What follows belongs to an exercise in optimizing a design on an open flow for small area, a short achievable clock period and few clock cycles; a production flow would make more cautious choices.
Where RTL was checked, it was by simulation tests only, not by an equivalence proof against the original.
The series may have gaps, and a smaller design here may also do less where the tests do not look.
No functional check of the RTL was part of run 5.

Figure 1. Met1 routing (run 1).
The bar under the picture is 100 µm long.
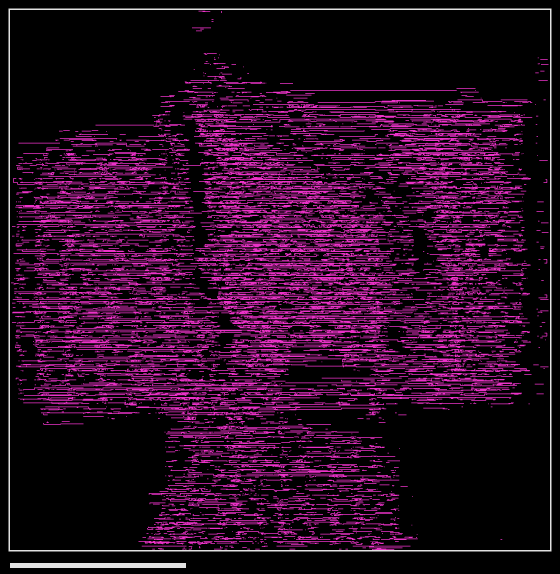
Figure 2. Wires at chosen ports, followed through buffers (run 1).
The bar under the picture is 100 µm long.
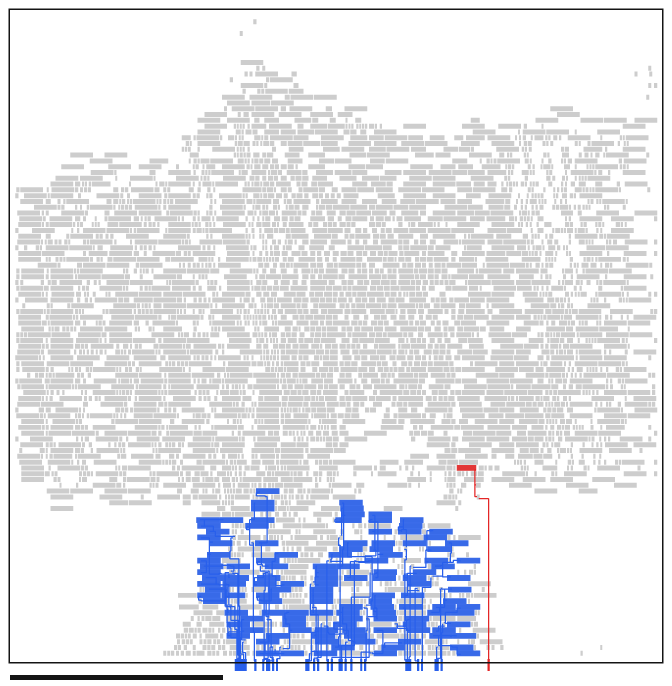
Figure 3. Cell density map (run 1).
31 x 31 tiles, from dark purple (low) to yellow (high), 0 to 100% covered.
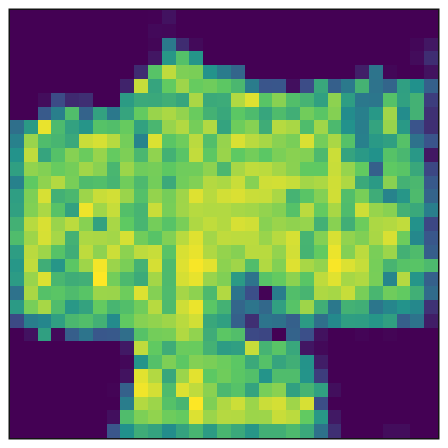
[design/flow/config.mk]
export PLATFORM = sky130hd
export DESIGN_NAME = axi_matrix_accelerator
export DESIGN_NICKNAME = axi_matrix_accelerator
export VERILOG_FILES = /design/flow/design.v
export SDC_FILE = /design/flow/constraint.sdc
export NUM_CORES = 4
export LEC_CHECK = 0
export ABC_AREA = 1
export CAP_MARGIN = 20
export CORE_MARGIN = 2
export CORE_UTILIZATION = 45
export CTS_BUF_LIST = sky130_fd_sc_hd__clkbuf_16
export CTS_CLUSTER_DIAMETER = 120
export CTS_CLUSTER_SIZE = 22
export PLACE_DENSITY = 0.8
export SLEW_MARGIN = 20
[design/flow/constraint.sdc]
create_clock -name core_clock -period 11.0 [get_ports {clk}]
set_input_delay 2.2000 -clock core_clock [delete_from_list [all_inputs] [get_ports {clk}]]
set_output_delay 2.2000 -clock core_clock [all_outputs]
set_load 0.01 [all_outputs]
[design/flow/design.v]
module mac (
    input  logic [31:0] a,
    input  logic [15:0] one,
    input  logic [15:0] two,
    input  logic [15:0] neg,
    output logic [95:0] cs
);
    wire m1 = ((one[0] & a[0]) | (two[0] & 1'b0)) ^ neg[0];
    wire m2 = ((one[0] & a[1]) | (two[0] & a[0])) ^ neg[0];
    wire m3 = ((one[0] & a[2]) | (two[0] & a[1])) ^ neg[0];
    wire m4 = ((one[0] & a[3]) | (two[0] & a[2])) ^ neg[0];
    wire m5 = ((one[0] & a[4]) | (two[0] & a[3])) ^ neg[0];
    wire m6 = ((one[0] & a[5]) | (two[0] & a[4])) ^ neg[0];
    wire m7 = ((one[0] & a[6]) | (two[0] & a[5])) ^ neg[0];
    wire m8 = ((one[0] & a[7]) | (two[0] & a[6])) ^ neg[0];
    wire m9 = ((one[0] & a[8]) | (two[0] & a[7])) ^ neg[0];
    wire m10 = ((one[0] & a[9]) | (two[0] & a[8])) ^ neg[0];
    wire m11 = ((one[0] & a[10]) | (two[0] & a[9])) ^ neg[0];
    wire m12 = ((one[0] & a[11]) | (two[0] & a[10])) ^ neg[0];
    wire m13 = ((one[0] & a[12]) | (two[0] & a[11])) ^ neg[0];
    wire m14 = ((one[0] & a[13]) | (two[0] & a[12])) ^ neg[0];
    wire m15 = ((one[0] & a[14]) | (two[0] & a[13])) ^ neg[0];
    wire m16 = ((one[0] & a[15]) | (two[0] & a[14])) ^ neg[0];
    wire m17 = ((one[0] & a[16]) | (two[0] & a[15])) ^ neg[0];
    wire m18 = ((one[0] & a[17]) | (two[0] & a[16])) ^ neg[0];
    wire m19 = ((one[0] & a[18]) | (two[0] & a[17])) ^ neg[0];
    wire m20 = ((one[0] & a[19]) | (two[0] & a[18])) ^ neg[0];
    wire m21 = ((one[0] & a[20]) | (two[0] & a[19])) ^ neg[0];
    wire m22 = ((one[0] & a[21]) | (two[0] & a[20])) ^ neg[0];
    wire m23 = ((one[0] & a[22]) | (two[0] & a[21])) ^ neg[0];
    wire m24 = ((one[0] & a[23]) | (two[0] & a[22])) ^ neg[0];
    wire m25 = ((one[0] & a[24]) | (two[0] & a[23])) ^ neg[0];
    wire m26 = ((one[0] & a[25]) | (two[0] & a[24])) ^ neg[0];
    wire m27 = ((one[0] & a[26]) | (two[0] & a[25])) ^ neg[0];
    wire m28 = ((one[0] & a[27]) | (two[0] & a[26])) ^ neg[0];
    wire m29 = ((one[0] & a[28]) | (two[0] & a[27])) ^ neg[0];
    wire m30 = ((one[0] & a[29]) | (two[0] & a[28])) ^ neg[0];
    wire m31 = ((one[0] & a[30]) | (two[0] & a[29])) ^ neg[0];
    wire m32 = ((one[0] & a[31]) | (two[0] & a[30])) ^ neg[0];
    wire m33 = ((one[1] & a[0]) | (two[1] & 1'b0)) ^ neg[1];
    wire m34 = ((one[1] & a[1]) | (two[1] & a[0])) ^ neg[1];
    wire m35 = ((one[1] & a[2]) | (two[1] & a[1])) ^ neg[1];
    wire m36 = ((one[1] & a[3]) | (two[1] & a[2])) ^ neg[1];
    wire m37 = ((one[1] & a[4]) | (two[1] & a[3])) ^ neg[1];
    wire m38 = ((one[1] & a[5]) | (two[1] & a[4])) ^ neg[1];
    wire m39 = ((one[1] & a[6]) | (two[1] & a[5])) ^ neg[1];
    wire m40 = ((one[1] & a[7]) | (two[1] & a[6])) ^ neg[1];
    wire m41 = ((one[1] & a[8]) | (two[1] & a[7])) ^ neg[1];
    wire m42 = ((one[1] & a[9]) | (two[1] & a[8])) ^ neg[1];
    wire m43 = ((one[1] & a[10]) | (two[1] & a[9])) ^ neg[1];
    wire m44 = ((one[1] & a[11]) | (two[1] & a[10])) ^ neg[1];
    wire m45 = ((one[1] & a[12]) | (two[1] & a[11])) ^ neg[1];
    wire m46 = ((one[1] & a[13]) | (two[1] & a[12])) ^ neg[1];
    wire m47 = ((one[1] & a[14]) | (two[1] & a[13])) ^ neg[1];
    wire m48 = ((one[1] & a[15]) | (two[1] & a[14])) ^ neg[1];
    wire m49 = ((one[1] & a[16]) | (two[1] & a[15])) ^ neg[1];
    wire m50 = ((one[1] & a[17]) | (two[1] & a[16])) ^ neg[1];
    wire m51 = ((one[1] & a[18]) | (two[1] & a[17])) ^ neg[1];
    wire m52 = ((one[1] & a[19]) | (two[1] & a[18])) ^ neg[1];
    wire m53 = ((one[1] & a[20]) | (two[1] & a[19])) ^ neg[1];
    wire m54 = ((one[1] & a[21]) | (two[1] & a[20])) ^ neg[1];
    wire m55 = ((one[1] & a[22]) | (two[1] & a[21])) ^ neg[1];
    wire m56 = ((one[1] & a[23]) | (two[1] & a[22])) ^ neg[1];
    wire m57 = ((one[1] & a[24]) | (two[1] & a[23])) ^ neg[1];
    wire m58 = ((one[1] & a[25]) | (two[1] & a[24])) ^ neg[1];
    wire m59 = ((one[1] & a[26]) | (two[1] & a[25])) ^ neg[1];
    wire m60 = ((one[1] & a[27]) | (two[1] & a[26])) ^ neg[1];
    wire m61 = ((one[1] & a[28]) | (two[1] & a[27])) ^ neg[1];
    wire m62 = ((one[1] & a[29]) | (two[1] & a[28])) ^ neg[1];
    wire m63 = ((one[2] & a[0]) | (two[2] & 1'b0)) ^ neg[2];
    wire m64 = ((one[2] & a[1]) | (two[2] & a[0])) ^ neg[2];
    wire m65 = ((one[2] & a[2]) | (two[2] & a[1])) ^ neg[2];
    wire m66 = ((one[2] & a[3]) | (two[2] & a[2])) ^ neg[2];
    wire m67 = ((one[2] & a[4]) | (two[2] & a[3])) ^ neg[2];
    wire m68 = ((one[2] & a[5]) | (two[2] & a[4])) ^ neg[2];
    wire m69 = ((one[2] & a[6]) | (two[2] & a[5])) ^ neg[2];
    wire m70 = ((one[2] & a[7]) | (two[2] & a[6])) ^ neg[2];
    wire m71 = ((one[2] & a[8]) | (two[2] & a[7])) ^ neg[2];
    wire m72 = ((one[2] & a[9]) | (two[2] & a[8])) ^ neg[2];
    wire m73 = ((one[2] & a[10]) | (two[2] & a[9])) ^ neg[2];
    wire m74 = ((one[2] & a[11]) | (two[2] & a[10])) ^ neg[2];
    wire m75 = ((one[2] & a[12]) | (two[2] & a[11])) ^ neg[2];
    wire m76 = ((one[2] & a[13]) | (two[2] & a[12])) ^ neg[2];
    wire m77 = ((one[2] & a[14]) | (two[2] & a[13])) ^ neg[2];
    wire m78 = ((one[2] & a[15]) | (two[2] & a[14])) ^ neg[2];
    wire m79 = ((one[2] & a[16]) | (two[2] & a[15])) ^ neg[2];
    wire m80 = ((one[2] & a[17]) | (two[2] & a[16])) ^ neg[2];
    wire m81 = ((one[2] & a[18]) | (two[2] & a[17])) ^ neg[2];
    wire m82 = ((one[2] & a[19]) | (two[2] & a[18])) ^ neg[2];
    wire m83 = ((one[2] & a[20]) | (two[2] & a[19])) ^ neg[2];
    wire m84 = ((one[2] & a[21]) | (two[2] & a[20])) ^ neg[2];
    wire m85 = ((one[2] & a[22]) | (two[2] & a[21])) ^ neg[2];
    wire m86 = ((one[2] & a[23]) | (two[2] & a[22])) ^ neg[2];
    wire m87 = ((one[2] & a[24]) | (two[2] & a[23])) ^ neg[2];
    wire m88 = ((one[2] & a[25]) | (two[2] & a[24])) ^ neg[2];
    wire m89 = ((one[2] & a[26]) | (two[2] & a[25])) ^ neg[2];
    wire m90 = ((one[2] & a[27]) | (two[2] & a[26])) ^ neg[2];
    wire m91 = ((one[3] & a[0]) | (two[3] & 1'b0)) ^ neg[3];
    wire m92 = ((one[3] & a[1]) | (two[3] & a[0])) ^ neg[3];
    wire m93 = ((one[3] & a[2]) | (two[3] & a[1])) ^ neg[3];
    wire m94 = ((one[3] & a[3]) | (two[3] & a[2])) ^ neg[3];
    wire m95 = ((one[3] & a[4]) | (two[3] & a[3])) ^ neg[3];
    wire m96 = ((one[3] & a[5]) | (two[3] & a[4])) ^ neg[3];
    wire m97 = ((one[3] & a[6]) | (two[3] & a[5])) ^ neg[3];
    wire m98 = ((one[3] & a[7]) | (two[3] & a[6])) ^ neg[3];
    wire m99 = ((one[3] & a[8]) | (two[3] & a[7])) ^ neg[3];
    wire m100 = ((one[3] & a[9]) | (two[3] & a[8])) ^ neg[3];
    wire m101 = ((one[3] & a[10]) | (two[3] & a[9])) ^ neg[3];
    wire m102 = ((one[3] & a[11]) | (two[3] & a[10])) ^ neg[3];
    wire m103 = ((one[3] & a[12]) | (two[3] & a[11])) ^ neg[3];
    wire m104 = ((one[3] & a[13]) | (two[3] & a[12])) ^ neg[3];
    wire m105 = ((one[3] & a[14]) | (two[3] & a[13])) ^ neg[3];
    wire m106 = ((one[3] & a[15]) | (two[3] & a[14])) ^ neg[3];
    wire m107 = ((one[3] & a[16]) | (two[3] & a[15])) ^ neg[3];
    wire m108 = ((one[3] & a[17]) | (two[3] & a[16])) ^ neg[3];
    wire m109 = ((one[3] & a[18]) | (two[3] & a[17])) ^ neg[3];
    wire m110 = ((one[3] & a[19]) | (two[3] & a[18])) ^ neg[3];
    wire m111 = ((one[3] & a[20]) | (two[3] & a[19])) ^ neg[3];
    wire m112 = ((one[3] & a[21]) | (two[3] & a[20])) ^ neg[3];
    wire m113 = ((one[3] & a[22]) | (two[3] & a[21])) ^ neg[3];
    wire m114 = ((one[3] & a[23]) | (two[3] & a[22])) ^ neg[3];
    wire m115 = ((one[3] & a[24]) | (two[3] & a[23])) ^ neg[3];
    wire m116 = ((one[3] & a[25]) | (two[3] & a[24])) ^ neg[3];
    wire m117 = ((one[4] & a[0]) | (two[4] & 1'b0)) ^ neg[4];
    wire m118 = ((one[4] & a[1]) | (two[4] & a[0])) ^ neg[4];
    wire m119 = ((one[4] & a[2]) | (two[4] & a[1])) ^ neg[4];
    wire m120 = ((one[4] & a[3]) | (two[4] & a[2])) ^ neg[4];
    wire m121 = ((one[4] & a[4]) | (two[4] & a[3])) ^ neg[4];
    wire m122 = ((one[4] & a[5]) | (two[4] & a[4])) ^ neg[4];
    wire m123 = ((one[4] & a[6]) | (two[4] & a[5])) ^ neg[4];
    wire m124 = ((one[4] & a[7]) | (two[4] & a[6])) ^ neg[4];
    wire m125 = ((one[4] & a[8]) | (two[4] & a[7])) ^ neg[4];
    wire m126 = ((one[4] & a[9]) | (two[4] & a[8])) ^ neg[4];
    wire m127 = ((one[4] & a[10]) | (two[4] & a[9])) ^ neg[4];
    wire m128 = ((one[4] & a[11]) | (two[4] & a[10])) ^ neg[4];
    wire m129 = ((one[4] & a[12]) | (two[4] & a[11])) ^ neg[4];
    wire m130 = ((one[4] & a[13]) | (two[4] & a[12])) ^ neg[4];
    wire m131 = ((one[4] & a[14]) | (two[4] & a[13])) ^ neg[4];
    wire m132 = ((one[4] & a[15]) | (two[4] & a[14])) ^ neg[4];
    wire m133 = ((one[4] & a[16]) | (two[4] & a[15])) ^ neg[4];
    wire m134 = ((one[4] & a[17]) | (two[4] & a[16])) ^ neg[4];
    wire m135 = ((one[4] & a[18]) | (two[4] & a[17])) ^ neg[4];
    wire m136 = ((one[4] & a[19]) | (two[4] & a[18])) ^ neg[4];
    wire m137 = ((one[4] & a[20]) | (two[4] & a[19])) ^ neg[4];
    wire m138 = ((one[4] & a[21]) | (two[4] & a[20])) ^ neg[4];
    wire m139 = ((one[4] & a[22]) | (two[4] & a[21])) ^ neg[4];
    wire m140 = ((one[4] & a[23]) | (two[4] & a[22])) ^ neg[4];
    wire m141 = ((one[5] & a[0]) | (two[5] & 1'b0)) ^ neg[5];
    wire m142 = ((one[5] & a[1]) | (two[5] & a[0])) ^ neg[5];
    wire m143 = ((one[5] & a[2]) | (two[5] & a[1])) ^ neg[5];
    wire m144 = ((one[5] & a[3]) | (two[5] & a[2])) ^ neg[5];
    wire m145 = ((one[5] & a[4]) | (two[5] & a[3])) ^ neg[5];
    wire m146 = ((one[5] & a[5]) | (two[5] & a[4])) ^ neg[5];
    wire m147 = ((one[5] & a[6]) | (two[5] & a[5])) ^ neg[5];
    wire m148 = ((one[5] & a[7]) | (two[5] & a[6])) ^ neg[5];
    wire m149 = ((one[5] & a[8]) | (two[5] & a[7])) ^ neg[5];
    wire m150 = ((one[5] & a[9]) | (two[5] & a[8])) ^ neg[5];
    wire m151 = ((one[5] & a[10]) | (two[5] & a[9])) ^ neg[5];
    wire m152 = ((one[5] & a[11]) | (two[5] & a[10])) ^ neg[5];
    wire m153 = ((one[5] & a[12]) | (two[5] & a[11])) ^ neg[5];
    wire m154 = ((one[5] & a[13]) | (two[5] & a[12])) ^ neg[5];
    wire m155 = ((one[5] & a[14]) | (two[5] & a[13])) ^ neg[5];
    wire m156 = ((one[5] & a[15]) | (two[5] & a[14])) ^ neg[5];
    wire m157 = ((one[5] & a[16]) | (two[5] & a[15])) ^ neg[5];
    wire m158 = ((one[5] & a[17]) | (two[5] & a[16])) ^ neg[5];
    wire m159 = ((one[5] & a[18]) | (two[5] & a[17])) ^ neg[5];
    wire m160 = ((one[5] & a[19]) | (two[5] & a[18])) ^ neg[5];
    wire m161 = ((one[5] & a[20]) | (two[5] & a[19])) ^ neg[5];
    wire m162 = ((one[5] & a[21]) | (two[5] & a[20])) ^ neg[5];
    wire m163 = ((one[6] & a[0]) | (two[6] & 1'b0)) ^ neg[6];
    wire m164 = ((one[6] & a[1]) | (two[6] & a[0])) ^ neg[6];
    wire m165 = ((one[6] & a[2]) | (two[6] & a[1])) ^ neg[6];
    wire m166 = ((one[6] & a[3]) | (two[6] & a[2])) ^ neg[6];
    wire m167 = ((one[6] & a[4]) | (two[6] & a[3])) ^ neg[6];
    wire m168 = ((one[6] & a[5]) | (two[6] & a[4])) ^ neg[6];
    wire m169 = ((one[6] & a[6]) | (two[6] & a[5])) ^ neg[6];
    wire m170 = ((one[6] & a[7]) | (two[6] & a[6])) ^ neg[6];
    wire m171 = ((one[6] & a[8]) | (two[6] & a[7])) ^ neg[6];
    wire m172 = ((one[6] & a[9]) | (two[6] & a[8])) ^ neg[6];
    wire m173 = ((one[6] & a[10]) | (two[6] & a[9])) ^ neg[6];
    wire m174 = ((one[6] & a[11]) | (two[6] & a[10])) ^ neg[6];
    wire m175 = ((one[6] & a[12]) | (two[6] & a[11])) ^ neg[6];
    wire m176 = ((one[6] & a[13]) | (two[6] & a[12])) ^ neg[6];
    wire m177 = ((one[6] & a[14]) | (two[6] & a[13])) ^ neg[6];
    wire m178 = ((one[6] & a[15]) | (two[6] & a[14])) ^ neg[6];
    wire m179 = ((one[6] & a[16]) | (two[6] & a[15])) ^ neg[6];
    wire m180 = ((one[6] & a[17]) | (two[6] & a[16])) ^ neg[6];
    wire m181 = ((one[6] & a[18]) | (two[6] & a[17])) ^ neg[6];
    wire m182 = ((one[6] & a[19]) | (two[6] & a[18])) ^ neg[6];
    wire m183 = ((one[7] & a[0]) | (two[7] & 1'b0)) ^ neg[7];
    wire m184 = ((one[7] & a[1]) | (two[7] & a[0])) ^ neg[7];
    wire m185 = ((one[7] & a[2]) | (two[7] & a[1])) ^ neg[7];
    wire m186 = ((one[7] & a[3]) | (two[7] & a[2])) ^ neg[7];
    wire m187 = ((one[7] & a[4]) | (two[7] & a[3])) ^ neg[7];
    wire m188 = ((one[7] & a[5]) | (two[7] & a[4])) ^ neg[7];
    wire m189 = ((one[7] & a[6]) | (two[7] & a[5])) ^ neg[7];
    wire m190 = ((one[7] & a[7]) | (two[7] & a[6])) ^ neg[7];
    wire m191 = ((one[7] & a[8]) | (two[7] & a[7])) ^ neg[7];
    wire m192 = ((one[7] & a[9]) | (two[7] & a[8])) ^ neg[7];
    wire m193 = ((one[7] & a[10]) | (two[7] & a[9])) ^ neg[7];
    wire m194 = ((one[7] & a[11]) | (two[7] & a[10])) ^ neg[7];
    wire m195 = ((one[7] & a[12]) | (two[7] & a[11])) ^ neg[7];
    wire m196 = ((one[7] & a[13]) | (two[7] & a[12])) ^ neg[7];
    wire m197 = ((one[7] & a[14]) | (two[7] & a[13])) ^ neg[7];
    wire m198 = ((one[7] & a[15]) | (two[7] & a[14])) ^ neg[7];
    wire m199 = ((one[7] & a[16]) | (two[7] & a[15])) ^ neg[7];
    wire m200 = ((one[7] & a[17]) | (two[7] & a[16])) ^ neg[7];
    wire m201 = ((one[8] & a[0]) | (two[8] & 1'b0)) ^ neg[8];
    wire m202 = ((one[8] & a[1]) | (two[8] & a[0])) ^ neg[8];
    wire m203 = ((one[8] & a[2]) | (two[8] & a[1])) ^ neg[8];
    wire m204 = ((one[8] & a[3]) | (two[8] & a[2])) ^ neg[8];
    wire m205 = ((one[8] & a[4]) | (two[8] & a[3])) ^ neg[8];
    wire m206 = ((one[8] & a[5]) | (two[8] & a[4])) ^ neg[8];
    wire m207 = ((one[8] & a[6]) | (two[8] & a[5])) ^ neg[8];
    wire m208 = ((one[8] & a[7]) | (two[8] & a[6])) ^ neg[8];
    wire m209 = ((one[8] & a[8]) | (two[8] & a[7])) ^ neg[8];
    wire m210 = ((one[8] & a[9]) | (two[8] & a[8])) ^ neg[8];
    wire m211 = ((one[8] & a[10]) | (two[8] & a[9])) ^ neg[8];
    wire m212 = ((one[8] & a[11]) | (two[8] & a[10])) ^ neg[8];
    wire m213 = ((one[8] & a[12]) | (two[8] & a[11])) ^ neg[8];
    wire m214 = ((one[8] & a[13]) | (two[8] & a[12])) ^ neg[8];
    wire m215 = ((one[8] & a[14]) | (two[8] & a[13])) ^ neg[8];
    wire m216 = ((one[8] & a[15]) | (two[8] & a[14])) ^ neg[8];
    wire m217 = ((one[9] & a[0]) | (two[9] & 1'b0)) ^ neg[9];
    wire m218 = ((one[9] & a[1]) | (two[9] & a[0])) ^ neg[9];
    wire m219 = ((one[9] & a[2]) | (two[9] & a[1])) ^ neg[9];
    wire m220 = ((one[9] & a[3]) | (two[9] & a[2])) ^ neg[9];
    wire m221 = ((one[9] & a[4]) | (two[9] & a[3])) ^ neg[9];
    wire m222 = ((one[9] & a[5]) | (two[9] & a[4])) ^ neg[9];
    wire m223 = ((one[9] & a[6]) | (two[9] & a[5])) ^ neg[9];
    wire m224 = ((one[9] & a[7]) | (two[9] & a[6])) ^ neg[9];
    wire m225 = ((one[9] & a[8]) | (two[9] & a[7])) ^ neg[9];
    wire m226 = ((one[9] & a[9]) | (two[9] & a[8])) ^ neg[9];
    wire m227 = ((one[9] & a[10]) | (two[9] & a[9])) ^ neg[9];
    wire m228 = ((one[9] & a[11]) | (two[9] & a[10])) ^ neg[9];
    wire m229 = ((one[9] & a[12]) | (two[9] & a[11])) ^ neg[9];
    wire m230 = ((one[9] & a[13]) | (two[9] & a[12])) ^ neg[9];
    wire m231 = ((one[10] & a[0]) | (two[10] & 1'b0)) ^ neg[10];
    wire m232 = ((one[10] & a[1]) | (two[10] & a[0])) ^ neg[10];
    wire m233 = ((one[10] & a[2]) | (two[10] & a[1])) ^ neg[10];
    wire m234 = ((one[10] & a[3]) | (two[10] & a[2])) ^ neg[10];
    wire m235 = ((one[10] & a[4]) | (two[10] & a[3])) ^ neg[10];
    wire m236 = ((one[10] & a[5]) | (two[10] & a[4])) ^ neg[10];
    wire m237 = ((one[10] & a[6]) | (two[10] & a[5])) ^ neg[10];
    wire m238 = ((one[10] & a[7]) | (two[10] & a[6])) ^ neg[10];
    wire m239 = ((one[10] & a[8]) | (two[10] & a[7])) ^ neg[10];
    wire m240 = ((one[10] & a[9]) | (two[10] & a[8])) ^ neg[10];
    wire m241 = ((one[10] & a[10]) | (two[10] & a[9])) ^ neg[10];
    wire m242 = ((one[10] & a[11]) | (two[10] & a[10])) ^ neg[10];
    wire m243 = ((one[11] & a[0]) | (two[11] & 1'b0)) ^ neg[11];
    wire m244 = ((one[11] & a[1]) | (two[11] & a[0])) ^ neg[11];
    wire m245 = ((one[11] & a[2]) | (two[11] & a[1])) ^ neg[11];
    wire m246 = ((one[11] & a[3]) | (two[11] & a[2])) ^ neg[11];
    wire m247 = ((one[11] & a[4]) | (two[11] & a[3])) ^ neg[11];
    wire m248 = ((one[11] & a[5]) | (two[11] & a[4])) ^ neg[11];
    wire m249 = ((one[11] & a[6]) | (two[11] & a[5])) ^ neg[11];
    wire m250 = ((one[11] & a[7]) | (two[11] & a[6])) ^ neg[11];
    wire m251 = ((one[11] & a[8]) | (two[11] & a[7])) ^ neg[11];
    wire m252 = ((one[11] & a[9]) | (two[11] & a[8])) ^ neg[11];
    wire m253 = ((one[12] & a[0]) | (two[12] & 1'b0)) ^ neg[12];
    wire m254 = ((one[12] & a[1]) | (two[12] & a[0])) ^ neg[12];
    wire m255 = ((one[12] & a[2]) | (two[12] & a[1])) ^ neg[12];
    wire m256 = ((one[12] & a[3]) | (two[12] & a[2])) ^ neg[12];
    wire m257 = ((one[12] & a[4]) | (two[12] & a[3])) ^ neg[12];
    wire m258 = ((one[12] & a[5]) | (two[12] & a[4])) ^ neg[12];
    wire m259 = ((one[12] & a[6]) | (two[12] & a[5])) ^ neg[12];
    wire m260 = ((one[12] & a[7]) | (two[12] & a[6])) ^ neg[12];
    wire m261 = ((one[13] & a[0]) | (two[13] & 1'b0)) ^ neg[13];
    wire m262 = ((one[13] & a[1]) | (two[13] & a[0])) ^ neg[13];
    wire m263 = ((one[13] & a[2]) | (two[13] & a[1])) ^ neg[13];
    wire m264 = ((one[13] & a[3]) | (two[13] & a[2])) ^ neg[13];
    wire m265 = ((one[13] & a[4]) | (two[13] & a[3])) ^ neg[13];
    wire m266 = ((one[13] & a[5]) | (two[13] & a[4])) ^ neg[13];
    wire m267 = ((one[14] & a[0]) | (two[14] & 1'b0)) ^ neg[14];
    wire m268 = ((one[14] & a[1]) | (two[14] & a[0])) ^ neg[14];
    wire m269 = ((one[14] & a[2]) | (two[14] & a[1])) ^ neg[14];
    wire m270 = ((one[14] & a[3]) | (two[14] & a[2])) ^ neg[14];
    wire m271 = ((one[15] & a[0]) | (two[15] & 1'b0)) ^ neg[15];
    wire m272 = ((one[15] & a[1]) | (two[15] & a[0])) ^ neg[15];
    wire m273 = m32 ^ m62 ^ m90 ^ m116 ^ m140 ^ m162 ^ m182 ^ m200 ^ m216 ^ m230 ^ m242 ^ m252 ^ m260 ^ m266 ^ m270 ^ m272;
    wire m274 = m25 ^ m55;
    wire m275 = m25 & m55;
    wire m276 = m26 ^ m56;
    wire m277 = m26 & m56;
    wire m278 = m27 ^ m57 ^ m85;
    wire m279 = (m27 & m57) | (m27 & m85) | (m57 & m85);
    wire m280 = m111 ^ m135;
    wire m281 = m111 & m135;
    wire m282 = m28 ^ m58 ^ m86;
    wire m283 = (m28 & m58) | (m28 & m86) | (m58 & m86);
    wire m284 = m112 ^ m136;
    wire m285 = m112 & m136;
    wire m286 = m29 ^ m59 ^ m87;
    wire m287 = (m29 & m59) | (m29 & m87) | (m59 & m87);
    wire m288 = m113 ^ m137 ^ m159;
    wire m289 = (m113 & m137) | (m113 & m159) | (m137 & m159);
    wire m290 = m179 ^ m197;
    wire m291 = m179 & m197;
    wire m292 = m30 ^ m60 ^ m88;
    wire m293 = (m30 & m60) | (m30 & m88) | (m60 & m88);
    wire m294 = m114 ^ m138 ^ m160;
    wire m295 = (m114 & m138) | (m114 & m160) | (m138 & m160);
    wire m296 = m180 ^ m198;
    wire m297 = m180 & m198;
    wire m298 = m31 ^ m61 ^ m89;
    wire m299 = (m31 & m61) | (m31 & m89) | (m61 & m89);
    wire m300 = m115 ^ m139 ^ m161;
    wire m301 = (m115 & m139) | (m115 & m161) | (m139 & m161);
    wire m302 = m181 ^ m199 ^ m215;
    wire m303 = (m181 & m199) | (m181 & m215) | (m199 & m215);
    wire m304 = m229 ^ m241;
    wire m305 = m229 & m241;
    wire m306 = m17 ^ m47;
    wire m307 = m17 & m47;
    wire m308 = m18 ^ m48;
    wire m309 = m18 & m48;
    wire m310 = m19 ^ m49 ^ m77;
    wire m311 = (m19 & m49) | (m19 & m77) | (m49 & m77);
    wire m312 = m103 ^ m127;
    wire m313 = m103 & m127;
    wire m314 = m20 ^ m50 ^ m78;
    wire m315 = (m20 & m50) | (m20 & m78) | (m50 & m78);
    wire m316 = m104 ^ m128;
    wire m317 = m104 & m128;
    wire m318 = m21 ^ m51 ^ m79;
    wire m319 = (m21 & m51) | (m21 & m79) | (m51 & m79);
    wire m320 = m105 ^ m129 ^ m151;
    wire m321 = (m105 & m129) | (m105 & m151) | (m129 & m151);
    wire m322 = m171 ^ m189;
    wire m323 = m171 & m189;
    wire m324 = m22 ^ m52 ^ m80;
    wire m325 = (m22 & m52) | (m22 & m80) | (m52 & m80);
    wire m326 = m106 ^ m130 ^ m152;
    wire m327 = (m106 & m130) | (m106 & m152) | (m130 & m152);
    wire m328 = m172 ^ m190;
    wire m329 = m172 & m190;
    wire m330 = m23 ^ m53 ^ m81;
    wire m331 = (m23 & m53) | (m23 & m81) | (m53 & m81);
    wire m332 = m107 ^ m131 ^ m153;
    wire m333 = (m107 & m131) | (m107 & m153) | (m131 & m153);
    wire m334 = m173 ^ m191 ^ m207;
    wire m335 = (m173 & m191) | (m173 & m207) | (m191 & m207);
    wire m336 = m221 ^ m233;
    wire m337 = m221 & m233;
    wire m338 = m24 ^ m54 ^ m82;
    wire m339 = (m24 & m54) | (m24 & m82) | (m54 & m82);
    wire m340 = m108 ^ m132 ^ m154;
    wire m341 = (m108 & m132) | (m108 & m154) | (m132 & m154);
    wire m342 = m174 ^ m192 ^ m208;
    wire m343 = (m174 & m192) | (m174 & m208) | (m192 & m208);
    wire m344 = m222 ^ m234;
    wire m345 = m222 & m234;
    wire m346 = m274 ^ m83 ^ m109;
    wire m347 = (m274 & m83) | (m274 & m109) | (m83 & m109);
    wire m348 = m133 ^ m155 ^ m175;
    wire m349 = (m133 & m155) | (m133 & m175) | (m155 & m175);
    wire m350 = m193 ^ m209 ^ m223;
    wire m351 = (m193 & m209) | (m193 & m223) | (m209 & m223);
    wire m352 = m235 ^ m245 ^ m253;
    wire m353 = (m235 & m245) | (m235 & m253) | (m245 & m253);
    wire m354 = m275 ^ m276 ^ m84;
    wire m355 = (m275 & m276) | (m275 & m84) | (m276 & m84);
    wire m356 = m110 ^ m134 ^ m156;
    wire m357 = (m110 & m134) | (m110 & m156) | (m134 & m156);
    wire m358 = m176 ^ m194 ^ m210;
    wire m359 = (m176 & m194) | (m176 & m210) | (m194 & m210);
    wire m360 = m224 ^ m236 ^ m246;
    wire m361 = (m224 & m236) | (m224 & m246) | (m236 & m246);
    wire m362 = m277 ^ m278 ^ m280;
    wire m363 = (m277 & m278) | (m277 & m280) | (m278 & m280);
    wire m364 = m157 ^ m177 ^ m195;
    wire m365 = (m157 & m177) | (m157 & m195) | (m177 & m195);
    wire m366 = m211 ^ m225 ^ m237;
    wire m367 = (m211 & m225) | (m211 & m237) | (m225 & m237);
    wire m368 = m247 ^ m255 ^ m261;
    wire m369 = (m247 & m255) | (m247 & m261) | (m255 & m261);
    wire m370 = m279 ^ m281 ^ m282;
    wire m371 = (m279 & m281) | (m279 & m282) | (m281 & m282);
    wire m372 = m284 ^ m158 ^ m178;
    wire m373 = (m284 & m158) | (m284 & m178) | (m158 & m178);
    wire m374 = m196 ^ m212 ^ m226;
    wire m375 = (m196 & m212) | (m196 & m226) | (m212 & m226);
    wire m376 = m238 ^ m248 ^ m256;
    wire m377 = (m238 & m248) | (m238 & m256) | (m248 & m256);
    wire m378 = m283 ^ m285 ^ m286;
    wire m379 = (m283 & m285) | (m283 & m286) | (m285 & m286);
    wire m380 = m288 ^ m290 ^ m213;
    wire m381 = (m288 & m290) | (m288 & m213) | (m290 & m213);
    wire m382 = m227 ^ m239 ^ m249;
    wire m383 = (m227 & m239) | (m227 & m249) | (m239 & m249);
    wire m384 = m257 ^ m263 ^ m267;
    wire m385 = (m257 & m263) | (m257 & m267) | (m263 & m267);
    wire m386 = m287 ^ m289 ^ m291;
    wire m387 = (m287 & m289) | (m287 & m291) | (m289 & m291);
    wire m388 = m292 ^ m294 ^ m296;
    wire m389 = (m292 & m294) | (m292 & m296) | (m294 & m296);
    wire m390 = m214 ^ m228 ^ m240;
    wire m391 = (m214 & m228) | (m214 & m240) | (m228 & m240);
    wire m392 = m250 ^ m258 ^ m264;
    wire m393 = (m250 & m258) | (m250 & m264) | (m258 & m264);
    wire m394 = m293 ^ m295 ^ m297;
    wire m395 = (m293 & m295) | (m293 & m297) | (m295 & m297);
    wire m396 = m298 ^ m300 ^ m302;
    wire m397 = (m298 & m300) | (m298 & m302) | (m300 & m302);
    wire m398 = m304 ^ m251 ^ m259;
    wire m399 = (m304 & m251) | (m304 & m259) | (m251 & m259);
    wire m400 = m265 ^ m269 ^ m271;
    wire m401 = (m265 & m269) | (m265 & m271) | (m269 & m271);
    wire m402 = m11 ^ m41;
    wire m403 = m11 & m41;
    wire m404 = m12 ^ m42;
    wire m405 = m12 & m42;
    wire m406 = m13 ^ m43 ^ m71;
    wire m407 = (m13 & m43) | (m13 & m71) | (m43 & m71);
    wire m408 = m97 ^ m121;
    wire m409 = m97 & m121;
    wire m410 = m14 ^ m44 ^ m72;
    wire m411 = (m14 & m44) | (m14 & m72) | (m44 & m72);
    wire m412 = m98 ^ m122;
    wire m413 = m98 & m122;
    wire m414 = m15 ^ m45 ^ m73;
    wire m415 = (m15 & m45) | (m15 & m73) | (m45 & m73);
    wire m416 = m99 ^ m123 ^ m145;
    wire m417 = (m99 & m123) | (m99 & m145) | (m123 & m145);
    wire m418 = m165 ^ m183;
    wire m419 = m165 & m183;
    wire m420 = m16 ^ m46 ^ m74;
    wire m421 = (m16 & m46) | (m16 & m74) | (m46 & m74);
    wire m422 = m100 ^ m124 ^ m146;
    wire m423 = (m100 & m124) | (m100 & m146) | (m124 & m146);
    wire m424 = m166 ^ m184;
    wire m425 = m166 & m184;
    wire m426 = m306 ^ m75 ^ m101;
    wire m427 = (m306 & m75) | (m306 & m101) | (m75 & m101);
    wire m428 = m125 ^ m147 ^ m167;
    wire m429 = (m125 & m147) | (m125 & m167) | (m147 & m167);
    wire m430 = m185 ^ m201 ^ neg[8];
    wire m431 = (m185 & m201) | (m185 & neg[8]) | (m201 & neg[8]);
    wire m432 = m307 ^ m308 ^ m76;
    wire m433 = (m307 & m308) | (m307 & m76) | (m308 & m76);
    wire m434 = m102 ^ m126 ^ m148;
    wire m435 = (m102 & m126) | (m102 & m148) | (m126 & m148);
    wire m436 = m168 ^ m186 ^ m202;
    wire m437 = (m168 & m186) | (m168 & m202) | (m186 & m202);
    wire m438 = m309 ^ m310 ^ m312;
    wire m439 = (m309 & m310) | (m309 & m312) | (m310 & m312);
    wire m440 = m149 ^ m169 ^ m187;
    wire m441 = (m149 & m169) | (m149 & m187) | (m169 & m187);
    wire m442 = m203 ^ m217 ^ neg[9];
    wire m443 = (m203 & m217) | (m203 & neg[9]) | (m217 & neg[9]);
    wire m444 = m311 ^ m313 ^ m314;
    wire m445 = (m311 & m313) | (m311 & m314) | (m313 & m314);
    wire m446 = m316 ^ m150 ^ m170;
    wire m447 = (m316 & m150) | (m316 & m170) | (m150 & m170);
    wire m448 = m188 ^ m204 ^ m218;
    wire m449 = (m188 & m204) | (m188 & m218) | (m204 & m218);
    wire m450 = m315 ^ m317 ^ m318;
    wire m451 = (m315 & m317) | (m315 & m318) | (m317 & m318);
    wire m452 = m320 ^ m322 ^ m205;
    wire m453 = (m320 & m322) | (m320 & m205) | (m322 & m205);
    wire m454 = m219 ^ m231 ^ neg[10];
    wire m455 = (m219 & m231) | (m219 & neg[10]) | (m231 & neg[10]);
    wire m456 = m319 ^ m321 ^ m323;
    wire m457 = (m319 & m321) | (m319 & m323) | (m321 & m323);
    wire m458 = m324 ^ m326 ^ m328;
    wire m459 = (m324 & m326) | (m324 & m328) | (m326 & m328);
    wire m460 = m206 ^ m220 ^ m232;
    wire m461 = (m206 & m220) | (m206 & m232) | (m220 & m232);
    wire m462 = m325 ^ m327 ^ m329;
    wire m463 = (m325 & m327) | (m325 & m329) | (m327 & m329);
    wire m464 = m330 ^ m332 ^ m334;
    wire m465 = (m330 & m332) | (m330 & m334) | (m332 & m334);
    wire m466 = m336 ^ m243 ^ neg[11];
    wire m467 = (m336 & m243) | (m336 & neg[11]) | (m243 & neg[11]);
    wire m468 = m331 ^ m333 ^ m335;
    wire m469 = (m331 & m333) | (m331 & m335) | (m333 & m335);
    wire m470 = m337 ^ m338 ^ m340;
    wire m471 = (m337 & m338) | (m337 & m340) | (m338 & m340);
    wire m472 = m342 ^ m344 ^ m244;
    wire m473 = (m342 & m344) | (m342 & m244) | (m344 & m244);
    wire m474 = m339 ^ m341 ^ m343;
    wire m475 = (m339 & m341) | (m339 & m343) | (m341 & m343);
    wire m476 = m345 ^ m346 ^ m348;
    wire m477 = (m345 & m346) | (m345 & m348) | (m346 & m348);
    wire m478 = m350 ^ m352 ^ neg[12];
    wire m479 = (m350 & m352) | (m350 & neg[12]) | (m352 & neg[12]);
    wire m480 = m347 ^ m349 ^ m351;
    wire m481 = (m347 & m349) | (m347 & m351) | (m349 & m351);
    wire m482 = m353 ^ m354 ^ m356;
    wire m483 = (m353 & m354) | (m353 & m356) | (m354 & m356);
    wire m484 = m358 ^ m360 ^ m254;
    wire m485 = (m358 & m360) | (m358 & m254) | (m360 & m254);
    wire m486 = m355 ^ m357 ^ m359;
    wire m487 = (m355 & m357) | (m355 & m359) | (m357 & m359);
    wire m488 = m361 ^ m362 ^ m364;
    wire m489 = (m361 & m362) | (m361 & m364) | (m362 & m364);
    wire m490 = m366 ^ m368 ^ neg[13];
    wire m491 = (m366 & m368) | (m366 & neg[13]) | (m368 & neg[13]);
    wire m492 = m363 ^ m365 ^ m367;
    wire m493 = (m363 & m365) | (m363 & m367) | (m365 & m367);
    wire m494 = m369 ^ m370 ^ m372;
    wire m495 = (m369 & m370) | (m369 & m372) | (m370 & m372);
    wire m496 = m374 ^ m376 ^ m262;
    wire m497 = (m374 & m376) | (m374 & m262) | (m376 & m262);
    wire m498 = m371 ^ m373 ^ m375;
    wire m499 = (m371 & m373) | (m371 & m375) | (m373 & m375);
    wire m500 = m377 ^ m378 ^ m380;
    wire m501 = (m377 & m378) | (m377 & m380) | (m378 & m380);
    wire m502 = m382 ^ m384 ^ neg[14];
    wire m503 = (m382 & m384) | (m382 & neg[14]) | (m384 & neg[14]);
    wire m504 = m379 ^ m381 ^ m383;
    wire m505 = (m379 & m381) | (m379 & m383) | (m381 & m383);
    wire m506 = m385 ^ m386 ^ m388;
    wire m507 = (m385 & m386) | (m385 & m388) | (m386 & m388);
    wire m508 = m390 ^ m392 ^ m268;
    wire m509 = (m390 & m392) | (m390 & m268) | (m392 & m268);
    wire m510 = m387 ^ m389 ^ m391;
    wire m511 = (m387 & m389) | (m387 & m391) | (m389 & m391);
    wire m512 = m393 ^ m394 ^ m396;
    wire m513 = (m393 & m394) | (m393 & m396) | (m394 & m396);
    wire m514 = m398 ^ m400 ^ neg[15];
    wire m515 = (m398 & m400) | (m398 & neg[15]) | (m400 & neg[15]);
    wire m516 = m7 ^ m37;
    wire m517 = m7 & m37;
    wire m518 = m8 ^ m38;
    wire m519 = m8 & m38;
    wire m520 = m9 ^ m39 ^ m67;
    wire m521 = (m9 & m39) | (m9 & m67) | (m39 & m67);
    wire m522 = m93 ^ m117;
    wire m523 = m93 & m117;
    wire m524 = m10 ^ m40 ^ m68;
    wire m525 = (m10 & m40) | (m10 & m68) | (m40 & m68);
    wire m526 = m94 ^ m118;
    wire m527 = m94 & m118;
    wire m528 = m402 ^ m69 ^ m95;
    wire m529 = (m402 & m69) | (m402 & m95) | (m69 & m95);
    wire m530 = m119 ^ m141 ^ neg[5];
    wire m531 = (m119 & m141) | (m119 & neg[5]) | (m141 & neg[5]);
    wire m532 = m403 ^ m404 ^ m70;
    wire m533 = (m403 & m404) | (m403 & m70) | (m404 & m70);
    wire m534 = m96 ^ m120 ^ m142;
    wire m535 = (m96 & m120) | (m96 & m142) | (m120 & m142);
    wire m536 = m405 ^ m406 ^ m408;
    wire m537 = (m405 & m406) | (m405 & m408) | (m406 & m408);
    wire m538 = m143 ^ m163 ^ neg[6];
    wire m539 = (m143 & m163) | (m143 & neg[6]) | (m163 & neg[6]);
    wire m540 = m407 ^ m409 ^ m410;
    wire m541 = (m407 & m409) | (m407 & m410) | (m409 & m410);
    wire m542 = m412 ^ m144 ^ m164;
    wire m543 = (m412 & m144) | (m412 & m164) | (m144 & m164);
    wire m544 = m411 ^ m413 ^ m414;
    wire m545 = (m411 & m413) | (m411 & m414) | (m413 & m414);
    wire m546 = m416 ^ m418 ^ neg[7];
    wire m547 = (m416 & m418) | (m416 & neg[7]) | (m418 & neg[7]);
    wire m548 = m415 ^ m417 ^ m419;
    wire m549 = (m415 & m417) | (m415 & m419) | (m417 & m419);
    wire m550 = m420 ^ m422 ^ m424;
    wire m551 = (m420 & m422) | (m420 & m424) | (m422 & m424);
    wire m552 = m421 ^ m423 ^ m425;
    wire m553 = (m421 & m423) | (m421 & m425) | (m423 & m425);
    wire m554 = m426 ^ m428 ^ m430;
    wire m555 = (m426 & m428) | (m426 & m430) | (m428 & m430);
    wire m556 = m427 ^ m429 ^ m431;
    wire m557 = (m427 & m429) | (m427 & m431) | (m429 & m431);
    wire m558 = m432 ^ m434 ^ m436;
    wire m559 = (m432 & m434) | (m432 & m436) | (m434 & m436);
    wire m560 = m433 ^ m435 ^ m437;
    wire m561 = (m433 & m435) | (m433 & m437) | (m435 & m437);
    wire m562 = m438 ^ m440 ^ m442;
    wire m563 = (m438 & m440) | (m438 & m442) | (m440 & m442);
    wire m564 = m439 ^ m441 ^ m443;
    wire m565 = (m439 & m441) | (m439 & m443) | (m441 & m443);
    wire m566 = m444 ^ m446 ^ m448;
    wire m567 = (m444 & m446) | (m444 & m448) | (m446 & m448);
    wire m568 = m445 ^ m447 ^ m449;
    wire m569 = (m445 & m447) | (m445 & m449) | (m447 & m449);
    wire m570 = m450 ^ m452 ^ m454;
    wire m571 = (m450 & m452) | (m450 & m454) | (m452 & m454);
    wire m572 = m451 ^ m453 ^ m455;
    wire m573 = (m451 & m453) | (m451 & m455) | (m453 & m455);
    wire m574 = m456 ^ m458 ^ m460;
    wire m575 = (m456 & m458) | (m456 & m460) | (m458 & m460);
    wire m576 = m457 ^ m459 ^ m461;
    wire m577 = (m457 & m459) | (m457 & m461) | (m459 & m461);
    wire m578 = m462 ^ m464 ^ m466;
    wire m579 = (m462 & m464) | (m462 & m466) | (m464 & m466);
    wire m580 = m463 ^ m465 ^ m467;
    wire m581 = (m463 & m465) | (m463 & m467) | (m465 & m467);
    wire m582 = m468 ^ m470 ^ m472;
    wire m583 = (m468 & m470) | (m468 & m472) | (m470 & m472);
    wire m584 = m469 ^ m471 ^ m473;
    wire m585 = (m469 & m471) | (m469 & m473) | (m471 & m473);
    wire m586 = m474 ^ m476 ^ m478;
    wire m587 = (m474 & m476) | (m474 & m478) | (m476 & m478);
    wire m588 = m475 ^ m477 ^ m479;
    wire m589 = (m475 & m477) | (m475 & m479) | (m477 & m479);
    wire m590 = m480 ^ m482 ^ m484;
    wire m591 = (m480 & m482) | (m480 & m484) | (m482 & m484);
    wire m592 = m481 ^ m483 ^ m485;
    wire m593 = (m481 & m483) | (m481 & m485) | (m483 & m485);
    wire m594 = m486 ^ m488 ^ m490;
    wire m595 = (m486 & m488) | (m486 & m490) | (m488 & m490);
    wire m596 = m487 ^ m489 ^ m491;
    wire m597 = (m487 & m489) | (m487 & m491) | (m489 & m491);
    wire m598 = m492 ^ m494 ^ m496;
    wire m599 = (m492 & m494) | (m492 & m496) | (m494 & m496);
    wire m600 = m493 ^ m495 ^ m497;
    wire m601 = (m493 & m495) | (m493 & m497) | (m495 & m497);
    wire m602 = m498 ^ m500 ^ m502;
    wire m603 = (m498 & m500) | (m498 & m502) | (m500 & m502);
    wire m604 = m499 ^ m501 ^ m503;
    wire m605 = (m499 & m501) | (m499 & m503) | (m501 & m503);
    wire m606 = m504 ^ m506 ^ m508;
    wire m607 = (m504 & m506) | (m504 & m508) | (m506 & m508);
    wire m608 = m505 ^ m507 ^ m509;
    wire m609 = (m505 & m507) | (m505 & m509) | (m507 & m509);
    wire m610 = m510 ^ m512 ^ m514;
    wire m611 = (m510 & m512) | (m510 & m514) | (m512 & m514);
    wire m612 = m5 ^ m35;
    wire m613 = m5 & m35;
    wire m614 = m6 ^ m36;
    wire m615 = m6 & m36;
    wire m616 = m516 ^ m65 ^ m91;
    wire m617 = (m516 & m65) | (m516 & m91) | (m65 & m91);
    wire m618 = m517 ^ m518 ^ m66;
    wire m619 = (m517 & m518) | (m517 & m66) | (m518 & m66);
    wire m620 = m519 ^ m520 ^ m522;
    wire m621 = (m519 & m520) | (m519 & m522) | (m520 & m522);
    wire m622 = m521 ^ m523 ^ m524;
    wire m623 = (m521 & m523) | (m521 & m524) | (m523 & m524);
    wire m624 = m525 ^ m527 ^ m528;
    wire m625 = (m525 & m527) | (m525 & m528) | (m527 & m528);
    wire m626 = m529 ^ m531 ^ m532;
    wire m627 = (m529 & m531) | (m529 & m532) | (m531 & m532);
    wire m628 = m533 ^ m535 ^ m536;
    wire m629 = (m533 & m535) | (m533 & m536) | (m535 & m536);
    wire m630 = m537 ^ m539 ^ m540;
    wire m631 = (m537 & m539) | (m537 & m540) | (m539 & m540);
    wire m632 = m541 ^ m543 ^ m544;
    wire m633 = (m541 & m543) | (m541 & m544) | (m543 & m544);
    wire m634 = m545 ^ m547 ^ m548;
    wire m635 = (m545 & m547) | (m545 & m548) | (m547 & m548);
    wire m636 = m549 ^ m551 ^ m552;
    wire m637 = (m549 & m551) | (m549 & m552) | (m551 & m552);
    wire m638 = m553 ^ m555 ^ m556;
    wire m639 = (m553 & m555) | (m553 & m556) | (m555 & m556);
    wire m640 = m557 ^ m559 ^ m560;
    wire m641 = (m557 & m559) | (m557 & m560) | (m559 & m560);
    wire m642 = m561 ^ m563 ^ m564;
    wire m643 = (m561 & m563) | (m561 & m564) | (m563 & m564);
    wire m644 = m565 ^ m567 ^ m568;
    wire m645 = (m565 & m567) | (m565 & m568) | (m567 & m568);
    wire m646 = m569 ^ m571 ^ m572;
    wire m647 = (m569 & m571) | (m569 & m572) | (m571 & m572);
    wire m648 = m573 ^ m575 ^ m576;
    wire m649 = (m573 & m575) | (m573 & m576) | (m575 & m576);
    wire m650 = m577 ^ m579 ^ m580;
    wire m651 = (m577 & m579) | (m577 & m580) | (m579 & m580);
    wire m652 = m581 ^ m583 ^ m584;
    wire m653 = (m581 & m583) | (m581 & m584) | (m583 & m584);
    wire m654 = m585 ^ m587 ^ m588;
    wire m655 = (m585 & m587) | (m585 & m588) | (m587 & m588);
    wire m656 = m589 ^ m591 ^ m592;
    wire m657 = (m589 & m591) | (m589 & m592) | (m591 & m592);
    wire m658 = m593 ^ m595 ^ m596;
    wire m659 = (m593 & m595) | (m593 & m596) | (m595 & m596);
    wire m660 = m597 ^ m599 ^ m600;
    wire m661 = (m597 & m599) | (m597 & m600) | (m599 & m600);
    wire m662 = m601 ^ m603 ^ m604;
    wire m663 = (m601 & m603) | (m601 & m604) | (m603 & m604);
    wire m664 = m605 ^ m607 ^ m608;
    wire m665 = (m605 & m607) | (m605 & m608) | (m607 & m608);
    wire m666 = m273 ^ m299 ^ m301 ^ m303 ^ m305 ^ m395 ^ m397 ^ m399 ^ m401;
    assign cs = {m665, m611, m609, m515, m513, m511, m666, m610, m664, m663, m606, m662, m661, m602, m660, m659, m598, m658, m657, m594, m656, m655, m590, m654, m653, m586, m652, m651, m582, m650, m649, m578, m648, m647, m574, m646, m645, m570, m644, m643, m566, m642, m641, m562, m640, m639, m558, m638, m637, m554, m636, m635, m550, m634, m633, m546, m632, m631, m542, m630, m629, m538, m628, m627, m534, m626, m625, m530, m624, m623, m526, m622, m621, neg[4], m620, m619, m92, m618, m617, neg[3], m616, m615, m64, m614, m613, neg[2], m63, m612, m34, m4, neg[1], m33, m3, m2, neg[0], m1};
endmodule
module mac_sum (
    input  logic [31:0] base,
    input  logic [95:0] cs,
    output logic [31:0] sum
);
    wire t1 = base[2] ^ cs[3];
    wire t2 = base[2] & cs[3];
    wire t3 = base[3] ^ cs[6];
    wire t4 = base[3] & cs[6];
    wire t5 = base[4] ^ cs[8] ^ cs[9];
    wire t6 = (base[4] & cs[8]) | (base[4] & cs[9]) | (cs[8] & cs[9]);
    wire t7 = base[5] ^ cs[11] ^ cs[12];
    wire t8 = (base[5] & cs[11]) | (base[5] & cs[12]) | (cs[11] & cs[12]);
    wire t9 = base[6] ^ cs[14] ^ cs[15];
    wire t10 = (base[6] & cs[14]) | (base[6] & cs[15]) | (cs[14] & cs[15]);
    wire t11 = base[7] ^ cs[17] ^ cs[18];
    wire t12 = (base[7] & cs[17]) | (base[7] & cs[18]) | (cs[17] & cs[18]);
    wire t13 = base[8] ^ cs[20] ^ cs[21];
    wire t14 = (base[8] & cs[20]) | (base[8] & cs[21]) | (cs[20] & cs[21]);
    wire t15 = base[9] ^ cs[23] ^ cs[24];
    wire t16 = (base[9] & cs[23]) | (base[9] & cs[24]) | (cs[23] & cs[24]);
    wire t17 = base[10] ^ cs[26] ^ cs[27];
    wire t18 = (base[10] & cs[26]) | (base[10] & cs[27]) | (cs[26] & cs[27]);
    wire t19 = base[11] ^ cs[29] ^ cs[30];
    wire t20 = (base[11] & cs[29]) | (base[11] & cs[30]) | (cs[29] & cs[30]);
    wire t21 = base[12] ^ cs[32] ^ cs[33];
    wire t22 = (base[12] & cs[32]) | (base[12] & cs[33]) | (cs[32] & cs[33]);
    wire t23 = base[13] ^ cs[35] ^ cs[36];
    wire t24 = (base[13] & cs[35]) | (base[13] & cs[36]) | (cs[35] & cs[36]);
    wire t25 = base[14] ^ cs[38] ^ cs[39];
    wire t26 = (base[14] & cs[38]) | (base[14] & cs[39]) | (cs[38] & cs[39]);
    wire t27 = base[15] ^ cs[41] ^ cs[42];
    wire t28 = (base[15] & cs[41]) | (base[15] & cs[42]) | (cs[41] & cs[42]);
    wire t29 = base[16] ^ cs[44] ^ cs[45];
    wire t30 = (base[16] & cs[44]) | (base[16] & cs[45]) | (cs[44] & cs[45]);
    wire t31 = base[17] ^ cs[47] ^ cs[48];
    wire t32 = (base[17] & cs[47]) | (base[17] & cs[48]) | (cs[47] & cs[48]);
    wire t33 = base[18] ^ cs[50] ^ cs[51];
    wire t34 = (base[18] & cs[50]) | (base[18] & cs[51]) | (cs[50] & cs[51]);
    wire t35 = base[19] ^ cs[53] ^ cs[54];
    wire t36 = (base[19] & cs[53]) | (base[19] & cs[54]) | (cs[53] & cs[54]);
    wire t37 = base[20] ^ cs[56] ^ cs[57];
    wire t38 = (base[20] & cs[56]) | (base[20] & cs[57]) | (cs[56] & cs[57]);
    wire t39 = base[21] ^ cs[59] ^ cs[60];
    wire t40 = (base[21] & cs[59]) | (base[21] & cs[60]) | (cs[59] & cs[60]);
    wire t41 = base[22] ^ cs[62] ^ cs[63];
    wire t42 = (base[22] & cs[62]) | (base[22] & cs[63]) | (cs[62] & cs[63]);
    wire t43 = base[23] ^ cs[65] ^ cs[66];
    wire t44 = (base[23] & cs[65]) | (base[23] & cs[66]) | (cs[65] & cs[66]);
    wire t45 = base[24] ^ cs[68] ^ cs[69];
    wire t46 = (base[24] & cs[68]) | (base[24] & cs[69]) | (cs[68] & cs[69]);
    wire t47 = base[25] ^ cs[71] ^ cs[72];
    wire t48 = (base[25] & cs[71]) | (base[25] & cs[72]) | (cs[71] & cs[72]);
    wire t49 = base[26] ^ cs[74] ^ cs[75];
    wire t50 = (base[26] & cs[74]) | (base[26] & cs[75]) | (cs[74] & cs[75]);
    wire t51 = base[27] ^ cs[77] ^ cs[78];
    wire t52 = (base[27] & cs[77]) | (base[27] & cs[78]) | (cs[77] & cs[78]);
    wire t53 = base[28] ^ cs[80] ^ cs[81];
    wire t54 = (base[28] & cs[80]) | (base[28] & cs[81]) | (cs[80] & cs[81]);
    wire t55 = base[29] ^ cs[83] ^ cs[84];
    wire t56 = (base[29] & cs[83]) | (base[29] & cs[84]) | (cs[83] & cs[84]);
    wire t57 = base[30] ^ cs[86] ^ cs[87];
    wire t58 = (base[30] & cs[86]) | (base[30] & cs[87]) | (cs[86] & cs[87]);
    wire t59 = base[0] ^ cs[0];
    wire t60 = base[0] & cs[0];
    wire t61 = base[1] ^ cs[2];
    wire t62 = base[1] & cs[2];
    wire t63 = t1 ^ cs[4] ^ cs[5];
    wire t64 = (t1 & cs[4]) | (t1 & cs[5]) | (cs[4] & cs[5]);
    wire t65 = t2 ^ t3 ^ cs[7];
    wire t66 = (t2 & t3) | (t2 & cs[7]) | (t3 & cs[7]);
    wire t67 = t4 ^ t5 ^ cs[10];
    wire t68 = (t4 & t5) | (t4 & cs[10]) | (t5 & cs[10]);
    wire t69 = t6 ^ t7 ^ cs[13];
    wire t70 = (t6 & t7) | (t6 & cs[13]) | (t7 & cs[13]);
    wire t71 = t8 ^ t9 ^ cs[16];
    wire t72 = (t8 & t9) | (t8 & cs[16]) | (t9 & cs[16]);
    wire t73 = t10 ^ t11 ^ cs[19];
    wire t74 = (t10 & t11) | (t10 & cs[19]) | (t11 & cs[19]);
    wire t75 = t12 ^ t13 ^ cs[22];
    wire t76 = (t12 & t13) | (t12 & cs[22]) | (t13 & cs[22]);
    wire t77 = t14 ^ t15 ^ cs[25];
    wire t78 = (t14 & t15) | (t14 & cs[25]) | (t15 & cs[25]);
    wire t79 = t16 ^ t17 ^ cs[28];
    wire t80 = (t16 & t17) | (t16 & cs[28]) | (t17 & cs[28]);
    wire t81 = t18 ^ t19 ^ cs[31];
    wire t82 = (t18 & t19) | (t18 & cs[31]) | (t19 & cs[31]);
    wire t83 = t20 ^ t21 ^ cs[34];
    wire t84 = (t20 & t21) | (t20 & cs[34]) | (t21 & cs[34]);
    wire t85 = t22 ^ t23 ^ cs[37];
    wire t86 = (t22 & t23) | (t22 & cs[37]) | (t23 & cs[37]);
    wire t87 = t24 ^ t25 ^ cs[40];
    wire t88 = (t24 & t25) | (t24 & cs[40]) | (t25 & cs[40]);
    wire t89 = t26 ^ t27 ^ cs[43];
    wire t90 = (t26 & t27) | (t26 & cs[43]) | (t27 & cs[43]);
    wire t91 = t28 ^ t29 ^ cs[46];
    wire t92 = (t28 & t29) | (t28 & cs[46]) | (t29 & cs[46]);
    wire t93 = t30 ^ t31 ^ cs[49];
    wire t94 = (t30 & t31) | (t30 & cs[49]) | (t31 & cs[49]);
    wire t95 = t32 ^ t33 ^ cs[52];
    wire t96 = (t32 & t33) | (t32 & cs[52]) | (t33 & cs[52]);
    wire t97 = t34 ^ t35 ^ cs[55];
    wire t98 = (t34 & t35) | (t34 & cs[55]) | (t35 & cs[55]);
    wire t99 = t36 ^ t37 ^ cs[58];
    wire t100 = (t36 & t37) | (t36 & cs[58]) | (t37 & cs[58]);
    wire t101 = t38 ^ t39 ^ cs[61];
    wire t102 = (t38 & t39) | (t38 & cs[61]) | (t39 & cs[61]);
    wire t103 = t40 ^ t41 ^ cs[64];
    wire t104 = (t40 & t41) | (t40 & cs[64]) | (t41 & cs[64]);
    wire t105 = t42 ^ t43 ^ cs[67];
    wire t106 = (t42 & t43) | (t42 & cs[67]) | (t43 & cs[67]);
    wire t107 = t44 ^ t45 ^ cs[70];
    wire t108 = (t44 & t45) | (t44 & cs[70]) | (t45 & cs[70]);
    wire t109 = t46 ^ t47 ^ cs[73];
    wire t110 = (t46 & t47) | (t46 & cs[73]) | (t47 & cs[73]);
    wire t111 = t48 ^ t49 ^ cs[76];
    wire t112 = (t48 & t49) | (t48 & cs[76]) | (t49 & cs[76]);
    wire t113 = t50 ^ t51 ^ cs[79];
    wire t114 = (t50 & t51) | (t50 & cs[79]) | (t51 & cs[79]);
    wire t115 = t52 ^ t53 ^ cs[82];
    wire t116 = (t52 & t53) | (t52 & cs[82]) | (t53 & cs[82]);
    wire t117 = t54 ^ t55 ^ cs[85];
    wire t118 = (t54 & t55) | (t54 & cs[85]) | (t55 & cs[85]);
    wire t119 = t56 ^ t57 ^ cs[88];
    wire t120 = (t56 & t57) | (t56 & cs[88]) | (t57 & cs[88]);
    wire t121 = t59 & cs[1];
    wire t122 = t59 ^ cs[1];
    wire t123 = t60 & t61;
    wire t124 = t60 ^ t61;
    wire t125 = t62 & t63;
    wire t126 = t62 ^ t63;
    wire t127 = t64 & t65;
    wire t128 = t64 ^ t65;
    wire t129 = t66 & t67;
    wire t130 = t66 ^ t67;
    wire t131 = t68 & t69;
    wire t132 = t68 ^ t69;
    wire t133 = t70 & t71;
    wire t134 = t70 ^ t71;
    wire t135 = t72 & t73;
    wire t136 = t72 ^ t73;
    wire t137 = t74 & t75;
    wire t138 = t74 ^ t75;
    wire t139 = t76 & t77;
    wire t140 = t76 ^ t77;
    wire t141 = t78 & t79;
    wire t142 = t78 ^ t79;
    wire t143 = t80 & t81;
    wire t144 = t80 ^ t81;
    wire t145 = t82 & t83;
    wire t146 = t82 ^ t83;
    wire t147 = t84 & t85;
    wire t148 = t84 ^ t85;
    wire t149 = t86 & t87;
    wire t150 = t86 ^ t87;
    wire t151 = t88 & t89;
    wire t152 = t88 ^ t89;
    wire t153 = t90 & t91;
    wire t154 = t90 ^ t91;
    wire t155 = t92 & t93;
    wire t156 = t92 ^ t93;
    wire t157 = t94 & t95;
    wire t158 = t94 ^ t95;
    wire t159 = t96 & t97;
    wire t160 = t96 ^ t97;
    wire t161 = t98 & t99;
    wire t162 = t98 ^ t99;
    wire t163 = t100 & t101;
    wire t164 = t100 ^ t101;
    wire t165 = t102 & t103;
    wire t166 = t102 ^ t103;
    wire t167 = t104 & t105;
    wire t168 = t104 ^ t105;
    wire t169 = t106 & t107;
    wire t170 = t106 ^ t107;
    wire t171 = t108 & t109;
    wire t172 = t108 ^ t109;
    wire t173 = t110 & t111;
    wire t174 = t110 ^ t111;
    wire t175 = t112 & t113;
    wire t176 = t112 ^ t113;
    wire t177 = t114 & t115;
    wire t178 = t114 ^ t115;
    wire t179 = t116 & t117;
    wire t180 = t116 ^ t117;
    wire t181 = t118 & t119;
    wire t182 = t118 ^ t119;
    wire t183 = t123 | (t124 & t121);
    wire t184 = t125 | (t126 & t123);
    wire t185 = t126 & t124;
    wire t186 = t127 | (t128 & t125);
    wire t187 = t128 & t126;
    wire t188 = t129 | (t130 & t127);
    wire t189 = t130 & t128;
    wire t190 = t131 | (t132 & t129);
    wire t191 = t132 & t130;
    wire t192 = t133 | (t134 & t131);
    wire t193 = t134 & t132;
    wire t194 = t135 | (t136 & t133);
    wire t195 = t136 & t134;
    wire t196 = t137 | (t138 & t135);
    wire t197 = t138 & t136;
    wire t198 = t139 | (t140 & t137);
    wire t199 = t140 & t138;
    wire t200 = t141 | (t142 & t139);
    wire t201 = t142 & t140;
    wire t202 = t143 | (t144 & t141);
    wire t203 = t144 & t142;
    wire t204 = t145 | (t146 & t143);
    wire t205 = t146 & t144;
    wire t206 = t147 | (t148 & t145);
    wire t207 = t148 & t146;
    wire t208 = t149 | (t150 & t147);
    wire t209 = t150 & t148;
    wire t210 = t151 | (t152 & t149);
    wire t211 = t152 & t150;
    wire t212 = t153 | (t154 & t151);
    wire t213 = t154 & t152;
    wire t214 = t155 | (t156 & t153);
    wire t215 = t156 & t154;
    wire t216 = t157 | (t158 & t155);
    wire t217 = t158 & t156;
    wire t218 = t159 | (t160 & t157);
    wire t219 = t160 & t158;
    wire t220 = t161 | (t162 & t159);
    wire t221 = t162 & t160;
    wire t222 = t163 | (t164 & t161);
    wire t223 = t164 & t162;
    wire t224 = t165 | (t166 & t163);
    wire t225 = t166 & t164;
    wire t226 = t167 | (t168 & t165);
    wire t227 = t168 & t166;
    wire t228 = t169 | (t170 & t167);
    wire t229 = t170 & t168;
    wire t230 = t171 | (t172 & t169);
    wire t231 = t172 & t170;
    wire t232 = t173 | (t174 & t171);
    wire t233 = t174 & t172;
    wire t234 = t175 | (t176 & t173);
    wire t235 = t176 & t174;
    wire t236 = t177 | (t178 & t175);
    wire t237 = t178 & t176;
    wire t238 = t179 | (t180 & t177);
    wire t239 = t180 & t178;
    wire t240 = t181 | (t182 & t179);
    wire t241 = t182 & t180;
    wire t242 = t184 | (t185 & t121);
    wire t243 = t186 | (t187 & t183);
    wire t244 = t188 | (t189 & t184);
    wire t245 = t189 & t185;
    wire t246 = t190 | (t191 & t186);
    wire t247 = t191 & t187;
    wire t248 = t192 | (t193 & t188);
    wire t249 = t193 & t189;
    wire t250 = t194 | (t195 & t190);
    wire t251 = t195 & t191;
    wire t252 = t196 | (t197 & t192);
    wire t253 = t197 & t193;
    wire t254 = t198 | (t199 & t194);
    wire t255 = t199 & t195;
    wire t256 = t200 | (t201 & t196);
    wire t257 = t201 & t197;
    wire t258 = t202 | (t203 & t198);
    wire t259 = t203 & t199;
    wire t260 = t204 | (t205 & t200);
    wire t261 = t205 & t201;
    wire t262 = t206 | (t207 & t202);
    wire t263 = t207 & t203;
    wire t264 = t208 | (t209 & t204);
    wire t265 = t209 & t205;
    wire t266 = t210 | (t211 & t206);
    wire t267 = t211 & t207;
    wire t268 = t212 | (t213 & t208);
    wire t269 = t213 & t209;
    wire t270 = t214 | (t215 & t210);
    wire t271 = t215 & t211;
    wire t272 = t216 | (t217 & t212);
    wire t273 = t217 & t213;
    wire t274 = t218 | (t219 & t214);
    wire t275 = t219 & t215;
    wire t276 = t220 | (t221 & t216);
    wire t277 = t221 & t217;
    wire t278 = t222 | (t223 & t218);
    wire t279 = t223 & t219;
    wire t280 = t224 | (t225 & t220);
    wire t281 = t225 & t221;
    wire t282 = t226 | (t227 & t222);
    wire t283 = t227 & t223;
    wire t284 = t228 | (t229 & t224);
    wire t285 = t229 & t225;
    wire t286 = t230 | (t231 & t226);
    wire t287 = t231 & t227;
    wire t288 = t232 | (t233 & t228);
    wire t289 = t233 & t229;
    wire t290 = t234 | (t235 & t230);
    wire t291 = t235 & t231;
    wire t292 = t236 | (t237 & t232);
    wire t293 = t237 & t233;
    wire t294 = t238 | (t239 & t234);
    wire t295 = t239 & t235;
    wire t296 = t240 | (t241 & t236);
    wire t297 = t241 & t237;
    wire t298 = t244 | (t245 & t121);
    wire t299 = t246 | (t247 & t183);
    wire t300 = t248 | (t249 & t242);
    wire t301 = t250 | (t251 & t243);
    wire t302 = t252 | (t253 & t244);
    wire t303 = t253 & t245;
    wire t304 = t254 | (t255 & t246);
    wire t305 = t255 & t247;
    wire t306 = t256 | (t257 & t248);
    wire t307 = t257 & t249;
    wire t308 = t258 | (t259 & t250);
    wire t309 = t259 & t251;
    wire t310 = t260 | (t261 & t252);
    wire t311 = t261 & t253;
    wire t312 = t262 | (t263 & t254);
    wire t313 = t263 & t255;
    wire t314 = t264 | (t265 & t256);
    wire t315 = t265 & t257;
    wire t316 = t266 | (t267 & t258);
    wire t317 = t267 & t259;
    wire t318 = t268 | (t269 & t260);
    wire t319 = t269 & t261;
    wire t320 = t270 | (t271 & t262);
    wire t321 = t271 & t263;
    wire t322 = t272 | (t273 & t264);
    wire t323 = t273 & t265;
    wire t324 = t274 | (t275 & t266);
    wire t325 = t275 & t267;
    wire t326 = t276 | (t277 & t268);
    wire t327 = t277 & t269;
    wire t328 = t278 | (t279 & t270);
    wire t329 = t279 & t271;
    wire t330 = t280 | (t281 & t272);
    wire t331 = t281 & t273;
    wire t332 = t282 | (t283 & t274);
    wire t333 = t283 & t275;
    wire t334 = t284 | (t285 & t276);
    wire t335 = t285 & t277;
    wire t336 = t286 | (t287 & t278);
    wire t337 = t287 & t279;
    wire t338 = t288 | (t289 & t280);
    wire t339 = t289 & t281;
    wire t340 = t290 | (t291 & t282);
    wire t341 = t291 & t283;
    wire t342 = t292 | (t293 & t284);
    wire t343 = t293 & t285;
    wire t344 = t294 | (t295 & t286);
    wire t345 = t295 & t287;
    wire t346 = t296 | (t297 & t288);
    wire t347 = t297 & t289;
    wire t348 = t302 | (t303 & t121);
    wire t349 = t304 | (t305 & t183);
    wire t350 = t306 | (t307 & t242);
    wire t351 = t308 | (t309 & t243);
    wire t352 = t310 | (t311 & t298);
    wire t353 = t312 | (t313 & t299);
    wire t354 = t314 | (t315 & t300);
    wire t355 = t316 | (t317 & t301);
    wire t356 = t318 | (t319 & t302);
    wire t357 = t319 & t303;
    wire t358 = t320 | (t321 & t304);
    wire t359 = t321 & t305;
    wire t360 = t322 | (t323 & t306);
    wire t361 = t323 & t307;
    wire t362 = t324 | (t325 & t308);
    wire t363 = t325 & t309;
    wire t364 = t326 | (t327 & t310);
    wire t365 = t327 & t311;
    wire t366 = t328 | (t329 & t312);
    wire t367 = t329 & t313;
    wire t368 = t330 | (t331 & t314);
    wire t369 = t331 & t315;
    wire t370 = t332 | (t333 & t316);
    wire t371 = t333 & t317;
    wire t372 = t334 | (t335 & t318);
    wire t373 = t335 & t319;
    wire t374 = t336 | (t337 & t320);
    wire t375 = t337 & t321;
    wire t376 = t338 | (t339 & t322);
    wire t377 = t339 & t323;
    wire t378 = t340 | (t341 & t324);
    wire t379 = t341 & t325;
    wire t380 = t342 | (t343 & t326);
    wire t381 = t343 & t327;
    wire t382 = t344 | (t345 & t328);
    wire t383 = t345 & t329;
    wire t384 = t346 | (t347 & t330);
    wire t385 = t347 & t331;
    wire t386 = t356 | (t357 & t121);
    wire t387 = t358 | (t359 & t183);
    wire t388 = t360 | (t361 & t242);
    wire t389 = t362 | (t363 & t243);
    wire t390 = t364 | (t365 & t298);
    wire t391 = t366 | (t367 & t299);
    wire t392 = t368 | (t369 & t300);
    wire t393 = t370 | (t371 & t301);
    wire t394 = t372 | (t373 & t348);
    wire t395 = t374 | (t375 & t349);
    wire t396 = t376 | (t377 & t350);
    wire t397 = t378 | (t379 & t351);
    wire t398 = t380 | (t381 & t352);
    wire t399 = t382 | (t383 & t353);
    wire t400 = t384 | (t385 & t354);
    wire t401 = t124 ^ t121;
    wire t402 = t126 ^ t183;
    wire t403 = t128 ^ t242;
    wire t404 = t130 ^ t243;
    wire t405 = t132 ^ t298;
    wire t406 = t134 ^ t299;
    wire t407 = t136 ^ t300;
    wire t408 = t138 ^ t301;
    wire t409 = t140 ^ t348;
    wire t410 = t142 ^ t349;
    wire t411 = t144 ^ t350;
    wire t412 = t146 ^ t351;
    wire t413 = t148 ^ t352;
    wire t414 = t150 ^ t353;
    wire t415 = t152 ^ t354;
    wire t416 = t154 ^ t355;
    wire t417 = t156 ^ t386;
    wire t418 = t158 ^ t387;
    wire t419 = t160 ^ t388;
    wire t420 = t162 ^ t389;
    wire t421 = t164 ^ t390;
    wire t422 = t166 ^ t391;
    wire t423 = t168 ^ t392;
    wire t424 = t170 ^ t393;
    wire t425 = t172 ^ t394;
    wire t426 = t174 ^ t395;
    wire t427 = t176 ^ t396;
    wire t428 = t178 ^ t397;
    wire t429 = t180 ^ t398;
    wire t430 = t182 ^ t399;
    wire t431 = base[31] ^ cs[89] ^ cs[90] ^ cs[91] ^ cs[92] ^ cs[93] ^ cs[94] ^ cs[95] ^ t58 ^ t120 ^ t400;
    assign sum = {t431, t430, t429, t428, t427, t426, t425, t424, t423, t422, t421, t420, t419, t418, t417, t416, t415, t414, t413, t412, t411, t410, t409, t408, t407, t406, t405, t404, t403, t402, t401, t122};
endmodule
module mac_array_mxn (
    input  logic        clk,
    input  logic        we,
    input  logic        n2,
    input  logic        clr,
    input  logic        clr_all,
    input  logic [31:0] d,
    output logic [31:0] cur
);
    logic [31:0] oth;
    wire  [31:0] dz = (clr | clr_all) ? 32'd0 : d;
    always_ff @(posedge clk) begin
        if (we | clr_all) begin
            cur <= (n2 & ~clr_all) ? oth : dz;
            oth <= dz;
        end
    end
endmodule
module matmul_datapath (
    input  logic        clk,
    input  logic        rst_n,
    input  logic        adv,
    input  logic        v2,       
    input  logic        n2,       
    input  logic        l2,       
    input  logic [31:0] a,
    input  logic [15:0] one,
    input  logic [15:0] two,
    input  logic [15:0] neg,
    output logic [31:0] res       
);
    localparam int NB = 96;    
    logic [NB-1:0] cs, cs_q;
    logic [31:0] acc_cur;
    logic        fresh_q;    
    always_ff @(posedge clk or negedge rst_n) begin
        if (!rst_n) fresh_q <= 1'b1;
        else        fresh_q <= 1'b0;
    end
    mac u_mul (
        .a    (a),
        .one  (one),
        .two  (two),
        .neg  (neg),
        .cs   (cs)
    );
    always_ff @(posedge clk)
        if (adv) cs_q <= cs;
    mac_sum u_sum (
        .base (acc_cur),
        .cs   (cs_q),
        .sum  (res)
    );
    mac_array_mxn u_acc (
        .clk (clk),
        .we  (adv & v2),
        .n2  (n2),
        .clr (l2),
        .clr_all (fresh_q),
        .d   (res),
        .cur (acc_cur)
    );
endmodule
module compute_wrapper (
    input  logic        clk,
    input  logic        rst_n,
    input  logic [31:0] s_axis_a_tdata,
    input  logic        s_axis_a_tvalid,
    output logic        s_axis_a_tready,
    input  logic        s_axis_a_tlast,
    input  logic [31:0] s_axis_b_tdata,
    input  logic        s_axis_b_tvalid,
    output logic        s_axis_b_tready,
    input  logic        s_axis_b_tlast,
    output logic [31:0] m_axis_c_tdata,
    output logic        m_axis_c_tvalid,
    input  logic        m_axis_c_tready,
    output logic        m_axis_c_tlast,
    input  logic [31:0] cfg_m,
    input  logic [31:0] cfg_k,
    input  logic [31:0] cfg_n,
    output logic        job_end
);
    wire       m2    = cfg_m[1];
    wire       n2    = cfg_n[1];
    wire [1:0] klast = cfg_k[1:0] - 2'd1;
    wire [3:0] kn    = n2 ? {cfg_k[2:0], 1'b0} : {1'b0, cfg_k[2:0]};
    logic       i_q, j_q, idone_q, a_have_q, a_rdy_q, b_rdy_q;
    logic [1:0] k_q;
    logic [3:0] b_cnt_q;
    logic       v1_q, l1_q, t1_q;
    logic       v2_q, l2_q, t2_q;
    logic       ov_q, ol_q, sv_q, sl_q;
    logic [31:0] bstore [8];
    logic [31:0] op_a;
    logic [15:0] one_q, two_q, neg_q;
    logic [31:0] out_q, skid_q;
    wire adv = ~sv_q;
    wire a_hs  = s_axis_a_tvalid & a_rdy_q;
    wire b_hs  = s_axis_b_tvalid & b_rdy_q;
    wire [2:0] idx     = n2 ? {k_q, j_q} : {1'b0, k_q};
    wire       b_port  = (b_cnt_q == {1'b0, idx});
    wire       b_ok    = (b_cnt_q > {1'b0, idx}) | (b_port & b_hs);
    wire       a_ok    = a_have_q | a_hs;
    wire       issue   = adv & ~idone_q & a_ok & b_ok;
    wire       j_end   = ~n2 | j_q;
    wire       k_end   = (k_q == klast);
    wire       i_end   = ~m2 | i_q;
    wire pop  = ov_q & m_axis_c_tready;
    assign job_end = pop & ol_q;
    logic       i_d, j_d, idone_d, a_have_d, b_rdy_d, sv_d;
    logic [1:0] k_d;
    logic [3:0] b_cnt_d;
    always_comb begin
        i_d = i_q; j_d = j_q; k_d = k_q; idone_d = idone_q;
        a_have_d = a_have_q; b_cnt_d = b_cnt_q;
        if (issue) begin
            if (!j_end)
                j_d = 1'b1;
            else begin
                j_d = 1'b0;
                if (!k_end)
                    k_d = k_q + 2'd1;
                else begin
                    k_d = 2'd0;
                    if (!i_end) i_d = 1'b1;
                    else        idone_d = 1'b1;
                end
            end
        end
        if (issue & j_end)
            a_have_d = 1'b0;
        else if (a_hs)
            a_have_d = 1'b1;
        if (b_hs)
            b_cnt_d = b_cnt_q + 4'd1;
        b_rdy_d = b_cnt_d < kn;
        if (job_end) begin
            i_d = 1'b0; j_d = 1'b0; k_d = 2'd0; idone_d = 1'b0;
            a_have_d = 1'b0; b_cnt_d = 4'd0; b_rdy_d = 1'b1;
        end
    end
    always_ff @(posedge clk or negedge rst_n) begin
        if (!rst_n) begin
            i_q <= 1'b0; j_q <= 1'b0; k_q <= 2'd0; idone_q <= 1'b0;
            a_have_q <= 1'b0; b_cnt_q <= 4'd0; b_rdy_q <= 1'b0;
            a_rdy_q <= 1'b1;
        end else begin
            i_q <= i_d; j_q <= j_d; k_q <= k_d; idone_q <= idone_d;
            a_have_q <= a_have_d; b_cnt_q <= b_cnt_d; b_rdy_q <= b_rdy_d;
            a_rdy_q <= ~idone_d & ~a_have_d & ~sv_d;
        end
    end
    always_ff @(posedge clk) begin
        if (b_hs)
            bstore[b_cnt_q[2:0]] <= s_axis_b_tdata;
        if (a_hs)
            op_a <= s_axis_a_tdata;
    end
    wire [31:0] b_op = b_port ? s_axis_b_tdata : bstore[idx];
    logic [15:0] one_d, two_d, neg_d;
    always_comb begin
        for (int r = 0; r < 16; r++) begin
            logic x2, x1, x0;
            x2 = b_op[2*r+1];
            x1 = b_op[2*r];
            x0 = (r == 0) ? 1'b0 : b_op[2*r-1];
            one_d[r] = x1 ^ x0;
            two_d[r] = (x2 & ~x1 & ~x0) | (~x2 & x1 & x0);
            neg_d[r] = x2 & ~(x1 & x0);
        end
    end
    always_ff @(posedge clk) begin
        if (adv) begin
            one_q <= one_d;
            two_q <= two_d;
            neg_q <= neg_d;
        end
    end
    always_ff @(posedge clk or negedge rst_n) begin
        if (!rst_n) begin
            v1_q <= 1'b0; l1_q <= 1'b0; t1_q <= 1'b0;
            v2_q <= 1'b0; l2_q <= 1'b0; t2_q <= 1'b0;
        end else if (adv) begin
            v1_q <= issue;
            l1_q <= k_end;
            t1_q <= k_end & j_end & i_end;
            v2_q <= v1_q;
            l2_q <= l1_q;
            t2_q <= t1_q;
        end
    end
    logic [31:0] res;
    matmul_datapath u_dp (
        .clk   (clk),
        .rst_n (rst_n),
        .adv   (adv),
        .v2    (v2_q),
        .n2    (n2),
        .l2    (l2_q),
        .a     (op_a),
        .one   (one_q),
        .two   (two_q),
        .neg   (neg_q),
        .res   (res)
    );
    wire push = adv & v2_q & l2_q;
    assign sv_d = sv_q ? ~pop : (push & ov_q & ~pop);
    always_ff @(posedge clk or negedge rst_n) begin
        if (!rst_n) begin
            ov_q <= 1'b0; ol_q <= 1'b0; sv_q <= 1'b0; sl_q <= 1'b0;
        end else begin
            sv_q <= sv_d;
            if (sv_q) begin
                if (pop) ol_q <= sl_q;
            end else if (push) begin
                if (!ov_q || pop) begin
                    ov_q <= 1'b1;
                    ol_q <= t2_q;
                end else
                    sl_q <= t2_q;
            end else if (pop)
                ov_q <= 1'b0;
        end
    end
    always_ff @(posedge clk) begin
        if (sv_q) begin
            if (pop) out_q <= skid_q;
        end else if (push) begin
            if (!ov_q || pop) out_q <= res;
            else              skid_q <= res;
        end
    end
    assign s_axis_a_tready = a_rdy_q;
    assign s_axis_b_tready = b_rdy_q;
    assign m_axis_c_tvalid = ov_q;
    assign m_axis_c_tdata  = out_q;
    assign m_axis_c_tlast  = ol_q;
endmodule
module axi_lite_ctrl_wrapper (
    input  logic        clk,
    input  logic        rst_n,
    input  logic [31:0] s_axi_awaddr,
    input  logic        s_axi_awvalid,
    output logic        s_axi_awready,
    input  logic [31:0] s_axi_wdata,
    input  logic        s_axi_wvalid,
    output logic        s_axi_wready,
    output logic        s_axi_bvalid,
    output logic [1:0]  s_axi_bresp,
    input  logic        s_axi_bready,
    input  logic [31:0] s_axi_araddr,
    input  logic        s_axi_arvalid,
    output logic        s_axi_arready,
    output logic [31:0] s_axi_rdata,
    output logic [1:0]  s_axi_rresp,
    output logic        s_axi_rvalid,
    input  logic        s_axi_rready,
    output logic [31:0] cfg_m,
    output logic [31:0] cfg_k,
    output logic [31:0] cfg_n,
    input  logic        job_end       
);
    logic [31:1] ctrl_q;
    logic [31:0] cfg_m_q, cfg_k_q, cfg_n_q;
    logic [3:0]  wrote_q;     
    logic        done_q;
    logic        bvalid_q, bresp_q, awready_q, arready_q;
    logic        rpend_q, rvalid_q, rresp_q, rdone_q;
    logic [4:0]  rsel_q;      
    logic [31:0] rdata_q;
    wire wr = s_axi_awvalid & s_axi_wvalid & awready_q;
    wire [7:0] wa = s_axi_awaddr[7:0];
    wire full_ok = (s_axi_awaddr[31:5] == 27'd0) &&
                   (s_axi_awaddr[4:0] == 5'h00 || s_axi_awaddr[4:0] == 5'h08 ||
                    s_axi_awaddr[4:0] == 5'h0C || s_axi_awaddr[4:0] == 5'h10);
    wire [3:0] wsel = {wr && wa == 8'h10, wr && wa == 8'h0C, wr && wa == 8'h08, wr && wa == 8'h00};
    wire start = wsel[0] & s_axi_wdata[0];
    always_ff @(posedge clk or negedge rst_n) begin
        if (!rst_n)
            wrote_q <= '0;
        else
            wrote_q <= wrote_q | wsel;
    end
    always_ff @(posedge clk) begin
        if (wsel[0]) ctrl_q  <= s_axi_wdata[31:1];
        if (wsel[1]) cfg_m_q <= s_axi_wdata;
        if (wsel[2]) cfg_k_q <= s_axi_wdata;
        if (wsel[3]) cfg_n_q <= s_axi_wdata;
    end
    wire [31:1] ctrl_v  = wrote_q[0] ? ctrl_q  : '0;
    wire [31:0] cfg_m_v = wrote_q[1] ? cfg_m_q : '0;
    wire [31:0] cfg_k_v = wrote_q[2] ? cfg_k_q : '0;
    wire [31:0] cfg_n_v = wrote_q[3] ? cfg_n_q : '0;
    always_ff @(posedge clk or negedge rst_n) begin
        if (!rst_n) begin
            bvalid_q  <= 1'b0;
            awready_q <= 1'b1;
            bresp_q   <= 1'b0;
            done_q    <= 1'b0;
        end else begin
            if (wr) begin
                bvalid_q  <= 1'b1;
                awready_q <= 1'b0;
                bresp_q   <= ~full_ok;
            end else if (s_axi_bready) begin
                bvalid_q  <= 1'b0;
                awready_q <= 1'b1;
            end
            if (start)
                done_q <= 1'b0;
            else if (job_end)
                done_q <= 1'b1;
        end
    end
    wire ar = s_axi_arvalid & arready_q;
    wire rvalid_d = rpend_q | (rvalid_q & ~s_axi_rready);
    wire [7:0] ra = s_axi_araddr[7:0];
    always_ff @(posedge clk or negedge rst_n) begin
        if (!rst_n) begin
            rpend_q   <= 1'b0;
            rvalid_q  <= 1'b0;
            arready_q <= 1'b1;
        end else begin
            rpend_q   <= ar;
            rvalid_q  <= rvalid_d;
            arready_q <= ~ar & ~rvalid_d;
        end
    end
    always_ff @(posedge clk) begin
        if (ar) begin
            rsel_q  <= {ra == 8'h10, ra == 8'h0C, ra == 8'h08, ra == 8'h04, ra == 8'h00};
            rdone_q <= done_q;
        end
        if (rpend_q) begin
            rdata_q <= ({32{rsel_q[0]}} & {ctrl_v, 1'b0}) |
                       ({32{rsel_q[1]}} & {31'd0, rdone_q}) |
                       ({32{rsel_q[2]}} & cfg_m_v) |
                       ({32{rsel_q[3]}} & cfg_k_v) |
                       ({32{rsel_q[4]}} & cfg_n_v);
            rresp_q <= ~|rsel_q;
        end
    end
    assign s_axi_awready = awready_q;
    assign s_axi_wready  = awready_q;
    assign s_axi_bvalid  = bvalid_q;
    assign s_axi_bresp   = {bresp_q, 1'b0};
    assign s_axi_arready = arready_q;
    assign s_axi_rvalid  = rvalid_q;
    assign s_axi_rdata   = rdata_q;
    assign s_axi_rresp   = {rresp_q, 1'b0};
    assign cfg_m = cfg_m_v;
    assign cfg_k = cfg_k_v;
    assign cfg_n = cfg_n_v;
endmodule
module axi_matrix_accelerator #(
    parameter ADDR_W = 32,
    parameter DATA_W = 32
) (
    input  logic clk,
    input  logic rst_n,
    input  logic [ADDR_W-1:0] s_axi_awaddr,
    input  logic        s_axi_awvalid,
    output logic        s_axi_awready,
    input  logic [DATA_W-1:0] s_axi_wdata,
    input  logic        s_axi_wvalid,
    output logic        s_axi_wready,
    output logic        s_axi_bvalid,
    output logic [1:0]  s_axi_bresp,
    input  logic        s_axi_bready,
    input  logic [ADDR_W-1:0] s_axi_araddr,
    input  logic        s_axi_arvalid,
    output logic        s_axi_arready,
    output logic [DATA_W-1:0] s_axi_rdata,
    output logic [1:0]  s_axi_rresp,
    output logic        s_axi_rvalid,
    input  logic        s_axi_rready,
    input  logic [DATA_W-1:0] s_axis_a_tdata,
    input  logic        s_axis_a_tvalid,
    output logic        s_axis_a_tready,
    input  logic        s_axis_a_tlast,
    input  logic [DATA_W-1:0] s_axis_b_tdata,
    input  logic        s_axis_b_tvalid,
    output logic        s_axis_b_tready,
    input  logic        s_axis_b_tlast,
    output logic [DATA_W-1:0] m_axis_c_tdata,
    output logic        m_axis_c_tvalid,
    input  logic        m_axis_c_tready,
    output logic        m_axis_c_tlast
);
    logic [DATA_W-1:0] cfg_m;
    logic [DATA_W-1:0] cfg_k;
    logic [DATA_W-1:0] cfg_n;
    logic              job_end;
    axi_lite_ctrl_wrapper u_ctrl (
        .clk            (clk),
        .rst_n          (rst_n),
        .s_axi_awaddr   (s_axi_awaddr),
        .s_axi_awvalid  (s_axi_awvalid),
        .s_axi_awready  (s_axi_awready),
        .s_axi_wdata    (s_axi_wdata),
        .s_axi_wvalid   (s_axi_wvalid),
        .s_axi_wready   (s_axi_wready),
        .s_axi_bvalid   (s_axi_bvalid),
        .s_axi_bresp    (s_axi_bresp),
        .s_axi_bready   (s_axi_bready),
        .s_axi_araddr   (s_axi_araddr),
        .s_axi_arvalid  (s_axi_arvalid),
        .s_axi_arready  (s_axi_arready),
        .s_axi_rdata    (s_axi_rdata),
        .s_axi_rresp    (s_axi_rresp),
        .s_axi_rvalid   (s_axi_rvalid),
        .s_axi_rready   (s_axi_rready),
        .cfg_m          (cfg_m),
        .cfg_k          (cfg_k),
        .cfg_n          (cfg_n),
        .job_end        (job_end)
    );
    compute_wrapper u_compute (
        .clk                (clk),
        .rst_n              (rst_n),
        .s_axis_a_tdata     (s_axis_a_tdata),
        .s_axis_a_tvalid    (s_axis_a_tvalid),
        .s_axis_a_tready    (s_axis_a_tready),
        .s_axis_a_tlast     (s_axis_a_tlast),
        .s_axis_b_tdata     (s_axis_b_tdata),
        .s_axis_b_tvalid    (s_axis_b_tvalid),
        .s_axis_b_tready    (s_axis_b_tready),
        .s_axis_b_tlast     (s_axis_b_tlast),
        .m_axis_c_tdata     (m_axis_c_tdata),
        .m_axis_c_tvalid    (m_axis_c_tvalid),
        .m_axis_c_tready    (m_axis_c_tready),
        .m_axis_c_tlast     (m_axis_c_tlast),
        .cfg_m              (cfg_m),
        .cfg_k              (cfg_k),
        .cfg_n              (cfg_n),
        .job_end            (job_end)
    );
endmodule
[design/flow/flow/run.sh]
#!/bin/bash
# The standard layout (standard.sh), with three changes to how it is made:
#  - after the standard synthesis, flow/fapol.py removes inverters between full
#    adders by choosing for each full adder whether it computes its outputs or
#    their complements (a full adder with all inputs inverted gives both outputs
#    inverted); registers and all other logic are unchanged;
#  - the timing repair steps are asked to leave MARGIN ns of setup slack at
#    the design's clock period (flow/margin.txt);
#  - the port buffers are sky130_fd_sc_hd__buf_2 (ORFS otherwise picks a delay
#    cell); every port still gets its buffer.
# Logs: make_synth.log, fapol.log, make_finish.log here; each step's full log in orfs/logs/.
set -euo pipefail
MARGIN=$(cat flow/margin.txt)
KNOBS=(SETUP_SLACK_MARGIN=$MARGIN "BUFFER_PORTS_ARGS=-buffer_cell sky130_fd_sc_hd__buf_2")
bash standard.sh "${KNOBS[@]}" synth > make_synth.log 2>&1
R=orfs/results/${FLOW_PLATFORM}/axi_matrix_accelerator/base
cp $R/1_2_yosys.v std_1_2_yosys.v
python3 flow/fapol.py std_1_2_yosys.v $R/1_2_yosys.v > fapol.log 2>&1
rm -f $R/1_synth.odb $R/1_synth.sdc
bash standard.sh "${KNOBS[@]}" finish > make_finish.log 2>&1
[design/flow/flow/fapol.py]
#!/usr/bin/env python3
"""Remove inverters between full adders of a Yosys netlist by choosing, for
each full adder, whether it computes its outputs or their complements
(fa(~a,~b,~c) = ~fa(a,b,c) for both outputs). Registers and all other cells
are kept; only inverters next to full adders are removed or added.

usage: fapol.py IN.v OUT.v
"""
import re, sys, random

src = open(sys.argv[1]).read()
m = re.search(r'^module\s+(\S+)\s*\(', src, re.M)
body_start = src.index(';', m.end()) + 1
end = src.rindex('endmodule')
header = src[:body_start]
body = src[body_start:end]

# split the body into statements
stmts = []
for s in re.finditer(r'(.*?;)', body, re.S):
    stmts.append(s.group(1))
tail = body[sum(len(s) for s in stmts):]

cell_re = re.compile(r'^\s*(sky130_fd_sc_hd__\w+)\s+(\S+)\s*\((.*)\)\s*;\s*$', re.S)
pin_re = re.compile(r'\.(\w+)\(\s*((?:\\\S+\s)|[^()\s]+)\s*\)')
OUTPINS = {'X', 'Y', 'Q', 'Q_N', 'COUT', 'SUM', 'HI', 'LO'}

cells = []       # (index, type, name, {pin: net})
decls = []       # statement indices of declarations / others
ports_out = set(); ports_in = set()
for i, st in enumerate(stmts):
    c = cell_re.match(st)
    if c:
        pins = {p: n.strip() for p, n in pin_re.findall(c.group(3))}
        cells.append([i, c.group(1), c.group(2), pins])
    else:
        t = st.strip()
        mm = re.match(r'(input|output)\s+(?:\[[^\]]*\]\s*)?(.+);', t, re.S)
        if mm:
            for nm in mm.group(2).split(','):
                (ports_in if mm.group(1) == 'input' else ports_out).add(nm.strip())

def esc(n):
    return n + ' ' if n.startswith('\\') else n

def base_name(n):
    # bus bit "x[3]" -> "x" for port lookups
    return re.sub(r'\[\d+\]$', '', n.strip())

driver = {}
loads = {}
for ci, (i, typ, name, pins) in enumerate(cells):
    for p, n in pins.items():
        if p in OUTPINS:
            driver[n] = (ci, p)
        else:
            loads.setdefault(n, []).append((ci, p))

def is_fa(ci): return re.match(r'sky130_fd_sc_hd__fa_\d+$', cells[ci][1]) is not None
def is_inv(ci): return re.match(r'sky130_fd_sc_hd__inv_\d+$', cells[ci][1]) is not None
def is_port(n): return base_name(n) in ports_out or base_name(n) in ports_in

# managed inverters: next to a full adder, output not a port
managed = set()
for ci, (i, typ, name, pins) in enumerate(cells):
    if not is_inv(ci): continue
    a, y = pins['A'], pins['Y']
    if is_port(y): continue
    d = driver.get(a)
    nearfa = (d is not None and (is_fa(d[0]) or is_inv(d[0]))) or any(is_fa(l[0]) for l in loads.get(y, []))
    if nearfa:
        managed.add(ci)
# close over chains: an inverter feeding a managed inverter, or fed by one
changed = True
while changed:
    changed = False
    for ci in list(managed):
        a, y = cells[ci][3]['A'], cells[ci][3]['Y']
        d = driver.get(a)
        if d and is_inv(d[0]) and d[0] not in managed and not is_port(cells[d[0]][3]['Y']):
            managed.add(d[0]); changed = True

def resolve(n):
    inv = 0
    while n in driver and driver[n][0] in managed:
        inv ^= 1
        n = cells[driver[n][0]][3]['A']
    return n, inv

# every load pin reached through a managed inverter, or on a full adder input
# or on a full adder output net: (src, inv, load cell, pin)
edges = []
for n, ls in loads.items():
    for (ci, p) in ls:
        if ci in managed: continue
        src, inv = resolve(n)
        d = driver.get(src)
        src_fa = d is not None and is_fa(d[0])
        if inv or is_fa(ci) or src_fa:
            edges.append([src, inv, ci, p])

fas = [ci for ci in range(len(cells)) if is_fa(ci)]
flip = {ci: 0 for ci in fas}
def src_flip(src):
    d = driver.get(src)
    return flip[d[0]] if d is not None and d[0] in flip else 0
def need(e):
    src, inv, ci, p = e
    return inv ^ src_flip(src) ^ (flip[ci] if ci in flip else 0)
def weight(e):
    d = driver.get(e[0])
    return 10 if (d is not None and is_fa(d[0]) and is_fa(e[2])) else 1
W = [weight(e) for e in edges]
def cost():
    return sum(W[k] * need(e) for k, e in enumerate(edges))

# incident edges per full adder
inc = {ci: [] for ci in fas}
for k, e in enumerate(edges):
    if e[2] in inc: inc[e[2]].append(k)
    d = driver.get(e[0])
    if d is not None and d[0] in inc: inc[d[0]].append(k)

before = cost()
rng = random.Random(1)
order = list(fas)
def descend():
    for it in range(100):
        improved = False
        rng.shuffle(order)
        for ci in order:
            ks = set(inc[ci])
            c0 = sum(W[k] * need(edges[k]) for k in ks)
            flip[ci] ^= 1
            c1 = sum(W[k] * need(edges[k]) for k in ks)
            if c1 < c0:
                improved = True
            else:
                flip[ci] ^= 1
        if not improved:
            break
best = None
for restart in range(40):
    for ci in fas:
        flip[ci] = rng.randint(0, 1) if restart else 0
    descend()
    # a few perturbations from the local minimum
    for kick in range(20):
        saved = dict(flip); c_saved = cost()
        for ci in rng.sample(fas, 5):
            flip[ci] ^= 1
        descend()
        if cost() > c_saved:
            flip.update(saved)
    c = cost()
    if best is None or c < best[0]:
        best = (c, dict(flip))
flip.update(best[1])
after = cost()

# a source net driven by an XOR/XNOR gate whose loads all want its complement:
# swap the gate for its complement instead of adding an inverter
SWAP = {'xor2': 'xnor2', 'xnor2': 'xor2'}
swapped = 0
swapped_cells = []
bysrc = {}
for k2, e in enumerate(edges):
    bysrc.setdefault(e[0], []).append(k2)
for src, ks in bysrc.items():
    d = driver.get(src)
    if d is None: continue
    mt = re.match(r'sky130_fd_sc_hd__(xor2|xnor2)_(\d+)$', cells[d[0]][1])
    if not mt or is_port(src): continue
    other = [l for l in loads.get(src, []) if l[0] not in managed and
             not any(edges[k2][2] == l[0] and edges[k2][3] == l[1] for k2 in ks)]
    if other: continue
    if all(need(edges[k2]) for k2 in ks):
        cells[d[0]][1] = f'sky130_fd_sc_hd__{SWAP[mt.group(1)]}_{mt.group(2)}'
        # xor2 drives X, xnor2 drives Y
        pins = cells[d[0]][3]
        if mt.group(1) == 'xor2':
            pins['Y'] = pins.pop('X')
        else:
            pins['X'] = pins.pop('Y')
        for k2 in ks:
            edges[k2][1] ^= 1
        swapped += 1
        swapped_cells.append(d[0])

# rewrite: drop managed inverters, reconnect loads, one new inverter per
# source net whose loads need the complement
newinv = {}
def inv_net(src):
    if src not in newinv:
        newinv[src] = f'_fapol_n{len(newinv) + 1}_'
    return newinv[src]
for e in edges:
    src, inv, ci, p = e
    net = inv_net(src) if need(e) else src
    cells[ci][3][p] = net

# nets that now carry the complement of their old value get new names
rename = {}
def newname(n):
    return (n + '_fapol') if not n.startswith('\\') else (n + '_fapol')
for ci in fas:
    if flip[ci]:
        for p in ('COUT', 'SUM'):
            n = cells[ci][3].get(p)
            if n is not None:
                rename[n] = newname(n)
for ci in swapped_cells:
    for p in ('X', 'Y'):
        n = cells[ci][3].get(p)
        if n is not None:
            rename[n] = newname(n)
for ci in range(len(cells)):
    pins = cells[ci][3]
    for p in pins:
        if pins[p] in rename:
            pins[p] = rename[pins[p]]
# and so do the cells that drive them
for ci in set(swapped_cells) | {c for c in fas if flip[c]}:
    cells[ci][2] = newname(cells[ci][2])
decl_re = re.compile(r'^(\s*wire\s+)(\S+)(\s*;\s*)$', re.S)
for i, st in enumerate(stmts):
    md = decl_re.match(st)
    if md and md.group(2) in rename:
        stmts[i] = md.group(1) + rename[md.group(2)] + (' ' if rename[md.group(2)].startswith('\\') else '') + ';'
extra = []
for k2, (src, nn) in enumerate(newinv.items()):
    a = rename.get(src, src)
    extra.append(f'  wire {nn};')
    extra.append(f'  sky130_fd_sc_hd__inv_1 _fapol_i{k2 + 1}_ (\n    .A({esc(a)}),\n    .Y({nn})\n  );')
idx_of = {cells[ci][0]: ci for ci in range(len(cells))}
res = []
for i, st in enumerate(stmts):
    if i in idx_of:
        ci = idx_of[i]
        if ci in managed:
            continue
        typ, name, pins = cells[ci][1], cells[ci][2], cells[ci][3]
        pl = ",\n".join(f"    .{p}({esc(n)})" for p, n in pins.items())
        res.append(f"\n  {typ} {esc(name)} (\n{pl}\n  );")
    else:
        res.append(st)
text = header + "".join(res) + "\n" + "\n".join(extra) + "\n" + tail + "endmodule\n"
open(sys.argv[2], 'w').write(text)
print(f"full adders {len(fas)}, flipped {sum(flip.values())}, managed inverters {len(managed)}, "
      f"weighted inverted connections {before} -> {after}, xor/xnor swapped {swapped}, new inverters {len(newinv)}")
[design/flow/flow/margin.txt]
7.6
[design/flow/standard.sh]
#!/bin/bash
# synth_recipe.tcl (not shown) runs the flow's synth.tcl, then flattens the netlist and writes it again
# the make line also repeats each setting of config.mk as NAME=value (left out here)
make -C /OpenROAD-flow-scripts/flow DESIGN_CONFIG=/design/flow/config.mk WORK_HOME=/design/flow/orfs CLKGATE_MAP_FILE= SYNTH_SCRIPT=/design/flow/synth_recipe.tcl "${@:-finish}"
==> results.yml, run 1 <==
cts:
  numClockSinks: 760
  htreeDepth: 2
  cts_inserted_buffers: 41
  cts_hold_buf: 0
  clk_latency_ps: 620
  cts_tree: "built"
  cts_max_path_buffers: 3
  clk_pin_slew_ps: 90
  cts_resized: 185
  post_cts.repair.setup_buffers: 93
  clock-root-buffer: "clkbuf_16"
critical_path:
  cp_cell_sequence: "clkinvlp_4 -> buf_6 -> buf_4 -> o22ai_1 -> xnor2_1 -> fa_1 -> fa_2 -> fa_1 -> fa_2"
  r2r_setup_slack_ps: 7070
  required_ps: 11360
  path_max_fanout: 7
  worst_path_max_delay_cell: "xnor2_1"
  crit_path_end_kind: "register"
  path_class: "register to register"
  reg2reg_depth: 9
  crit_path_start_kind: "register"
  timing.rr.start: "u_compute.one_q[3]"
  slowest_delay_ps: 610
  r2r_end: "u_compute.u_dp.cs_q[75]"
  critPathArrivalTime_ps: 4290
drt:
  drt-met1-wl_mm: 42.1
  drtIter0Drc: 3282
  routed_wl_mm: 110
  routed.top_layer: "met5"
  wl_met2_mm: 51.1
  met3WireLength_mm: 10.3
  via_per_inst: 5.70
  firstDrtPassIters: 8
  vias: 29144
  wl_per_cell_um: 21.5
  drc: 0
  postRouteAntennaNets: 0
place:
  place_ws_ps: 6610
  dpl.cell_count: 4884
  place_hpwl_mm: 68.2
  placed_area_um2: 43400
  gp_routability_congestion: 0.899
  port_buffers: 220
logic_synthesis:
  synth_area_um2: 41100
  syn-instance-count: 3634
  ys_warn_count: 4
  syn_area_per_cell_um2: 11.3
final_layout:
  largest_reg_flops: 256
  stdcell_area_um2: 47600
  final_cells: 5113
  layout-drive-gt1-share_pct: 20.7
  layout_common_cells: "edfxtp_1, nand2_1, inv_1, buf_2, o22ai_1"
  layout.cells.most_common: "edfxtp_1"
  area_delta_synth_final_pct: 15.9
  fin_nets: 4381
  utilization_pct: 52.7
floorplan:
  coreArea_um2: 90300
  initial_core_util_pct: 45.5
  die_w_um: 306
  num_rows: 110
  dieArea_um2: 93700
  pin_count: 249
  die_y_um: 306
hold_path:
  hold_path.class: "register to register"
  holdPathStages: 0
  min_from: "u_ctrl.done_q"
  min_to: "u_ctrl.rdone_q"
global_routing:
  grt_pass1_wl_mm: 160
  grt.met3_usage_pct: 3.93
  antenna_found_initial: 20
  grt-busiest-layer: "met2"
  grt_max_degree: 114
  grt.total_usage_pct: 22.0
  use_met1_pct: 29.4
  first_global_vias: 27861
  grt_overflow_total: 0
  grt_use_met2_pct: 34.9
sta:
  period_minus_slack_ps: 3930
  holdWs_ps: 465
  setup_slack_ps: 7070
  final_max_slew_viol_count: 0
  fin_crit_sh_pct: 35.7
  rsz0062_at_grt: "true"
  timing.slew.headroom_pct: 33.3
  final_hold_viol_count: 0
  skew_ps: 27.5
  fin_tns_setup_ps: 0
  worstMarginPinSlew_ps: 998
  setup_viol: 0
  max_freq_mhz: 255
run:
  maxCapViolations: 0
outcome:
  outcome: "timing/DRC/antenna clean"
Testbench counts for the RTL of run 1, summed over its fixed seeds: cycles 9,492.
-- Figure 1 (at the start) --
- longest straight run: 94.3 µm
- main direction: horizontal

-- Figure 2 (at the start) --
- red: m_axis_c_tlast (bits 1; direction output; edge bottom; end cells 1; buffers 1; wire 95.4 µm)
- blue: s_axi_wdata (bits 32; direction input; edge bottom; end cells 128; buffers 32; wire 2070 µm)

-- Figure 3 (at the start) --
- emptiest ninth of the die: bottom right
- fullest tile: 100%
- nearly empty tiles: 27%

run 1: layout make-up:
cell class	instances	area, µm²
Antenna cell	11	27.5
Clock buffer	42	1050
Clock inverter	22	136
Fill cell	7298	42700
Inverter	417	1770
Multi-Input combinational cell	2281	17700
Sequential cell	760	22700
Tap cell	1176	1470
Timing Repair Buffer	385	2730
Timing Repair inverter	19	128
run 1: worst max path at each step:
stage	from	endpoint	slack, ps	cells past startpoint
after floorplan	s_axi_awvalid	u_ctrl.cfg_k_q[0]	6790	3
after global placement	u_compute.two_q[0]	u_compute.u_dp.cs_q[84]	6650	8
after detailed placement	u_compute.two_q[0]	u_compute.u_dp.cs_q[87]	6610	8
after CTS	u_compute.one_q[4]	u_compute.u_dp.cs_q[87]	7350	9
after global routing	u_compute.one_q[3]	u_compute.u_dp.cs_q[75]	7010	9
final	u_compute.one_q[3]	u_compute.u_dp.cs_q[75]	7070	9
run 1: worst max-delay path: cells and delay by family (launching register included):
family,cells,cell delay (ps)
xor gates and xnor gates,1,610
adders and majority gates,4,1900
DFF,1,490
buffers and inverters,3,550
AOI/OAI and AO/OA,1,120
==> run 2: changes to the inputs <==
==> design/flow/flow/margin.txt (replaced) <==
7.3
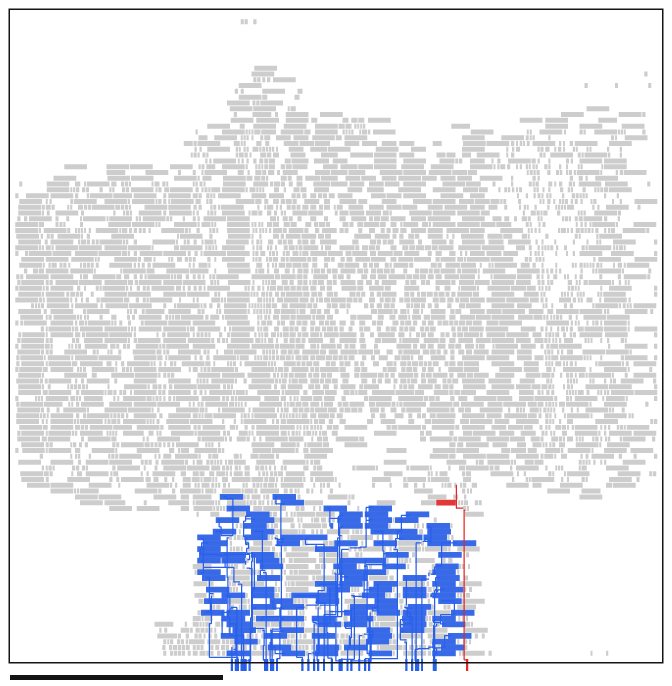
Figure 4: run 2, wires at chosen ports, followed through buffers.
The bar under the picture is 100 µm long.
- red: m_axis_c_tlast (bits 1; direction output; edge bottom; end cells 1; buffers 1; wire 87.5 µm)
- blue: s_axi_wdata (bits 32; direction input; edge bottom; end cells 128; buffers 32; wire 2130 µm)

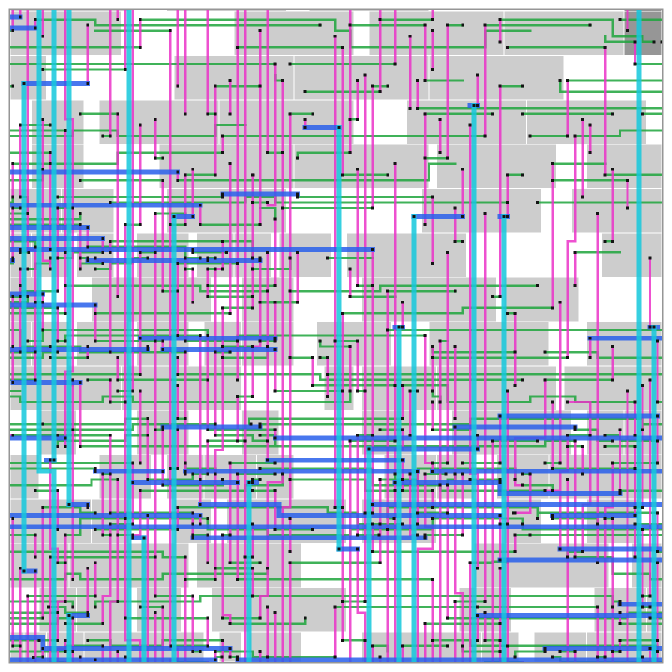
Figure 5: run 2, close-up of the layout.
Window x 133 to 173, y 194 to 234 µm. Cells in gray, sequential cells in the stronger gray; small squares are vias.
- magenta: M2
- blue: M3
- green: M1
- cyan: M4
- most frequent: fa_1 (27), o22ai_1 (24), xnor2_1 (18)
- sequential cells in the window: 0
- cells with their middle in the window: 96

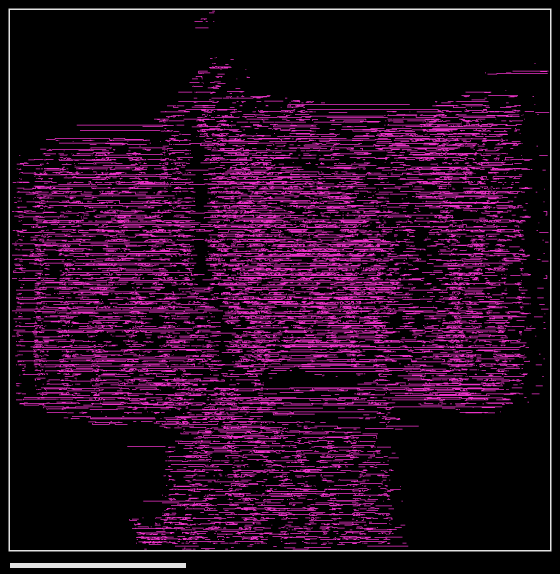
Figure 6: run 2, met1 routing.
The bar under the picture is 100 µm long.
- wire length on this layer: 40.5 mm
- main direction: horizontal

==> run 2 against run 1 <==
Effect of this change: synthesized cell count unchanged; clock-buffer cell count decreased by 2; highest routed layer unchanged; still clean; clock skew fell by 3.5 ps; register-to-register slack improved by 210 ps; sequential cell count stayed put; critical path type unchanged; non-clock buffer count down 66; cell count fell by 1.5%; worst setup slack better by 210 ps; maximum frequency is 5.7% higher.
==> results.yml, run 2 <==
outcome:
  outcome: "timing/DRC/antenna clean"
sta:
  setup_viol: 0
  fin_tns_setup_ps: 0
  fin_crit_sh_pct: 33.8
  skew_ps: 24.0
  final_hold_viol_count: 0
  worstMarginPinSlew_ps: 1030
  rsz0062_at_grt: "true"
  final_max_slew_viol_count: 0
  max_freq_mhz: 269
  setup_slack_ps: 7290
  period_minus_slack_ps: 3710
  timing.slew.headroom_pct: 31.5
  holdWs_ps: 477
final_layout:
  final_cells: 5035
  stdcell_area_um2: 45700
  layout.cells.most_common: "edfxtp_1"
  fillerInstances: 7544
  layout_common_cells: "edfxtp_1, nand2_1, inv_1, o22ai_1, buf_2"
  fin_nets: 4308
  layout-drive-gt1-share_pct: 13.9
  area_delta_synth_final_pct: 11.2
  largest_reg_flops: 256
  utilization_pct: 50.6
critical_path:
  crit_start: "u_compute.op_a[7]"
  crit_path_end_kind: "register"
  cp_cell_sequence: "clkinvlp_4 -> o22ai_1 -> xnor2_1 -> fa_1 -> fa_1 -> fa_1 -> fa_1"
  path_max_fanout: 24
  worst_path_max_delay_cell: "fa_1"
  cpMostUsedCell: "fa_1"
  critPathArrivalTime_ps: 4070
  crit_path_start_kind: "register"
  path_buf_inv: 1
  path_delay_family: "adder cells"
  slowest_delay_ps: 510
  path_class: "register to register"
  required_ps: 11350
  timing.rr.start: "u_compute.op_a[7]"
floorplan:
  die_y_um: 306
  initial_core_util_pct: 45.5
  num_rows: 110
  coreArea_um2: 90300
  die_w_um: 306
  pin_count: 249
  dieArea_um2: 93700
logic_synthesis:
  syn_area_per_cell_um2: 11.3
  ys_warn_count: 4
  synth_area_um2: 41100
  syn-instance-count: 3634
global_routing:
  grt.total_usage_pct: 21.6
  use_met1_pct: 28.9
  grt_overflow_total: 0
  antenna_found_initial: 20
  grt-busiest-layer: "met2"
  first_global_vias: 27455
  grt_pass1_wl_mm: 157
  grt_max_degree: 123
  grt_use_met2_pct: 34.9
  grt.met3_usage_pct: 3.47
place:
  place_hpwl_mm: 68.7
  gp_routability_congestion: 0.904
  place_ws_ps: 6550
  dpl.cell_count: 4887
  placed_area_um2: 43400
  port_buffers: 220
drt:
  via_per_inst: 5.64
  postRouteAntennaNets: 0
  drtIter0Drc: 3060
  routed_wl_mm: 103
  firstDrtPassIters: 9
  vias: 28385
  wl_per_cell_um: 20.5
  drc: 0
  drt-met1-wl_mm: 40.5
  met3WireLength_mm: 9.28
  wl_met2_mm: 48.3
  routed.top_layer: "met5"
cts:
  cts_tree: "built"
  cts_inserted_buffers: 40
  clk_pin_slew_ps: 90
  cts_max_path_buffers: 3
  clock-root-buffer: "clkbuf_16"
  clk_latency_ps: 620
  numClockSinks: 760
  cts_hold_buf: 0
  htreeDepth: 2
hold_path:
  hold_path.class: "register to register"
  min_from: "u_ctrl.done_q"
run:
  maxCapViolations: 0
## run 2: final cells by class
| type | count | area [µm²] | area share, % |
|---|---|---|---|
| timing repair inverter | 14 | 82.6 | 0.181 |
| inverter | 417 | 1720 | 3.76 |
| sequential | 760 | 22700 | 49.6 |
| tap | 1176 | 1470 | 3.22 |
| clock inverter | 16 | 124 | 0.271 |
| multi-input combinational | 2280 | 16500 | 36.2 |
| antenna | 13 | 32.5 | 0.0712 |
| timing repair buffer | 319 | 2060 | 4.52 |
| clock buffer | 40 | 1000 | 2.19 |
## run 2: final timing paths
check	slack [ps]	to	depth (start not counted)
worst max register to register	7290	u_compute.u_dp.cs_q[69]	7
max in group asynchronous	8570	u_ctrl.rpend_q	1
worst min-delay path	480	u_ctrl.rdone_q	0
min in group asynchronous	1730	u_ctrl.bresp_q	1
worst max-delay path	7290	u_compute.u_dp.cs_q[69]	7
worst min register to register	480	u_ctrl.rdone_q	0
## run 2: timing repair
action,4_1_cts,5_1_grt
resized for setup,67,72
endpoints found under the setup margin,112,94
setup buffers,38,21
cloned,16,2
pin swaps,4,29
==> run 3: changes to the inputs <==
--- a/design/flow/config.mk
+++ b/design/flow/config.mk
@@ -9,5 +9,5 @@
 export CAP_MARGIN = 20
 export CORE_MARGIN = 2
-export CORE_UTILIZATION = 45
+export CORE_UTILIZATION = 55
 export CTS_BUF_LIST = sky130_fd_sc_hd__clkbuf_16
 export CTS_CLUSTER_DIAMETER = 120
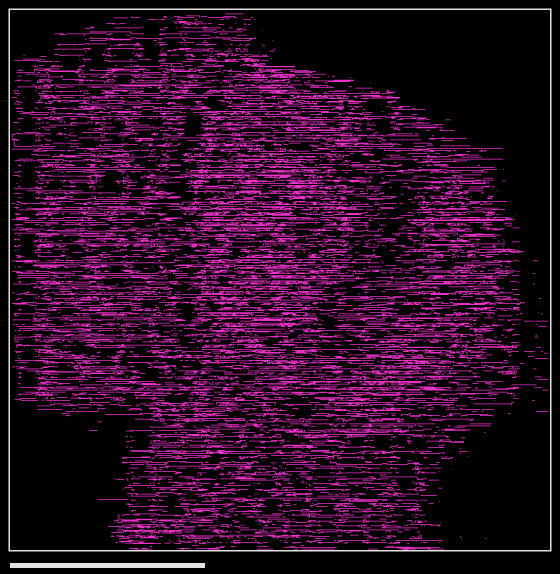
Figure 7: run 3, met1 routing.
The bar under the picture is 100 µm long.
- nets with wire on the layer: 4036
- share of all routed wire: 37%
- main direction: horizontal

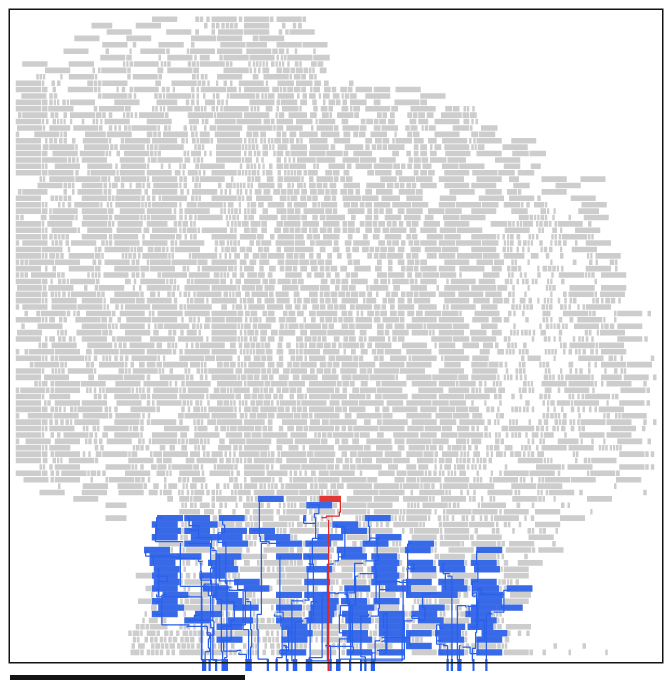
Figure 8: run 3, wires at chosen ports, followed through buffers.
The bar under the picture is 100 µm long.
- red: m_axis_c_tlast (bits 1; direction output; edge bottom; end cells 1; buffers 1; wire 75.6 µm)
- blue: s_axi_wdata (bits 32; direction input; edge bottom; end cells 128; buffers 32; wire 2060 µm)

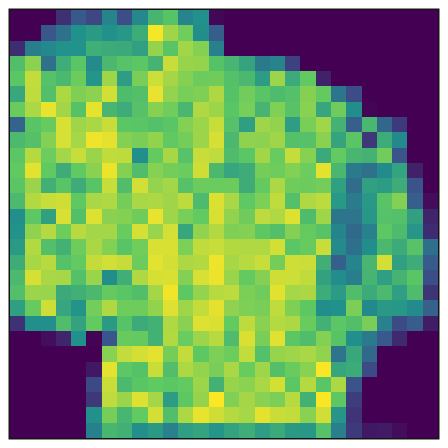
Figure 9: run 3, cell density map.
28 x 28 tiles, from dark purple (low) to yellow (high), 0 to 100% covered.
- nearly empty tiles: 18%
- mean over tiles: 58%
- emptiest ninth of the die: top right
- tiles over 75% full: 43%
- fullest tile: 100%

==> run 3 against run 2 <==
Effect of this change: still clean; synthesized cell count did not move; non-clock buffer count up 19; global-route usage up 5.2 points; register-to-register slack lost 120 ps; cell area is 0.11% lower; sequential share of layout area increased by 0.056 points; wire length up 3.0%; clock skew grew 12 ps; sequential cell count unchanged.
==> results.yml, run 3 <==
outcome:
  outcome: "timing/DRC/antenna clean"
final_layout:
  fillerInstances: 5525
  layout.cells.most_common: "edfxtp_1"
  nFlopsAndLatches: 760
  sh_seq_area_pct: 49.7
  layout_common_cells: "edfxtp_1, nand2_1, inv_1, o22ai_1, buf_2"
  nMultiInputCombCells: 2280
  utilization_pct: 61.5
  area_delta_synth_final_pct: 11.1
  multi_input_area_share_pct: 36.3
  final-clk-cell-share_pct: 2.50
  clkbuf_count: 41
  largest_reg_flops: 256
  nNonClkBuffers: 338
  seqCellArea_um2: 22700
  non_clock_buffer_area_share_pct: 4.98
  multi_input_area_um2: 16600
  inverters_excl_clock: 429
  layout-drive-gt1-share_pct: 14.4
  fin_nets: 4325
  biggestCellCategory: "sequential cells"
  num_antenna_cells: 3
cts:
  cts_tree: "built"
  htreeDepth: 2
  numClockSinks: 760
  clock-root-buffer: "clkbuf_16"
  cts_inserted_buffers: 40
  clk_latency_ps: 630
  clk_pin_slew_ps: 90
  cts_max_path_buffers: 3
sta:
  fin_tns_setup_ps: 0
  period_minus_slack_ps: 3840
  max_freq_mhz: 261
  worstMarginPinSlew_ps: 1030
  setup_viol: 0
  final_max_slew_viol_count: 0
  skew_ps: 36.2
  fin_crit_sh_pct: 34.9
  final_hold_viol_count: 0
  rsz0062_at_grt: "true"
  timing.slew.headroom_pct: 31.4
drt:
  postRouteAntennaNets: 0
  via_per_inst: 5.98
  firstDrtPassIters: 7
  drtIter0Drc: 3078
  vias: 28934
  drc: 0
  wl_per_cell_um: 21.9
  routed_wl_mm: 106
critical_path:
  timing.rr.start: "u_compute.two_q[3]"
  r2r_setup_slack_ps: 7160
  r2r_end: "u_compute.u_dp.cs_q[84]"
  reg2reg_depth: 9
  critPathArrivalTime_ps: 4190
  path_max_fanout: 12
  required_ps: 11360
  crit_path_start_kind: "register"
  crit_path_end_kind: "register"
  crit_start: "u_compute.two_q[3]"
  cp-endpoint: "u_compute.u_dp.cs_q[84]"
  path_class: "register to register"
logic_synthesis:
  syn_area_per_cell_um2: 11.3
  synth_area_um2: 41100
  syn-instance-count: 3634
  ys_warn_count: 4
floorplan:
  num_rows: 100
  coreArea_um2: 74200
  die_w_um: 277
  pin_count: 249
  die_y_um: 277
  initial_core_util_pct: 55.4
  dieArea_um2: 76900
  taps: 969
hold_path:
  hold_path.class: "register to register"
  min_to: "u_ctrl.wrote_q[0]"
  holdPathStages: 1
  min_from: "u_ctrl.wrote_q[0]"
place:
  gp_routability_congestion: 0.940
  port_buffers: 220
  place_hpwl_mm: 68.4
global_routing:
  grt_overflow_total: 0
  grt-busiest-layer: "met2"
  grt.met3_usage_pct: 5.16
  use_met1_pct: 35.1
  grt_pass1_wl_mm: 160
  grt_use_met2_pct: 44.4
  grt_max_degree: 119
  first_global_vias: 28080
  antenna_found_initial: 5
  grt.total_usage_pct: 26.8
run:
  maxCapViolations: 0
## run 3: layer usage
metal  wire length, µm  vias up
li1                  -    12885
met1             39300    13958
met2             50600     1666
met3             10700      421
met4              5560        4
met5                24        -
## run 3: through the flow
step | std cells | setup slack [ps] | instance area [µm²] | hold slack [ps]
after global routing | 4840 | 7150 | 45600 | 510
final | 4840 | 7160 | 45600 | 491
after floorplan | 3636 | 6790 | 41200 | 420
after CTS | 4805 | 7260 | 45100 | 472
after detailed placement | 4684 | 6510 | 43100 | 450
after global placement | 4684 | 6550 | 43100 | 447
## run 3: critical path, cell delays in order (launching register included)
cell and delay, ps:
edfxtp_1 420, inv_2 160, buf_12 160, o22ai_1 100, xnor2_1 280, fa_1 520
fa_2 600, fa_2 450, fa_2 380, fa_1 500
## run 3: timing repair
action | CTS | global route
pin swaps | 12 | 35
setup endpoints to repair | 87 | 72
gates resized for setup | 85 | 75
setup buffers | 47 | 25
cloned | 13 | 6
hold buffers | 0 | 0
endpoints found under the hold margin | 0 | 0
==> run 4: changes to the inputs <==
--- a/design/flow/config.mk
+++ b/design/flow/config.mk
@@ -9,8 +9,8 @@
 export CAP_MARGIN = 20
 export CORE_MARGIN = 2
-export CORE_UTILIZATION = 55
+export CORE_UTILIZATION = 45
 export CTS_BUF_LIST = sky130_fd_sc_hd__clkbuf_16
-export CTS_CLUSTER_DIAMETER = 120
-export CTS_CLUSTER_SIZE = 22
+export CTS_CLUSTER_DIAMETER = 135
+export CTS_CLUSTER_SIZE = 26
 export PLACE_DENSITY = 0.8
 export SLEW_MARGIN = 20
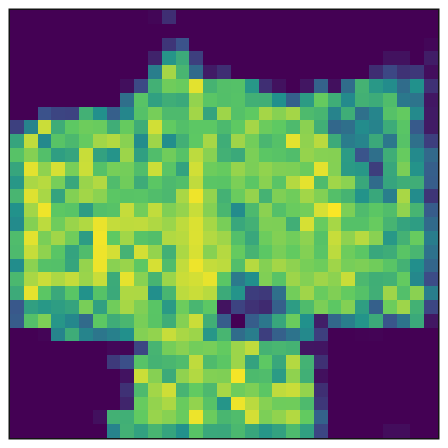
Figure 10: run 4, cell density map.
31 x 31 tiles, from dark purple (low) to yellow (high), 0 to 100% covered.
- nearly empty tiles: 28%
- fullest tile: 100%
- mean over tiles: 47%

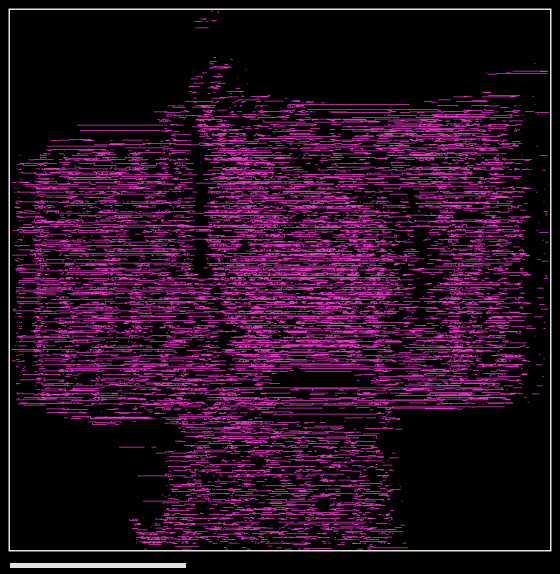
Figure 11: run 4, met1 routing.
The bar under the picture is 100 µm long.
- nets with wire on the layer: 4007
- main direction: horizontal
- longest straight run: 105 µm
- wire length on this layer: 41.0 mm

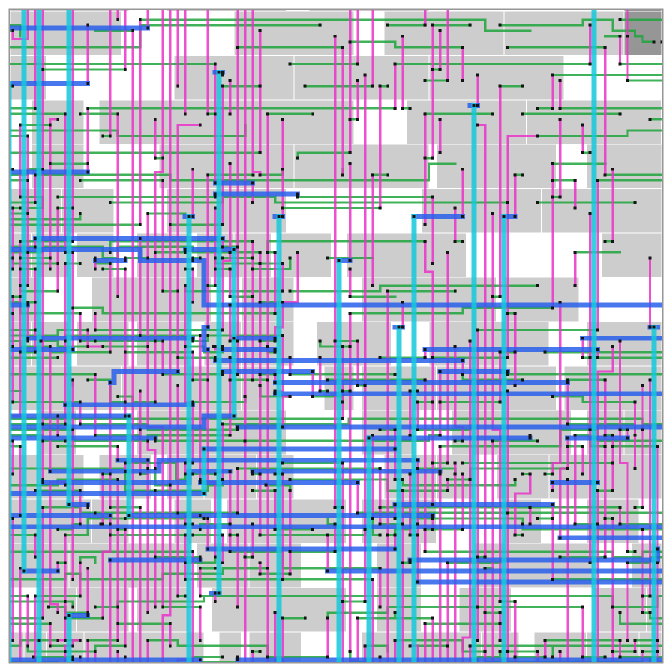
Figure 12: run 4, close-up of the layout.
Window x 133 to 173, y 194 to 234 µm. Cells in gray, sequential cells in the stronger gray; small squares are vias.
- blue: M3
- cyan: M4
- magenta: M2
- green: M1
- sequential cells in the window: 0
- cells with their middle in the window: 99
- most frequent: fa_1 (28), o22ai_1 (24), xnor2_1 (18)

==> run 4 against run 3 <==
Effect of this change: still clean; via count shrank 1.6%; clock skew grew 4.0 ps; die area increased by 22%; global-route usage down 5.3 points; worst setup slack improved by 85 ps; critical endpoint is now u_compute.u_dp.cs_q[87]; largest cell class unchanged.
==> results.yml, run 4 <==
outcome:
  outcome: "timing/DRC/antenna clean"
logic_synthesis:
  syn-instance-count: 3634
  ys_warn_count: 4
  synth_area_um2: 41100
  syn_area_per_cell_um2: 11.3
critical_path:
  path_class: "register to register"
  cp-endpoint: "u_compute.u_dp.cs_q[87]"
  path_max_fanout: 4
  crit_path_start_kind: "register"
  crit_start: "u_compute.two_q[0]"
  timing.rr.start: "u_compute.two_q[0]"
  r2r_end: "u_compute.u_dp.cs_q[87]"
  crit_path_end_kind: "register"
  r2r_setup_slack_ps: 7250
  required_ps: 11360
  critPathArrivalTime_ps: 4120
  reg2reg_depth: 9
sta:
  skew_ps: 40.2
  max_freq_mhz: 267
  fin_tns_setup_ps: 0
  final_hold_viol_count: 0
  fin_crit_sh_pct: 34.1
  setup_viol: 0
  period_minus_slack_ps: 3750
  rsz0062_at_grt: "true"
  holdWs_ps: 472
  timing.slew.headroom_pct: 32.1
  setup_slack_ps: 7250
  final_max_slew_viol_count: 0
  worstMarginPinSlew_ps: 1020
global_routing:
  grt_overflow_total: 0
  grt_pass1_wl_mm: 157
  grt_max_degree: 123
  first_global_vias: 27214
  grt.total_usage_pct: 21.5
  antenna_found_initial: 21
cts:
  cts_tree: "built"
  cts_hold_buf: 0
  numClockSinks: 760
  clk_latency_ps: 620
  clock-root-buffer: "clkbuf_16"
  htreeDepth: 2
  cts_max_path_buffers: 3
  cts_inserted_buffers: 35
  clk_pin_slew_ps: 100
hold_path:
  min_to: "u_ctrl.rdone_q"
  hold_path.class: "register to register"
  min_from: "u_ctrl.done_q"
  holdPathStages: 0
drt:
  postRouteAntennaNets: 0
  routed_wl_mm: 104
  firstDrtPassIters: 6
  via_per_inst: 5.65
  drc: 0
  drtIter0Drc: 3650
  vias: 28474
  wl_per_cell_um: 20.6
floorplan:
  die_w_um: 306
  dieArea_um2: 93700
  coreArea_um2: 90300
  num_rows: 110
  initial_core_util_pct: 45.5
  die_y_um: 306
  pin_count: 249
final_layout:
  layout-drive-gt1-share_pct: 14.0
  final_cells: 5040
  largest_reg_flops: 256
  layout_common_cells: "edfxtp_1, nand2_1, inv_1, o22ai_1, buf_2"
  layout.cells.most_common: "edfxtp_1"
  utilization_pct: 50.5
  fin_nets: 4312
  area_delta_synth_final_pct: 11.1
  stdcell_area_um2: 45600
place:
  placed_area_um2: 43400
  place_ws_ps: 6550
  place_hpwl_mm: 68.7
  dpl.cell_count: 4887
  gp_routability_congestion: 0.904
  port_buffers: 220
run:
  maxCapViolations: 0
==> run 4: area by class of cell <==
type | count | area, µm²
well taps | 1176 | 1470
repair buffers | 326 | 2130
multi-input cells | 2280 | 16500
clock buffers | 35 | 876
fillers | 7547 | 44700
clock inverters | 16 | 103
inverters | 417 | 1720
diodes | 14 | 35.0
flip-flops and latches | 760 | 22700
repair inverters | 16 | 97.6
==> run 4: repair_timing <==
action | CTS | global route
gates cloned | 16 | 5
pin swaps | 4 | 35
gates resized for setup | 72 | 74
endpoints found under the setup margin | 111 | 94
buffers inserted | 37 | 28
==> run 4: worst max-delay path, stage by stage (launching register included) <==
cell        delay [ps]
edfxtp_1           440
clkinvlp_4         200
buf_4              200
o22ai_4            140
xnor2_2            150
fa_2               510
fa_2               610
fa_2               460
fa_2               350
fa_1               440
==> run 4: routing by layer <==
layer	vias to the layer above	routed length (µm)	GRT usage, %
met5	-	52	0
met4	10	4910	9.42
met3	314	9230	3.23
met2	1485	48600	34.6
met1	13804	41000	29.1
li1	12861	-	-
## Run 5: large edit since run 4, in outline
design/flow/design.v: 1552 -> 1555 lines; modules unchanged: 1
  mac: edited, 675 -> 747 lines
  mac_sum: edited, 438 -> 380 lines
  mac_array_mxn: edited, 18 -> 15 lines
  matmul_datapath: edited, 45 -> 38 lines
  compute_wrapper: edited, 176 -> 177 lines
  axi_lite_ctrl_wrapper: edited, 116 -> 114 lines
==> module mac_sum as of run 5 <==
module mac_sum (
    input  logic [31:0] base,
    input  logic [61:0] cs,
    output logic [31:0] sum
);
    wire t1 = base[0] ^ cs[0];
    wire t2 = base[0] & cs[0];
    wire t3 = base[1] ^ cs[2];
    wire t4 = base[1] & cs[2];
    wire t5 = base[2] ^ cs[3] ^ cs[4];
    wire t6 = (base[2] & cs[3]) | (base[2] & cs[4]) | (cs[3] & cs[4]);
    wire t7 = base[3] ^ cs[5] ^ cs[6];
    wire t8 = (base[3] & cs[5]) | (base[3] & cs[6]) | (cs[5] & cs[6]);
    wire t9 = base[4] ^ cs[7] ^ cs[8];
    wire t10 = (base[4] & cs[7]) | (base[4] & cs[8]) | (cs[7] & cs[8]);
    wire t11 = base[5] ^ cs[9] ^ cs[10];
    wire t12 = (base[5] & cs[9]) | (base[5] & cs[10]) | (cs[9] & cs[10]);
    wire t13 = base[6] ^ cs[11] ^ cs[12];
    wire t14 = (base[6] & cs[11]) | (base[6] & cs[12]) | (cs[11] & cs[12]);
    wire t15 = base[7] ^ cs[13] ^ cs[14];
    wire t16 = (base[7] & cs[13]) | (base[7] & cs[14]) | (cs[13] & cs[14]);
    wire t17 = base[8] ^ cs[15] ^ cs[16];
    wire t18 = (base[8] & cs[15]) | (base[8] & cs[16]) | (cs[15] & cs[16]);
    wire t19 = base[9] ^ cs[17] ^ cs[18];
    wire t20 = (base[9] & cs[17]) | (base[9] & cs[18]) | (cs[17] & cs[18]);
    wire t21 = base[10] ^ cs[19] ^ cs[20];
    wire t22 = (base[10] & cs[19]) | (base[10] & cs[20]) | (cs[19] & cs[20]);
    wire t23 = base[11] ^ cs[21] ^ cs[22];
    wire t24 = (base[11] & cs[21]) | (base[11] & cs[22]) | (cs[21] & cs[22]);
    wire t25 = base[12] ^ cs[23] ^ cs[24];
    wire t26 = (base[12] & cs[23]) | (base[12] & cs[24]) | (cs[23] & cs[24]);
    wire t27 = base[13] ^ cs[25] ^ cs[26];
    wire t28 = (base[13] & cs[25]) | (base[13] & cs[26]) | (cs[25] & cs[26]);
    wire t29 = base[14] ^ cs[27] ^ cs[28];
    wire t30 = (base[14] & cs[27]) | (base[14] & cs[28]) | (cs[27] & cs[28]);
    wire t31 = base[15] ^ cs[29] ^ cs[30];
    wire t32 = (base[15] & cs[29]) | (base[15] & cs[30]) | (cs[29] & cs[30]);
    wire t33 = base[16] ^ cs[31] ^ cs[32];
    wire t34 = (base[16] & cs[31]) | (base[16] & cs[32]) | (cs[31] & cs[32]);
    wire t35 = base[17] ^ cs[33] ^ cs[34];
    wire t36 = (base[17] & cs[33]) | (base[17] & cs[34]) | (cs[33] & cs[34]);
    wire t37 = base[18] ^ cs[35] ^ cs[36];
    wire t38 = (base[18] & cs[35]) | (base[18] & cs[36]) | (cs[35] & cs[36]);
    wire t39 = base[19] ^ cs[37] ^ cs[38];
    wire t40 = (base[19] & cs[37]) | (base[19] & cs[38]) | (cs[37] & cs[38]);
    wire t41 = base[20] ^ cs[39] ^ cs[40];
    wire t42 = (base[20] & cs[39]) | (base[20] & cs[40]) | (cs[39] & cs[40]);
    wire t43 = base[21] ^ cs[41] ^ cs[42];
    wire t44 = (base[21] & cs[41]) | (base[21] & cs[42]) | (cs[41] & cs[42]);
    wire t45 = base[22] ^ cs[43] ^ cs[44];
    wire t46 = (base[22] & cs[43]) | (base[22] & cs[44]) | (cs[43] & cs[44]);
    wire t47 = base[23] ^ cs[45] ^ cs[46];
    wire t48 = (base[23] & cs[45]) | (base[23] & cs[46]) | (cs[45] & cs[46]);
    wire t49 = base[24] ^ cs[47] ^ cs[48];
    wire t50 = (base[24] & cs[47]) | (base[24] & cs[48]) | (cs[47] & cs[48]);
    wire t51 = base[25] ^ cs[49] ^ cs[50];
    wire t52 = (base[25] & cs[49]) | (base[25] & cs[50]) | (cs[49] & cs[50]);
    wire t53 = base[26] ^ cs[51] ^ cs[52];
    wire t54 = (base[26] & cs[51]) | (base[26] & cs[52]) | (cs[51] & cs[52]);
    wire t55 = base[27] ^ cs[53] ^ cs[54];
    wire t56 = (base[27] & cs[53]) | (base[27] & cs[54]) | (cs[53] & cs[54]);
    wire t57 = base[28] ^ cs[55] ^ cs[56];
    wire t58 = (base[28] & cs[55]) | (base[28] & cs[56]) | (cs[55] & cs[56]);
    wire t59 = base[29] ^ cs[57] ^ cs[58];
    wire t60 = (base[29] & cs[57]) | (base[29] & cs[58]) | (cs[57] & cs[58]);
    wire t61 = base[30] ^ cs[59] ^ cs[60];
    wire t62 = (base[30] & cs[59]) | (base[30] & cs[60]) | (cs[59] & cs[60]);
    wire t63 = t1 & cs[1];
    wire t64 = t1 ^ cs[1];
    wire t65 = t2 & t3;
    wire t66 = t2 ^ t3;
    wire t67 = t4 & t5;
    wire t68 = t4 ^ t5;
    wire t69 = t6 & t7;
    wire t70 = t6 ^ t7;
    wire t71 = t8 & t9;
    wire t72 = t8 ^ t9;
    wire t73 = t10 & t11;
    wire t74 = t10 ^ t11;
    wire t75 = t12 & t13;
    wire t76 = t12 ^ t13;
    wire t77 = t14 & t15;
    wire t78 = t14 ^ t15;
    wire t79 = t16 & t17;
    wire t80 = t16 ^ t17;
    wire t81 = t18 & t19;
    wire t82 = t18 ^ t19;
    wire t83 = t20 & t21;
    wire t84 = t20 ^ t21;
    wire t85 = t22 & t23;
    wire t86 = t22 ^ t23;
    wire t87 = t24 & t25;
    wire t88 = t24 ^ t25;
    wire t89 = t26 & t27;
    wire t90 = t26 ^ t27;
    wire t91 = t28 & t29;
    wire t92 = t28 ^ t29;
    wire t93 = t30 & t31;
    wire t94 = t30 ^ t31;
    wire t95 = t32 & t33;
    wire t96 = t32 ^ t33;
    wire t97 = t34 & t35;
    wire t98 = t34 ^ t35;
    wire t99 = t36 & t37;
    wire t100 = t36 ^ t37;
    wire t101 = t38 & t39;
    wire t102 = t38 ^ t39;
    wire t103 = t40 & t41;
    wire t104 = t40 ^ t41;
    wire t105 = t42 & t43;
    wire t106 = t42 ^ t43;
    wire t107 = t44 & t45;
    wire t108 = t44 ^ t45;
    wire t109 = t46 & t47;
    wire t110 = t46 ^ t47;
    wire t111 = t48 & t49;
    wire t112 = t48 ^ t49;
    wire t113 = t50 & t51;
    wire t114 = t50 ^ t51;
    wire t115 = t52 & t53;
    wire t116 = t52 ^ t53;
    wire t117 = t54 & t55;
    wire t118 = t54 ^ t55;
    wire t119 = t56 & t57;
    wire t120 = t56 ^ t57;
    wire t121 = t58 & t59;
    wire t122 = t58 ^ t59;
    wire t123 = t60 & t61;
    wire t124 = t60 ^ t61;
    wire t125 = t65 | (t66 & t63);
    wire t126 = t67 | (t68 & t65);
    wire t127 = t68 & t66;
    wire t128 = t69 | (t70 & t67);
    wire t129 = t70 & t68;
    wire t130 = t71 | (t72 & t69);
    wire t131 = t72 & t70;
    wire t132 = t73 | (t74 & t71);
    wire t133 = t74 & t72;
    wire t134 = t75 | (t76 & t73);
    wire t135 = t76 & t74;
    wire t136 = t77 | (t78 & t75);
    wire t137 = t78 & t76;
    wire t138 = t79 | (t80 & t77);
    wire t139 = t80 & t78;
    wire t140 = t81 | (t82 & t79);
    wire t141 = t82 & t80;
    wire t142 = t83 | (t84 & t81);
    wire t143 = t84 & t82;
    wire t144 = t85 | (t86 & t83);
    wire t145 = t86 & t84;
    wire t146 = t87 | (t88 & t85);
    wire t147 = t88 & t86;
    wire t148 = t89 | (t90 & t87);
    wire t149 = t90 & t88;
    wire t150 = t91 | (t92 & t89);
    wire t151 = t92 & t90;
    wire t152 = t93 | (t94 & t91);
    wire t153 = t94 & t92;
    wire t154 = t95 | (t96 & t93);
    wire t155 = t96 & t94;
    wire t156 = t97 | (t98 & t95);
    wire t157 = t98 & t96;
    wire t158 = t99 | (t100 & t97);
    wire t159 = t100 & t98;
    wire t160 = t101 | (t102 & t99);
    wire t161 = t102 & t100;
    wire t162 = t103 | (t104 & t101);
    wire t163 = t104 & t102;
    wire t164 = t105 | (t106 & t103);
    wire t165 = t106 & t104;
    wire t166 = t107 | (t108 & t105);
    wire t167 = t108 & t106;
    wire t168 = t109 | (t110 & t107);
    wire t169 = t110 & t108;
    wire t170 = t111 | (t112 & t109);
    wire t171 = t112 & t110;
    wire t172 = t113 | (t114 & t111);
    wire t173 = t114 & t112;
    wire t174 = t115 | (t116 & t113);
    wire t175 = t116 & t114;
    wire t176 = t117 | (t118 & t115);
    wire t177 = t118 & t116;
    wire t178 = t119 | (t120 & t117);
    wire t179 = t120 & t118;
    wire t180 = t121 | (t122 & t119);
    wire t181 = t122 & t120;
    wire t182 = t123 | (t124 & t121);
    wire t183 = t124 & t122;
    wire t184 = t126 | (t127 & t63);
    wire t185 = t128 | (t129 & t125);
    wire t186 = t130 | (t131 & t126);
    wire t187 = t131 & t127;
    wire t188 = t132 | (t133 & t128);
    wire t189 = t133 & t129;
    wire t190 = t134 | (t135 & t130);
    wire t191 = t135 & t131;
    wire t192 = t136 | (t137 & t132);
    wire t193 = t137 & t133;
    wire t194 = t138 | (t139 & t134);
    wire t195 = t139 & t135;
    wire t196 = t140 | (t141 & t136);
    wire t197 = t141 & t137;
    wire t198 = t142 | (t143 & t138);
    wire t199 = t143 & t139;
    wire t200 = t144 | (t145 & t140);
    wire t201 = t145 & t141;
    wire t202 = t146 | (t147 & t142);
    wire t203 = t147 & t143;
    wire t204 = t148 | (t149 & t144);
    wire t205 = t149 & t145;
    wire t206 = t150 | (t151 & t146);
    wire t207 = t151 & t147;
    wire t208 = t152 | (t153 & t148);
    wire t209 = t153 & t149;
    wire t210 = t154 | (t155 & t150);
    wire t211 = t155 & t151;
    wire t212 = t156 | (t157 & t152);
    wire t213 = t157 & t153;
    wire t214 = t158 | (t159 & t154);
    wire t215 = t159 & t155;
    wire t216 = t160 | (t161 & t156);
    wire t217 = t161 & t157;
    wire t218 = t162 | (t163 & t158);
    wire t219 = t163 & t159;
    wire t220 = t164 | (t165 & t160);
    wire t221 = t165 & t161;
    wire t222 = t166 | (t167 & t162);
    wire t223 = t167 & t163;
    wire t224 = t168 | (t169 & t164);
    wire t225 = t169 & t165;
    wire t226 = t170 | (t171 & t166);
    wire t227 = t171 & t167;
    wire t228 = t172 | (t173 & t168);
    wire t229 = t173 & t169;
    wire t230 = t174 | (t175 & t170);
    wire t231 = t175 & t171;
    wire t232 = t176 | (t177 & t172);
    wire t233 = t177 & t173;
    wire t234 = t178 | (t179 & t174);
    wire t235 = t179 & t175;
    wire t236 = t180 | (t181 & t176);
    wire t237 = t181 & t177;
    wire t238 = t182 | (t183 & t178);
    wire t239 = t183 & t179;
    wire t240 = t186 | (t187 & t63);
    wire t241 = t188 | (t189 & t125);
    wire t242 = t190 | (t191 & t184);
    wire t243 = t192 | (t193 & t185);
    wire t244 = t194 | (t195 & t186);
    wire t245 = t195 & t187;
    wire t246 = t196 | (t197 & t188);
    wire t247 = t197 & t189;
    wire t248 = t198 | (t199 & t190);
    wire t249 = t199 & t191;
    wire t250 = t200 | (t201 & t192);
    wire t251 = t201 & t193;
    wire t252 = t202 | (t203 & t194);
    wire t253 = t203 & t195;
    wire t254 = t204 | (t205 & t196);
    wire t255 = t205 & t197;
    wire t256 = t206 | (t207 & t198);
    wire t257 = t207 & t199;
    wire t258 = t208 | (t209 & t200);
    wire t259 = t209 & t201;
    wire t260 = t210 | (t211 & t202);
    wire t261 = t211 & t203;
    wire t262 = t212 | (t213 & t204);
    wire t263 = t213 & t205;
    wire t264 = t214 | (t215 & t206);
    wire t265 = t215 & t207;
    wire t266 = t216 | (t217 & t208);
    wire t267 = t217 & t209;
    wire t268 = t218 | (t219 & t210);
    wire t269 = t219 & t211;
    wire t270 = t220 | (t221 & t212);
    wire t271 = t221 & t213;
    wire t272 = t222 | (t223 & t214);
    wire t273 = t223 & t215;
    wire t274 = t224 | (t225 & t216);
    wire t275 = t225 & t217;
    wire t276 = t226 | (t227 & t218);
    wire t277 = t227 & t219;
    wire t278 = t228 | (t229 & t220);
    wire t279 = t229 & t221;
    wire t280 = t230 | (t231 & t222);
    wire t281 = t231 & t223;
    wire t282 = t232 | (t233 & t224);
    wire t283 = t233 & t225;
    wire t284 = t234 | (t235 & t226);
    wire t285 = t235 & t227;
    wire t286 = t236 | (t237 & t228);
    wire t287 = t237 & t229;
    wire t288 = t238 | (t239 & t230);
    wire t289 = t239 & t231;
    wire t290 = t244 | (t245 & t63);
    wire t291 = t246 | (t247 & t125);
    wire t292 = t248 | (t249 & t184);
    wire t293 = t250 | (t251 & t185);
    wire t294 = t252 | (t253 & t240);
    wire t295 = t254 | (t255 & t241);
    wire t296 = t256 | (t257 & t242);
    wire t297 = t258 | (t259 & t243);
    wire t298 = t260 | (t261 & t244);
    wire t299 = t261 & t245;
    wire t300 = t262 | (t263 & t246);
    wire t301 = t263 & t247;
    wire t302 = t264 | (t265 & t248);
    wire t303 = t265 & t249;
    wire t304 = t266 | (t267 & t250);
    wire t305 = t267 & t251;
    wire t306 = t268 | (t269 & t252);
    wire t307 = t269 & t253;
    wire t308 = t270 | (t271 & t254);
    wire t309 = t271 & t255;
    wire t310 = t272 | (t273 & t256);
    wire t311 = t273 & t257;
    wire t312 = t274 | (t275 & t258);
    wire t313 = t275 & t259;
    wire t314 = t276 | (t277 & t260);
    wire t315 = t277 & t261;
    wire t316 = t278 | (t279 & t262);
    wire t317 = t279 & t263;
    wire t318 = t280 | (t281 & t264);
    wire t319 = t281 & t265;
    wire t320 = t282 | (t283 & t266);
    wire t321 = t283 & t267;
    wire t322 = t284 | (t285 & t268);
    wire t323 = t285 & t269;
    wire t324 = t286 | (t287 & t270);
    wire t325 = t287 & t271;
    wire t326 = t288 | (t289 & t272);
    wire t327 = t289 & t273;
    wire t328 = t298 | (t299 & t63);
    wire t329 = t300 | (t301 & t125);
    wire t330 = t302 | (t303 & t184);
    wire t331 = t304 | (t305 & t185);
    wire t332 = t306 | (t307 & t240);
    wire t333 = t308 | (t309 & t241);
    wire t334 = t310 | (t311 & t242);
    wire t335 = t312 | (t313 & t243);
    wire t336 = t314 | (t315 & t290);
    wire t337 = t316 | (t317 & t291);
    wire t338 = t318 | (t319 & t292);
    wire t339 = t320 | (t321 & t293);
    wire t340 = t322 | (t323 & t294);
    wire t341 = t324 | (t325 & t295);
    wire t342 = t326 | (t327 & t296);
    wire t343 = t66 ^ t63;
    wire t344 = t68 ^ t125;
    wire t345 = t70 ^ t184;
    wire t346 = t72 ^ t185;
    wire t347 = t74 ^ t240;
    wire t348 = t76 ^ t241;
    wire t349 = t78 ^ t242;
    wire t350 = t80 ^ t243;
    wire t351 = t82 ^ t290;
    wire t352 = t84 ^ t291;
    wire t353 = t86 ^ t292;
    wire t354 = t88 ^ t293;
    wire t355 = t90 ^ t294;
    wire t356 = t92 ^ t295;
    wire t357 = t94 ^ t296;
    wire t358 = t96 ^ t297;
    wire t359 = t98 ^ t328;
    wire t360 = t100 ^ t329;
    wire t361 = t102 ^ t330;
    wire t362 = t104 ^ t331;
    wire t363 = t106 ^ t332;
    wire t364 = t108 ^ t333;
    wire t365 = t110 ^ t334;
    wire t366 = t112 ^ t335;
    wire t367 = t114 ^ t336;
    wire t368 = t116 ^ t337;
    wire t369 = t118 ^ t338;
    wire t370 = t120 ^ t339;
    wire t371 = t122 ^ t340;
    wire t372 = t124 ^ t341;
    wire t373 = base[31] ^ cs[61] ^ t62 ^ t342;
    assign sum = {t373, t372, t371, t370, t369, t368, t367, t366, t365, t364, t363, t362, t361, t360, t359, t358, t357, t356, t355, t354, t353, t352, t351, t350, t349, t348, t347, t346, t345, t344, t343, t64};
endmodule
==> module mac_array_mxn as of run 5 <==
module mac_array_mxn (
    input  logic        clk,
    input  logic        we,
    input  logic        n2,
    input  logic [31:0] d,
    output logic [31:0] cur
);
    logic [31:0] oth;
    always_ff @(posedge clk) begin
        if (we) begin
            cur <= n2 ? oth : d;
            oth <= d;
        end
    end
endmodule
==> module matmul_datapath as of run 5 <==
module matmul_datapath (
    input  logic        clk,
    input  logic        adv,
    input  logic        v2,       
    input  logic        n2,       
    input  logic        f2,       
    input  logic [31:0] a,
    input  logic [15:0] one,
    input  logic [15:0] two,
    input  logic [15:0] neg,
    output logic [31:0] res       
);
    localparam int NB = 62;    
    logic [NB-1:0] cs, cs_q;
    logic [31:0] acc_cur;
    mac u_mul (
        .a    (a),
        .one  (one),
        .two  (two),
        .neg  (neg),
        .cs   (cs)
    );
    always_ff @(posedge clk)
        if (adv) cs_q <= cs;
    wire [31:0] base = f2 ? 32'd0 : acc_cur;
    mac_sum u_sum (
        .base (base),
        .cs   (cs_q),
        .sum  (res)
    );
    mac_array_mxn u_acc (
        .clk (clk),
        .we  (adv & v2),
        .n2  (n2),
        .d   (res),
        .cur (acc_cur)
    );
endmodule
==> design/flow/flow/run.sh (replaced) <==
#!/bin/bash
set -euo pipefail
MARGIN=$(cat flow/margin.txt)
bash standard.sh SETUP_SLACK_MARGIN=$MARGIN finish > make_finish.log 2>&1
==> design/flow/flow/margin.txt (replaced) <==
7.5
==> design/flow/config.mk (replaced) <==
export PLATFORM = sky130hd
export DESIGN_NAME = axi_matrix_accelerator
export DESIGN_NICKNAME = axi_matrix_accelerator
export VERILOG_FILES = /design/flow/design.v
export SDC_FILE = /design/flow/constraint.sdc
export NUM_CORES = 4
export LEC_CHECK = 0
export ABC_CLOCK_PERIOD_IN_PS = 3500
export CAP_MARGIN = 20
export CORE_MARGIN = 2
export CORE_UTILIZATION = 45
export SLEW_MARGIN = 20
removed: design/flow/flow/fapol.py
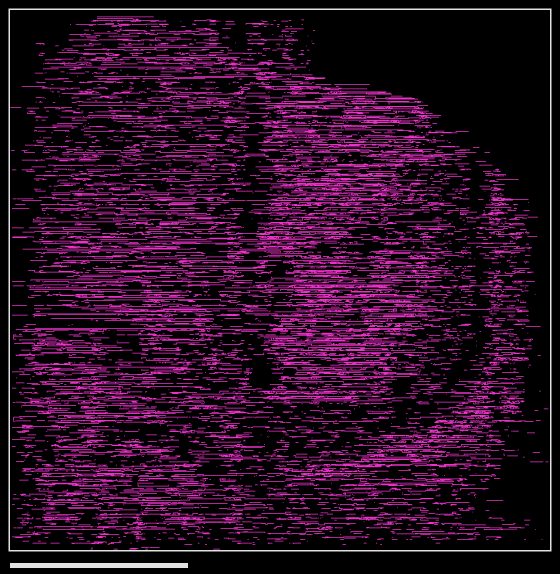
Figure 13: run 5, met1 routing.
The bar under the picture is 100 µm long.
- main direction: horizontal
- wire length on this layer: 43.2 mm
- share of all routed wire: 40%
- nets with wire on the layer: 3559

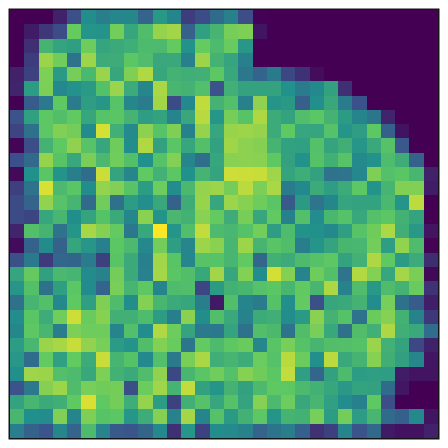
Figure 14: run 5, cell density map.
30 x 30 tiles, from dark purple (low) to yellow (high), 0 to 100% covered.
- nearly empty tiles: 10%
- tiles over 75% full: 21%
- emptiest ninth of the die: top right
- mean over tiles: 53%

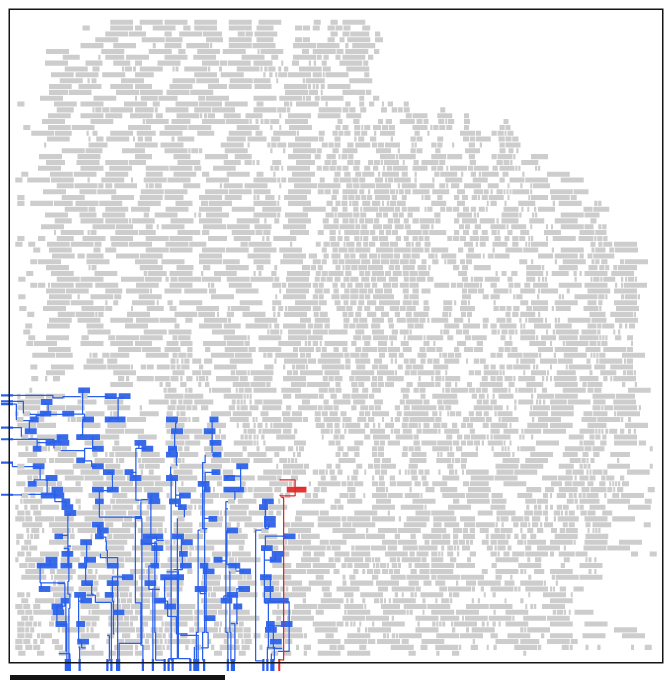
Figure 15: run 5, wires at chosen ports, followed through buffers.
The bar under the picture is 100 µm long.
- red: m_axis_c_tlast (bits 1; direction output; edge bottom; end cells 1; buffers 1; wire 106 µm)
- blue: s_axi_wdata (bits 32; direction input; edge 25 bottom, 7 left; end cells 128; buffers 32; wire 2330 µm)

==> run 5 against run 4 <==
Effect of this change: via count is 8.9% lower; cell area is 10% higher; sequential cell count is 37 lower; register-to-register slack worse by 1300 ps; critical path type unchanged.
==> results.yml, run 5 <==
critical_path:
  r2r_end: "u_compute.u_dp.cs_q[61]"
  slowest_delay_ps: 550
  crit_start: "u_compute.op_a[26]"
  r2r_setup_slack_ps: 5950
  cp_cell_sequence: "a22oi_1 -> xor2_1 -> fa_1 -> fa_1 -> inv_2 -> fa_2 -> inv_2 -> fa_2 -> fa_1 -> fa_2 -> xnor2_2 -> xnor2_1 -> xnor2_1 -> xnor2_1 -> xnor2_1 -> xnor2_2"
  cp-endpoint: "u_compute.u_dp.cs_q[61]"
  path_delay_family: "adder cells"
  path_buf_inv: 2
  worst-path-stages: 16
  path_class: "register to register"
  crit_path_start_kind: "register"
  crit_path_end_kind: "register"
  cpMostUsedCell: "xnor2_1"
  timing.rr.start: "u_compute.op_a[26]"
  worst_path_max_delay_cell: "edfxtp_1"
sta:
  skew_ps: 36.2
  rsz0062_at_grt: "true"
  final_max_slew_viol_count: 0
  fin_tns_setup_ps: 0
  setup_viol: 0
  period_minus_slack_ps: 5050
  max_freq_mhz: 198
  final_hold_viol_count: 0
  fin_crit_sh_pct: 45.9
  timing.slew.headroom_pct: 23.6
global_routing:
  grt_pass1_wl_mm: 164
  antenna_found_initial: 13
  grt_overflow_total: 0
  use_met1_pct: 29.9
  first_global_vias: 27519
  grt_use_met2_pct: 40.1
  grt_max_degree: 89
  grt-busiest-layer: "met2"
  grt.met3_usage_pct: 3.78
final_layout:
  inverters_excl_clock: 274
  nFlopsAndLatches: 723
  biggestCellCategory: "sequential cells"
  final_cells: 4593
  num_antenna_cells: 6
  area_delta_synth_final_pct: 24.3
  layout_common_cells: "edfxtp_1, a22oi_1, inv_1, xnor2_1, dfrtp_1"
  layout-drive-gt1-share_pct: 28.9
  utilization_pct: 56.6
  final-clk-cell-share_pct: 4.99
  clkbuf_count: 110
  seqCellArea_um2: 20900
  largest_reg_flops: 256
  layout.cells.most_common: "edfxtp_1"
  fillerInstances: 7142
  nMultiInputCombCells: 1808
  fin_nets: 3834
  nNonClkBuffers: 471
  non_clock_buffer_area_share_pct: 9.41
  multi_input_area_share_pct: 38.9
drt:
  via_per_inst: 5.65
  routed_wl_mm: 108
  drc: 0
  met3WireLength_mm: 6.30
  drtIter0Drc: 1864
  vias: 25938
  wl_per_cell_um: 23.6
  routed.top_layer: "met5"
  wl_met2_mm: 54.4
  firstDrtPassIters: 5
  postRouteAntennaNets: 0
logic_synthesis:
  ys_warn_count: 4
  syn_area_per_cell_um2: 13.4
  syn-instance-count: 3016
  synth_area_um2: 40400
cts:
  cts_tree: "built"
  post_cts.repair.setup_buffers: 146
  clk_pin_slew_ps: 60
  clk_latency_ps: 660
  clock-root-buffer: "clkbuf_16"
  numClockSinks: 723
  cts_resized: 536
  cts_max_path_buffers: 3
  htreeDepth: 3
run:
  maxCapViolations: 0
floorplan:
  num_rows: 109
  taps: 1165
  dieArea_um2: 92100
  die_y_um: 304
  pin_count: 249
  coreArea_um2: 88600
place:
  dpl.cell_count: 4241
  place_hpwl_mm: 66.4
  port_buffers: 220
  gp_routability_congestion: 0.855
hold_path:
  hold_path.class: "register to register"
  min_to: "u_ctrl.rdone_q"
  holdPathStages: 0
  min_from: "u_ctrl.done_q"
outcome:
  outcome: "timing/DRC/antenna clean"
run 5: cell count changes in the layout (fill, tap and decap cells not counted), moves of 122 or more:
cell,previous run,this run
nand3_1,193,23
dfrtp_1,28,150
inv_1,367,225
nand2_1,687,134
o22ai_1,231,0
clkdlybuf4s50_1,0,136
buf_2,220,36
edfxtp_1,726,565
a22oi_1,2,257
run 5: stage by stage:
stage	setup WS (ps)	area, µm²	hold slack [ps]
floorplan	6310	41500	424
global placement	5240	44200	456
detailed placement	5280	44300	462
CTS	6000	49400	458
global route	5800	50200	474
finish	5950	50200	460
run 5: cells by family after synthesis:
kind of cell	after synthesis
AOI/OAI and AO/OA	539
DFF	723
adders and majority gates	304
muxes	255
xor gates and xnor gates	329
and+or+nand+nor	375
other	1
buffers and inverters	490

-- afterwards: timing with drivers on the ports --
How much do the figures lean on ideal ports? The routed layouts below were timed once more, with nothing changed but the port constraints. Step 1 assumes that a clkbuf_16 drives the clock port and a buf_2 every other input. Step 2, shift: input delay + t, output delay - t, t = (earliest + latest rising clock arrival at the registers) / 2. This alone moves slack from input paths to output paths. Three values: no drivers, after step 1, after step 2; two values: the first two.
run | t (ns) | setup WS [ns] | worst data-port slew with drivers (ns)
run 1 | 0.674 | 7.072 / 7.072 / 7.016 | 0.13
run 2 | 0.671 | 7.285 / 7.285 / 6.896 | 0.11
run 3 | 0.676 | 7.164 / 7.164 / 6.892 | 0.10
run 4 | 0.671 | 7.249 / 7.249 / 6.878 | 0.11
run 5 | 0.714 | 5.947 / 5.947 / 5.947 | 0.11
After both steps setup and hold are still met in every run listed. For run 2, which loses most, drivers alone change the setup slack by 0.000 ns; drivers and shift together by -0.389 ns.
